Context: an optimization exercise on an open-source flow, tuned for small area. The choices shown serve that exercise and are no tape-out recipe.
RTL that was checked went through simulation tests only; none was proved equivalent to the original.
The series may have gaps, and a smaller design here may also do less where the tests do not look.
Only the layout flow was run in runs 2, 4 and 5; the RTL was not checked for function there.

run_1/gates.png
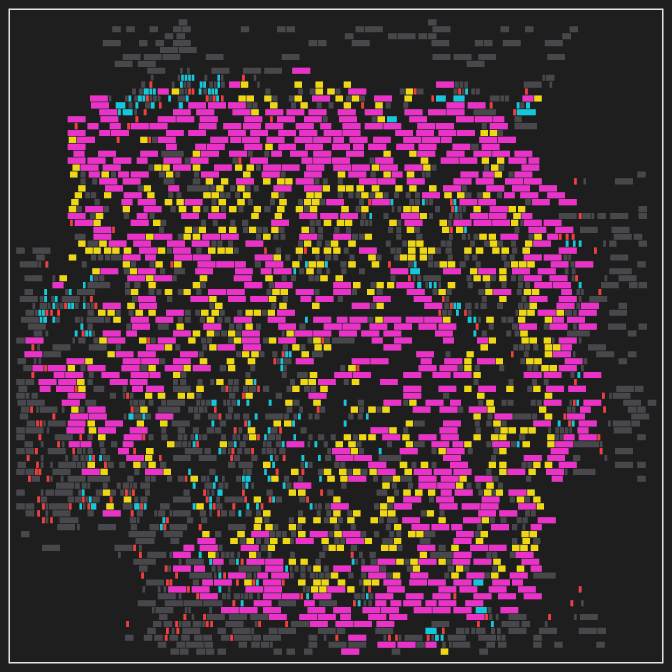
run_1/ff_map.png
Other sequential cells in the stronger gray, the rest of the logic in the fainter gray.
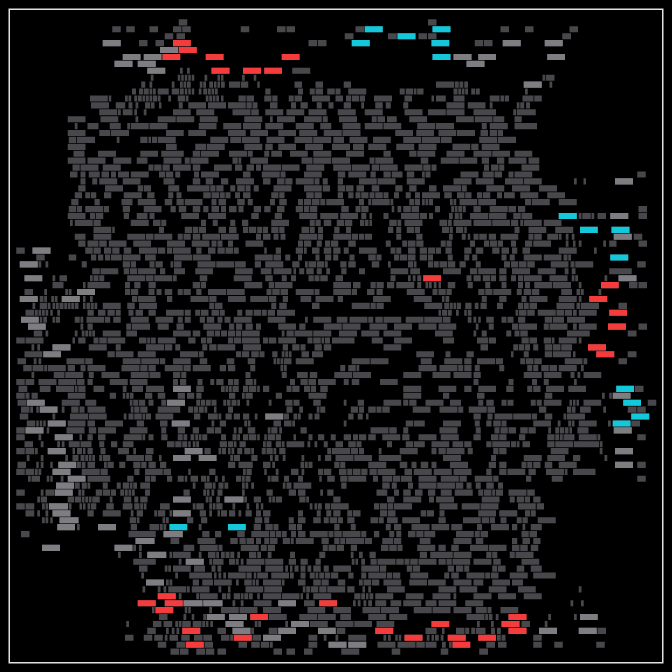
run_1/util_map.png
Scale bar: 100 µm. 26 x 26 tiles, from black (low) to pale yellow (high), 0 to 100% covered.
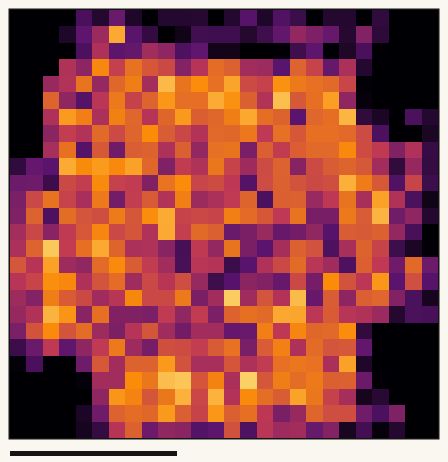
==> flow/config.mk <==
export PLATFORM = sky130hd
export DESIGN_NAME = complex_multiplier
export DESIGN_NICKNAME = complex_multiplier
export VERILOG_FILES = /design/flow/design.v
export SDC_FILE = /design/flow/constraint.sdc
export NUM_CORES = 4
export LEC_CHECK = 0
export ABC_AREA = 1
export CAP_MARGIN = 20
export CORE_MARGIN = 2
export CORE_UTILIZATION = 40
export SLEW_MARGIN = 20
export SYNTH_HIERARCHICAL = 1
export SYNTH_MINIMUM_KEEP_SIZE = 0
==> flow/constraint.sdc <==
create_clock -name core_clock -period 10.0 [get_ports {i_clk}]
set_input_delay 2.0000 -clock core_clock [delete_from_list [all_inputs] [get_ports {i_clk}]]
set_output_delay 2.0000 -clock core_clock [all_outputs]
set_load 0.01 [all_outputs]
==> flow/design.v <==
module complex_multiplier #(parameter INPUT_DATA_WIDTH = 16)
    (
        input  wire                                    i_clk,
        input  wire                                    i_rst,
        input  wire signed [INPUT_DATA_WIDTH-1:0]      i_real_h,
        input  wire signed [INPUT_DATA_WIDTH-1:0]      i_imag_h,
        input  wire signed [INPUT_DATA_WIDTH-1:0]      i_real_y,
        input  wire signed [INPUT_DATA_WIDTH-1:0]      i_imag_y,
        output reg  signed [INPUT_DATA_WIDTH*2:0]      o_real,
        output reg  signed [INPUT_DATA_WIDTH*2:0]      o_imag
    );
    reg [15:0] a, b, c, d;
    always @(posedge i_clk) begin
        a <= i_real_h;
        b <= i_imag_h;
        if (i_rst) begin
            c <= 16'd0;
            d <= 16'd0;
        end else begin
            c <= i_real_y;
            d <= i_imag_y;
        end
    end
    wire c_one0 = c[0] ^ 1'b0;
    wire c_two0 = (c[1] & ~c[0] & ~1'b0) | (~c[1] & c[0] & 1'b0);
    wire p1 = (c_one0 & a[0]) ^ c[1];
    wire p2 = ((c_one0 & a[1]) | (c_two0 & a[0])) ^ c[1];
    wire p3 = ((c_one0 & a[2]) | (c_two0 & a[1])) ^ c[1];
    wire p4 = ((c_one0 & a[3]) | (c_two0 & a[2])) ^ c[1];
    wire p5 = ((c_one0 & a[4]) | (c_two0 & a[3])) ^ c[1];
    wire p6 = ((c_one0 & a[5]) | (c_two0 & a[4])) ^ c[1];
    wire p7 = ((c_one0 & a[6]) | (c_two0 & a[5])) ^ c[1];
    wire p8 = ((c_one0 & a[7]) | (c_two0 & a[6])) ^ c[1];
    wire p9 = ((c_one0 & a[8]) | (c_two0 & a[7])) ^ c[1];
    wire p10 = ((c_one0 & a[9]) | (c_two0 & a[8])) ^ c[1];
    wire p11 = ((c_one0 & a[10]) | (c_two0 & a[9])) ^ c[1];
    wire p12 = ((c_one0 & a[11]) | (c_two0 & a[10])) ^ c[1];
    wire p13 = ((c_one0 & a[12]) | (c_two0 & a[11])) ^ c[1];
    wire p14 = ((c_one0 & a[13]) | (c_two0 & a[12])) ^ c[1];
    wire p15 = ((c_one0 & a[14]) | (c_two0 & a[13])) ^ c[1];
    wire p16 = ((c_one0 & a[15]) | (c_two0 & a[14])) ^ c[1];
    wire p17 = ~(((c_one0 & a[15]) | (c_two0 & a[15])) ^ c[1]);
    wire g18 = c[1];
    wire c_one1 = c[2] ^ c[1];
    wire c_two1 = (c[3] & ~c[2] & ~c[1]) | (~c[3] & c[2] & c[1]);
    wire p19 = (c_one1 & a[0]) ^ c[3];
    wire p20 = ((c_one1 & a[1]) | (c_two1 & a[0])) ^ c[3];
    wire p21 = ((c_one1 & a[2]) | (c_two1 & a[1])) ^ c[3];
    wire p22 = ((c_one1 & a[3]) | (c_two1 & a[2])) ^ c[3];
    wire p23 = ((c_one1 & a[4]) | (c_two1 & a[3])) ^ c[3];
    wire p24 = ((c_one1 & a[5]) | (c_two1 & a[4])) ^ c[3];
    wire p25 = ((c_one1 & a[6]) | (c_two1 & a[5])) ^ c[3];
    wire p26 = ((c_one1 & a[7]) | (c_two1 & a[6])) ^ c[3];
    wire p27 = ((c_one1 & a[8]) | (c_two1 & a[7])) ^ c[3];
    wire p28 = ((c_one1 & a[9]) | (c_two1 & a[8])) ^ c[3];
    wire p29 = ((c_one1 & a[10]) | (c_two1 & a[9])) ^ c[3];
    wire p30 = ((c_one1 & a[11]) | (c_two1 & a[10])) ^ c[3];
    wire p31 = ((c_one1 & a[12]) | (c_two1 & a[11])) ^ c[3];
    wire p32 = ((c_one1 & a[13]) | (c_two1 & a[12])) ^ c[3];
    wire p33 = ((c_one1 & a[14]) | (c_two1 & a[13])) ^ c[3];
    wire p34 = ((c_one1 & a[15]) | (c_two1 & a[14])) ^ c[3];
    wire p35 = ~(((c_one1 & a[15]) | (c_two1 & a[15])) ^ c[3]);
    wire g36 = c[3];
    wire c_one2 = c[4] ^ c[3];
    wire c_two2 = (c[5] & ~c[4] & ~c[3]) | (~c[5] & c[4] & c[3]);
    wire p37 = (c_one2 & a[0]) ^ c[5];
    wire p38 = ((c_one2 & a[1]) | (c_two2 & a[0])) ^ c[5];
    wire p39 = ((c_one2 & a[2]) | (c_two2 & a[1])) ^ c[5];
    wire p40 = ((c_one2 & a[3]) | (c_two2 & a[2])) ^ c[5];
    wire p41 = ((c_one2 & a[4]) | (c_two2 & a[3])) ^ c[5];
    wire p42 = ((c_one2 & a[5]) | (c_two2 & a[4])) ^ c[5];
    wire p43 = ((c_one2 & a[6]) | (c_two2 & a[5])) ^ c[5];
    wire p44 = ((c_one2 & a[7]) | (c_two2 & a[6])) ^ c[5];
    wire p45 = ((c_one2 & a[8]) | (c_two2 & a[7])) ^ c[5];
    wire p46 = ((c_one2 & a[9]) | (c_two2 & a[8])) ^ c[5];
    wire p47 = ((c_one2 & a[10]) | (c_two2 & a[9])) ^ c[5];
    wire p48 = ((c_one2 & a[11]) | (c_two2 & a[10])) ^ c[5];
    wire p49 = ((c_one2 & a[12]) | (c_two2 & a[11])) ^ c[5];
    wire p50 = ((c_one2 & a[13]) | (c_two2 & a[12])) ^ c[5];
    wire p51 = ((c_one2 & a[14]) | (c_two2 & a[13])) ^ c[5];
    wire p52 = ((c_one2 & a[15]) | (c_two2 & a[14])) ^ c[5];
    wire p53 = ~(((c_one2 & a[15]) | (c_two2 & a[15])) ^ c[5]);
    wire g54 = c[5];
    wire c_one3 = c[6] ^ c[5];
    wire c_two3 = (c[7] & ~c[6] & ~c[5]) | (~c[7] & c[6] & c[5]);
    wire p55 = (c_one3 & a[0]) ^ c[7];
    wire p56 = ((c_one3 & a[1]) | (c_two3 & a[0])) ^ c[7];
    wire p57 = ((c_one3 & a[2]) | (c_two3 & a[1])) ^ c[7];
    wire p58 = ((c_one3 & a[3]) | (c_two3 & a[2])) ^ c[7];
    wire p59 = ((c_one3 & a[4]) | (c_two3 & a[3])) ^ c[7];
    wire p60 = ((c_one3 & a[5]) | (c_two3 & a[4])) ^ c[7];
    wire p61 = ((c_one3 & a[6]) | (c_two3 & a[5])) ^ c[7];
    wire p62 = ((c_one3 & a[7]) | (c_two3 & a[6])) ^ c[7];
    wire p63 = ((c_one3 & a[8]) | (c_two3 & a[7])) ^ c[7];
    wire p64 = ((c_one3 & a[9]) | (c_two3 & a[8])) ^ c[7];
    wire p65 = ((c_one3 & a[10]) | (c_two3 & a[9])) ^ c[7];
    wire p66 = ((c_one3 & a[11]) | (c_two3 & a[10])) ^ c[7];
    wire p67 = ((c_one3 & a[12]) | (c_two3 & a[11])) ^ c[7];
    wire p68 = ((c_one3 & a[13]) | (c_two3 & a[12])) ^ c[7];
    wire p69 = ((c_one3 & a[14]) | (c_two3 & a[13])) ^ c[7];
    wire p70 = ((c_one3 & a[15]) | (c_two3 & a[14])) ^ c[7];
    wire p71 = ~(((c_one3 & a[15]) | (c_two3 & a[15])) ^ c[7]);
    wire g72 = c[7];
    wire c_one4 = c[8] ^ c[7];
    wire c_two4 = (c[9] & ~c[8] & ~c[7]) | (~c[9] & c[8] & c[7]);
    wire p73 = (c_one4 & a[0]) ^ c[9];
    wire p74 = ((c_one4 & a[1]) | (c_two4 & a[0])) ^ c[9];
    wire p75 = ((c_one4 & a[2]) | (c_two4 & a[1])) ^ c[9];
    wire p76 = ((c_one4 & a[3]) | (c_two4 & a[2])) ^ c[9];
    wire p77 = ((c_one4 & a[4]) | (c_two4 & a[3])) ^ c[9];
    wire p78 = ((c_one4 & a[5]) | (c_two4 & a[4])) ^ c[9];
    wire p79 = ((c_one4 & a[6]) | (c_two4 & a[5])) ^ c[9];
    wire p80 = ((c_one4 & a[7]) | (c_two4 & a[6])) ^ c[9];
    wire p81 = ((c_one4 & a[8]) | (c_two4 & a[7])) ^ c[9];
    wire p82 = ((c_one4 & a[9]) | (c_two4 & a[8])) ^ c[9];
    wire p83 = ((c_one4 & a[10]) | (c_two4 & a[9])) ^ c[9];
    wire p84 = ((c_one4 & a[11]) | (c_two4 & a[10])) ^ c[9];
    wire p85 = ((c_one4 & a[12]) | (c_two4 & a[11])) ^ c[9];
    wire p86 = ((c_one4 & a[13]) | (c_two4 & a[12])) ^ c[9];
    wire p87 = ((c_one4 & a[14]) | (c_two4 & a[13])) ^ c[9];
    wire p88 = ((c_one4 & a[15]) | (c_two4 & a[14])) ^ c[9];
    wire p89 = ~(((c_one4 & a[15]) | (c_two4 & a[15])) ^ c[9]);
    wire g90 = c[9];
    wire c_one5 = c[10] ^ c[9];
    wire c_two5 = (c[11] & ~c[10] & ~c[9]) | (~c[11] & c[10] & c[9]);
    wire p91 = (c_one5 & a[0]) ^ c[11];
    wire p92 = ((c_one5 & a[1]) | (c_two5 & a[0])) ^ c[11];
    wire p93 = ((c_one5 & a[2]) | (c_two5 & a[1])) ^ c[11];
    wire p94 = ((c_one5 & a[3]) | (c_two5 & a[2])) ^ c[11];
    wire p95 = ((c_one5 & a[4]) | (c_two5 & a[3])) ^ c[11];
    wire p96 = ((c_one5 & a[5]) | (c_two5 & a[4])) ^ c[11];
    wire p97 = ((c_one5 & a[6]) | (c_two5 & a[5])) ^ c[11];
    wire p98 = ((c_one5 & a[7]) | (c_two5 & a[6])) ^ c[11];
    wire p99 = ((c_one5 & a[8]) | (c_two5 & a[7])) ^ c[11];
    wire p100 = ((c_one5 & a[9]) | (c_two5 & a[8])) ^ c[11];
    wire p101 = ((c_one5 & a[10]) | (c_two5 & a[9])) ^ c[11];
    wire p102 = ((c_one5 & a[11]) | (c_two5 & a[10])) ^ c[11];
    wire p103 = ((c_one5 & a[12]) | (c_two5 & a[11])) ^ c[11];
    wire p104 = ((c_one5 & a[13]) | (c_two5 & a[12])) ^ c[11];
    wire p105 = ((c_one5 & a[14]) | (c_two5 & a[13])) ^ c[11];
    wire p106 = ((c_one5 & a[15]) | (c_two5 & a[14])) ^ c[11];
    wire p107 = ~(((c_one5 & a[15]) | (c_two5 & a[15])) ^ c[11]);
    wire g108 = c[11];
    wire c_one6 = c[12] ^ c[11];
    wire c_two6 = (c[13] & ~c[12] & ~c[11]) | (~c[13] & c[12] & c[11]);
    wire p109 = (c_one6 & a[0]) ^ c[13];
    wire p110 = ((c_one6 & a[1]) | (c_two6 & a[0])) ^ c[13];
    wire p111 = ((c_one6 & a[2]) | (c_two6 & a[1])) ^ c[13];
    wire p112 = ((c_one6 & a[3]) | (c_two6 & a[2])) ^ c[13];
    wire p113 = ((c_one6 & a[4]) | (c_two6 & a[3])) ^ c[13];
    wire p114 = ((c_one6 & a[5]) | (c_two6 & a[4])) ^ c[13];
    wire p115 = ((c_one6 & a[6]) | (c_two6 & a[5])) ^ c[13];
    wire p116 = ((c_one6 & a[7]) | (c_two6 & a[6])) ^ c[13];
    wire p117 = ((c_one6 & a[8]) | (c_two6 & a[7])) ^ c[13];
    wire p118 = ((c_one6 & a[9]) | (c_two6 & a[8])) ^ c[13];
    wire p119 = ((c_one6 & a[10]) | (c_two6 & a[9])) ^ c[13];
    wire p120 = ((c_one6 & a[11]) | (c_two6 & a[10])) ^ c[13];
    wire p121 = ((c_one6 & a[12]) | (c_two6 & a[11])) ^ c[13];
    wire p122 = ((c_one6 & a[13]) | (c_two6 & a[12])) ^ c[13];
    wire p123 = ((c_one6 & a[14]) | (c_two6 & a[13])) ^ c[13];
    wire p124 = ((c_one6 & a[15]) | (c_two6 & a[14])) ^ c[13];
    wire p125 = ~(((c_one6 & a[15]) | (c_two6 & a[15])) ^ c[13]);
    wire g126 = c[13];
    wire c_one7 = c[14] ^ c[13];
    wire c_two7 = (c[15] & ~c[14] & ~c[13]) | (~c[15] & c[14] & c[13]);
    wire p127 = (c_one7 & a[0]) ^ c[15];
    wire p128 = ((c_one7 & a[1]) | (c_two7 & a[0])) ^ c[15];
    wire p129 = ((c_one7 & a[2]) | (c_two7 & a[1])) ^ c[15];
    wire p130 = ((c_one7 & a[3]) | (c_two7 & a[2])) ^ c[15];
    wire p131 = ((c_one7 & a[4]) | (c_two7 & a[3])) ^ c[15];
    wire p132 = ((c_one7 & a[5]) | (c_two7 & a[4])) ^ c[15];
    wire p133 = ((c_one7 & a[6]) | (c_two7 & a[5])) ^ c[15];
    wire p134 = ((c_one7 & a[7]) | (c_two7 & a[6])) ^ c[15];
    wire p135 = ((c_one7 & a[8]) | (c_two7 & a[7])) ^ c[15];
    wire p136 = ((c_one7 & a[9]) | (c_two7 & a[8])) ^ c[15];
    wire p137 = ((c_one7 & a[10]) | (c_two7 & a[9])) ^ c[15];
    wire p138 = ((c_one7 & a[11]) | (c_two7 & a[10])) ^ c[15];
    wire p139 = ((c_one7 & a[12]) | (c_two7 & a[11])) ^ c[15];
    wire p140 = ((c_one7 & a[13]) | (c_two7 & a[12])) ^ c[15];
    wire p141 = ((c_one7 & a[14]) | (c_two7 & a[13])) ^ c[15];
    wire p142 = ((c_one7 & a[15]) | (c_two7 & a[14])) ^ c[15];
    wire p143 = ~(((c_one7 & a[15]) | (c_two7 & a[15])) ^ c[15]);
    wire g144 = c[15];
    wire d_one0 = d[0] ^ 1'b0;
    wire d_two0 = (d[1] & ~d[0] & ~1'b0) | (~d[1] & d[0] & 1'b0);
    wire p145 = (d_one0 & b[0]) ^ ~d[1];
    wire p146 = ((d_one0 & b[1]) | (d_two0 & b[0])) ^ ~d[1];
    wire p147 = ((d_one0 & b[2]) | (d_two0 & b[1])) ^ ~d[1];
    wire p148 = ((d_one0 & b[3]) | (d_two0 & b[2])) ^ ~d[1];
    wire p149 = ((d_one0 & b[4]) | (d_two0 & b[3])) ^ ~d[1];
    wire p150 = ((d_one0 & b[5]) | (d_two0 & b[4])) ^ ~d[1];
    wire p151 = ((d_one0 & b[6]) | (d_two0 & b[5])) ^ ~d[1];
    wire p152 = ((d_one0 & b[7]) | (d_two0 & b[6])) ^ ~d[1];
    wire p153 = ((d_one0 & b[8]) | (d_two0 & b[7])) ^ ~d[1];
    wire p154 = ((d_one0 & b[9]) | (d_two0 & b[8])) ^ ~d[1];
    wire p155 = ((d_one0 & b[10]) | (d_two0 & b[9])) ^ ~d[1];
    wire p156 = ((d_one0 & b[11]) | (d_two0 & b[10])) ^ ~d[1];
    wire p157 = ((d_one0 & b[12]) | (d_two0 & b[11])) ^ ~d[1];
    wire p158 = ((d_one0 & b[13]) | (d_two0 & b[12])) ^ ~d[1];
    wire p159 = ((d_one0 & b[14]) | (d_two0 & b[13])) ^ ~d[1];
    wire p160 = ((d_one0 & b[15]) | (d_two0 & b[14])) ^ ~d[1];
    wire p161 = ~(((d_one0 & b[15]) | (d_two0 & b[15])) ^ ~d[1]);
    wire g162 = ~d[1];
    wire d_one1 = d[2] ^ d[1];
    wire d_two1 = (d[3] & ~d[2] & ~d[1]) | (~d[3] & d[2] & d[1]);
    wire p163 = (d_one1 & b[0]) ^ ~d[3];
    wire p164 = ((d_one1 & b[1]) | (d_two1 & b[0])) ^ ~d[3];
    wire p165 = ((d_one1 & b[2]) | (d_two1 & b[1])) ^ ~d[3];
    wire p166 = ((d_one1 & b[3]) | (d_two1 & b[2])) ^ ~d[3];
    wire p167 = ((d_one1 & b[4]) | (d_two1 & b[3])) ^ ~d[3];
    wire p168 = ((d_one1 & b[5]) | (d_two1 & b[4])) ^ ~d[3];
    wire p169 = ((d_one1 & b[6]) | (d_two1 & b[5])) ^ ~d[3];
    wire p170 = ((d_one1 & b[7]) | (d_two1 & b[6])) ^ ~d[3];
    wire p171 = ((d_one1 & b[8]) | (d_two1 & b[7])) ^ ~d[3];
    wire p172 = ((d_one1 & b[9]) | (d_two1 & b[8])) ^ ~d[3];
    wire p173 = ((d_one1 & b[10]) | (d_two1 & b[9])) ^ ~d[3];
    wire p174 = ((d_one1 & b[11]) | (d_two1 & b[10])) ^ ~d[3];
    wire p175 = ((d_one1 & b[12]) | (d_two1 & b[11])) ^ ~d[3];
    wire p176 = ((d_one1 & b[13]) | (d_two1 & b[12])) ^ ~d[3];
    wire p177 = ((d_one1 & b[14]) | (d_two1 & b[13])) ^ ~d[3];
    wire p178 = ((d_one1 & b[15]) | (d_two1 & b[14])) ^ ~d[3];
    wire p179 = ~(((d_one1 & b[15]) | (d_two1 & b[15])) ^ ~d[3]);
    wire g180 = ~d[3];
    wire d_one2 = d[4] ^ d[3];
    wire d_two2 = (d[5] & ~d[4] & ~d[3]) | (~d[5] & d[4] & d[3]);
    wire p181 = (d_one2 & b[0]) ^ ~d[5];
    wire p182 = ((d_one2 & b[1]) | (d_two2 & b[0])) ^ ~d[5];
    wire p183 = ((d_one2 & b[2]) | (d_two2 & b[1])) ^ ~d[5];
    wire p184 = ((d_one2 & b[3]) | (d_two2 & b[2])) ^ ~d[5];
    wire p185 = ((d_one2 & b[4]) | (d_two2 & b[3])) ^ ~d[5];
    wire p186 = ((d_one2 & b[5]) | (d_two2 & b[4])) ^ ~d[5];
    wire p187 = ((d_one2 & b[6]) | (d_two2 & b[5])) ^ ~d[5];
    wire p188 = ((d_one2 & b[7]) | (d_two2 & b[6])) ^ ~d[5];
    wire p189 = ((d_one2 & b[8]) | (d_two2 & b[7])) ^ ~d[5];
    wire p190 = ((d_one2 & b[9]) | (d_two2 & b[8])) ^ ~d[5];
    wire p191 = ((d_one2 & b[10]) | (d_two2 & b[9])) ^ ~d[5];
    wire p192 = ((d_one2 & b[11]) | (d_two2 & b[10])) ^ ~d[5];
    wire p193 = ((d_one2 & b[12]) | (d_two2 & b[11])) ^ ~d[5];
    wire p194 = ((d_one2 & b[13]) | (d_two2 & b[12])) ^ ~d[5];
    wire p195 = ((d_one2 & b[14]) | (d_two2 & b[13])) ^ ~d[5];
    wire p196 = ((d_one2 & b[15]) | (d_two2 & b[14])) ^ ~d[5];
    wire p197 = ~(((d_one2 & b[15]) | (d_two2 & b[15])) ^ ~d[5]);
    wire g198 = ~d[5];
    wire d_one3 = d[6] ^ d[5];
    wire d_two3 = (d[7] & ~d[6] & ~d[5]) | (~d[7] & d[6] & d[5]);
    wire p199 = (d_one3 & b[0]) ^ ~d[7];
    wire p200 = ((d_one3 & b[1]) | (d_two3 & b[0])) ^ ~d[7];
    wire p201 = ((d_one3 & b[2]) | (d_two3 & b[1])) ^ ~d[7];
    wire p202 = ((d_one3 & b[3]) | (d_two3 & b[2])) ^ ~d[7];
    wire p203 = ((d_one3 & b[4]) | (d_two3 & b[3])) ^ ~d[7];
    wire p204 = ((d_one3 & b[5]) | (d_two3 & b[4])) ^ ~d[7];
    wire p205 = ((d_one3 & b[6]) | (d_two3 & b[5])) ^ ~d[7];
    wire p206 = ((d_one3 & b[7]) | (d_two3 & b[6])) ^ ~d[7];
    wire p207 = ((d_one3 & b[8]) | (d_two3 & b[7])) ^ ~d[7];
    wire p208 = ((d_one3 & b[9]) | (d_two3 & b[8])) ^ ~d[7];
    wire p209 = ((d_one3 & b[10]) | (d_two3 & b[9])) ^ ~d[7];
    wire p210 = ((d_one3 & b[11]) | (d_two3 & b[10])) ^ ~d[7];
    wire p211 = ((d_one3 & b[12]) | (d_two3 & b[11])) ^ ~d[7];
    wire p212 = ((d_one3 & b[13]) | (d_two3 & b[12])) ^ ~d[7];
    wire p213 = ((d_one3 & b[14]) | (d_two3 & b[13])) ^ ~d[7];
    wire p214 = ((d_one3 & b[15]) | (d_two3 & b[14])) ^ ~d[7];
    wire p215 = ~(((d_one3 & b[15]) | (d_two3 & b[15])) ^ ~d[7]);
    wire g216 = ~d[7];
    wire d_one4 = d[8] ^ d[7];
    wire d_two4 = (d[9] & ~d[8] & ~d[7]) | (~d[9] & d[8] & d[7]);
    wire p217 = (d_one4 & b[0]) ^ ~d[9];
    wire p218 = ((d_one4 & b[1]) | (d_two4 & b[0])) ^ ~d[9];
    wire p219 = ((d_one4 & b[2]) | (d_two4 & b[1])) ^ ~d[9];
    wire p220 = ((d_one4 & b[3]) | (d_two4 & b[2])) ^ ~d[9];
    wire p221 = ((d_one4 & b[4]) | (d_two4 & b[3])) ^ ~d[9];
    wire p222 = ((d_one4 & b[5]) | (d_two4 & b[4])) ^ ~d[9];
    wire p223 = ((d_one4 & b[6]) | (d_two4 & b[5])) ^ ~d[9];
    wire p224 = ((d_one4 & b[7]) | (d_two4 & b[6])) ^ ~d[9];
    wire p225 = ((d_one4 & b[8]) | (d_two4 & b[7])) ^ ~d[9];
    wire p226 = ((d_one4 & b[9]) | (d_two4 & b[8])) ^ ~d[9];
    wire p227 = ((d_one4 & b[10]) | (d_two4 & b[9])) ^ ~d[9];
    wire p228 = ((d_one4 & b[11]) | (d_two4 & b[10])) ^ ~d[9];
    wire p229 = ((d_one4 & b[12]) | (d_two4 & b[11])) ^ ~d[9];
    wire p230 = ((d_one4 & b[13]) | (d_two4 & b[12])) ^ ~d[9];
    wire p231 = ((d_one4 & b[14]) | (d_two4 & b[13])) ^ ~d[9];
    wire p232 = ((d_one4 & b[15]) | (d_two4 & b[14])) ^ ~d[9];
    wire p233 = ~(((d_one4 & b[15]) | (d_two4 & b[15])) ^ ~d[9]);
    wire g234 = ~d[9];
    wire d_one5 = d[10] ^ d[9];
    wire d_two5 = (d[11] & ~d[10] & ~d[9]) | (~d[11] & d[10] & d[9]);
    wire p235 = (d_one5 & b[0]) ^ ~d[11];
    wire p236 = ((d_one5 & b[1]) | (d_two5 & b[0])) ^ ~d[11];
    wire p237 = ((d_one5 & b[2]) | (d_two5 & b[1])) ^ ~d[11];
    wire p238 = ((d_one5 & b[3]) | (d_two5 & b[2])) ^ ~d[11];
    wire p239 = ((d_one5 & b[4]) | (d_two5 & b[3])) ^ ~d[11];
    wire p240 = ((d_one5 & b[5]) | (d_two5 & b[4])) ^ ~d[11];
    wire p241 = ((d_one5 & b[6]) | (d_two5 & b[5])) ^ ~d[11];
    wire p242 = ((d_one5 & b[7]) | (d_two5 & b[6])) ^ ~d[11];
    wire p243 = ((d_one5 & b[8]) | (d_two5 & b[7])) ^ ~d[11];
    wire p244 = ((d_one5 & b[9]) | (d_two5 & b[8])) ^ ~d[11];
    wire p245 = ((d_one5 & b[10]) | (d_two5 & b[9])) ^ ~d[11];
    wire p246 = ((d_one5 & b[11]) | (d_two5 & b[10])) ^ ~d[11];
    wire p247 = ((d_one5 & b[12]) | (d_two5 & b[11])) ^ ~d[11];
    wire p248 = ((d_one5 & b[13]) | (d_two5 & b[12])) ^ ~d[11];
    wire p249 = ((d_one5 & b[14]) | (d_two5 & b[13])) ^ ~d[11];
    wire p250 = ((d_one5 & b[15]) | (d_two5 & b[14])) ^ ~d[11];
    wire p251 = ~(((d_one5 & b[15]) | (d_two5 & b[15])) ^ ~d[11]);
    wire g252 = ~d[11];
    wire d_one6 = d[12] ^ d[11];
    wire d_two6 = (d[13] & ~d[12] & ~d[11]) | (~d[13] & d[12] & d[11]);
    wire p253 = (d_one6 & b[0]) ^ ~d[13];
    wire p254 = ((d_one6 & b[1]) | (d_two6 & b[0])) ^ ~d[13];
    wire p255 = ((d_one6 & b[2]) | (d_two6 & b[1])) ^ ~d[13];
    wire p256 = ((d_one6 & b[3]) | (d_two6 & b[2])) ^ ~d[13];
    wire p257 = ((d_one6 & b[4]) | (d_two6 & b[3])) ^ ~d[13];
    wire p258 = ((d_one6 & b[5]) | (d_two6 & b[4])) ^ ~d[13];
    wire p259 = ((d_one6 & b[6]) | (d_two6 & b[5])) ^ ~d[13];
    wire p260 = ((d_one6 & b[7]) | (d_two6 & b[6])) ^ ~d[13];
    wire p261 = ((d_one6 & b[8]) | (d_two6 & b[7])) ^ ~d[13];
    wire p262 = ((d_one6 & b[9]) | (d_two6 & b[8])) ^ ~d[13];
    wire p263 = ((d_one6 & b[10]) | (d_two6 & b[9])) ^ ~d[13];
    wire p264 = ((d_one6 & b[11]) | (d_two6 & b[10])) ^ ~d[13];
    wire p265 = ((d_one6 & b[12]) | (d_two6 & b[11])) ^ ~d[13];
    wire p266 = ((d_one6 & b[13]) | (d_two6 & b[12])) ^ ~d[13];
    wire p267 = ((d_one6 & b[14]) | (d_two6 & b[13])) ^ ~d[13];
    wire p268 = ((d_one6 & b[15]) | (d_two6 & b[14])) ^ ~d[13];
    wire p269 = ~(((d_one6 & b[15]) | (d_two6 & b[15])) ^ ~d[13]);
    wire g270 = ~d[13];
    wire d_one7 = d[14] ^ d[13];
    wire d_two7 = (d[15] & ~d[14] & ~d[13]) | (~d[15] & d[14] & d[13]);
    wire p271 = (d_one7 & b[0]) ^ ~d[15];
    wire p272 = ((d_one7 & b[1]) | (d_two7 & b[0])) ^ ~d[15];
    wire p273 = ((d_one7 & b[2]) | (d_two7 & b[1])) ^ ~d[15];
    wire p274 = ((d_one7 & b[3]) | (d_two7 & b[2])) ^ ~d[15];
    wire p275 = ((d_one7 & b[4]) | (d_two7 & b[3])) ^ ~d[15];
    wire p276 = ((d_one7 & b[5]) | (d_two7 & b[4])) ^ ~d[15];
    wire p277 = ((d_one7 & b[6]) | (d_two7 & b[5])) ^ ~d[15];
    wire p278 = ((d_one7 & b[7]) | (d_two7 & b[6])) ^ ~d[15];
    wire p279 = ((d_one7 & b[8]) | (d_two7 & b[7])) ^ ~d[15];
    wire p280 = ((d_one7 & b[9]) | (d_two7 & b[8])) ^ ~d[15];
    wire p281 = ((d_one7 & b[10]) | (d_two7 & b[9])) ^ ~d[15];
    wire p282 = ((d_one7 & b[11]) | (d_two7 & b[10])) ^ ~d[15];
    wire p283 = ((d_one7 & b[12]) | (d_two7 & b[11])) ^ ~d[15];
    wire p284 = ((d_one7 & b[13]) | (d_two7 & b[12])) ^ ~d[15];
    wire p285 = ((d_one7 & b[14]) | (d_two7 & b[13])) ^ ~d[15];
    wire p286 = ((d_one7 & b[15]) | (d_two7 & b[14])) ^ ~d[15];
    wire p287 = ~(((d_one7 & b[15]) | (d_two7 & b[15])) ^ ~d[15]);
    wire g288 = ~d[15];
    wire n289 = ~p98;
    wire n290 = ~p99;
    wire n291 = ~p85;
    wire n292 = ~p87;
    wire n293 = ~p89;
    wire n294 = ~p283;
    wire n295 = ~p285;
    wire n296 = ~p287;
    wire s297, c298;
    cm_fa us297 (.a(g108), .b(g252), .ci(p11), .s(s297), .co(c298));
    wire s299, c300;
    cm_fa us299 (.a(g126), .b(g270), .ci(p109), .s(s299), .co(c300));
    wire s301, c302;
    cm_fa us301 (.a(p13), .b(p157), .ci(p173), .s(s301), .co(c302));
    wire s303, c304;
    cm_fa us303 (.a(p110), .b(p14), .ci(p158), .s(s303), .co(c304));
    wire s305, c306;
    cm_fa us305 (.a(p174), .b(p190), .ci(p206), .s(s305), .co(c306));
    wire s307, c308;
    cm_fa us307 (.a(g144), .b(g288), .ci(p111), .s(s307), .co(c308));
    wire s309, c310;
    cm_fa us309 (.a(p127), .b(p15), .ci(p159), .s(s309), .co(c310));
    wire s311, c312;
    cm_fa us311 (.a(p175), .b(p191), .ci(p207), .s(s311), .co(c312));
    wire s313, c314;
    cm_fa us313 (.a(p223), .b(p239), .ci(p255), .s(s313), .co(c314));
    wire s315, c316;
    cm_fa us315 (.a(p112), .b(p128), .ci(p16), .s(s315), .co(c316));
    wire s317, c318;
    cm_fa us317 (.a(p160), .b(p176), .ci(p192), .s(s317), .co(c318));
    wire s319, c320;
    cm_fa us319 (.a(p208), .b(p224), .ci(p240), .s(s319), .co(c320));
    wire s321, c322;
    cm_fa us321 (.a(p256), .b(p272), .ci(p32), .s(s321), .co(c322));
    wire s323, c324;
    cm_fa us323 (.a(p113), .b(p129), .ci(p161), .s(s323), .co(c324));
    wire s325, c326;
    cm_fa us325 (.a(p17), .b(p177), .ci(p193), .s(s325), .co(c326));
    wire s327, c328;
    cm_fa us327 (.a(p209), .b(p225), .ci(p241), .s(s327), .co(c328));
    wire s329, c330;
    cm_fa us329 (.a(p257), .b(p273), .ci(p33), .s(s329), .co(c330));
    wire s331, c332;
    cm_fa us331 (.a(n289), .b(p114), .ci(p130), .s(s331), .co(c332));
    wire s333, c334;
    cm_fa us333 (.a(p178), .b(p194), .ci(p210), .s(s333), .co(c334));
    wire s335, c336;
    cm_fa us335 (.a(p226), .b(p242), .ci(p258), .s(s335), .co(c336));
    wire s337, c338;
    cm_fa us337 (.a(n290), .b(p115), .ci(p131), .s(s337), .co(c338));
    wire s339, c340;
    cm_fa us339 (.a(p179), .b(p195), .ci(p211), .s(s339), .co(c340));
    wire s341, c342;
    cm_fa us341 (.a(p227), .b(p243), .ci(p259), .s(s341), .co(c342));
    wire s343, c344;
    cm_fa us343 (.a(p100), .b(p116), .ci(p132), .s(s343), .co(c344));
    wire s345, c346;
    cm_fa us345 (.a(p196), .b(p212), .ci(p228), .s(s345), .co(c346));
    wire s347, c348;
    cm_fa us347 (.a(n291), .b(p101), .ci(p117), .s(s347), .co(c348));
    wire s349, c350;
    cm_fa us349 (.a(g216), .b(g72), .ci(p151), .s(s349), .co(c350));
    wire s351, c352;
    cm_fa us351 (.a(g234), .b(g90), .ci(p153), .s(s351), .co(c352));
    wire s353, c354;
    cm_fa us353 (.a(p169), .b(p185), .ci(p201), .s(s353), .co(c354));
    wire s355, c356;
    cm_fa us355 (.a(p10), .b(p154), .ci(p170), .s(s355), .co(c356));
    wire s357, c358;
    cm_fa us357 (.a(p186), .b(p202), .ci(p218), .s(s357), .co(c358));
    wire s359, c360;
    cm_fa us359 (.a(p155), .b(p171), .ci(p187), .s(s359), .co(c360));
    wire s361, c362;
    cm_fa us361 (.a(p203), .b(p219), .ci(p235), .s(s361), .co(c362));
    wire s363, c364;
    cm_fa us363 (.a(p27), .b(p43), .ci(p59), .s(s363), .co(c364));
    wire s365, c366;
    cm_fa us365 (.a(p12), .b(p156), .ci(p172), .s(s365), .co(c366));
    wire s367, c368;
    cm_fa us367 (.a(p188), .b(p204), .ci(p220), .s(s367), .co(c368));
    wire s369, c370;
    cm_fa us369 (.a(p236), .b(p28), .ci(p44), .s(s369), .co(c370));
    wire s371, c372;
    cm_fa us371 (.a(p60), .b(p76), .ci(p92), .s(s371), .co(c372));
    wire s373, c374;
    cm_fa us373 (.a(p189), .b(p205), .ci(p221), .s(s373), .co(c374));
    wire s375, c376;
    cm_fa us375 (.a(p237), .b(p253), .ci(p29), .s(s375), .co(c376));
    wire s377, c378;
    cm_fa us377 (.a(p45), .b(p61), .ci(p77), .s(s377), .co(c378));
    wire s379, c380;
    cm_fa us379 (.a(p93), .b(s299), .ci(s301), .s(s379), .co(c380));
    wire s381, c382;
    cm_fa us381 (.a(p222), .b(p238), .ci(p254), .s(s381), .co(c382));
    wire s383, c384;
    cm_fa us383 (.a(p30), .b(p46), .ci(p62), .s(s383), .co(c384));
    wire s385, c386;
    cm_fa us385 (.a(p78), .b(p94), .ci(c300), .s(s385), .co(c386));
    wire s387, c388;
    cm_fa us387 (.a(c302), .b(s303), .ci(s305), .s(s387), .co(c388));
    wire s389, c390;
    cm_fa us389 (.a(p271), .b(p31), .ci(p47), .s(s389), .co(c390));
    wire s391, c392;
    cm_fa us391 (.a(p63), .b(p79), .ci(p95), .s(s391), .co(c392));
    wire s393, c394;
    cm_fa us393 (.a(c304), .b(c306), .ci(s307), .s(s393), .co(c394));
    wire s395, c396;
    cm_fa us395 (.a(s309), .b(s311), .ci(s313), .s(s395), .co(c396));
    wire s397, c398;
    cm_fa us397 (.a(p48), .b(p64), .ci(p80), .s(s397), .co(c398));
    wire s399, c400;
    cm_fa us399 (.a(p96), .b(c308), .ci(c310), .s(s399), .co(c400));
    wire s401, c402;
    cm_fa us401 (.a(c312), .b(c314), .ci(s315), .s(s401), .co(c402));
    wire s403, c404;
    cm_fa us403 (.a(s317), .b(s319), .ci(s321), .s(s403), .co(c404));
    wire s405, c406;
    cm_fa us405 (.a(p49), .b(p65), .ci(p81), .s(s405), .co(c406));
    wire s407, c408;
    cm_fa us407 (.a(p97), .b(c316), .ci(c318), .s(s407), .co(c408));
    wire s409, c410;
    cm_fa us409 (.a(c320), .b(c322), .ci(s323), .s(s409), .co(c410));
    wire s411, c412;
    cm_fa us411 (.a(s325), .b(s327), .ci(s329), .s(s411), .co(c412));
    wire s413, c414;
    cm_fa us413 (.a(p274), .b(p34), .ci(p50), .s(s413), .co(c414));
    wire s415, c416;
    cm_fa us415 (.a(p66), .b(p82), .ci(c324), .s(s415), .co(c416));
    wire s417, c418;
    cm_fa us417 (.a(c326), .b(c328), .ci(c330), .s(s417), .co(c418));
    wire s419, c420;
    cm_fa us419 (.a(s331), .b(s333), .ci(s335), .s(s419), .co(c420));
    wire s421, c422;
    cm_fa us421 (.a(p275), .b(p35), .ci(p51), .s(s421), .co(c422));
    wire s423, c424;
    cm_fa us423 (.a(p67), .b(p83), .ci(p98), .s(s423), .co(c424));
    wire s425, c426;
    cm_fa us425 (.a(c332), .b(c334), .ci(c336), .s(s425), .co(c426));
    wire s427, c428;
    cm_fa us427 (.a(s337), .b(s339), .ci(s341), .s(s427), .co(c428));
    wire s429, c430;
    cm_fa us429 (.a(p244), .b(p260), .ci(p276), .s(s429), .co(c430));
    wire s431, c432;
    cm_fa us431 (.a(p52), .b(p68), .ci(p84), .s(s431), .co(c432));
    wire s433, c434;
    cm_fa us433 (.a(p99), .b(c338), .ci(c340), .s(s433), .co(c434));
    wire s435, c436;
    cm_fa us435 (.a(c342), .b(s343), .ci(s345), .s(s435), .co(c436));
    wire s437, c438;
    cm_fa us437 (.a(p133), .b(p197), .ci(p213), .s(s437), .co(c438));
    wire s439, c440;
    cm_fa us439 (.a(p229), .b(p245), .ci(p261), .s(s439), .co(c440));
    wire s441, c442;
    cm_fa us441 (.a(p277), .b(p53), .ci(p69), .s(s441), .co(c442));
    wire s443, c444;
    cm_fa us443 (.a(c344), .b(c346), .ci(s347), .s(s443), .co(c444));
    wire s445, c446;
    cm_fa us445 (.a(p102), .b(p118), .ci(p134), .s(s445), .co(c446));
    wire s447, c448;
    cm_fa us447 (.a(p214), .b(p230), .ci(p246), .s(s447), .co(c448));
    wire s449, c450;
    cm_fa us449 (.a(p262), .b(p278), .ci(p70), .s(s449), .co(c450));
    wire s451, c452;
    cm_fa us451 (.a(p85), .b(p86), .ci(c348), .s(s451), .co(c452));
    wire s453, c454;
    cm_fa us453 (.a(n292), .b(p103), .ci(p119), .s(s453), .co(c454));
    wire s455, c456;
    cm_fa us455 (.a(p135), .b(p215), .ci(p231), .s(s455), .co(c456));
    wire s457, c458;
    cm_fa us457 (.a(p247), .b(p263), .ci(p279), .s(s457), .co(c458));
    wire s459, c460;
    cm_fa us459 (.a(p104), .b(p120), .ci(p136), .s(s459), .co(c460));
    wire s461, c462;
    cm_fa us461 (.a(p232), .b(p248), .ci(p264), .s(s461), .co(c462));
    wire s463, c464;
    cm_fa us463 (.a(n293), .b(p105), .ci(p121), .s(s463), .co(c464));
    wire s465, c466;
    cm_fa us465 (.a(g198), .b(g54), .ci(p149), .s(s465), .co(c466));
    wire s467, c468;
    cm_fa us467 (.a(p150), .b(p166), .ci(p182), .s(s467), .co(c468));
    wire s469, c470;
    cm_fa us469 (.a(p167), .b(p183), .ci(p199), .s(s469), .co(c470));
    wire s471, c472;
    cm_fa us471 (.a(p23), .b(p39), .ci(p55), .s(s471), .co(c472));
    wire s473, c474;
    cm_fa us473 (.a(p152), .b(p168), .ci(p184), .s(s473), .co(c474));
    wire s475, c476;
    cm_fa us475 (.a(p200), .b(p24), .ci(p40), .s(s475), .co(c476));
    wire s477, c478;
    cm_fa us477 (.a(p56), .b(p8), .ci(c350), .s(s477), .co(c478));
    wire s479, c480;
    cm_fa us479 (.a(p217), .b(p25), .ci(p41), .s(s479), .co(c480));
    wire s481, c482;
    cm_fa us481 (.a(p57), .b(p73), .ci(p9), .s(s481), .co(c482));
    wire s483, c484;
    cm_ha us483 (.a(s351), .b(s353), .s(s483), .co(c484));
    wire s485, c486;
    cm_fa us485 (.a(p26), .b(p42), .ci(p58), .s(s485), .co(c486));
    wire s487, c488;
    cm_fa us487 (.a(p74), .b(c352), .ci(c354), .s(s487), .co(c488));
    wire s489, c490;
    cm_ha us489 (.a(s355), .b(s357), .s(s489), .co(c490));
    wire s491, c492;
    cm_fa us491 (.a(p75), .b(p91), .ci(c356), .s(s491), .co(c492));
    wire s493, c494;
    cm_fa us493 (.a(c358), .b(s297), .ci(s359), .s(s493), .co(c494));
    wire s495, c496;
    cm_ha us495 (.a(s361), .b(s363), .s(s495), .co(c496));
    wire s497, c498;
    cm_fa us497 (.a(c298), .b(c360), .ci(c362), .s(s497), .co(c498));
    wire s499, c500;
    cm_fa us499 (.a(c364), .b(s365), .ci(s367), .s(s499), .co(c500));
    wire s501, c502;
    cm_ha us501 (.a(s369), .b(s371), .s(s501), .co(c502));
    wire s503, c504;
    cm_fa us503 (.a(c366), .b(c368), .ci(c370), .s(s503), .co(c504));
    wire s505, c506;
    cm_fa us505 (.a(c372), .b(s373), .ci(s375), .s(s505), .co(c506));
    wire s507, c508;
    cm_ha us507 (.a(s377), .b(s379), .s(s507), .co(c508));
    wire s509, c510;
    cm_fa us509 (.a(c374), .b(c376), .ci(c378), .s(s509), .co(c510));
    wire s511, c512;
    cm_fa us511 (.a(s381), .b(s383), .ci(s385), .s(s511), .co(c512));
    wire s513, c514;
    cm_ha us513 (.a(c380), .b(s387), .s(s513), .co(c514));
    wire s515, c516;
    cm_fa us515 (.a(c382), .b(c384), .ci(s389), .s(s515), .co(c516));
    wire s517, c518;
    cm_fa us517 (.a(s391), .b(c386), .ci(c388), .s(s517), .co(c518));
    wire s519, c520;
    cm_ha us519 (.a(s393), .b(s395), .s(s519), .co(c520));
    wire s521, c522;
    cm_fa us521 (.a(c390), .b(c392), .ci(s397), .s(s521), .co(c522));
    wire s523, c524;
    cm_fa us523 (.a(s399), .b(c394), .ci(c396), .s(s523), .co(c524));
    wire s525, c526;
    cm_ha us525 (.a(s401), .b(s403), .s(s525), .co(c526));
    wire s527, c528;
    cm_fa us527 (.a(c398), .b(s405), .ci(c400), .s(s527), .co(c528));
    wire s529, c530;
    cm_fa us529 (.a(s407), .b(c402), .ci(c404), .s(s529), .co(c530));
    wire s531, c532;
    cm_ha us531 (.a(s409), .b(s411), .s(s531), .co(c532));
    wire s533, c534;
    cm_fa us533 (.a(c406), .b(s413), .ci(c408), .s(s533), .co(c534));
    wire s535, c536;
    cm_fa us535 (.a(s415), .b(s417), .ci(c410), .s(s535), .co(c536));
    wire s537, c538;
    cm_ha us537 (.a(c412), .b(s419), .s(s537), .co(c538));
    wire s539, c540;
    cm_fa us539 (.a(c414), .b(s421), .ci(s423), .s(s539), .co(c540));
    wire s541, c542;
    cm_fa us541 (.a(c416), .b(c418), .ci(s425), .s(s541), .co(c542));
    wire s543, c544;
    cm_ha us543 (.a(c420), .b(s427), .s(s543), .co(c544));
    wire s545, c546;
    cm_fa us545 (.a(c422), .b(c424), .ci(s429), .s(s545), .co(c546));
    wire s547, c548;
    cm_fa us547 (.a(s431), .b(c426), .ci(s433), .s(s547), .co(c548));
    wire s549, c550;
    cm_ha us549 (.a(c428), .b(s435), .s(s549), .co(c550));
    wire s551, c552;
    cm_fa us551 (.a(c430), .b(c432), .ci(s437), .s(s551), .co(c552));
    wire s553, c554;
    cm_fa us553 (.a(s439), .b(s441), .ci(c434), .s(s553), .co(c554));
    wire s555, c556;
    cm_ha us555 (.a(c436), .b(s443), .s(s555), .co(c556));
    wire s557, c558;
    cm_fa us557 (.a(c438), .b(c440), .ci(c442), .s(s557), .co(c558));
    wire s559, c560;
    cm_fa us559 (.a(s445), .b(s447), .ci(s449), .s(s559), .co(c560));
    wire s561, c562;
    cm_ha us561 (.a(s451), .b(c444), .s(s561), .co(c562));
    wire s563, c564;
    cm_fa us563 (.a(p71), .b(c446), .ci(c448), .s(s563), .co(c564));
    wire s565, c566;
    cm_fa us565 (.a(c450), .b(s453), .ci(s455), .s(s565), .co(c566));
    wire s567, c568;
    cm_ha us567 (.a(s457), .b(c452), .s(s567), .co(c568));
    wire s569, c570;
    cm_fa us569 (.a(p280), .b(p87), .ci(p88), .s(s569), .co(c570));
    wire s571, c572;
    cm_fa us571 (.a(c454), .b(c456), .ci(c458), .s(s571), .co(c572));
    wire s573, c574;
    cm_ha us573 (.a(s459), .b(s461), .s(s573), .co(c574));
    wire s575, c576;
    cm_fa us575 (.a(p137), .b(p233), .ci(p249), .s(s575), .co(c576));
    wire s577, c578;
    cm_fa us577 (.a(p265), .b(p281), .ci(c460), .s(s577), .co(c578));
    wire s579, c580;
    cm_ha us579 (.a(c462), .b(s463), .s(s579), .co(c580));
    wire s581, c582;
    cm_fa us581 (.a(p106), .b(p122), .ci(p138), .s(s581), .co(c582));
    wire s583, c584;
    cm_fa us583 (.a(p250), .b(p266), .ci(p282), .s(s583), .co(c584));
    wire s585, c586;
    cm_ha us585 (.a(p89), .b(c464), .s(s585), .co(c586));
    wire s587, c588;
    cm_fa us587 (.a(n294), .b(p107), .ci(p123), .s(s587), .co(c588));
    wire s589, c590;
    cm_fa us589 (.a(p139), .b(p251), .ci(p267), .s(s589), .co(c590));
    wire s591, c592;
    cm_fa us591 (.a(p124), .b(p140), .ci(p268), .s(s591), .co(c592));
    wire s593, c594;
    cm_fa us593 (.a(g180), .b(g36), .ci(p147), .s(s593), .co(c594));
    wire s595, c596;
    cm_fa us595 (.a(p148), .b(p164), .ci(p20), .s(s595), .co(c596));
    wire s597, c598;
    cm_fa us597 (.a(p165), .b(p181), .ci(p21), .s(s597), .co(c598));
    wire s599, c600;
    cm_fa us599 (.a(p37), .b(p5), .ci(s465), .s(s599), .co(c600));
    wire s601, c602;
    cm_fa us601 (.a(p22), .b(p38), .ci(p6), .s(s601), .co(c602));
    wire s603, c604;
    cm_ha us603 (.a(c466), .b(s467), .s(s603), .co(c604));
    wire s605, c606;
    cm_fa us605 (.a(p7), .b(c468), .ci(s349), .s(s605), .co(c606));
    wire s607, c608;
    cm_ha us607 (.a(s469), .b(s471), .s(s607), .co(c608));
    wire s609, c610;
    cm_fa us609 (.a(c470), .b(c472), .ci(s473), .s(s609), .co(c610));
    wire s611, c612;
    cm_ha us611 (.a(s475), .b(s477), .s(s611), .co(c612));
    wire s613, c614;
    cm_fa us613 (.a(c474), .b(c476), .ci(s479), .s(s613), .co(c614));
    wire s615, c616;
    cm_fa us615 (.a(s481), .b(s483), .ci(c478), .s(s615), .co(c616));
    wire s617, c618;
    cm_fa us617 (.a(c480), .b(c482), .ci(s485), .s(s617), .co(c618));
    wire s619, c620;
    cm_fa us619 (.a(c484), .b(s489), .ci(s487), .s(s619), .co(c620));
    wire s621, c622;
    cm_fa us621 (.a(c486), .b(c490), .ci(s495), .s(s621), .co(c622));
    wire s623, c624;
    cm_fa us623 (.a(c488), .b(s491), .ci(s493), .s(s623), .co(c624));
    wire s625, c626;
    cm_fa us625 (.a(c496), .b(s501), .ci(c492), .s(s625), .co(c626));
    wire s627, c628;
    cm_fa us627 (.a(s497), .b(c494), .ci(s499), .s(s627), .co(c628));
    wire s629, c630;
    cm_fa us629 (.a(c502), .b(c498), .ci(s503), .s(s629), .co(c630));
    wire s631, c632;
    cm_fa us631 (.a(c500), .b(s505), .ci(s507), .s(s631), .co(c632));
    wire s633, c634;
    cm_fa us633 (.a(c504), .b(s509), .ci(c506), .s(s633), .co(c634));
    wire s635, c636;
    cm_fa us635 (.a(c508), .b(s513), .ci(s511), .s(s635), .co(c636));
    wire s637, c638;
    cm_fa us637 (.a(c510), .b(s515), .ci(c514), .s(s637), .co(c638));
    wire s639, c640;
    cm_fa us639 (.a(s519), .b(c512), .ci(s517), .s(s639), .co(c640));
    wire s641, c642;
    cm_fa us641 (.a(c516), .b(s521), .ci(c520), .s(s641), .co(c642));
    wire s643, c644;
    cm_fa us643 (.a(s525), .b(c518), .ci(s523), .s(s643), .co(c644));
    wire s645, c646;
    cm_fa us645 (.a(c522), .b(c526), .ci(s531), .s(s645), .co(c646));
    wire s647, c648;
    cm_fa us647 (.a(s527), .b(c524), .ci(s529), .s(s647), .co(c648));
    wire s649, c650;
    cm_fa us649 (.a(c532), .b(s537), .ci(c528), .s(s649), .co(c650));
    wire s651, c652;
    cm_fa us651 (.a(s533), .b(c530), .ci(s535), .s(s651), .co(c652));
    wire s653, c654;
    cm_fa us653 (.a(s539), .b(c538), .ci(s543), .s(s653), .co(c654));
    wire s655, c656;
    cm_fa us655 (.a(c534), .b(c536), .ci(s541), .s(s655), .co(c656));
    wire s657, c658;
    cm_fa us657 (.a(c540), .b(s545), .ci(c544), .s(s657), .co(c658));
    wire s659, c660;
    cm_fa us659 (.a(s549), .b(c542), .ci(s547), .s(s659), .co(c660));
    wire s661, c662;
    cm_fa us661 (.a(c546), .b(s551), .ci(c550), .s(s661), .co(c662));
    wire s663, c664;
    cm_fa us663 (.a(s555), .b(c548), .ci(s553), .s(s663), .co(c664));
    wire s665, c666;
    cm_fa us665 (.a(s557), .b(c552), .ci(s559), .s(s665), .co(c666));
    wire s667, c668;
    cm_fa us667 (.a(s561), .b(c556), .ci(c554), .s(s667), .co(c668));
    wire s669, c670;
    cm_fa us669 (.a(c558), .b(s563), .ci(c560), .s(s669), .co(c670));
    wire s671, c672;
    cm_fa us671 (.a(s565), .b(s567), .ci(c562), .s(s671), .co(c672));
    wire s673, c674;
    cm_fa us673 (.a(s569), .b(s573), .ci(c564), .s(s673), .co(c674));
    wire s675, c676;
    cm_fa us675 (.a(s571), .b(c566), .ci(c568), .s(s675), .co(c676));
    wire s677, c678;
    cm_fa us677 (.a(c570), .b(s575), .ci(c574), .s(s677), .co(c678));
    wire s679, c680;
    cm_fa us679 (.a(s579), .b(c572), .ci(s577), .s(s679), .co(c680));
    wire s681, c682;
    cm_fa us681 (.a(c576), .b(s581), .ci(s583), .s(s681), .co(c682));
    wire s683, c684;
    cm_fa us683 (.a(s585), .b(c580), .ci(c578), .s(s683), .co(c684));
    wire s685, c686;
    cm_fa us685 (.a(c582), .b(c584), .ci(s587), .s(s685), .co(c686));
    wire s687, c688;
    cm_ha us687 (.a(s589), .b(c586), .s(s687), .co(c688));
    wire s689, c690;
    cm_fa us689 (.a(p283), .b(p284), .ci(c588), .s(s689), .co(c690));
    wire s691, c692;
    cm_ha us691 (.a(c590), .b(s591), .s(s691), .co(c692));
    wire s693, c694;
    cm_fa us693 (.a(n295), .b(p125), .ci(p141), .s(s693), .co(c694));
    wire s695, c696;
    cm_ha us695 (.a(p269), .b(c592), .s(s695), .co(c696));
    wire s697, c698;
    cm_fa us697 (.a(p142), .b(p285), .ci(p286), .s(s697), .co(c698));
    wire s699, c700;
    cm_fa us699 (.a(g162), .b(g18), .ci(p1), .s(s699), .co(c700));
    wire s701, c702;
    cm_fa us701 (.a(p163), .b(p19), .ci(p3), .s(s701), .co(c702));
    wire s703, c704;
    cm_fa us703 (.a(p4), .b(c594), .ci(s595), .s(s703), .co(c704));
    wire s705, c706;
    cm_fa us705 (.a(c596), .b(s597), .ci(s599), .s(s705), .co(c706));
    wire s707, c708;
    cm_fa us707 (.a(c598), .b(s601), .ci(s603), .s(s707), .co(c708));
    wire s709, c710;
    cm_fa us709 (.a(c602), .b(c604), .ci(s607), .s(s709), .co(c710));
    wire s711, c712;
    cm_fa us711 (.a(c608), .b(c606), .ci(s609), .s(s711), .co(c712));
    wire s713, c714;
    cm_fa us713 (.a(c610), .b(s613), .ci(c612), .s(s713), .co(c714));
    wire s715, c716;
    cm_fa us715 (.a(c614), .b(s617), .ci(c616), .s(s715), .co(c716));
    wire s717, c718;
    cm_fa us717 (.a(c618), .b(s621), .ci(c620), .s(s717), .co(c718));
    wire s719, c720;
    cm_fa us719 (.a(c622), .b(s625), .ci(c624), .s(s719), .co(c720));
    wire s721, c722;
    cm_fa us721 (.a(c626), .b(s629), .ci(c628), .s(s721), .co(c722));
    wire s723, c724;
    cm_fa us723 (.a(c630), .b(s633), .ci(c632), .s(s723), .co(c724));
    wire s725, c726;
    cm_fa us725 (.a(c634), .b(s637), .ci(c636), .s(s725), .co(c726));
    wire s727, c728;
    cm_fa us727 (.a(c638), .b(s641), .ci(c640), .s(s727), .co(c728));
    wire s729, c730;
    cm_fa us729 (.a(c642), .b(s645), .ci(c644), .s(s729), .co(c730));
    wire s731, c732;
    cm_fa us731 (.a(c646), .b(s649), .ci(c648), .s(s731), .co(c732));
    wire s733, c734;
    cm_fa us733 (.a(c650), .b(s653), .ci(c652), .s(s733), .co(c734));
    wire s735, c736;
    cm_fa us735 (.a(c654), .b(s657), .ci(c656), .s(s735), .co(c736));
    wire s737, c738;
    cm_fa us737 (.a(c658), .b(s661), .ci(c660), .s(s737), .co(c738));
    wire s739, c740;
    cm_fa us739 (.a(s665), .b(c662), .ci(c664), .s(s739), .co(c740));
    wire s741, c742;
    cm_fa us741 (.a(c666), .b(s669), .ci(s671), .s(s741), .co(c742));
    wire s743, c744;
    cm_fa us743 (.a(s673), .b(c670), .ci(s675), .s(s743), .co(c744));
    wire s745, c746;
    cm_fa us745 (.a(s677), .b(c674), .ci(s679), .s(s745), .co(c746));
    wire s747, c748;
    cm_fa us747 (.a(s681), .b(c678), .ci(c680), .s(s747), .co(c748));
    wire s749, c750;
    cm_fa us749 (.a(c682), .b(s687), .ci(s685), .s(s749), .co(c750));
    wire s751, c752;
    cm_fa us751 (.a(s691), .b(s689), .ci(c686), .s(s751), .co(c752));
    wire s753, c754;
    cm_fa us753 (.a(s693), .b(s695), .ci(c692), .s(s753), .co(c754));
    wire s755, c756;
    cm_fa us755 (.a(c694), .b(s697), .ci(c696), .s(s755), .co(c756));
    wire s757, c758;
    cm_fa us757 (.a(n296), .b(p143), .ci(c698), .s(s757), .co(c758));
    wire s759, c760;
    cm_fa us759 (.a(p146), .b(p2), .ci(c700), .s(s759), .co(c760));
    wire s761, c762;
    cm_ha us761 (.a(s593), .b(s701), .s(s761), .co(c762));
    wire s763, c764;
    cm_ha us763 (.a(c702), .b(s703), .s(s763), .co(c764));
    wire s765, c766;
    cm_ha us765 (.a(c704), .b(s705), .s(s765), .co(c766));
    wire s767, c768;
    cm_fa us767 (.a(c600), .b(s707), .ci(c706), .s(s767), .co(c768));
    wire s769, c770;
    cm_fa us769 (.a(s605), .b(c708), .ci(s709), .s(s769), .co(c770));
    wire s771, c772;
    cm_fa us771 (.a(s611), .b(c710), .ci(s711), .s(s771), .co(c772));
    wire s773, c774;
    cm_fa us773 (.a(s615), .b(c712), .ci(s713), .s(s773), .co(c774));
    wire s775, c776;
    cm_fa us775 (.a(s619), .b(c714), .ci(s715), .s(s775), .co(c776));
    wire s777, c778;
    cm_fa us777 (.a(s623), .b(c716), .ci(s717), .s(s777), .co(c778));
    wire s779, c780;
    cm_fa us779 (.a(s627), .b(c718), .ci(s719), .s(s779), .co(c780));
    wire s781, c782;
    cm_fa us781 (.a(s631), .b(c720), .ci(s721), .s(s781), .co(c782));
    wire s783, c784;
    cm_fa us783 (.a(c722), .b(s635), .ci(s723), .s(s783), .co(c784));
    wire s785, c786;
    cm_fa us785 (.a(s639), .b(c724), .ci(s725), .s(s785), .co(c786));
    wire s787, c788;
    cm_fa us787 (.a(s643), .b(c726), .ci(s727), .s(s787), .co(c788));
    wire s789, c790;
    cm_fa us789 (.a(s647), .b(c728), .ci(s729), .s(s789), .co(c790));
    wire s791, c792;
    cm_fa us791 (.a(s651), .b(c730), .ci(s731), .s(s791), .co(c792));
    wire s793, c794;
    cm_fa us793 (.a(s655), .b(c732), .ci(s733), .s(s793), .co(c794));
    wire s795, c796;
    cm_fa us795 (.a(s659), .b(c734), .ci(s735), .s(s795), .co(c796));
    wire s797, c798;
    cm_fa us797 (.a(s663), .b(c736), .ci(s737), .s(s797), .co(c798));
    wire s799, c800;
    cm_fa us799 (.a(s667), .b(c738), .ci(s739), .s(s799), .co(c800));
    wire s801, c802;
    cm_fa us801 (.a(c668), .b(s741), .ci(c740), .s(s801), .co(c802));
    wire s803, c804;
    cm_fa us803 (.a(c672), .b(s743), .ci(c742), .s(s803), .co(c804));
    wire s805, c806;
    cm_fa us805 (.a(c676), .b(s745), .ci(c744), .s(s805), .co(c806));
    wire s807, c808;
    cm_fa us807 (.a(s683), .b(c746), .ci(s747), .s(s807), .co(c808));
    wire s809, c810;
    cm_fa us809 (.a(c684), .b(s749), .ci(c748), .s(s809), .co(c810));
    wire s811, c812;
    cm_fa us811 (.a(c688), .b(c750), .ci(s751), .s(s811), .co(c812));
    wire s813, c814;
    cm_fa us813 (.a(c690), .b(s753), .ci(c752), .s(s813), .co(c814));
    wire s815, c816;
    cm_ha us815 (.a(s755), .b(c754), .s(s815), .co(c816));
    wire s817, c818;
    cm_ha us817 (.a(s757), .b(c756), .s(s817), .co(c818));
    wire s819, c820;
    cm_ha us819 (.a(p287), .b(c758), .s(s819), .co(c820));
    wire ra821 = {1'b1, s819, s817, s815, c812, s811, c808, s807, s805, s803, c800, c798, c796, c794, c792, c790, c788, c786, c784, c782, c780, c778, c776, c774, c772, c770, s769, c766, c764, c762, s761, s759, p145};
    wire rb822 = {c820, c818, c816, c814, s813, c810, s809, c806, c804, c802, s801, s799, s797, s795, s793, s791, s789, s787, s785, s783, s781, s779, s777, s775, s773, s771, c768, s767, s765, s763, c760, 1'b0, s699};
    wire s823, c824;
    cm_ha us823 (.a(p145), .b(s699), .s(s823), .co(c824));
    wire s825, c826;
    cm_fa us825 (.a(s759), .b(1'b0), .ci(c824), .s(s825), .co(c826));
    wire s827, c828;
    cm_fa us827 (.a(s761), .b(c760), .ci(c826), .s(s827), .co(c828));
    wire s829, c830;
    cm_fa us829 (.a(c762), .b(s763), .ci(c828), .s(s829), .co(c830));
    wire s831, c832;
    cm_fa us831 (.a(c764), .b(s765), .ci(c830), .s(s831), .co(c832));
    wire s833, c834;
    cm_fa us833 (.a(c766), .b(s767), .ci(c832), .s(s833), .co(c834));
    wire s835, c836;
    cm_fa us835 (.a(s769), .b(c768), .ci(c834), .s(s835), .co(c836));
    wire s837, c838;
    cm_fa us837 (.a(c770), .b(s771), .ci(c836), .s(s837), .co(c838));
    wire s839, c840;
    cm_fa us839 (.a(c772), .b(s773), .ci(c838), .s(s839), .co(c840));
    wire s841, c842;
    cm_fa us841 (.a(c774), .b(s775), .ci(c840), .s(s841), .co(c842));
    wire s843, c844;
    cm_fa us843 (.a(c776), .b(s777), .ci(c842), .s(s843), .co(c844));
    wire s845, c846;
    cm_ha us845 (.a(c778), .b(s779), .s(s845), .co(c846));
    wire s847, c848;
    cm_fa us847 (.a(c780), .b(s781), .ci(c846), .s(s847), .co(c848));
    wire s849, c850;
    cm_fa us849 (.a(c782), .b(s783), .ci(c848), .s(s849), .co(c850));
    wire s851, c852;
    cm_fa us851 (.a(c784), .b(s785), .ci(c850), .s(s851), .co(c852));
    wire s853, c854;
    cm_fa us853 (.a(c786), .b(s787), .ci(c852), .s(s853), .co(c854));
    wire s855, c856;
    cm_fa us855 (.a(c788), .b(s789), .ci(c854), .s(s855), .co(c856));
    wire s857, c858;
    cm_fa us857 (.a(c790), .b(s791), .ci(c856), .s(s857), .co(c858));
    wire q859 = s845 ^ c844;
    wire q860 = s847 ^ (c844 & s845);
    wire t861 = s845 & s847;
    wire q862 = s849 ^ (c844 & t861);
    wire t863 = t861 & s849;
    wire q864 = s851 ^ (c844 & t863);
    wire t865 = t863 & s851;
    wire q866 = s853 ^ (c844 & t865);
    wire t867 = t865 & s853;
    wire q868 = s855 ^ (c844 & t867);
    wire t869 = t867 & s855;
    wire q870 = s857 ^ (c844 & t869);
    wire t871 = t869 & s857;
    wire k872 = c858 | (c844 & t871);
    wire s873, c874;
    cm_ha us873 (.a(c792), .b(s793), .s(s873), .co(c874));
    wire s875, c876;
    cm_fa us875 (.a(c794), .b(s795), .ci(c874), .s(s875), .co(c876));
    wire s877, c878;
    cm_fa us877 (.a(c796), .b(s797), .ci(c876), .s(s877), .co(c878));
    wire s879, c880;
    cm_fa us879 (.a(c798), .b(s799), .ci(c878), .s(s879), .co(c880));
    wire s881, c882;
    cm_fa us881 (.a(c800), .b(s801), .ci(c880), .s(s881), .co(c882));
    wire s883, c884;
    cm_fa us883 (.a(s803), .b(c802), .ci(c882), .s(s883), .co(c884));
    wire s885, c886;
    cm_fa us885 (.a(s805), .b(c804), .ci(c884), .s(s885), .co(c886));
    wire q887 = s873 ^ k872;
    wire q888 = s875 ^ (k872 & s873);
    wire t889 = s873 & s875;
    wire q890 = s877 ^ (k872 & t889);
    wire t891 = t889 & s877;
    wire q892 = s879 ^ (k872 & t891);
    wire t893 = t891 & s879;
    wire q894 = s881 ^ (k872 & t893);
    wire t895 = t893 & s881;
    wire q896 = s883 ^ (k872 & t895);
    wire t897 = t895 & s883;
    wire q898 = s885 ^ (k872 & t897);
    wire t899 = t897 & s885;
    wire k900 = c886 | (k872 & t899);
    wire s901, c902;
    cm_ha us901 (.a(s807), .b(c806), .s(s901), .co(c902));
    wire s903, c904;
    cm_fa us903 (.a(c808), .b(s809), .ci(c902), .s(s903), .co(c904));
    wire s905, c906;
    cm_fa us905 (.a(s811), .b(c810), .ci(c904), .s(s905), .co(c906));
    wire s907, c908;
    cm_fa us907 (.a(c812), .b(s813), .ci(c906), .s(s907), .co(c908));
    wire s909, c910;
    cm_fa us909 (.a(s815), .b(c814), .ci(c908), .s(s909), .co(c910));
    wire s911, c912;
    cm_fa us911 (.a(s817), .b(c816), .ci(c910), .s(s911), .co(c912));
    wire s913, c914;
    cm_fa us913 (.a(s819), .b(c818), .ci(c912), .s(s913), .co(c914));
    wire s915, c916;
    cm_fa us915 (.a(1'b1), .b(c820), .ci(c914), .s(s915), .co(c916));
    wire q917 = s901 ^ k900;
    wire q918 = s903 ^ (k900 & s901);
    wire t919 = s901 & s903;
    wire q920 = s905 ^ (k900 & t919);
    wire t921 = t919 & s905;
    wire q922 = s907 ^ (k900 & t921);
    wire t923 = t921 & s907;
    wire q924 = s909 ^ (k900 & t923);
    wire t925 = t923 & s909;
    wire q926 = s911 ^ (k900 & t925);
    wire t927 = t925 & s911;
    wire q928 = s913 ^ (k900 & t927);
    wire t929 = t927 & s913;
    wire q930 = s915 ^ (k900 & t929);
    wire [32:0] real_w = {q930, q928, q926, q924, q922, q920, q918, q917, q898, q896, q894, q892, q890, q888, q887, q870, q868, q866, q864, q862, q860, q859, s843, s841, s839, s837, s835, s833, s831, s829, s827, s825, s823};
    wire p931 = (d_one0 & a[0]) ^ d[1];
    wire p932 = ((d_one0 & a[1]) | (d_two0 & a[0])) ^ d[1];
    wire p933 = ((d_one0 & a[2]) | (d_two0 & a[1])) ^ d[1];
    wire p934 = ((d_one0 & a[3]) | (d_two0 & a[2])) ^ d[1];
    wire p935 = ((d_one0 & a[4]) | (d_two0 & a[3])) ^ d[1];
    wire p936 = ((d_one0 & a[5]) | (d_two0 & a[4])) ^ d[1];
    wire p937 = ((d_one0 & a[6]) | (d_two0 & a[5])) ^ d[1];
    wire p938 = ((d_one0 & a[7]) | (d_two0 & a[6])) ^ d[1];
    wire p939 = ((d_one0 & a[8]) | (d_two0 & a[7])) ^ d[1];
    wire p940 = ((d_one0 & a[9]) | (d_two0 & a[8])) ^ d[1];
    wire p941 = ((d_one0 & a[10]) | (d_two0 & a[9])) ^ d[1];
    wire p942 = ((d_one0 & a[11]) | (d_two0 & a[10])) ^ d[1];
    wire p943 = ((d_one0 & a[12]) | (d_two0 & a[11])) ^ d[1];
    wire p944 = ((d_one0 & a[13]) | (d_two0 & a[12])) ^ d[1];
    wire p945 = ((d_one0 & a[14]) | (d_two0 & a[13])) ^ d[1];
    wire p946 = ((d_one0 & a[15]) | (d_two0 & a[14])) ^ d[1];
    wire p947 = ~(((d_one0 & a[15]) | (d_two0 & a[15])) ^ d[1]);
    wire g948 = d[1];
    wire p949 = (d_one1 & a[0]) ^ d[3];
    wire p950 = ((d_one1 & a[1]) | (d_two1 & a[0])) ^ d[3];
    wire p951 = ((d_one1 & a[2]) | (d_two1 & a[1])) ^ d[3];
    wire p952 = ((d_one1 & a[3]) | (d_two1 & a[2])) ^ d[3];
    wire p953 = ((d_one1 & a[4]) | (d_two1 & a[3])) ^ d[3];
    wire p954 = ((d_one1 & a[5]) | (d_two1 & a[4])) ^ d[3];
    wire p955 = ((d_one1 & a[6]) | (d_two1 & a[5])) ^ d[3];
    wire p956 = ((d_one1 & a[7]) | (d_two1 & a[6])) ^ d[3];
    wire p957 = ((d_one1 & a[8]) | (d_two1 & a[7])) ^ d[3];
    wire p958 = ((d_one1 & a[9]) | (d_two1 & a[8])) ^ d[3];
    wire p959 = ((d_one1 & a[10]) | (d_two1 & a[9])) ^ d[3];
    wire p960 = ((d_one1 & a[11]) | (d_two1 & a[10])) ^ d[3];
    wire p961 = ((d_one1 & a[12]) | (d_two1 & a[11])) ^ d[3];
    wire p962 = ((d_one1 & a[13]) | (d_two1 & a[12])) ^ d[3];
    wire p963 = ((d_one1 & a[14]) | (d_two1 & a[13])) ^ d[3];
    wire p964 = ((d_one1 & a[15]) | (d_two1 & a[14])) ^ d[3];
    wire p965 = ~(((d_one1 & a[15]) | (d_two1 & a[15])) ^ d[3]);
    wire g966 = d[3];
    wire p967 = (d_one2 & a[0]) ^ d[5];
    wire p968 = ((d_one2 & a[1]) | (d_two2 & a[0])) ^ d[5];
    wire p969 = ((d_one2 & a[2]) | (d_two2 & a[1])) ^ d[5];
    wire p970 = ((d_one2 & a[3]) | (d_two2 & a[2])) ^ d[5];
    wire p971 = ((d_one2 & a[4]) | (d_two2 & a[3])) ^ d[5];
    wire p972 = ((d_one2 & a[5]) | (d_two2 & a[4])) ^ d[5];
    wire p973 = ((d_one2 & a[6]) | (d_two2 & a[5])) ^ d[5];
    wire p974 = ((d_one2 & a[7]) | (d_two2 & a[6])) ^ d[5];
    wire p975 = ((d_one2 & a[8]) | (d_two2 & a[7])) ^ d[5];
    wire p976 = ((d_one2 & a[9]) | (d_two2 & a[8])) ^ d[5];
    wire p977 = ((d_one2 & a[10]) | (d_two2 & a[9])) ^ d[5];
    wire p978 = ((d_one2 & a[11]) | (d_two2 & a[10])) ^ d[5];
    wire p979 = ((d_one2 & a[12]) | (d_two2 & a[11])) ^ d[5];
    wire p980 = ((d_one2 & a[13]) | (d_two2 & a[12])) ^ d[5];
    wire p981 = ((d_one2 & a[14]) | (d_two2 & a[13])) ^ d[5];
    wire p982 = ((d_one2 & a[15]) | (d_two2 & a[14])) ^ d[5];
    wire p983 = ~(((d_one2 & a[15]) | (d_two2 & a[15])) ^ d[5]);
    wire g984 = d[5];
    wire p985 = (d_one3 & a[0]) ^ d[7];
    wire p986 = ((d_one3 & a[1]) | (d_two3 & a[0])) ^ d[7];
    wire p987 = ((d_one3 & a[2]) | (d_two3 & a[1])) ^ d[7];
    wire p988 = ((d_one3 & a[3]) | (d_two3 & a[2])) ^ d[7];
    wire p989 = ((d_one3 & a[4]) | (d_two3 & a[3])) ^ d[7];
    wire p990 = ((d_one3 & a[5]) | (d_two3 & a[4])) ^ d[7];
    wire p991 = ((d_one3 & a[6]) | (d_two3 & a[5])) ^ d[7];
    wire p992 = ((d_one3 & a[7]) | (d_two3 & a[6])) ^ d[7];
    wire p993 = ((d_one3 & a[8]) | (d_two3 & a[7])) ^ d[7];
    wire p994 = ((d_one3 & a[9]) | (d_two3 & a[8])) ^ d[7];
    wire p995 = ((d_one3 & a[10]) | (d_two3 & a[9])) ^ d[7];
    wire p996 = ((d_one3 & a[11]) | (d_two3 & a[10])) ^ d[7];
    wire p997 = ((d_one3 & a[12]) | (d_two3 & a[11])) ^ d[7];
    wire p998 = ((d_one3 & a[13]) | (d_two3 & a[12])) ^ d[7];
    wire p999 = ((d_one3 & a[14]) | (d_two3 & a[13])) ^ d[7];
    wire p1000 = ((d_one3 & a[15]) | (d_two3 & a[14])) ^ d[7];
    wire p1001 = ~(((d_one3 & a[15]) | (d_two3 & a[15])) ^ d[7]);
    wire g1002 = d[7];
    wire p1003 = (d_one4 & a[0]) ^ d[9];
    wire p1004 = ((d_one4 & a[1]) | (d_two4 & a[0])) ^ d[9];
    wire p1005 = ((d_one4 & a[2]) | (d_two4 & a[1])) ^ d[9];
    wire p1006 = ((d_one4 & a[3]) | (d_two4 & a[2])) ^ d[9];
    wire p1007 = ((d_one4 & a[4]) | (d_two4 & a[3])) ^ d[9];
    wire p1008 = ((d_one4 & a[5]) | (d_two4 & a[4])) ^ d[9];
    wire p1009 = ((d_one4 & a[6]) | (d_two4 & a[5])) ^ d[9];
    wire p1010 = ((d_one4 & a[7]) | (d_two4 & a[6])) ^ d[9];
    wire p1011 = ((d_one4 & a[8]) | (d_two4 & a[7])) ^ d[9];
    wire p1012 = ((d_one4 & a[9]) | (d_two4 & a[8])) ^ d[9];
    wire p1013 = ((d_one4 & a[10]) | (d_two4 & a[9])) ^ d[9];
    wire p1014 = ((d_one4 & a[11]) | (d_two4 & a[10])) ^ d[9];
    wire p1015 = ((d_one4 & a[12]) | (d_two4 & a[11])) ^ d[9];
    wire p1016 = ((d_one4 & a[13]) | (d_two4 & a[12])) ^ d[9];
    wire p1017 = ((d_one4 & a[14]) | (d_two4 & a[13])) ^ d[9];
    wire p1018 = ((d_one4 & a[15]) | (d_two4 & a[14])) ^ d[9];
    wire p1019 = ~(((d_one4 & a[15]) | (d_two4 & a[15])) ^ d[9]);
    wire g1020 = d[9];
    wire p1021 = (d_one5 & a[0]) ^ d[11];
    wire p1022 = ((d_one5 & a[1]) | (d_two5 & a[0])) ^ d[11];
    wire p1023 = ((d_one5 & a[2]) | (d_two5 & a[1])) ^ d[11];
    wire p1024 = ((d_one5 & a[3]) | (d_two5 & a[2])) ^ d[11];
    wire p1025 = ((d_one5 & a[4]) | (d_two5 & a[3])) ^ d[11];
    wire p1026 = ((d_one5 & a[5]) | (d_two5 & a[4])) ^ d[11];
    wire p1027 = ((d_one5 & a[6]) | (d_two5 & a[5])) ^ d[11];
    wire p1028 = ((d_one5 & a[7]) | (d_two5 & a[6])) ^ d[11];
    wire p1029 = ((d_one5 & a[8]) | (d_two5 & a[7])) ^ d[11];
    wire p1030 = ((d_one5 & a[9]) | (d_two5 & a[8])) ^ d[11];
    wire p1031 = ((d_one5 & a[10]) | (d_two5 & a[9])) ^ d[11];
    wire p1032 = ((d_one5 & a[11]) | (d_two5 & a[10])) ^ d[11];
    wire p1033 = ((d_one5 & a[12]) | (d_two5 & a[11])) ^ d[11];
    wire p1034 = ((d_one5 & a[13]) | (d_two5 & a[12])) ^ d[11];
    wire p1035 = ((d_one5 & a[14]) | (d_two5 & a[13])) ^ d[11];
    wire p1036 = ((d_one5 & a[15]) | (d_two5 & a[14])) ^ d[11];
    wire p1037 = ~(((d_one5 & a[15]) | (d_two5 & a[15])) ^ d[11]);
    wire g1038 = d[11];
    wire p1039 = (d_one6 & a[0]) ^ d[13];
    wire p1040 = ((d_one6 & a[1]) | (d_two6 & a[0])) ^ d[13];
    wire p1041 = ((d_one6 & a[2]) | (d_two6 & a[1])) ^ d[13];
    wire p1042 = ((d_one6 & a[3]) | (d_two6 & a[2])) ^ d[13];
    wire p1043 = ((d_one6 & a[4]) | (d_two6 & a[3])) ^ d[13];
    wire p1044 = ((d_one6 & a[5]) | (d_two6 & a[4])) ^ d[13];
    wire p1045 = ((d_one6 & a[6]) | (d_two6 & a[5])) ^ d[13];
    wire p1046 = ((d_one6 & a[7]) | (d_two6 & a[6])) ^ d[13];
    wire p1047 = ((d_one6 & a[8]) | (d_two6 & a[7])) ^ d[13];
    wire p1048 = ((d_one6 & a[9]) | (d_two6 & a[8])) ^ d[13];
    wire p1049 = ((d_one6 & a[10]) | (d_two6 & a[9])) ^ d[13];
    wire p1050 = ((d_one6 & a[11]) | (d_two6 & a[10])) ^ d[13];
    wire p1051 = ((d_one6 & a[12]) | (d_two6 & a[11])) ^ d[13];
    wire p1052 = ((d_one6 & a[13]) | (d_two6 & a[12])) ^ d[13];
    wire p1053 = ((d_one6 & a[14]) | (d_two6 & a[13])) ^ d[13];
    wire p1054 = ((d_one6 & a[15]) | (d_two6 & a[14])) ^ d[13];
    wire p1055 = ~(((d_one6 & a[15]) | (d_two6 & a[15])) ^ d[13]);
    wire g1056 = d[13];
    wire p1057 = (d_one7 & a[0]) ^ d[15];
    wire p1058 = ((d_one7 & a[1]) | (d_two7 & a[0])) ^ d[15];
    wire p1059 = ((d_one7 & a[2]) | (d_two7 & a[1])) ^ d[15];
    wire p1060 = ((d_one7 & a[3]) | (d_two7 & a[2])) ^ d[15];
    wire p1061 = ((d_one7 & a[4]) | (d_two7 & a[3])) ^ d[15];
    wire p1062 = ((d_one7 & a[5]) | (d_two7 & a[4])) ^ d[15];
    wire p1063 = ((d_one7 & a[6]) | (d_two7 & a[5])) ^ d[15];
    wire p1064 = ((d_one7 & a[7]) | (d_two7 & a[6])) ^ d[15];
    wire p1065 = ((d_one7 & a[8]) | (d_two7 & a[7])) ^ d[15];
    wire p1066 = ((d_one7 & a[9]) | (d_two7 & a[8])) ^ d[15];
    wire p1067 = ((d_one7 & a[10]) | (d_two7 & a[9])) ^ d[15];
    wire p1068 = ((d_one7 & a[11]) | (d_two7 & a[10])) ^ d[15];
    wire p1069 = ((d_one7 & a[12]) | (d_two7 & a[11])) ^ d[15];
    wire p1070 = ((d_one7 & a[13]) | (d_two7 & a[12])) ^ d[15];
    wire p1071 = ((d_one7 & a[14]) | (d_two7 & a[13])) ^ d[15];
    wire p1072 = ((d_one7 & a[15]) | (d_two7 & a[14])) ^ d[15];
    wire p1073 = ~(((d_one7 & a[15]) | (d_two7 & a[15])) ^ d[15]);
    wire g1074 = d[15];
    wire p1075 = (c_one0 & b[0]) ^ c[1];
    wire p1076 = ((c_one0 & b[1]) | (c_two0 & b[0])) ^ c[1];
    wire p1077 = ((c_one0 & b[2]) | (c_two0 & b[1])) ^ c[1];
    wire p1078 = ((c_one0 & b[3]) | (c_two0 & b[2])) ^ c[1];
    wire p1079 = ((c_one0 & b[4]) | (c_two0 & b[3])) ^ c[1];
    wire p1080 = ((c_one0 & b[5]) | (c_two0 & b[4])) ^ c[1];
    wire p1081 = ((c_one0 & b[6]) | (c_two0 & b[5])) ^ c[1];
    wire p1082 = ((c_one0 & b[7]) | (c_two0 & b[6])) ^ c[1];
    wire p1083 = ((c_one0 & b[8]) | (c_two0 & b[7])) ^ c[1];
    wire p1084 = ((c_one0 & b[9]) | (c_two0 & b[8])) ^ c[1];
    wire p1085 = ((c_one0 & b[10]) | (c_two0 & b[9])) ^ c[1];
    wire p1086 = ((c_one0 & b[11]) | (c_two0 & b[10])) ^ c[1];
    wire p1087 = ((c_one0 & b[12]) | (c_two0 & b[11])) ^ c[1];
    wire p1088 = ((c_one0 & b[13]) | (c_two0 & b[12])) ^ c[1];
    wire p1089 = ((c_one0 & b[14]) | (c_two0 & b[13])) ^ c[1];
    wire p1090 = ((c_one0 & b[15]) | (c_two0 & b[14])) ^ c[1];
    wire p1091 = ~(((c_one0 & b[15]) | (c_two0 & b[15])) ^ c[1]);
    wire g1092 = c[1];
    wire p1093 = (c_one1 & b[0]) ^ c[3];
    wire p1094 = ((c_one1 & b[1]) | (c_two1 & b[0])) ^ c[3];
    wire p1095 = ((c_one1 & b[2]) | (c_two1 & b[1])) ^ c[3];
    wire p1096 = ((c_one1 & b[3]) | (c_two1 & b[2])) ^ c[3];
    wire p1097 = ((c_one1 & b[4]) | (c_two1 & b[3])) ^ c[3];
    wire p1098 = ((c_one1 & b[5]) | (c_two1 & b[4])) ^ c[3];
    wire p1099 = ((c_one1 & b[6]) | (c_two1 & b[5])) ^ c[3];
    wire p1100 = ((c_one1 & b[7]) | (c_two1 & b[6])) ^ c[3];
    wire p1101 = ((c_one1 & b[8]) | (c_two1 & b[7])) ^ c[3];
    wire p1102 = ((c_one1 & b[9]) | (c_two1 & b[8])) ^ c[3];
    wire p1103 = ((c_one1 & b[10]) | (c_two1 & b[9])) ^ c[3];
    wire p1104 = ((c_one1 & b[11]) | (c_two1 & b[10])) ^ c[3];
    wire p1105 = ((c_one1 & b[12]) | (c_two1 & b[11])) ^ c[3];
    wire p1106 = ((c_one1 & b[13]) | (c_two1 & b[12])) ^ c[3];
    wire p1107 = ((c_one1 & b[14]) | (c_two1 & b[13])) ^ c[3];
    wire p1108 = ((c_one1 & b[15]) | (c_two1 & b[14])) ^ c[3];
    wire p1109 = ~(((c_one1 & b[15]) | (c_two1 & b[15])) ^ c[3]);
    wire g1110 = c[3];
    wire p1111 = (c_one2 & b[0]) ^ c[5];
    wire p1112 = ((c_one2 & b[1]) | (c_two2 & b[0])) ^ c[5];
    wire p1113 = ((c_one2 & b[2]) | (c_two2 & b[1])) ^ c[5];
    wire p1114 = ((c_one2 & b[3]) | (c_two2 & b[2])) ^ c[5];
    wire p1115 = ((c_one2 & b[4]) | (c_two2 & b[3])) ^ c[5];
    wire p1116 = ((c_one2 & b[5]) | (c_two2 & b[4])) ^ c[5];
    wire p1117 = ((c_one2 & b[6]) | (c_two2 & b[5])) ^ c[5];
    wire p1118 = ((c_one2 & b[7]) | (c_two2 & b[6])) ^ c[5];
    wire p1119 = ((c_one2 & b[8]) | (c_two2 & b[7])) ^ c[5];
    wire p1120 = ((c_one2 & b[9]) | (c_two2 & b[8])) ^ c[5];
    wire p1121 = ((c_one2 & b[10]) | (c_two2 & b[9])) ^ c[5];
    wire p1122 = ((c_one2 & b[11]) | (c_two2 & b[10])) ^ c[5];
    wire p1123 = ((c_one2 & b[12]) | (c_two2 & b[11])) ^ c[5];
    wire p1124 = ((c_one2 & b[13]) | (c_two2 & b[12])) ^ c[5];
    wire p1125 = ((c_one2 & b[14]) | (c_two2 & b[13])) ^ c[5];
    wire p1126 = ((c_one2 & b[15]) | (c_two2 & b[14])) ^ c[5];
    wire p1127 = ~(((c_one2 & b[15]) | (c_two2 & b[15])) ^ c[5]);
    wire g1128 = c[5];
    wire p1129 = (c_one3 & b[0]) ^ c[7];
    wire p1130 = ((c_one3 & b[1]) | (c_two3 & b[0])) ^ c[7];
    wire p1131 = ((c_one3 & b[2]) | (c_two3 & b[1])) ^ c[7];
    wire p1132 = ((c_one3 & b[3]) | (c_two3 & b[2])) ^ c[7];
    wire p1133 = ((c_one3 & b[4]) | (c_two3 & b[3])) ^ c[7];
    wire p1134 = ((c_one3 & b[5]) | (c_two3 & b[4])) ^ c[7];
    wire p1135 = ((c_one3 & b[6]) | (c_two3 & b[5])) ^ c[7];
    wire p1136 = ((c_one3 & b[7]) | (c_two3 & b[6])) ^ c[7];
    wire p1137 = ((c_one3 & b[8]) | (c_two3 & b[7])) ^ c[7];
    wire p1138 = ((c_one3 & b[9]) | (c_two3 & b[8])) ^ c[7];
    wire p1139 = ((c_one3 & b[10]) | (c_two3 & b[9])) ^ c[7];
    wire p1140 = ((c_one3 & b[11]) | (c_two3 & b[10])) ^ c[7];
    wire p1141 = ((c_one3 & b[12]) | (c_two3 & b[11])) ^ c[7];
    wire p1142 = ((c_one3 & b[13]) | (c_two3 & b[12])) ^ c[7];
    wire p1143 = ((c_one3 & b[14]) | (c_two3 & b[13])) ^ c[7];
    wire p1144 = ((c_one3 & b[15]) | (c_two3 & b[14])) ^ c[7];
    wire p1145 = ~(((c_one3 & b[15]) | (c_two3 & b[15])) ^ c[7]);
    wire g1146 = c[7];
    wire p1147 = (c_one4 & b[0]) ^ c[9];
    wire p1148 = ((c_one4 & b[1]) | (c_two4 & b[0])) ^ c[9];
    wire p1149 = ((c_one4 & b[2]) | (c_two4 & b[1])) ^ c[9];
    wire p1150 = ((c_one4 & b[3]) | (c_two4 & b[2])) ^ c[9];
    wire p1151 = ((c_one4 & b[4]) | (c_two4 & b[3])) ^ c[9];
    wire p1152 = ((c_one4 & b[5]) | (c_two4 & b[4])) ^ c[9];
    wire p1153 = ((c_one4 & b[6]) | (c_two4 & b[5])) ^ c[9];
    wire p1154 = ((c_one4 & b[7]) | (c_two4 & b[6])) ^ c[9];
    wire p1155 = ((c_one4 & b[8]) | (c_two4 & b[7])) ^ c[9];
    wire p1156 = ((c_one4 & b[9]) | (c_two4 & b[8])) ^ c[9];
    wire p1157 = ((c_one4 & b[10]) | (c_two4 & b[9])) ^ c[9];
    wire p1158 = ((c_one4 & b[11]) | (c_two4 & b[10])) ^ c[9];
    wire p1159 = ((c_one4 & b[12]) | (c_two4 & b[11])) ^ c[9];
    wire p1160 = ((c_one4 & b[13]) | (c_two4 & b[12])) ^ c[9];
    wire p1161 = ((c_one4 & b[14]) | (c_two4 & b[13])) ^ c[9];
    wire p1162 = ((c_one4 & b[15]) | (c_two4 & b[14])) ^ c[9];
    wire p1163 = ~(((c_one4 & b[15]) | (c_two4 & b[15])) ^ c[9]);
    wire g1164 = c[9];
    wire p1165 = (c_one5 & b[0]) ^ c[11];
    wire p1166 = ((c_one5 & b[1]) | (c_two5 & b[0])) ^ c[11];
    wire p1167 = ((c_one5 & b[2]) | (c_two5 & b[1])) ^ c[11];
    wire p1168 = ((c_one5 & b[3]) | (c_two5 & b[2])) ^ c[11];
    wire p1169 = ((c_one5 & b[4]) | (c_two5 & b[3])) ^ c[11];
    wire p1170 = ((c_one5 & b[5]) | (c_two5 & b[4])) ^ c[11];
    wire p1171 = ((c_one5 & b[6]) | (c_two5 & b[5])) ^ c[11];
    wire p1172 = ((c_one5 & b[7]) | (c_two5 & b[6])) ^ c[11];
    wire p1173 = ((c_one5 & b[8]) | (c_two5 & b[7])) ^ c[11];
    wire p1174 = ((c_one5 & b[9]) | (c_two5 & b[8])) ^ c[11];
    wire p1175 = ((c_one5 & b[10]) | (c_two5 & b[9])) ^ c[11];
    wire p1176 = ((c_one5 & b[11]) | (c_two5 & b[10])) ^ c[11];
    wire p1177 = ((c_one5 & b[12]) | (c_two5 & b[11])) ^ c[11];
    wire p1178 = ((c_one5 & b[13]) | (c_two5 & b[12])) ^ c[11];
    wire p1179 = ((c_one5 & b[14]) | (c_two5 & b[13])) ^ c[11];
    wire p1180 = ((c_one5 & b[15]) | (c_two5 & b[14])) ^ c[11];
    wire p1181 = ~(((c_one5 & b[15]) | (c_two5 & b[15])) ^ c[11]);
    wire g1182 = c[11];
    wire p1183 = (c_one6 & b[0]) ^ c[13];
    wire p1184 = ((c_one6 & b[1]) | (c_two6 & b[0])) ^ c[13];
    wire p1185 = ((c_one6 & b[2]) | (c_two6 & b[1])) ^ c[13];
    wire p1186 = ((c_one6 & b[3]) | (c_two6 & b[2])) ^ c[13];
    wire p1187 = ((c_one6 & b[4]) | (c_two6 & b[3])) ^ c[13];
    wire p1188 = ((c_one6 & b[5]) | (c_two6 & b[4])) ^ c[13];
    wire p1189 = ((c_one6 & b[6]) | (c_two6 & b[5])) ^ c[13];
    wire p1190 = ((c_one6 & b[7]) | (c_two6 & b[6])) ^ c[13];
    wire p1191 = ((c_one6 & b[8]) | (c_two6 & b[7])) ^ c[13];
    wire p1192 = ((c_one6 & b[9]) | (c_two6 & b[8])) ^ c[13];
    wire p1193 = ((c_one6 & b[10]) | (c_two6 & b[9])) ^ c[13];
    wire p1194 = ((c_one6 & b[11]) | (c_two6 & b[10])) ^ c[13];
    wire p1195 = ((c_one6 & b[12]) | (c_two6 & b[11])) ^ c[13];
    wire p1196 = ((c_one6 & b[13]) | (c_two6 & b[12])) ^ c[13];
    wire p1197 = ((c_one6 & b[14]) | (c_two6 & b[13])) ^ c[13];
    wire p1198 = ((c_one6 & b[15]) | (c_two6 & b[14])) ^ c[13];
    wire p1199 = ~(((c_one6 & b[15]) | (c_two6 & b[15])) ^ c[13]);
    wire g1200 = c[13];
    wire p1201 = (c_one7 & b[0]) ^ c[15];
    wire p1202 = ((c_one7 & b[1]) | (c_two7 & b[0])) ^ c[15];
    wire p1203 = ((c_one7 & b[2]) | (c_two7 & b[1])) ^ c[15];
    wire p1204 = ((c_one7 & b[3]) | (c_two7 & b[2])) ^ c[15];
    wire p1205 = ((c_one7 & b[4]) | (c_two7 & b[3])) ^ c[15];
    wire p1206 = ((c_one7 & b[5]) | (c_two7 & b[4])) ^ c[15];
    wire p1207 = ((c_one7 & b[6]) | (c_two7 & b[5])) ^ c[15];
    wire p1208 = ((c_one7 & b[7]) | (c_two7 & b[6])) ^ c[15];
    wire p1209 = ((c_one7 & b[8]) | (c_two7 & b[7])) ^ c[15];
    wire p1210 = ((c_one7 & b[9]) | (c_two7 & b[8])) ^ c[15];
    wire p1211 = ((c_one7 & b[10]) | (c_two7 & b[9])) ^ c[15];
    wire p1212 = ((c_one7 & b[11]) | (c_two7 & b[10])) ^ c[15];
    wire p1213 = ((c_one7 & b[12]) | (c_two7 & b[11])) ^ c[15];
    wire p1214 = ((c_one7 & b[13]) | (c_two7 & b[12])) ^ c[15];
    wire p1215 = ((c_one7 & b[14]) | (c_two7 & b[13])) ^ c[15];
    wire p1216 = ((c_one7 & b[15]) | (c_two7 & b[14])) ^ c[15];
    wire p1217 = ~(((c_one7 & b[15]) | (c_two7 & b[15])) ^ c[15]);
    wire g1218 = c[15];
    wire n1219 = ~p996;
    wire n1220 = ~p997;
    wire n1221 = ~p999;
    wire n1222 = ~p1209;
    wire n1223 = ~p1211;
    wire n1224 = ~p1213;
    wire n1225 = ~p1215;
    wire n1226 = ~p1217;
    wire s1227, c1228;
    cm_fa us1227 (.a(g1038), .b(g1182), .ci(p1005), .s(s1227), .co(c1228));
    wire s1229, c1230;
    cm_fa us1229 (.a(g1056), .b(g1200), .ci(p1007), .s(s1229), .co(c1230));
    wire s1231, c1232;
    cm_fa us1231 (.a(p1023), .b(p1039), .ci(p1087), .s(s1231), .co(c1232));
    wire s1233, c1234;
    cm_fa us1233 (.a(p1008), .b(p1024), .ci(p1040), .s(s1233), .co(c1234));
    wire s1235, c1236;
    cm_fa us1235 (.a(p1088), .b(p1104), .ci(p1120), .s(s1235), .co(c1236));
    wire s1237, c1238;
    cm_fa us1237 (.a(g1074), .b(g1218), .ci(p1009), .s(s1237), .co(c1238));
    wire s1239, c1240;
    cm_fa us1239 (.a(p1025), .b(p1041), .ci(p1057), .s(s1239), .co(c1240));
    wire s1241, c1242;
    cm_fa us1241 (.a(p1089), .b(p1105), .ci(p1121), .s(s1241), .co(c1242));
    wire s1243, c1244;
    cm_fa us1243 (.a(p1137), .b(p1153), .ci(p1169), .s(s1243), .co(c1244));
    wire s1245, c1246;
    cm_fa us1245 (.a(p1010), .b(p1026), .ci(p1042), .s(s1245), .co(c1246));
    wire s1247, c1248;
    cm_fa us1247 (.a(p1058), .b(p1090), .ci(p1106), .s(s1247), .co(c1248));
    wire s1249, c1250;
    cm_fa us1249 (.a(p1122), .b(p1138), .ci(p1154), .s(s1249), .co(c1250));
    wire s1251, c1252;
    cm_fa us1251 (.a(p1170), .b(p1186), .ci(p1202), .s(s1251), .co(c1252));
    wire s1253, c1254;
    cm_fa us1253 (.a(p1011), .b(p1027), .ci(p1043), .s(s1253), .co(c1254));
    wire s1255, c1256;
    cm_fa us1255 (.a(p1059), .b(p1091), .ci(p1107), .s(s1255), .co(c1256));
    wire s1257, c1258;
    cm_fa us1257 (.a(p1123), .b(p1139), .ci(p1155), .s(s1257), .co(c1258));
    wire s1259, c1260;
    cm_fa us1259 (.a(p1171), .b(p1187), .ci(p1203), .s(s1259), .co(c1260));
    wire s1261, c1262;
    cm_fa us1261 (.a(n1219), .b(p1012), .ci(p1028), .s(s1261), .co(c1262));
    wire s1263, c1264;
    cm_fa us1263 (.a(p1044), .b(p1060), .ci(p1108), .s(s1263), .co(c1264));
    wire s1265, c1266;
    cm_fa us1265 (.a(p1124), .b(p1140), .ci(p1156), .s(s1265), .co(c1266));
    wire s1267, c1268;
    cm_fa us1267 (.a(n1220), .b(p1013), .ci(p1029), .s(s1267), .co(c1268));
    wire s1269, c1270;
    cm_fa us1269 (.a(p1045), .b(p1061), .ci(p1109), .s(s1269), .co(c1270));
    wire s1271, c1272;
    cm_fa us1271 (.a(p1125), .b(p1141), .ci(p1157), .s(s1271), .co(c1272));
    wire s1273, c1274;
    cm_fa us1273 (.a(p1014), .b(p1030), .ci(p1046), .s(s1273), .co(c1274));
    wire s1275, c1276;
    cm_fa us1275 (.a(p1062), .b(p1126), .ci(p1142), .s(s1275), .co(c1276));
    wire s1277, c1278;
    cm_fa us1277 (.a(n1221), .b(p1015), .ci(p1031), .s(s1277), .co(c1278));
    wire s1279, c1280;
    cm_fa us1279 (.a(g1002), .b(g1146), .ci(p1081), .s(s1279), .co(c1280));
    wire s1281, c1282;
    cm_fa us1281 (.a(g1020), .b(g1164), .ci(p1003), .s(s1281), .co(c1282));
    wire s1283, c1284;
    cm_fa us1283 (.a(p1083), .b(p1099), .ci(p1115), .s(s1283), .co(c1284));
    wire s1285, c1286;
    cm_fa us1285 (.a(p1004), .b(p1084), .ci(p1100), .s(s1285), .co(c1286));
    wire s1287, c1288;
    cm_fa us1287 (.a(p1116), .b(p1132), .ci(p1148), .s(s1287), .co(c1288));
    wire s1289, c1290;
    cm_fa us1289 (.a(p1021), .b(p1085), .ci(p1101), .s(s1289), .co(c1290));
    wire s1291, c1292;
    cm_fa us1291 (.a(p1117), .b(p1133), .ci(p1149), .s(s1291), .co(c1292));
    wire s1293, c1294;
    cm_fa us1293 (.a(p1165), .b(p941), .ci(p957), .s(s1293), .co(c1294));
    wire s1295, c1296;
    cm_fa us1295 (.a(p1006), .b(p1022), .ci(p1086), .s(s1295), .co(c1296));
    wire s1297, c1298;
    cm_fa us1297 (.a(p1102), .b(p1118), .ci(p1134), .s(s1297), .co(c1298));
    wire s1299, c1300;
    cm_fa us1299 (.a(p1150), .b(p1166), .ci(p942), .s(s1299), .co(c1300));
    wire s1301, c1302;
    cm_fa us1301 (.a(p958), .b(p974), .ci(p990), .s(s1301), .co(c1302));
    wire s1303, c1304;
    cm_fa us1303 (.a(p1103), .b(p1119), .ci(p1135), .s(s1303), .co(c1304));
    wire s1305, c1306;
    cm_fa us1305 (.a(p1151), .b(p1167), .ci(p1183), .s(s1305), .co(c1306));
    wire s1307, c1308;
    cm_fa us1307 (.a(p943), .b(p959), .ci(p975), .s(s1307), .co(c1308));
    wire s1309, c1310;
    cm_fa us1309 (.a(p991), .b(s1229), .ci(s1231), .s(s1309), .co(c1310));
    wire s1311, c1312;
    cm_fa us1311 (.a(p1136), .b(p1152), .ci(p1168), .s(s1311), .co(c1312));
    wire s1313, c1314;
    cm_fa us1313 (.a(p1184), .b(p944), .ci(p960), .s(s1313), .co(c1314));
    wire s1315, c1316;
    cm_fa us1315 (.a(p976), .b(p992), .ci(c1230), .s(s1315), .co(c1316));
    wire s1317, c1318;
    cm_fa us1317 (.a(c1232), .b(s1233), .ci(s1235), .s(s1317), .co(c1318));
    wire s1319, c1320;
    cm_fa us1319 (.a(p1185), .b(p1201), .ci(p945), .s(s1319), .co(c1320));
    wire s1321, c1322;
    cm_fa us1321 (.a(p961), .b(p977), .ci(p993), .s(s1321), .co(c1322));
    wire s1323, c1324;
    cm_fa us1323 (.a(c1234), .b(c1236), .ci(s1237), .s(s1323), .co(c1324));
    wire s1325, c1326;
    cm_fa us1325 (.a(s1239), .b(s1241), .ci(s1243), .s(s1325), .co(c1326));
    wire s1327, c1328;
    cm_fa us1327 (.a(p946), .b(p962), .ci(p978), .s(s1327), .co(c1328));
    wire s1329, c1330;
    cm_fa us1329 (.a(p994), .b(c1238), .ci(c1240), .s(s1329), .co(c1330));
    wire s1331, c1332;
    cm_fa us1331 (.a(c1242), .b(c1244), .ci(s1245), .s(s1331), .co(c1332));
    wire s1333, c1334;
    cm_fa us1333 (.a(s1247), .b(s1249), .ci(s1251), .s(s1333), .co(c1334));
    wire s1335, c1336;
    cm_fa us1335 (.a(p947), .b(p963), .ci(p979), .s(s1335), .co(c1336));
    wire s1337, c1338;
    cm_fa us1337 (.a(p995), .b(c1246), .ci(c1248), .s(s1337), .co(c1338));
    wire s1339, c1340;
    cm_fa us1339 (.a(c1250), .b(c1252), .ci(s1253), .s(s1339), .co(c1340));
    wire s1341, c1342;
    cm_fa us1341 (.a(s1255), .b(s1257), .ci(s1259), .s(s1341), .co(c1342));
    wire s1343, c1344;
    cm_fa us1343 (.a(p1172), .b(p1188), .ci(p1204), .s(s1343), .co(c1344));
    wire s1345, c1346;
    cm_fa us1345 (.a(p964), .b(p980), .ci(c1254), .s(s1345), .co(c1346));
    wire s1347, c1348;
    cm_fa us1347 (.a(c1256), .b(c1258), .ci(c1260), .s(s1347), .co(c1348));
    wire s1349, c1350;
    cm_fa us1349 (.a(s1261), .b(s1263), .ci(s1265), .s(s1349), .co(c1350));
    wire s1351, c1352;
    cm_fa us1351 (.a(p1173), .b(p1189), .ci(p1205), .s(s1351), .co(c1352));
    wire s1353, c1354;
    cm_fa us1353 (.a(p965), .b(p981), .ci(p996), .s(s1353), .co(c1354));
    wire s1355, c1356;
    cm_fa us1355 (.a(c1262), .b(c1264), .ci(c1266), .s(s1355), .co(c1356));
    wire s1357, c1358;
    cm_fa us1357 (.a(s1267), .b(s1269), .ci(s1271), .s(s1357), .co(c1358));
    wire s1359, c1360;
    cm_fa us1359 (.a(p1158), .b(p1174), .ci(p1190), .s(s1359), .co(c1360));
    wire s1361, c1362;
    cm_fa us1361 (.a(p1206), .b(p982), .ci(p997), .s(s1361), .co(c1362));
    wire s1363, c1364;
    cm_fa us1363 (.a(p998), .b(c1268), .ci(c1270), .s(s1363), .co(c1364));
    wire s1365, c1366;
    cm_fa us1365 (.a(c1272), .b(s1273), .ci(s1275), .s(s1365), .co(c1366));
    wire s1367, c1368;
    cm_fa us1367 (.a(p1047), .b(p1063), .ci(p1127), .s(s1367), .co(c1368));
    wire s1369, c1370;
    cm_fa us1369 (.a(p1143), .b(p1159), .ci(p1175), .s(s1369), .co(c1370));
    wire s1371, c1372;
    cm_fa us1371 (.a(p1191), .b(p1207), .ci(p983), .s(s1371), .co(c1372));
    wire s1373, c1374;
    cm_fa us1373 (.a(c1274), .b(c1276), .ci(s1277), .s(s1373), .co(c1374));
    wire s1375, c1376;
    cm_fa us1375 (.a(p1000), .b(p1016), .ci(p1032), .s(s1375), .co(c1376));
    wire s1377, c1378;
    cm_fa us1377 (.a(p1048), .b(p1064), .ci(p1144), .s(s1377), .co(c1378));
    wire s1379, c1380;
    cm_fa us1379 (.a(p1160), .b(p1176), .ci(p1192), .s(s1379), .co(c1380));
    wire s1381, c1382;
    cm_fa us1381 (.a(p1208), .b(p999), .ci(c1278), .s(s1381), .co(c1382));
    wire s1383, c1384;
    cm_fa us1383 (.a(n1222), .b(p1001), .ci(p1017), .s(s1383), .co(c1384));
    wire s1385, c1386;
    cm_fa us1385 (.a(p1033), .b(p1049), .ci(p1065), .s(s1385), .co(c1386));
    wire s1387, c1388;
    cm_fa us1387 (.a(p1145), .b(p1161), .ci(p1177), .s(s1387), .co(c1388));
    wire s1389, c1390;
    cm_fa us1389 (.a(p1018), .b(p1034), .ci(p1050), .s(s1389), .co(c1390));
    wire s1391, c1392;
    cm_fa us1391 (.a(p1066), .b(p1162), .ci(p1178), .s(s1391), .co(c1392));
    wire s1393, c1394;
    cm_fa us1393 (.a(n1223), .b(p1019), .ci(p1035), .s(s1393), .co(c1394));
    wire s1395, c1396;
    cm_fa us1395 (.a(g1128), .b(g984), .ci(p1079), .s(s1395), .co(c1396));
    wire s1397, c1398;
    cm_fa us1397 (.a(p1080), .b(p1096), .ci(p1112), .s(s1397), .co(c1398));
    wire s1399, c1400;
    cm_fa us1399 (.a(p1097), .b(p1113), .ci(p1129), .s(s1399), .co(c1400));
    wire s1401, c1402;
    cm_fa us1401 (.a(p937), .b(p953), .ci(p969), .s(s1401), .co(c1402));
    wire s1403, c1404;
    cm_fa us1403 (.a(p1082), .b(p1098), .ci(p1114), .s(s1403), .co(c1404));
    wire s1405, c1406;
    cm_fa us1405 (.a(p1130), .b(p938), .ci(p954), .s(s1405), .co(c1406));
    wire s1407, c1408;
    cm_fa us1407 (.a(p970), .b(p986), .ci(c1280), .s(s1407), .co(c1408));
    wire s1409, c1410;
    cm_fa us1409 (.a(p1131), .b(p1147), .ci(p939), .s(s1409), .co(c1410));
    wire s1411, c1412;
    cm_fa us1411 (.a(p955), .b(p971), .ci(p987), .s(s1411), .co(c1412));
    wire s1413, c1414;
    cm_ha us1413 (.a(s1281), .b(s1283), .s(s1413), .co(c1414));
    wire s1415, c1416;
    cm_fa us1415 (.a(p940), .b(p956), .ci(p972), .s(s1415), .co(c1416));
    wire s1417, c1418;
    cm_fa us1417 (.a(p988), .b(c1282), .ci(c1284), .s(s1417), .co(c1418));
    wire s1419, c1420;
    cm_ha us1419 (.a(s1285), .b(s1287), .s(s1419), .co(c1420));
    wire s1421, c1422;
    cm_fa us1421 (.a(p973), .b(p989), .ci(c1286), .s(s1421), .co(c1422));
    wire s1423, c1424;
    cm_fa us1423 (.a(c1288), .b(s1227), .ci(s1289), .s(s1423), .co(c1424));
    wire s1425, c1426;
    cm_ha us1425 (.a(s1291), .b(s1293), .s(s1425), .co(c1426));
    wire s1427, c1428;
    cm_fa us1427 (.a(c1228), .b(c1290), .ci(c1292), .s(s1427), .co(c1428));
    wire s1429, c1430;
    cm_fa us1429 (.a(c1294), .b(s1295), .ci(s1297), .s(s1429), .co(c1430));
    wire s1431, c1432;
    cm_ha us1431 (.a(s1299), .b(s1301), .s(s1431), .co(c1432));
    wire s1433, c1434;
    cm_fa us1433 (.a(c1296), .b(c1298), .ci(c1300), .s(s1433), .co(c1434));
    wire s1435, c1436;
    cm_fa us1435 (.a(c1302), .b(s1303), .ci(s1305), .s(s1435), .co(c1436));
    wire s1437, c1438;
    cm_ha us1437 (.a(s1307), .b(s1309), .s(s1437), .co(c1438));
    wire s1439, c1440;
    cm_fa us1439 (.a(c1304), .b(c1306), .ci(c1308), .s(s1439), .co(c1440));
    wire s1441, c1442;
    cm_fa us1441 (.a(s1311), .b(s1313), .ci(s1315), .s(s1441), .co(c1442));
    wire s1443, c1444;
    cm_ha us1443 (.a(c1310), .b(s1317), .s(s1443), .co(c1444));
    wire s1445, c1446;
    cm_fa us1445 (.a(c1312), .b(c1314), .ci(s1319), .s(s1445), .co(c1446));
    wire s1447, c1448;
    cm_fa us1447 (.a(s1321), .b(c1316), .ci(c1318), .s(s1447), .co(c1448));
    wire s1449, c1450;
    cm_ha us1449 (.a(s1323), .b(s1325), .s(s1449), .co(c1450));
    wire s1451, c1452;
    cm_fa us1451 (.a(c1320), .b(c1322), .ci(s1327), .s(s1451), .co(c1452));
    wire s1453, c1454;
    cm_fa us1453 (.a(s1329), .b(c1324), .ci(c1326), .s(s1453), .co(c1454));
    wire s1455, c1456;
    cm_ha us1455 (.a(s1331), .b(s1333), .s(s1455), .co(c1456));
    wire s1457, c1458;
    cm_fa us1457 (.a(c1328), .b(s1335), .ci(c1330), .s(s1457), .co(c1458));
    wire s1459, c1460;
    cm_fa us1459 (.a(s1337), .b(c1332), .ci(c1334), .s(s1459), .co(c1460));
    wire s1461, c1462;
    cm_ha us1461 (.a(s1339), .b(s1341), .s(s1461), .co(c1462));
    wire s1463, c1464;
    cm_fa us1463 (.a(c1336), .b(s1343), .ci(c1338), .s(s1463), .co(c1464));
    wire s1465, c1466;
    cm_fa us1465 (.a(s1345), .b(s1347), .ci(c1340), .s(s1465), .co(c1466));
    wire s1467, c1468;
    cm_ha us1467 (.a(c1342), .b(s1349), .s(s1467), .co(c1468));
    wire s1469, c1470;
    cm_fa us1469 (.a(c1344), .b(s1351), .ci(s1353), .s(s1469), .co(c1470));
    wire s1471, c1472;
    cm_fa us1471 (.a(c1346), .b(c1348), .ci(s1355), .s(s1471), .co(c1472));
    wire s1473, c1474;
    cm_ha us1473 (.a(c1350), .b(s1357), .s(s1473), .co(c1474));
    wire s1475, c1476;
    cm_fa us1475 (.a(c1352), .b(c1354), .ci(s1359), .s(s1475), .co(c1476));
    wire s1477, c1478;
    cm_fa us1477 (.a(s1361), .b(c1356), .ci(s1363), .s(s1477), .co(c1478));
    wire s1479, c1480;
    cm_ha us1479 (.a(c1358), .b(s1365), .s(s1479), .co(c1480));
    wire s1481, c1482;
    cm_fa us1481 (.a(c1360), .b(c1362), .ci(s1367), .s(s1481), .co(c1482));
    wire s1483, c1484;
    cm_fa us1483 (.a(s1369), .b(s1371), .ci(c1364), .s(s1483), .co(c1484));
    wire s1485, c1486;
    cm_ha us1485 (.a(c1366), .b(s1373), .s(s1485), .co(c1486));
    wire s1487, c1488;
    cm_fa us1487 (.a(c1368), .b(c1370), .ci(c1372), .s(s1487), .co(c1488));
    wire s1489, c1490;
    cm_fa us1489 (.a(s1375), .b(s1377), .ci(s1379), .s(s1489), .co(c1490));
    wire s1491, c1492;
    cm_ha us1491 (.a(s1381), .b(c1374), .s(s1491), .co(c1492));
    wire s1493, c1494;
    cm_fa us1493 (.a(p1193), .b(c1376), .ci(c1378), .s(s1493), .co(c1494));
    wire s1495, c1496;
    cm_fa us1495 (.a(c1380), .b(s1383), .ci(s1385), .s(s1495), .co(c1496));
    wire s1497, c1498;
    cm_ha us1497 (.a(s1387), .b(c1382), .s(s1497), .co(c1498));
    wire s1499, c1500;
    cm_fa us1499 (.a(p1194), .b(p1209), .ci(p1210), .s(s1499), .co(c1500));
    wire s1501, c1502;
    cm_fa us1501 (.a(c1384), .b(c1386), .ci(c1388), .s(s1501), .co(c1502));
    wire s1503, c1504;
    cm_ha us1503 (.a(s1389), .b(s1391), .s(s1503), .co(c1504));
    wire s1505, c1506;
    cm_fa us1505 (.a(p1051), .b(p1067), .ci(p1163), .s(s1505), .co(c1506));
    wire s1507, c1508;
    cm_fa us1507 (.a(p1179), .b(p1195), .ci(c1390), .s(s1507), .co(c1508));
    wire s1509, c1510;
    cm_ha us1509 (.a(c1392), .b(s1393), .s(s1509), .co(c1510));
    wire s1511, c1512;
    cm_fa us1511 (.a(p1036), .b(p1052), .ci(p1068), .s(s1511), .co(c1512));
    wire s1513, c1514;
    cm_fa us1513 (.a(p1180), .b(p1196), .ci(p1211), .s(s1513), .co(c1514));
    wire s1515, c1516;
    cm_ha us1515 (.a(p1212), .b(c1394), .s(s1515), .co(c1516));
    wire s1517, c1518;
    cm_fa us1517 (.a(n1224), .b(p1037), .ci(p1053), .s(s1517), .co(c1518));
    wire s1519, c1520;
    cm_fa us1519 (.a(p1069), .b(p1181), .ci(p1197), .s(s1519), .co(c1520));
    wire s1521, c1522;
    cm_fa us1521 (.a(p1054), .b(p1070), .ci(p1198), .s(s1521), .co(c1522));
    wire s1523, c1524;
    cm_fa us1523 (.a(g1110), .b(g966), .ci(p1077), .s(s1523), .co(c1524));
    wire s1525, c1526;
    cm_fa us1525 (.a(p1078), .b(p1094), .ci(p934), .s(s1525), .co(c1526));
    wire s1527, c1528;
    cm_fa us1527 (.a(p1095), .b(p1111), .ci(p935), .s(s1527), .co(c1528));
    wire s1529, c1530;
    cm_fa us1529 (.a(p951), .b(p967), .ci(s1395), .s(s1529), .co(c1530));
    wire s1531, c1532;
    cm_fa us1531 (.a(p936), .b(p952), .ci(p968), .s(s1531), .co(c1532));
    wire s1533, c1534;
    cm_ha us1533 (.a(c1396), .b(s1397), .s(s1533), .co(c1534));
    wire s1535, c1536;
    cm_fa us1535 (.a(p985), .b(c1398), .ci(s1279), .s(s1535), .co(c1536));
    wire s1537, c1538;
    cm_ha us1537 (.a(s1399), .b(s1401), .s(s1537), .co(c1538));
    wire s1539, c1540;
    cm_fa us1539 (.a(c1400), .b(c1402), .ci(s1403), .s(s1539), .co(c1540));
    wire s1541, c1542;
    cm_ha us1541 (.a(s1405), .b(s1407), .s(s1541), .co(c1542));
    wire s1543, c1544;
    cm_fa us1543 (.a(c1404), .b(c1406), .ci(s1409), .s(s1543), .co(c1544));
    wire s1545, c1546;
    cm_fa us1545 (.a(s1411), .b(s1413), .ci(c1408), .s(s1545), .co(c1546));
    wire s1547, c1548;
    cm_fa us1547 (.a(c1410), .b(c1412), .ci(s1415), .s(s1547), .co(c1548));
    wire s1549, c1550;
    cm_fa us1549 (.a(c1414), .b(s1419), .ci(s1417), .s(s1549), .co(c1550));
    wire s1551, c1552;
    cm_fa us1551 (.a(c1416), .b(c1420), .ci(s1425), .s(s1551), .co(c1552));
    wire s1553, c1554;
    cm_fa us1553 (.a(c1418), .b(s1421), .ci(s1423), .s(s1553), .co(c1554));
    wire s1555, c1556;
    cm_fa us1555 (.a(c1426), .b(s1431), .ci(c1422), .s(s1555), .co(c1556));
    wire s1557, c1558;
    cm_fa us1557 (.a(s1427), .b(c1424), .ci(s1429), .s(s1557), .co(c1558));
    wire s1559, c1560;
    cm_fa us1559 (.a(c1432), .b(c1428), .ci(s1433), .s(s1559), .co(c1560));
    wire s1561, c1562;
    cm_fa us1561 (.a(c1430), .b(s1435), .ci(s1437), .s(s1561), .co(c1562));
    wire s1563, c1564;
    cm_fa us1563 (.a(c1434), .b(s1439), .ci(c1436), .s(s1563), .co(c1564));
    wire s1565, c1566;
    cm_fa us1565 (.a(c1438), .b(s1443), .ci(s1441), .s(s1565), .co(c1566));
    wire s1567, c1568;
    cm_fa us1567 (.a(c1440), .b(s1445), .ci(c1444), .s(s1567), .co(c1568));
    wire s1569, c1570;
    cm_fa us1569 (.a(s1449), .b(c1442), .ci(s1447), .s(s1569), .co(c1570));
    wire s1571, c1572;
    cm_fa us1571 (.a(c1446), .b(s1451), .ci(c1450), .s(s1571), .co(c1572));
    wire s1573, c1574;
    cm_fa us1573 (.a(s1455), .b(c1448), .ci(s1453), .s(s1573), .co(c1574));
    wire s1575, c1576;
    cm_fa us1575 (.a(c1452), .b(c1456), .ci(s1461), .s(s1575), .co(c1576));
    wire s1577, c1578;
    cm_fa us1577 (.a(s1457), .b(c1454), .ci(s1459), .s(s1577), .co(c1578));
    wire s1579, c1580;
    cm_fa us1579 (.a(c1462), .b(s1467), .ci(c1458), .s(s1579), .co(c1580));
    wire s1581, c1582;
    cm_fa us1581 (.a(s1463), .b(c1460), .ci(s1465), .s(s1581), .co(c1582));
    wire s1583, c1584;
    cm_fa us1583 (.a(s1469), .b(c1468), .ci(s1473), .s(s1583), .co(c1584));
    wire s1585, c1586;
    cm_fa us1585 (.a(c1464), .b(c1466), .ci(s1471), .s(s1585), .co(c1586));
    wire s1587, c1588;
    cm_fa us1587 (.a(c1470), .b(s1475), .ci(c1474), .s(s1587), .co(c1588));
    wire s1589, c1590;
    cm_fa us1589 (.a(s1479), .b(c1472), .ci(s1477), .s(s1589), .co(c1590));
    wire s1591, c1592;
    cm_fa us1591 (.a(c1476), .b(s1481), .ci(c1480), .s(s1591), .co(c1592));
    wire s1593, c1594;
    cm_fa us1593 (.a(s1485), .b(c1478), .ci(s1483), .s(s1593), .co(c1594));
    wire s1595, c1596;
    cm_fa us1595 (.a(s1487), .b(c1482), .ci(s1489), .s(s1595), .co(c1596));
    wire s1597, c1598;
    cm_fa us1597 (.a(s1491), .b(c1486), .ci(c1484), .s(s1597), .co(c1598));
    wire s1599, c1600;
    cm_fa us1599 (.a(c1488), .b(s1493), .ci(c1490), .s(s1599), .co(c1600));
    wire s1601, c1602;
    cm_fa us1601 (.a(s1495), .b(s1497), .ci(c1492), .s(s1601), .co(c1602));
    wire s1603, c1604;
    cm_fa us1603 (.a(s1499), .b(s1503), .ci(c1494), .s(s1603), .co(c1604));
    wire s1605, c1606;
    cm_fa us1605 (.a(s1501), .b(c1496), .ci(c1498), .s(s1605), .co(c1606));
    wire s1607, c1608;
    cm_fa us1607 (.a(c1500), .b(s1505), .ci(c1504), .s(s1607), .co(c1608));
    wire s1609, c1610;
    cm_fa us1609 (.a(s1509), .b(c1502), .ci(s1507), .s(s1609), .co(c1610));
    wire s1611, c1612;
    cm_fa us1611 (.a(c1506), .b(s1511), .ci(s1513), .s(s1611), .co(c1612));
    wire s1613, c1614;
    cm_fa us1613 (.a(s1515), .b(c1510), .ci(c1508), .s(s1613), .co(c1614));
    wire s1615, c1616;
    cm_fa us1615 (.a(c1512), .b(c1514), .ci(s1517), .s(s1615), .co(c1616));
    wire s1617, c1618;
    cm_ha us1617 (.a(s1519), .b(c1516), .s(s1617), .co(c1618));
    wire s1619, c1620;
    cm_fa us1619 (.a(p1213), .b(p1214), .ci(c1518), .s(s1619), .co(c1620));
    wire s1621, c1622;
    cm_ha us1621 (.a(c1520), .b(s1521), .s(s1621), .co(c1622));
    wire s1623, c1624;
    cm_fa us1623 (.a(n1225), .b(p1055), .ci(p1071), .s(s1623), .co(c1624));
    wire s1625, c1626;
    cm_ha us1625 (.a(p1199), .b(c1522), .s(s1625), .co(c1626));
    wire s1627, c1628;
    cm_fa us1627 (.a(p1072), .b(p1215), .ci(p1216), .s(s1627), .co(c1628));
    wire s1629, c1630;
    cm_fa us1629 (.a(g1092), .b(g948), .ci(p1075), .s(s1629), .co(c1630));
    wire s1631, c1632;
    cm_fa us1631 (.a(p1093), .b(p933), .ci(p949), .s(s1631), .co(c1632));
    wire s1633, c1634;
    cm_fa us1633 (.a(p950), .b(c1524), .ci(s1525), .s(s1633), .co(c1634));
    wire s1635, c1636;
    cm_fa us1635 (.a(c1526), .b(s1527), .ci(s1529), .s(s1635), .co(c1636));
    wire s1637, c1638;
    cm_fa us1637 (.a(c1528), .b(s1531), .ci(s1533), .s(s1637), .co(c1638));
    wire s1639, c1640;
    cm_fa us1639 (.a(c1532), .b(c1534), .ci(s1537), .s(s1639), .co(c1640));
    wire s1641, c1642;
    cm_fa us1641 (.a(c1538), .b(c1536), .ci(s1539), .s(s1641), .co(c1642));
    wire s1643, c1644;
    cm_fa us1643 (.a(c1540), .b(s1543), .ci(c1542), .s(s1643), .co(c1644));
    wire s1645, c1646;
    cm_fa us1645 (.a(c1544), .b(s1547), .ci(c1546), .s(s1645), .co(c1646));
    wire s1647, c1648;
    cm_fa us1647 (.a(c1548), .b(s1551), .ci(c1550), .s(s1647), .co(c1648));
    wire s1649, c1650;
    cm_fa us1649 (.a(c1552), .b(s1555), .ci(c1554), .s(s1649), .co(c1650));
    wire s1651, c1652;
    cm_fa us1651 (.a(c1556), .b(s1559), .ci(c1558), .s(s1651), .co(c1652));
    wire s1653, c1654;
    cm_fa us1653 (.a(c1560), .b(s1563), .ci(c1562), .s(s1653), .co(c1654));
    wire s1655, c1656;
    cm_fa us1655 (.a(c1564), .b(s1567), .ci(c1566), .s(s1655), .co(c1656));
    wire s1657, c1658;
    cm_fa us1657 (.a(c1568), .b(s1571), .ci(c1570), .s(s1657), .co(c1658));
    wire s1659, c1660;
    cm_fa us1659 (.a(c1572), .b(s1575), .ci(c1574), .s(s1659), .co(c1660));
    wire s1661, c1662;
    cm_fa us1661 (.a(c1576), .b(s1579), .ci(c1578), .s(s1661), .co(c1662));
    wire s1663, c1664;
    cm_fa us1663 (.a(c1580), .b(s1583), .ci(c1582), .s(s1663), .co(c1664));
    wire s1665, c1666;
    cm_fa us1665 (.a(c1584), .b(s1587), .ci(c1586), .s(s1665), .co(c1666));
    wire s1667, c1668;
    cm_fa us1667 (.a(c1588), .b(s1591), .ci(c1590), .s(s1667), .co(c1668));
    wire s1669, c1670;
    cm_fa us1669 (.a(s1595), .b(c1592), .ci(c1594), .s(s1669), .co(c1670));
    wire s1671, c1672;
    cm_fa us1671 (.a(c1596), .b(s1599), .ci(s1601), .s(s1671), .co(c1672));
    wire s1673, c1674;
    cm_fa us1673 (.a(s1603), .b(c1600), .ci(s1605), .s(s1673), .co(c1674));
    wire s1675, c1676;
    cm_fa us1675 (.a(s1607), .b(c1604), .ci(s1609), .s(s1675), .co(c1676));
    wire s1677, c1678;
    cm_fa us1677 (.a(s1611), .b(c1608), .ci(c1610), .s(s1677), .co(c1678));
    wire s1679, c1680;
    cm_fa us1679 (.a(c1612), .b(s1617), .ci(s1615), .s(s1679), .co(c1680));
    wire s1681, c1682;
    cm_fa us1681 (.a(s1621), .b(s1619), .ci(c1616), .s(s1681), .co(c1682));
    wire s1683, c1684;
    cm_fa us1683 (.a(s1623), .b(s1625), .ci(c1622), .s(s1683), .co(c1684));
    wire s1685, c1686;
    cm_fa us1685 (.a(c1624), .b(s1627), .ci(c1626), .s(s1685), .co(c1686));
    wire s1687, c1688;
    cm_fa us1687 (.a(n1226), .b(p1073), .ci(c1628), .s(s1687), .co(c1688));
    wire s1689, c1690;
    cm_fa us1689 (.a(p1076), .b(p932), .ci(c1630), .s(s1689), .co(c1690));
    wire s1691, c1692;
    cm_ha us1691 (.a(s1523), .b(s1631), .s(s1691), .co(c1692));
    wire s1693, c1694;
    cm_ha us1693 (.a(c1632), .b(s1633), .s(s1693), .co(c1694));
    wire s1695, c1696;
    cm_ha us1695 (.a(c1634), .b(s1635), .s(s1695), .co(c1696));
    wire s1697, c1698;
    cm_fa us1697 (.a(c1530), .b(s1637), .ci(c1636), .s(s1697), .co(c1698));
    wire s1699, c1700;
    cm_fa us1699 (.a(s1535), .b(c1638), .ci(s1639), .s(s1699), .co(c1700));
    wire s1701, c1702;
    cm_fa us1701 (.a(s1541), .b(c1640), .ci(s1641), .s(s1701), .co(c1702));
    wire s1703, c1704;
    cm_fa us1703 (.a(s1545), .b(c1642), .ci(s1643), .s(s1703), .co(c1704));
    wire s1705, c1706;
    cm_fa us1705 (.a(s1549), .b(c1644), .ci(s1645), .s(s1705), .co(c1706));
    wire s1707, c1708;
    cm_fa us1707 (.a(s1553), .b(c1646), .ci(s1647), .s(s1707), .co(c1708));
    wire s1709, c1710;
    cm_fa us1709 (.a(s1557), .b(c1648), .ci(s1649), .s(s1709), .co(c1710));
    wire s1711, c1712;
    cm_fa us1711 (.a(s1561), .b(c1650), .ci(s1651), .s(s1711), .co(c1712));
    wire s1713, c1714;
    cm_fa us1713 (.a(c1652), .b(s1565), .ci(s1653), .s(s1713), .co(c1714));
    wire s1715, c1716;
    cm_fa us1715 (.a(s1569), .b(c1654), .ci(s1655), .s(s1715), .co(c1716));
    wire s1717, c1718;
    cm_fa us1717 (.a(s1573), .b(c1656), .ci(s1657), .s(s1717), .co(c1718));
    wire s1719, c1720;
    cm_fa us1719 (.a(s1577), .b(c1658), .ci(s1659), .s(s1719), .co(c1720));
    wire s1721, c1722;
    cm_fa us1721 (.a(s1581), .b(c1660), .ci(s1661), .s(s1721), .co(c1722));
    wire s1723, c1724;
    cm_fa us1723 (.a(s1585), .b(c1662), .ci(s1663), .s(s1723), .co(c1724));
    wire s1725, c1726;
    cm_fa us1725 (.a(s1589), .b(c1664), .ci(s1665), .s(s1725), .co(c1726));
    wire s1727, c1728;
    cm_fa us1727 (.a(s1593), .b(c1666), .ci(s1667), .s(s1727), .co(c1728));
    wire s1729, c1730;
    cm_fa us1729 (.a(s1597), .b(c1668), .ci(s1669), .s(s1729), .co(c1730));
    wire s1731, c1732;
    cm_fa us1731 (.a(c1598), .b(s1671), .ci(c1670), .s(s1731), .co(c1732));
    wire s1733, c1734;
    cm_fa us1733 (.a(c1602), .b(s1673), .ci(c1672), .s(s1733), .co(c1734));
    wire s1735, c1736;
    cm_fa us1735 (.a(c1606), .b(s1675), .ci(c1674), .s(s1735), .co(c1736));
    wire s1737, c1738;
    cm_fa us1737 (.a(s1613), .b(c1676), .ci(s1677), .s(s1737), .co(c1738));
    wire s1739, c1740;
    cm_fa us1739 (.a(c1614), .b(s1679), .ci(c1678), .s(s1739), .co(c1740));
    wire s1741, c1742;
    cm_fa us1741 (.a(c1618), .b(c1680), .ci(s1681), .s(s1741), .co(c1742));
    wire s1743, c1744;
    cm_fa us1743 (.a(c1620), .b(s1683), .ci(c1682), .s(s1743), .co(c1744));
    wire s1745, c1746;
    cm_ha us1745 (.a(s1685), .b(c1684), .s(s1745), .co(c1746));
    wire s1747, c1748;
    cm_ha us1747 (.a(s1687), .b(c1686), .s(s1747), .co(c1748));
    wire s1749, c1750;
    cm_ha us1749 (.a(p1217), .b(c1688), .s(s1749), .co(c1750));
    wire ra1751 = {1'b1, s1749, s1747, s1745, c1742, s1741, c1738, s1737, s1735, s1733, c1730, c1728, c1726, c1724, c1722, c1720, c1718, c1716, c1714, c1712, c1710, c1708, c1706, c1704, c1702, c1700, s1699, c1696, c1694, c1692, s1691, s1689, p931};
    wire rb1752 = {c1750, c1748, c1746, c1744, s1743, c1740, s1739, c1736, c1734, c1732, s1731, s1729, s1727, s1725, s1723, s1721, s1719, s1717, s1715, s1713, s1711, s1709, s1707, s1705, s1703, s1701, c1698, s1697, s1695, s1693, c1690, 1'b0, s1629};
    wire s1753, c1754;
    cm_ha us1753 (.a(p931), .b(s1629), .s(s1753), .co(c1754));
    wire s1755, c1756;
    cm_fa us1755 (.a(s1689), .b(1'b0), .ci(c1754), .s(s1755), .co(c1756));
    wire s1757, c1758;
    cm_fa us1757 (.a(s1691), .b(c1690), .ci(c1756), .s(s1757), .co(c1758));
    wire s1759, c1760;
    cm_fa us1759 (.a(c1692), .b(s1693), .ci(c1758), .s(s1759), .co(c1760));
    wire s1761, c1762;
    cm_fa us1761 (.a(c1694), .b(s1695), .ci(c1760), .s(s1761), .co(c1762));
    wire s1763, c1764;
    cm_fa us1763 (.a(c1696), .b(s1697), .ci(c1762), .s(s1763), .co(c1764));
    wire s1765, c1766;
    cm_fa us1765 (.a(s1699), .b(c1698), .ci(c1764), .s(s1765), .co(c1766));
    wire s1767, c1768;
    cm_fa us1767 (.a(c1700), .b(s1701), .ci(c1766), .s(s1767), .co(c1768));
    wire s1769, c1770;
    cm_fa us1769 (.a(c1702), .b(s1703), .ci(c1768), .s(s1769), .co(c1770));
    wire s1771, c1772;
    cm_fa us1771 (.a(c1704), .b(s1705), .ci(c1770), .s(s1771), .co(c1772));
    wire s1773, c1774;
    cm_fa us1773 (.a(c1706), .b(s1707), .ci(c1772), .s(s1773), .co(c1774));
    wire s1775, c1776;
    cm_ha us1775 (.a(c1708), .b(s1709), .s(s1775), .co(c1776));
    wire s1777, c1778;
    cm_fa us1777 (.a(c1710), .b(s1711), .ci(c1776), .s(s1777), .co(c1778));
    wire s1779, c1780;
    cm_fa us1779 (.a(c1712), .b(s1713), .ci(c1778), .s(s1779), .co(c1780));
    wire s1781, c1782;
    cm_fa us1781 (.a(c1714), .b(s1715), .ci(c1780), .s(s1781), .co(c1782));
    wire s1783, c1784;
    cm_fa us1783 (.a(c1716), .b(s1717), .ci(c1782), .s(s1783), .co(c1784));
    wire s1785, c1786;
    cm_fa us1785 (.a(c1718), .b(s1719), .ci(c1784), .s(s1785), .co(c1786));
    wire s1787, c1788;
    cm_fa us1787 (.a(c1720), .b(s1721), .ci(c1786), .s(s1787), .co(c1788));
    wire q1789 = s1775 ^ c1774;
    wire q1790 = s1777 ^ (c1774 & s1775);
    wire t1791 = s1775 & s1777;
    wire q1792 = s1779 ^ (c1774 & t1791);
    wire t1793 = t1791 & s1779;
    wire q1794 = s1781 ^ (c1774 & t1793);
    wire t1795 = t1793 & s1781;
    wire q1796 = s1783 ^ (c1774 & t1795);
    wire t1797 = t1795 & s1783;
    wire q1798 = s1785 ^ (c1774 & t1797);
    wire t1799 = t1797 & s1785;
    wire q1800 = s1787 ^ (c1774 & t1799);
    wire t1801 = t1799 & s1787;
    wire k1802 = c1788 | (c1774 & t1801);
    wire s1803, c1804;
    cm_ha us1803 (.a(c1722), .b(s1723), .s(s1803), .co(c1804));
    wire s1805, c1806;
    cm_fa us1805 (.a(c1724), .b(s1725), .ci(c1804), .s(s1805), .co(c1806));
    wire s1807, c1808;
    cm_fa us1807 (.a(c1726), .b(s1727), .ci(c1806), .s(s1807), .co(c1808));
    wire s1809, c1810;
    cm_fa us1809 (.a(c1728), .b(s1729), .ci(c1808), .s(s1809), .co(c1810));
    wire s1811, c1812;
    cm_fa us1811 (.a(c1730), .b(s1731), .ci(c1810), .s(s1811), .co(c1812));
    wire s1813, c1814;
    cm_fa us1813 (.a(s1733), .b(c1732), .ci(c1812), .s(s1813), .co(c1814));
    wire s1815, c1816;
    cm_fa us1815 (.a(s1735), .b(c1734), .ci(c1814), .s(s1815), .co(c1816));
    wire q1817 = s1803 ^ k1802;
    wire q1818 = s1805 ^ (k1802 & s1803);
    wire t1819 = s1803 & s1805;
    wire q1820 = s1807 ^ (k1802 & t1819);
    wire t1821 = t1819 & s1807;
    wire q1822 = s1809 ^ (k1802 & t1821);
    wire t1823 = t1821 & s1809;
    wire q1824 = s1811 ^ (k1802 & t1823);
    wire t1825 = t1823 & s1811;
    wire q1826 = s1813 ^ (k1802 & t1825);
    wire t1827 = t1825 & s1813;
    wire q1828 = s1815 ^ (k1802 & t1827);
    wire t1829 = t1827 & s1815;
    wire k1830 = c1816 | (k1802 & t1829);
    wire s1831, c1832;
    cm_ha us1831 (.a(s1737), .b(c1736), .s(s1831), .co(c1832));
    wire s1833, c1834;
    cm_fa us1833 (.a(c1738), .b(s1739), .ci(c1832), .s(s1833), .co(c1834));
    wire s1835, c1836;
    cm_fa us1835 (.a(s1741), .b(c1740), .ci(c1834), .s(s1835), .co(c1836));
    wire s1837, c1838;
    cm_fa us1837 (.a(c1742), .b(s1743), .ci(c1836), .s(s1837), .co(c1838));
    wire s1839, c1840;
    cm_fa us1839 (.a(s1745), .b(c1744), .ci(c1838), .s(s1839), .co(c1840));
    wire s1841, c1842;
    cm_fa us1841 (.a(s1747), .b(c1746), .ci(c1840), .s(s1841), .co(c1842));
    wire s1843, c1844;
    cm_fa us1843 (.a(s1749), .b(c1748), .ci(c1842), .s(s1843), .co(c1844));
    wire s1845, c1846;
    cm_fa us1845 (.a(1'b1), .b(c1750), .ci(c1844), .s(s1845), .co(c1846));
    wire q1847 = s1831 ^ k1830;
    wire q1848 = s1833 ^ (k1830 & s1831);
    wire t1849 = s1831 & s1833;
    wire q1850 = s1835 ^ (k1830 & t1849);
    wire t1851 = t1849 & s1835;
    wire q1852 = s1837 ^ (k1830 & t1851);
    wire t1853 = t1851 & s1837;
    wire q1854 = s1839 ^ (k1830 & t1853);
    wire t1855 = t1853 & s1839;
    wire q1856 = s1841 ^ (k1830 & t1855);
    wire t1857 = t1855 & s1841;
    wire q1858 = s1843 ^ (k1830 & t1857);
    wire t1859 = t1857 & s1843;
    wire q1860 = s1845 ^ (k1830 & t1859);
    wire [32:0] imag_w = {q1860, q1858, q1856, q1854, q1852, q1850, q1848, q1847, q1828, q1826, q1824, q1822, q1820, q1818, q1817, q1800, q1798, q1796, q1794, q1792, q1790, q1789, s1773, s1771, s1769, s1767, s1765, s1763, s1761, s1759, s1757, s1755, s1753};
    always @(posedge i_clk) begin
        if (i_rst) begin
            o_real <= 33'd0;
            o_imag <= 33'd0;
        end else begin
            o_real <= real_w;
            o_imag <= imag_w;
        end
    end
endmodule
module cm_fa (input wire a, input wire b, input wire ci, output wire s, output wire co);
    assign s  = a ^ b ^ ci;
    assign co = (a & b) | (ci & (a ^ b));
endmodule
module cm_ha (input wire a, input wire b, output wire s, output wire co);
    assign s  = a ^ b;
    assign co = a & b;
endmodule
==> flow/run.sh <==
#!/bin/bash
# synth_recipe.tcl (not shown) runs the flow's synth.tcl, then flattens the netlist and writes it again
# the make line also repeats each setting of config.mk as NAME=value (left out here)
make -C /OpenROAD-flow-scripts/flow DESIGN_CONFIG=/design/flow/config.mk WORK_HOME=/design/flow/orfs CLKGATE_MAP_FILE= SYNTH_SCRIPT=/design/flow/synth_recipe.tcl finish
==> results.json, run 1 <==
{
  "critPathKind": "reg -> reg",
  "dieArea_mm2": 0.0658,
  "dp_hpwl_um": 72000,
  "grt-ovfl-total": 0,
  "antenna_cells": 0,
  "fin_crit_sh_pct": 85.7,
  "ys_ff_latch": 130,
  "synth_area_leaders": "fa_1 41%, xor2_1 16%, o22ai_1 11%",
  "max_freq_mhz": 117,
  "ys_types": 33,
  "r2r-start": "d[13]",
  "cts_max_path_buffers": 2,
  "reg2reg_slack_ns": 1.43,
  "dp.cells": 3442,
  "vias": 21744,
  "tns_ns": 0,
  "design_area_mm2": 0.0281,
  "clock-sinks": 130,
  "setup_viol_count_final": 0,
  "syn2layout_area_growth_pct": 10.1,
  "synth_area_mm2": 0.0255,
  "drt-total-wl_um": 103000,
  "drive_gt1_share_pct": 9.13,
  "rsz0062_at_grt": "no",
  "layout_common_cells": "522 x fa_1, 480 x xor2_1, 436 x o22ai_1",
  "worst_slack_ns": 1.43,
  "hold_violations": 0,
  "grt_use_total_pct": 31.7,
  "cts_tree": "done",
  "cts_setup_buffers": 0,
  "fin_nets": 3277,
  "worst_slew_pin_slew_ns": 1.09,
  "io_pins": 132,
  "outcome": "finished clean",
  "critPathCaptureType": "register",
  "path_max_fanout": 30,
  "synth-edff-count": 0,
  "die_h_um": 256,
  "maxSlewHeadroom_pct": 27.4,
  "clkTransAtPathRegs_ns": 0.07,
  "hp-class": "reg -> reg",
  "start_util_pct": 40.4,
  "first_global_vias": 23315,
  "worstSetupStartpointType": "register",
  "yosysTopAreaCell": "fa_1",
  "timing.rr.end": "o_imag[26]"
}
## Picture notes: gates.png
Key: xor and xnor cells = yellow [cells 486]; nand cells = cyan [cells 166]; inv cells = red [cells 183, where spread over the die]; fa/ha/maj cells = magenta [cells 596, where spread over the die]
commonest non-fill, non-tap cell in the layout: fa_1
multi-input logic portion of the cell area: 74.7%
final std cells w/o fill: 3474

## Picture notes: ff_map.png
Key: a = cyan [sequential cells 16]; o_imag = red [sequential cells 33, where spread over the die]
Reg area: 0.00261 mm²
fraction of area in registers: 9.31%
Util after Layout: 44.5%

## Picture notes: util_map.png
16% of the tiles are nearly empty. The emptiest ninth of the die: north-east. The mean over all tiles is 41%.

run 1: cell usage after synthesis, types with 10 or more instances:
| library cell | count |
|---|---|
| inv_1 | 161 |
| a21oi_1 | 65 |
| nand2_1 | 143 |
| buf_4 | 12 |
| a31oi_1 | 10 |
| o22ai_1 | 436 |
| xor2_1 | 480 |
| nor2_1 | 166 |
| buf_2 | 104 |
| clkbuf_1 | 129 |
| buf_1 | 12 |
| o22ai_2 | 18 |
| o21ai_0 | 50 |
| nor3_1 | 11 |
| dfxtp_1 | 130 |
| buf_6 | 14 |
| o21ai_1 | 14 |
| ha_1 | 74 |
| fa_1 | 522 |
| inv_2 | 20 |
run 1: worst register-to-register path, cell delays in order, from the launching register on:
cell     delay, ns
dfxtp_1       0.31
buf_4         0.22
nor2_1        0.32
nor2_2        0.15
inv_2         0.56
o22ai_1       0.19
xor2_1        0.21
fa_1          0.60
fa_1          0.47
fa_1          0.47
fa_1          0.44
fa_1          0.41
fa_1          0.48
ha_1          0.21
fa_1          0.38
fa_1          0.39
fa_1          0.39
fa_1          0.38
fa_1          0.39
fa_1          0.51
nand3_1       0.08
nor2_1        0.20
nand2_4       0.11
nand2_4       0.16
ha_1          0.19
xnor2_1       0.12
nor2_1        0.06
run 1: sequential cells by signal, indices dropped and copies added (netlist names):
| name | flops |
|---|---|
| d | 16 |
| o_real | 33 |
| b | 16 |
| c | 16 |
| o_imag | 33 |
| a | 16 |
run 1: through the flow:
step           util (%)  hold slack [ns]
4_1_cts            44.5             1.01
2_1_floorplan         -            0.767
5_1_grt            44.5             1.05
3_5_place_dp       43.6            0.998
6_report           44.5             1.01
3_3_place_gp       43.6            0.984
run 1: layout make-up:
cell class | count | area [µm²]
clock buffer | 18 | 429
sequential | 130 | 2610
clock inverter | 14 | 143
timing repair buffer | 237 | 2160
fill | 6140 | 35000
inverter | 183 | 687
tap | 846 | 1060
multi-input combinational | 2046 | 21000
run 1: per-module statistics from Yosys, one instance, submodules excluded:
module / times used / area, µm² / flip-flops and latches
cm_ha: 68 / 12.5 / 0
cm_fa: 522 / 20.0 / 0
complex_multiplier: 1 / 14200 / 130
run 1: worst min path at each step:
stage,slack (ns),startpoint,to
3_3_place_gp,0.98,d[0],o_imag[0]
6_report,1.01,d[0],o_imag[0]
3_5_place_dp,1.0,d[0],o_imag[0]
4_1_cts,1.01,d[0],o_imag[0]
5_1_grt,1.05,d[0],o_imag[0]
2_1_floorplan,0.77,a[0],o_imag[0]
run 1: logic make-up after synthesis:
family | share of synthesized area [%]
buf+inv | 7.78
fa+ha+maj | 44.6
flops | 10.2
compound gates | 14.6
simple gates | 6.07
other cells | 0.0295
xor+xnor | 16.7
run 1: per-layer routing:
metal | part of all wire [%] | GRT usage (%) | vias to the layer above
met5 | 0.039 | 0 | -
met3 | 12 | 11.0 | 468
li1 | - | - | 8640
met2 | 43 | 47.6 | 1685
met1 | 36 | 38.3 | 10945
met4 | 7.8 | 21.5 | 6
run_1/placed.png
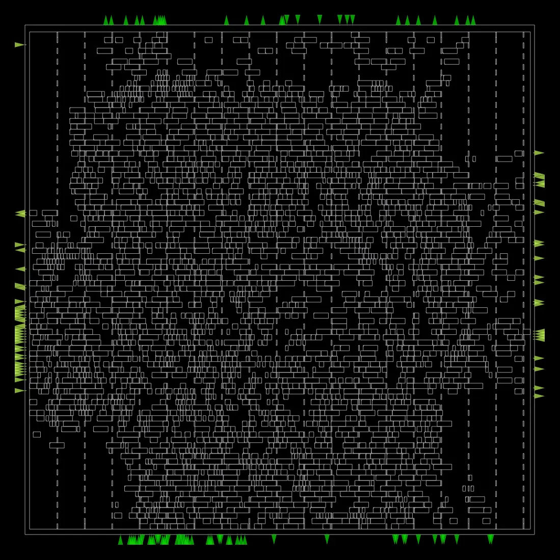

--- run 2 (changed files replaced; the others as in run 1) ---
==> flow/design.v <==
`timescale 1ns / 1ps
module complex_multiplier#(parameter INPUT_DATA_WIDTH = 16)
    (
        input  wire                                    i_clk,
        input  wire                                    i_rst,
        input  wire signed [INPUT_DATA_WIDTH-1:0]      i_real_h,
        input  wire signed [INPUT_DATA_WIDTH-1:0]      i_imag_h,
        input  wire signed [INPUT_DATA_WIDTH-1:0]      i_real_y,
        input  wire signed [INPUT_DATA_WIDTH-1:0]      i_imag_y,
        output reg  signed [INPUT_DATA_WIDTH*2:0]      o_real,
        output reg  signed [INPUT_DATA_WIDTH*2:0]      o_imag
    );
    reg signed [INPUT_DATA_WIDTH*2-1:0] ac;
    reg signed [INPUT_DATA_WIDTH*2-1:0] ad;
    reg signed [INPUT_DATA_WIDTH*2-1:0] cb;
    reg signed [INPUT_DATA_WIDTH*2-1:0] bd;
    always@(posedge i_clk) begin
        if(i_rst)begin
            o_real <= 0;
            o_imag <= 0;
            ac     <= 0;
            ad     <= 0;
            cb     <= 0;
            bd     <= 0;
        end         
        else begin
            ac <= i_real_h * i_real_y;
            ad <= i_real_h * i_imag_y;
            cb <= i_real_y * i_imag_h;
            bd <= i_imag_h * i_imag_y;
            o_real <= ac - bd;
            o_imag <= ad + cb;
        end
    end
endmodule
==> flow/config.mk <==
export PLATFORM = sky130hd
export DESIGN_NAME = complex_multiplier
export DESIGN_NICKNAME = complex_multiplier
export VERILOG_FILES = /design/flow/design.v
export SDC_FILE = /design/flow/constraint.sdc
export NUM_CORES = 4
export LEC_CHECK = 0
export CAP_MARGIN = 20
export CORE_MARGIN = 2
export CORE_UTILIZATION = 40
export SLEW_MARGIN = 20
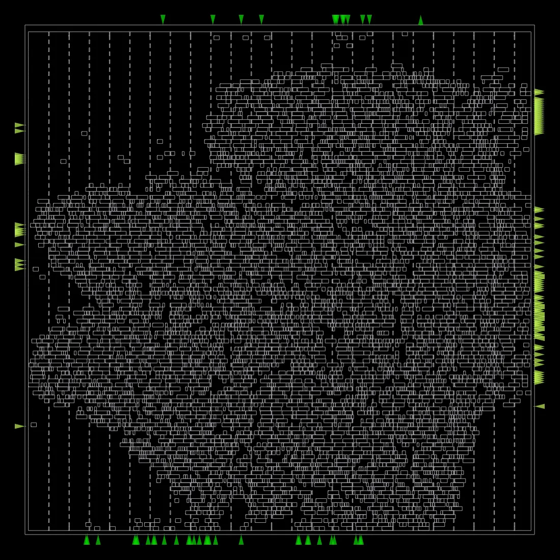
run_2/placed.png
core area: 0.117 mm²
Util after Layout: 43.9%
# rows: 125
Fillers: 11346
final std cells w/o fill: 6779

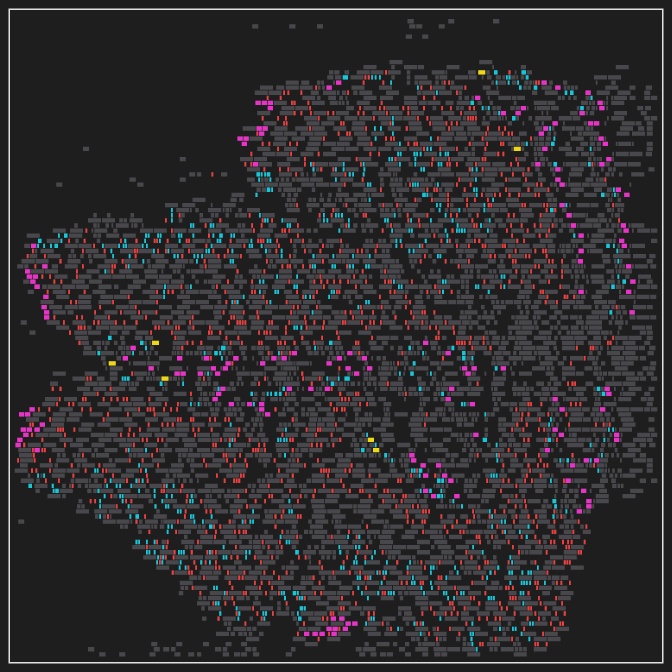
run_2/gates.png
Key: nand cells = cyan [cells 604]; inv cells = red [cells 1204, where spread over the die]; mux cells = yellow [cells 7]; xor and xnor cells = magenta [cells 160]
commonest non-fill, non-tap cell in the layout: inv_1
multi-input logic portion of the cell area: 74.2%

==> results.json, run 2 <==
{
  "vias": 34165,
  "outcome": "finished clean",
  "synthCells": 5189,
  "cts_tree": "done",
  "worst_slew_pin_slew_ns": 1.16,
  "yosysTopAreaCellShare_pct": 44.6,
  "r2r-start": "bd[11]",
  "rsz0062_at_grt": "no",
  "ys.flop_type": "dfxtp_1",
  "die_h_um": 347,
  "maxSlewHeadroom_pct": 22.3,
  "dp_hpwl_um": 107000,
  "synth_area_mm2": 0.0472,
  "hp-class": "reg -> reg",
  "clock-sinks": 194,
  "yosysTopAreaCell": "fa_1",
  "drt-total-wl_um": 128000,
  "setup_viol_count_final": 0,
  "fin_skew_ns": 0.0293,
  "hold_end": "o_real[0]",
  "yosysMostFrequentCell": "inv_1",
  "path_max_fanout": 17,
  "clkTransAtPathRegs_ns": 0.09,
  "grt_use_total_pct": 22.1,
  "max_freq_mhz": 112,
  "grt-ovfl-total": 0,
  "fin_nets": 6747,
  "layout_common_cells": "1204 x inv_1, 1050 x fa_1, 531 x nand2_1",
  "cts_setup_buffers": 0,
  "yosys-top-cells-count": "1204 x inv_1, 1050 x fa_1, 531 x nand2_1",
  "drive_gt1_share_pct": 3.45,
  "ys_types": 73,
  "critPathKind": "in -> reg",
  "syn2layout_area_growth_pct": 8.46,
  "ys_ff_latch": 194,
  "fin_crit_sh_pct": 89.2,
  "drt_iter0_drc": 2042,
  "reg2reg_slack_ns": 6.20,
  "synth-edff-count": 0,
  "io_pins": 132,
  "cts_buffers": 17,
  "dr.pass1.iters": 6,
  "tns_ns": 0,
  "dieArea_mm2": 0.121,
  "worstSetupStartpointType": "input pin",
  "synth_area_leaders": "fa_1 45%, ha_1 10%, inv_1 9.6%",
  "critPathCaptureType": "register",
  "cts_max_path_buffers": 2,
  "top_regs": "o_imag (33), o_real (33)",
  "start_util_pct": 40.5,
  "first_global_vias": 36089,
  "cts-root-buf": "clkbuf_16",
  "timing.rr.end": "o_real[26]",
  "hold_violations": 0
}
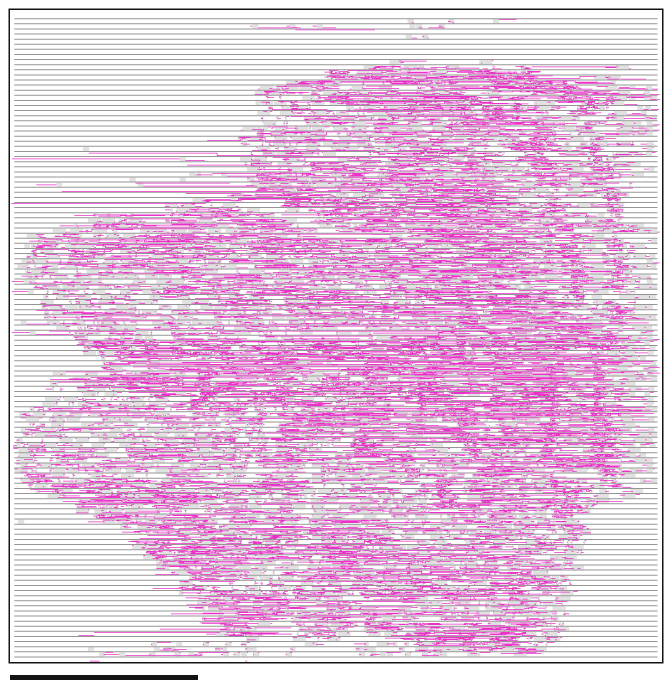
run_2/m1.png
Scale bar: 100 µm. Supply wires on this layer in gray. Cells faint in the background.
The layer carries 57.5 mm of wire. 6142 nets have wire on it. The longest straight run is 133 µm.

==> run 2: cell types whose count changed after synthesis, moves of 318 or more <==
cell,before,now
nand2_1,143,531
xor2_1,480,56
and2_1,0,514
inv_1,161,1204
ha_1,74,392
o22ai_1,436,4
fa_1,522,1050
==> run 2: area by class of cell <==
cell class / instances / area (µm²)
Fill cell: 11346 / 65400
Multi-Input combinational cell: 3573 / 37900
Inverter: 1204 / 4520
Sequential cell: 194 / 3880
Timing Repair Buffer: 249 / 2290
Tap cell: 1524 / 1910
Clock buffer: 18 / 439
Clock inverter: 14 / 161
Antenna cell: 3 / 7.51
==> run 2: cells by family (layout without fill, tap and decap cells) <==
family                     after synthesis  after routing  share of synthesized area, %
AOI/OAI and AO/OA                      443            443                          6.34
xor gates and xnor gates               160            160                          2.97
adders and majority gates             1442           1442                          55.0
buffers and inverters                 1422           1485                          11.3
DFF                                    194            194                          8.24
muxes                                    7              7                         0.162
other                                    0              3                             0
and+or+nand+nor                       1521           1521                          16.0
==> run 2: through the flow <==
step	hold WS, ns	area, µm²	setup WS, ns	cells
floorplan	0.478	47200	2.05	5189
CTS	0.546	51100	1.21	6776
finish	0.554	51100	1.08	6779
detailed placement	0.526	50500	0.677	6744
global placement	0.533	50500	0.774	6744
global route	0.557	51100	0.743	6777
==> run 2: metal layers <==
layer	track usage [%]	up-vias	wire length (µm)	part of all wire, %
li1	-	15543	-	-
met1	31.1	17595	57500	45
met2	36.2	882	59300	46
met3	2.75	135	7900	6.2
met4	5.25	10	2880	2.3
met5	0	-	62	0.049
==> run 2: how the worst max path moves through the flow <==
stage | end | depth (start not counted)
floorplan | ad[30] | 21
global placement | bd[27] | 21
detailed placement | bd[27] | 21
CTS | bd[27] | 21
global route | cb[28] | 21
finish | bd[27] | 21
==> run 2: worst max-delay path, cell delays in order <==
cell,delay (ns)
clkdlybuf4s50_1,1.23
buf_4,0.35
nand2_1,0.10
fa_1,0.55
inv_1,0.05
fa_1,0.48
fa_1,0.56
fa_1,0.44
fa_1,0.50
inv_1,0.05
fa_1,0.48
inv_1,0.04
ha_1,0.31
a21o_1,0.19
a21o_1,0.17
a21o_1,0.19
or3b_2,0.44
o221ai_1,0.43
o21ai_0,0.19
a21oi_1,0.19
mux2_2,0.35
run_2/util_map.png
Scale bar: 100 µm. 35 x 35 tiles, from black (low) to pale yellow (high), 0 to 100% covered.
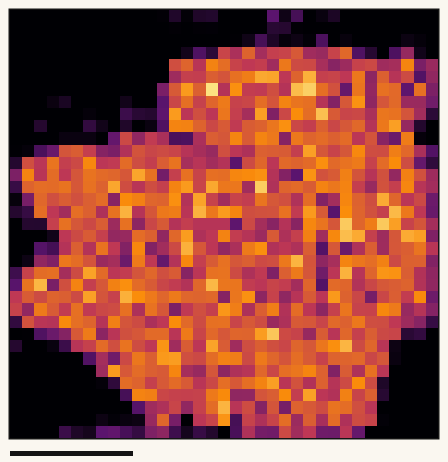

## Run 3: large edit since run 2, in outline
flow/design.v: 35 -> 1807 lines; modules unchanged: 0
  complex_multiplier: edited, 34 -> 1799 lines
  cm_fa: new, 4 lines
  cm_ha: new, 4 lines
==> module cm_fa as of run 3 <==
module cm_fa (input wire a, input wire b, input wire ci, output wire s, output wire co);
    assign s  = a ^ b ^ ci;
    assign co = (a & b) | (ci & (a ^ b));
endmodule
==> module cm_ha as of run 3 <==
module cm_ha (input wire a, input wire b, output wire s, output wire co);
    assign s  = a ^ b;
    assign co = a & b;
endmodule
--- a/flow/config.mk
+++ b/flow/config.mk
@@ -6,6 +6,9 @@
 export NUM_CORES = 4
 export LEC_CHECK = 0
+export ABC_AREA = 1
 export CAP_MARGIN = 20
 export CORE_MARGIN = 2
 export CORE_UTILIZATION = 40
 export SLEW_MARGIN = 20
+export SYNTH_HIERARCHICAL = 1
+export SYNTH_MINIMUM_KEEP_SIZE = 0
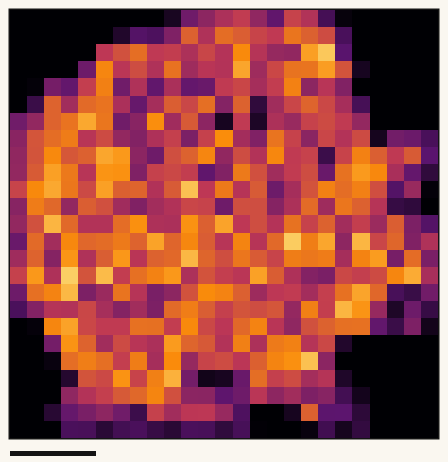
run_3/util_map.png
Scale bar: 50 µm. 25 x 25 tiles, from black (low) to pale yellow (high), 0 to 100% covered.
The mean over all tiles is 41%. 18% of the tiles are nearly empty. The fullest tile reaches 90%. 7.2% of the tiles are over 75% full.
core area: 0.0589 mm²
Initial Utilization: 40.3%
Util after Layout: 44.6%

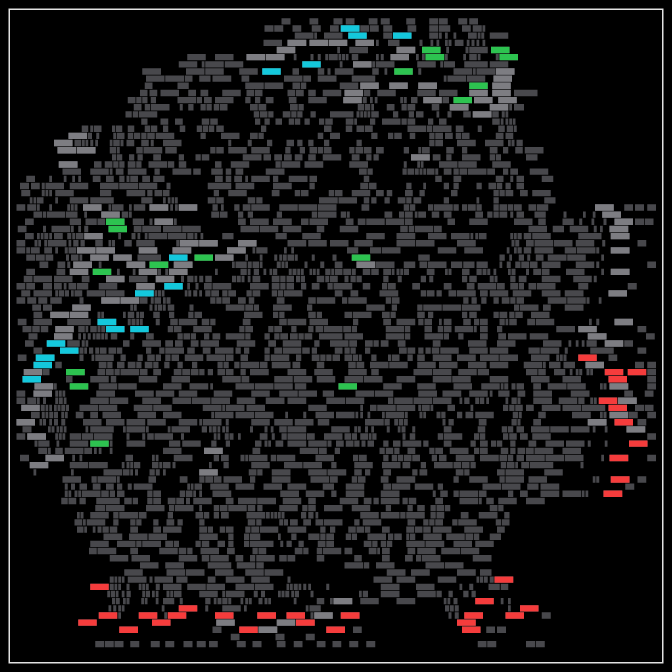
run_3/ff_map.png
Other sequential cells in the stronger gray, the rest of the logic in the fainter gray.
Key: a = cyan [sequential cells 16]; o_imag = red [sequential cells 33]; s2 = green [sequential cells 17]

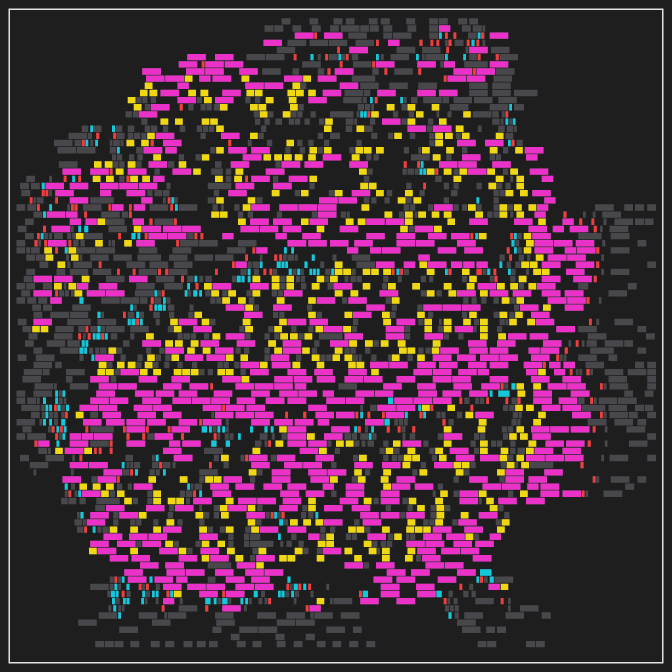
run_3/gates.png
Key: nand cells = cyan [cells 177, where spread over the die]; fa/ha/maj cells = magenta [cells 565, where spread over the die]; inv cells = red [cells 198, where spread over the die]; xor and xnor cells = yellow [cells 432]

==> results.json, run 3 <==
{
  "rsz0062_at_grt": "no",
  "slowest_stage": "dfxtp_1",
  "synth_area_leaders": "fa_1 43%, xor2_1 15%, dfxtp_1 14%",
  "clkTransAtPathRegs_ns": 0.07,
  "setup_viol_count_final": 0,
  "cpMostUsedCell": "fa_1",
  "drive_gt1_share_pct": 5.02,
  "outcome": "finished clean",
  "cts_setup_buffers": 0,
  "synthCells": 2341,
  "synth-edff-count": 0,
  "yosysTopAreaCell": "fa_1",
  "path_max_fanout": 16,
  "instances_no_fill": 3165,
  "wl_met1_um": 27600,
  "cts-root-buf": "clkbuf_16",
  "layout_commonest_cell": "fa_1",
  "vias": 17769,
  "cts_max_path_buffers": 2,
  "clock-sinks": 165,
  "dp_hpwl_um": 58500,
  "grt-ovfl-total": 0,
  "first_global_vias": 18742,
  "hold_violations": 0,
  "worst_slew_pin_slew_ns": 1.09,
  "fin_crit_sh_pct": 94.6,
  "yosysMostFrequentCell": "fa_1",
  "dr_wl_met2_um": 34100,
  "grt_use_total_pct": 24.3,
  "cts_buffers": 17,
  "ys.flop_type": "dfxtp_1",
  "yosys-top-cells-count": "508 x fa_1, 419 x xor2_1, 365 x o22ai_1",
  "fin_nets": 3010,
  "worstSetupStartpointType": "register",
  "dr.pass1.iters": 5,
  "synth_area_mm2": 0.0238,
  "maxCapViolations": 0,
  "dp.cells": 3133,
  "top_regs": "o_imag (33), o_real (33)",
  "routed.top_layer": "met4",
  "layout_common_cells": "508 x fa_1, 419 x xor2_1, 365 x o22ai_1",
  "maxSlewHeadroom_pct": 27.6,
  "io_pins": 132,
  "holdWs_ns": 0.933,
  "critPathKind": "reg -> reg",
  "tns_ns": 0,
  "ys_types": 34,
  "hp-class": "reg -> reg",
  "syn2layout_area_growth_pct": 10.5,
  "yosysTopAreaCellShare_pct": 42.8,
  "drt_iter0_drc": 1692,
  "drt-total-wl_um": 72000,
  "antenna_cells": 0,
  "fp-row-count": 89,
  "ys_ff_latch": 165
}
run 3: worst max-delay path, delay by kind of cell (launching register included):
family,cells,cell delay [ns]
DFF,1,0.72
buffers and inverters,1,0.05
AOI/OAI and AO/OA,2,0.85
and+or+nand+nor,5,0.70
adders and majority gates,16,6.68
xor gates and xnor gates,2,0.32
run 3: metal layers:
layer / global-route usage, % / up-vias
met5: 0 / -
met3: 4.21 / 197
met2: 38.6 / 875
met1: 30.5 / 8939
li1: - / 7758
met4: 16.5 / 0
run 3: worst paths after layout:
| path | cells after the start | startpoint | to | slack [ns] |
|---|---|---|---|---|
| worst max register to register | 26 | c[7] | o_real[26] | 0.54 |
| worst min register to register | 5 | s3[0] | o_real[0] | 0.93 |
| worst max-delay path | 26 | c[7] | o_real[26] | 0.54 |
| worst min-delay path | 5 | s3[0] | o_real[0] | 0.93 |
run 3: final cells by class:
| type | count | area [µm²] |
|---|---|---|
| tap | 773 | 967 |
| clock inverter | 14 | 135 |
| fill | 5552 | 32700 |
| sequential | 165 | 3300 |
| inverter | 198 | 746 |
| clock buffer | 18 | 439 |
| timing repair buffer | 181 | 1680 |
| multi-input combinational | 1816 | 19000 |
run 3: cell families (layout without fill, tap and decap cells):
kind of cell,Yosys count,in the layout,share of synthesized area (%)
AOI/OAI and AO/OA,487,487,12.6
adders and majority gates,565,565,45.8
buffers and inverters,361,411,6.25
and+or+nand+nor,330,330,5.53
other,1,2,0.0158
DFF,165,165,13.9
xor gates and xnor gates,432,432,15.9
run 3: Yosys stat by module, one instance, submodules excluded:
module	cells	copies in the design	flops+latches	area [µm²]
cm_fa	1	508	0	20.0
cm_ha	1	47	0	12.5
complex_multiplier	1786	1	165	13000
run 3: per-stage QoR:
stage               setup slack, ns  area, µm²  utilization [%]
finish                        0.544      26300             44.6
global placement              0.718      25700             43.6
floorplan                      1.65      23800                -
detailed placement            0.617      25700             43.6
CTS                           0.617      26300             44.6
global route                  0.196      26300             44.6
run_3/m1.png
Scale bar: 50 µm. Supply wires on this layer in gray. Cells faint in the background.
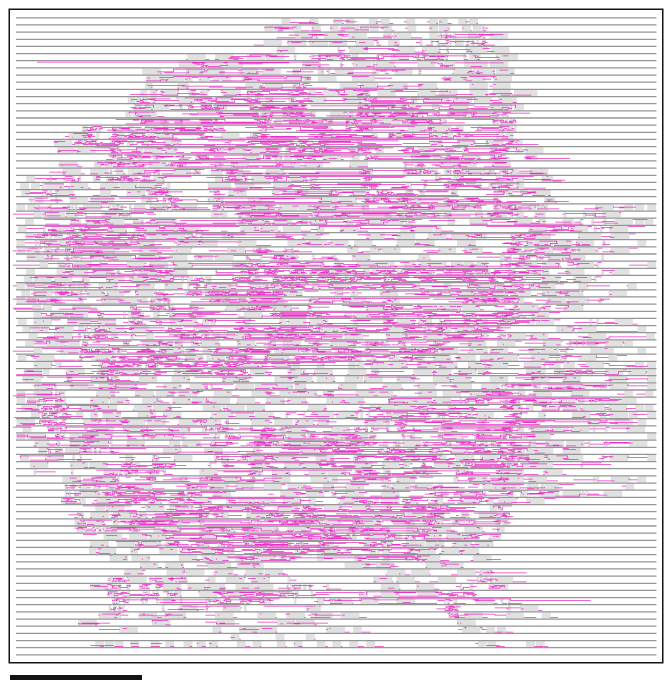

## Run 4: large edit since run 3, in outline
flow/design.v: 1807 -> 1769 lines; modules unchanged: 2
  complex_multiplier: edited, 1799 -> 1761 lines
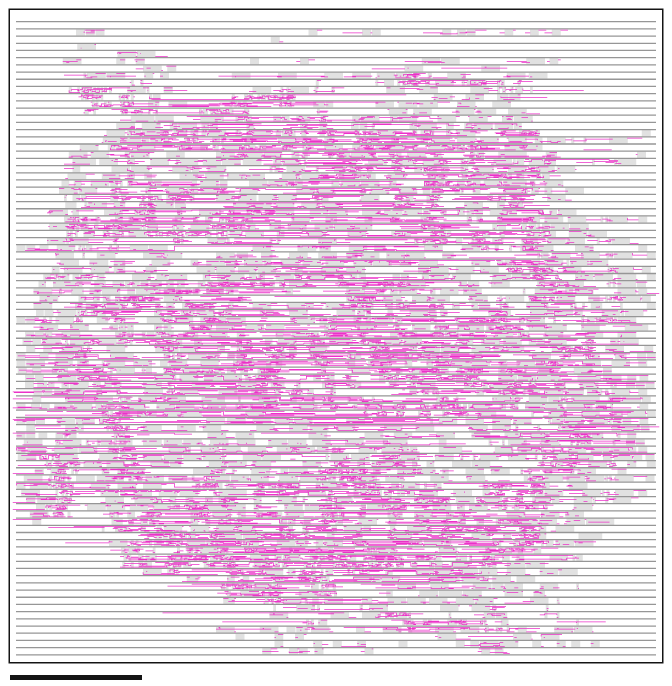
run_4/m1.png
Scale bar: 50 µm. Supply wires on this layer in gray. Cells faint in the background.
2720 nets have wire on it. The wires run mostly horizontal.
routed via count: 17924
DRT Wirelength: 72900 µm
GR Layer Usage met1: 32.7%

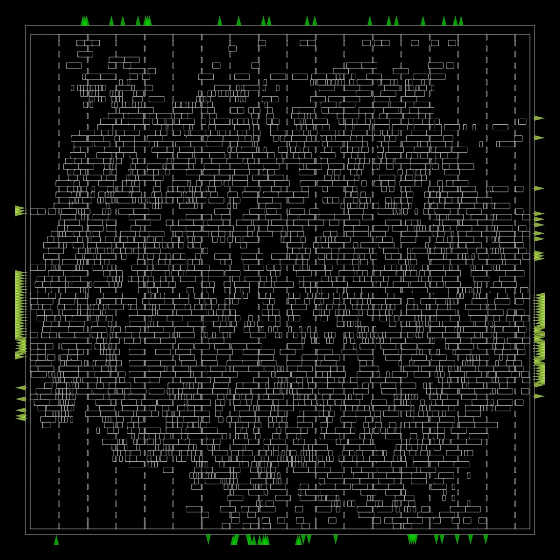
run_4/placed.png
# rows: 88
Util after Layout: 44.8%
fraction of area in registers: 12.8%

==> results.json, run 4 <==
{
  "fin_nets": 2995,
  "yosys-top-cells-count": "483 x fa_1, 393 x xor2_1, 352 x o22ai_1",
  "outcome": "finished clean",
  "synth_area_leaders": "fa_1 41%, xor2_1 15%, dfxtp_1 14%",
  "critPathCaptureType": "register",
  "io_pins": 132,
  "cts_buffers": 17,
  "fin_skew_ns": 0.0150,
  "synth_area_mm2": 0.0235,
  "dr.pass1.iters": 5,
  "hp-class": "reg -> reg",
  "maxSlewHeadroom_pct": 33.6,
  "layout_common_cells": "483 x fa_1, 393 x xor2_1, 352 x o22ai_1",
  "ys_types": 32,
  "worstSetupEndpoint": "o_imag[26]",
  "rsz0062_at_grt": "no",
  "yosysTopAreaCellShare_pct": 41.1,
  "start_util_pct": 40.6,
  "cp-startpoint": "c[5]",
  "reg2reg_slack_ns": 0.98,
  "clkTransAtPathRegs_ns": 0.07,
  "synth-edff-count": 0,
  "dieArea_mm2": 0.0608,
  "worst_slew_pin_slew_ns": 0.995,
  "ys.flop_type": "dfxtp_1",
  "grt-ovfl-total": 0,
  "core_mm2": 0.0579,
  "top_regs": "o_imag (33), o_real (33)",
  "drt_iter0_drc": 1708,
  "rr_worst_depth": 26,
  "max_freq_mhz": 111,
  "ys_ff_latch": 166,
  "worstSetupStartpointType": "register",
  "first_global_vias": 18959,
  "yosysTopAreaCell": "fa_1",
  "dp_hpwl_um": 58100,
  "cts_max_path_buffers": 2,
  "maxCapViolations": 0,
  "hold_violations": 0,
  "syn2layout_area_growth_pct": 10.3,
  "r2r-start": "c[5]",
  "die_h_um": 247,
  "setup_viol_count_final": 0,
  "antenna_cells": 0
}
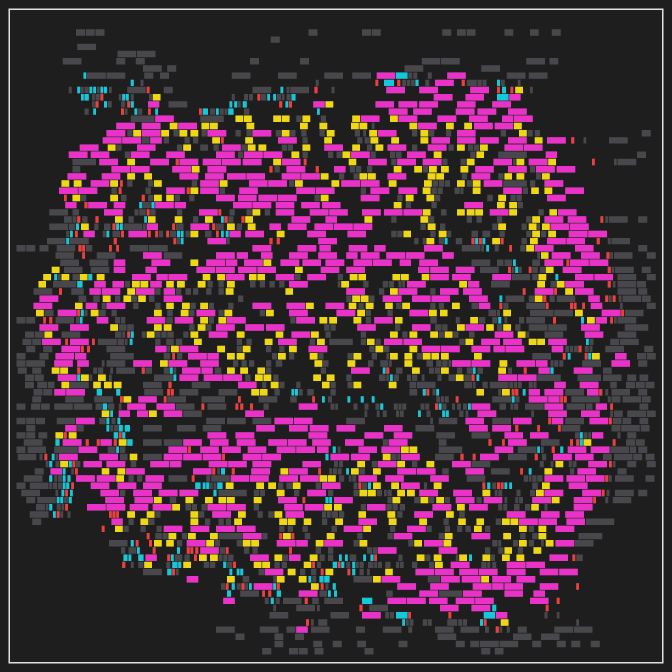
run_4/gates.png
Key: fa/ha/maj cells = magenta [cells 558]; nand cells = cyan [cells 184, where spread over the die]; xor and xnor cells = yellow [cells 406]; inv cells = red [cells 200, where spread over the die]
multi-input logic portion of the cell area: 72.0%
final std cells w/o fill: 3148
commonest non-fill, non-tap cell in the layout: fa_1

-- run 4: how the worst min path moves through the flow --
stage	endpoint	startpoint	cells after the start
5_1_grt	o_imag[20]	r	4
3_5_place_dp	o_real[0]	b[0]	5
4_1_cts	o_imag[24]	r	4
6_report	o_real[0]	b[0]	5
2_1_floorplan	o_imag[12]	r	3
3_3_place_gp	o_real[0]	b[0]	5
-- run 4: cells by family after synthesis --
| logic type | Yosys count | share of synthesized area (%) |
|---|---|---|
| adders and majority gates | 558 | 45.1 |
| xor gates and xnor gates | 406 | 15.1 |
| DFF | 166 | 14.1 |
| and+or+nand+nor | 340 | 5.97 |
| AOI/OAI and AO/OA | 513 | 13.2 |
| buffers and inverters | 360 | 6.44 |
-- run 4: per-module statistics from Yosys (local to each module, per instance) --
module,cells inside,copies in the design,flip-flops and latches
cm_ha,1,49,0
cm_fa,1,483,0
complex_multiplier,1811,1,166
-- run 4: per-layer routing --
layer	routed length (µm)	part of all wire, %	global-route usage [%]	up-vias
met5	0	0	0	-
met4	4310	5.9	14.0	0
met3	4990	6.8	3.79	168
met2	33900	47	39.6	870
met1	29600	41	32.7	9105
li1	-	-	-	7781
-- run 4: area by class of cell --
| type | instances | area, µm² |
|---|---|---|
| tap | 765 | 957 |
| multi-input combinational | 1817 | 18700 |
| clock buffer | 21 | 460 |
| timing repair buffer | 169 | 1600 |
| fill | 5607 | 32000 |
| sequential | 166 | 3320 |
| clock inverter | 10 | 169 |
| inverter | 200 | 751 |
-- run 4: stage by stage --
stage | cells | area (µm²) | setup WS, ns | hold slack (ns)
after floorplan | 2343 | 23500 | 1.89 | 0.562
after global placement | 3117 | 25300 | 1.14 | 0.859
after detailed placement | 3117 | 25300 | 1.04 | 0.850
after CTS | 3148 | 25900 | 1.03 | 0.875
after global routing | 3148 | 25900 | 0.650 | 0.914
final | 3148 | 25900 | 0.981 | 0.870
-- run 4: critical path: stages, from the launching register on --
cell     delay [ns]
dfxtp_1        0.43
buf_4          0.28
a21oi_2        0.67
o22ai_1        0.17
xor2_1         0.22
fa_1           0.47
fa_1           0.45
fa_1           0.54
fa_1           0.42
ha_1           0.33
fa_1           0.45
fa_1           0.52
fa_1           0.42
ha_1           0.20
fa_1           0.39
fa_1           0.39
fa_1           0.39
fa_1           0.40
fa_1           0.39
fa_1           0.48
inv_1          0.05
nor2_1         0.12
nand2_2        0.08
nand2_2        0.21
ha_1           0.22
xnor2_1        0.12
nor2_1         0.07
run_4/util_map.png
Scale bar: 50 µm. 25 x 25 tiles, from black (low) to pale yellow (high), 0 to 100% covered.
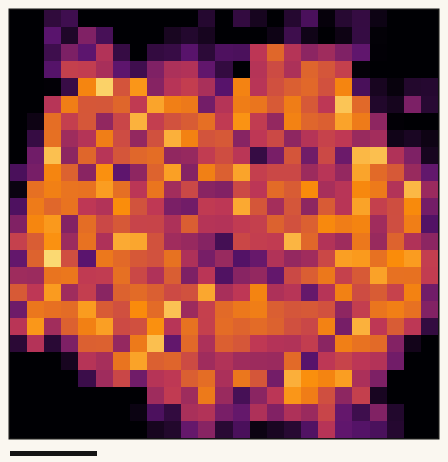

==> inputs of run 5 (changes only) <==
--- a/flow/config.mk
+++ b/flow/config.mk
@@ -10,4 +10,7 @@
 export CORE_MARGIN = 2
 export CORE_UTILIZATION = 40
+export CTS_BUF_LIST = sky130_fd_sc_hd__clkbuf_8
+export CTS_CLUSTER_DIAMETER = 50
+export CTS_CLUSTER_SIZE = 20
 export SLEW_MARGIN = 20
 export SYNTH_HIERARCHICAL = 1
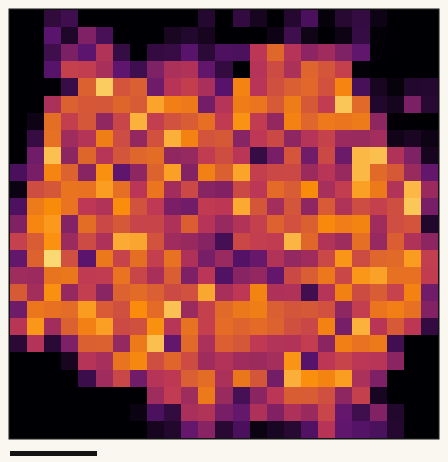
run_5/util_map.png
Scale bar: 50 µm. 25 x 25 tiles, from black (low) to pale yellow (high), 0 to 100% covered.
The emptiest ninth of the die: north-east. The mean over all tiles is 41%. 6.7% of the tiles are over 75% full. 16% of the tiles are nearly empty.

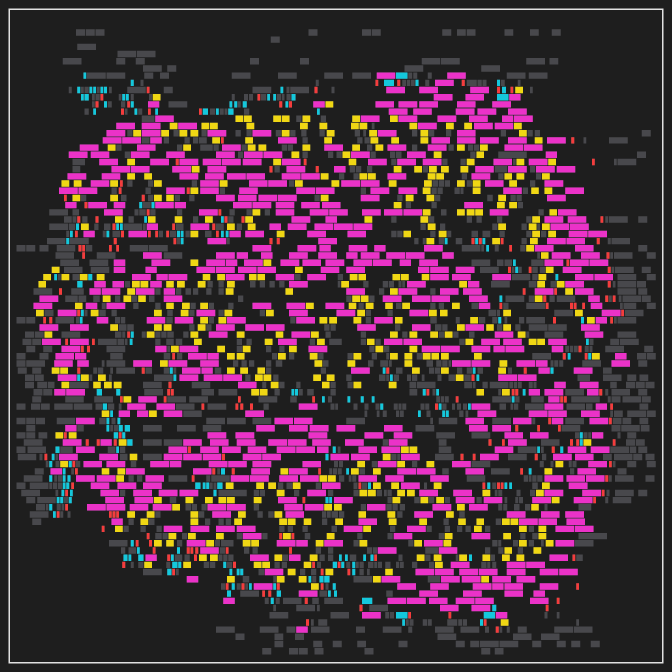
run_5/gates.png
Key: xor and xnor cells = yellow [cells 406]; inv cells = red [cells 200, where spread over the die]; nand cells = cyan [cells 184, where spread over the die]; fa/ha/maj cells = magenta [cells 558]

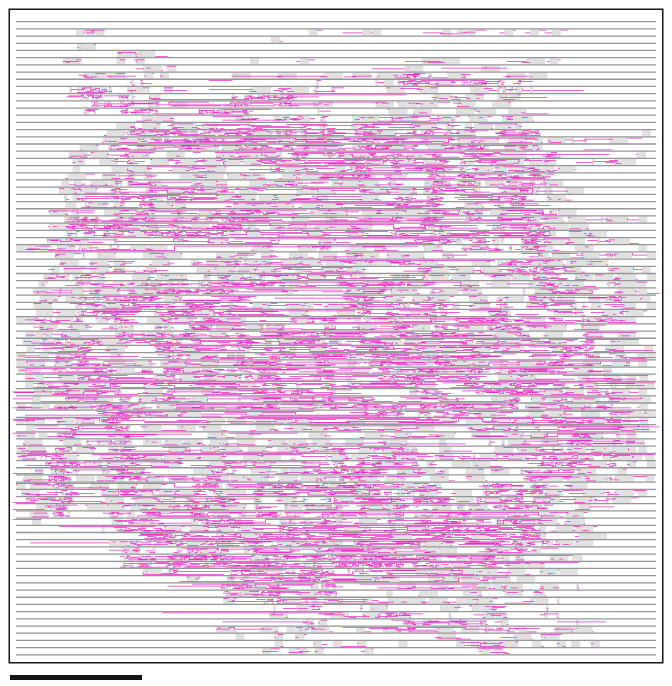
run_5/m1.png
Scale bar: 50 µm. Supply wires on this layer in gray. Cells faint in the background.
2723 nets have wire on it. The wires run mostly horizontal. The layer carries 29.2 mm of wire. The longest straight run is 80.5 µm.

==> results.json, run 5 <==
{
  "cts_max_path_buffers": 2,
  "core_mm2": 0.0579,
  "top_regs": "o_imag (33), o_real (33)",
  "routed.top_layer": "met4",
  "dieArea_mm2": 0.0608,
  "reg2reg_slack_ns": 1.00,
  "yosysTopAreaCellShare_pct": 41.1,
  "yosysTopAreaCell": "fa_1",
  "first_global_vias": 18993,
  "io_pins": 132,
  "setup_viol_count_final": 0,
  "maxCapViolations": 0,
  "fin_crit_sh_pct": 90.0,
  "cts_tree": "done",
  "fin_skew_ns": 0.0174,
  "dp_hpwl_um": 58100,
  "ys.flop_type": "dfxtp_1",
  "hold_violations": 0,
  "critPathKind": "reg -> reg",
  "grt-ovfl-total": 0,
  "critPathCaptureType": "register",
  "outcome": "finished clean",
  "wl_met1_um": 29200,
  "ys_types": 32
}
==> run 5: modules after synthesis, one instance, submodules excluded <==
| module | area (µm²) | cells | copies in the design |
|---|---|---|---|
| cm_ha | 12.5 | 1 | 49 |
| cm_fa | 20.0 | 1 | 483 |
| complex_multiplier | 13200 | 1811 | 1 |
==> run 5: critical path: stages, from the launching register on <==
cell and delay [ns]:
dfxtp_1 0.56, nor2_1 0.16, a21oi_2 0.64, o22ai_1 0.17
xor2_1 0.20, fa_1 0.46, fa_1 0.47, fa_1 0.54
fa_1 0.42, ha_1 0.33, fa_1 0.45, fa_1 0.52
fa_1 0.42, ha_1 0.20, fa_1 0.39, fa_1 0.39
fa_1 0.39, fa_1 0.40, fa_1 0.39, fa_1 0.48
inv_1 0.05, nor2_1 0.12, nand2_2 0.08, nand2_2 0.22
ha_1 0.22, xnor2_1 0.12, nor2_1 0.07
==> run 5: per-layer routing <==
| layer | vias to the layer above | GRT usage (%) |
|---|---|---|
| met5 | - | 0 |
| met4 | 0 | 14.7 |
| met3 | 189 | 3.61 |
| met2 | 907 | 39.3 |
| met1 | 9087 | 32.7 |
| li1 | 7783 | - |
==> run 5: kinds of logic (layout without fill, tap and decap cells) <==
| group | after synthesis | in the layout | synth area share, % |
|---|---|---|---|
| adders and majority gates | 558 | 558 | 45.1 |
| xor gates and xnor gates | 406 | 406 | 15.1 |
| AOI/OAI and AO/OA | 513 | 513 | 13.2 |
| other | 0 | 1 | 0 |
| DFF | 166 | 166 | 14.1 |
| buffers and inverters | 360 | 400 | 6.44 |
| and+or+nand+nor | 340 | 340 | 5.97 |
==> run 5: area by class of cell <==
cell class | instances | area [µm²]
repair buffers | 169 | 1600
multi-input cells | 1817 | 18700
clock buffers | 19 | 262
clock inverters | 12 | 176
fillers | 5626 | 32200
flip-flops and latches | 166 | 3320
diodes | 1 | 2.50
well taps | 765 | 957
inverters | 200 | 751
==> run 5: worst paths after layout <==
path                                   end  depth (start not counted)
worst min-delay path            o_imag[20]                          4
worst min register to register  o_imag[20]                          4
worst max-delay path            o_imag[26]                         26
worst max register to register  o_imag[26]                         26
==> run 5: stage by stage <==
stage                     cells  worst slack, ns  hold WS, ns
final                      3149             1.00        0.864
after detailed placement   3117             1.04        0.850
after CTS                  3148             1.03        0.874
after floorplan            2343             1.89        0.562
after global placement     3117             1.14        0.859
after global routing       3149            0.653        0.916

re-timing with driven ports:
In the flow no input, the clock included, has a driving cell. The finished layouts below were timed again as built, in two steps.
Step 1 sets driving cells, clkbuf_16 on the clock port and buf_2 on the other inputs (assumed; they add their load-dependent delay and slew).
Step 2 times the ports against the registers' clock, not the clock port: input delays grow and output delays shrink by t, the midpoint of the rising clock arrivals with the driver on.
a / b / c = no drivers / after step 1 / after step 2; a / b = the first two.
| run | shift t [ns] | setup WS [ns] | slew at the worst register clock pin (ns) |
|---|---|---|---|
| run 1 | 0.585 | 1.428 / 1.428 / 1.428 | 0.09 / 0.09 |
| run 2 | 0.562 | 1.083 / 1.119 / 0.557 | 0.10 / 0.10 |
| run 3 | 0.542 | 0.544 / 0.544 / 0.544 | 0.09 / 0.09 |
| run 4 | 0.552 | 0.981 / 0.981 / 0.981 | 0.08 / 0.08 |
| run 5 | 0.625 | 1.003 / 1.003 / 1.003 | 0.10 / 0.10 |
After both steps every run listed still meets setup and hold. The setup slack of run 2, which loses most, moves by +0.036 ns with the drivers and by -0.526 ns with both steps.
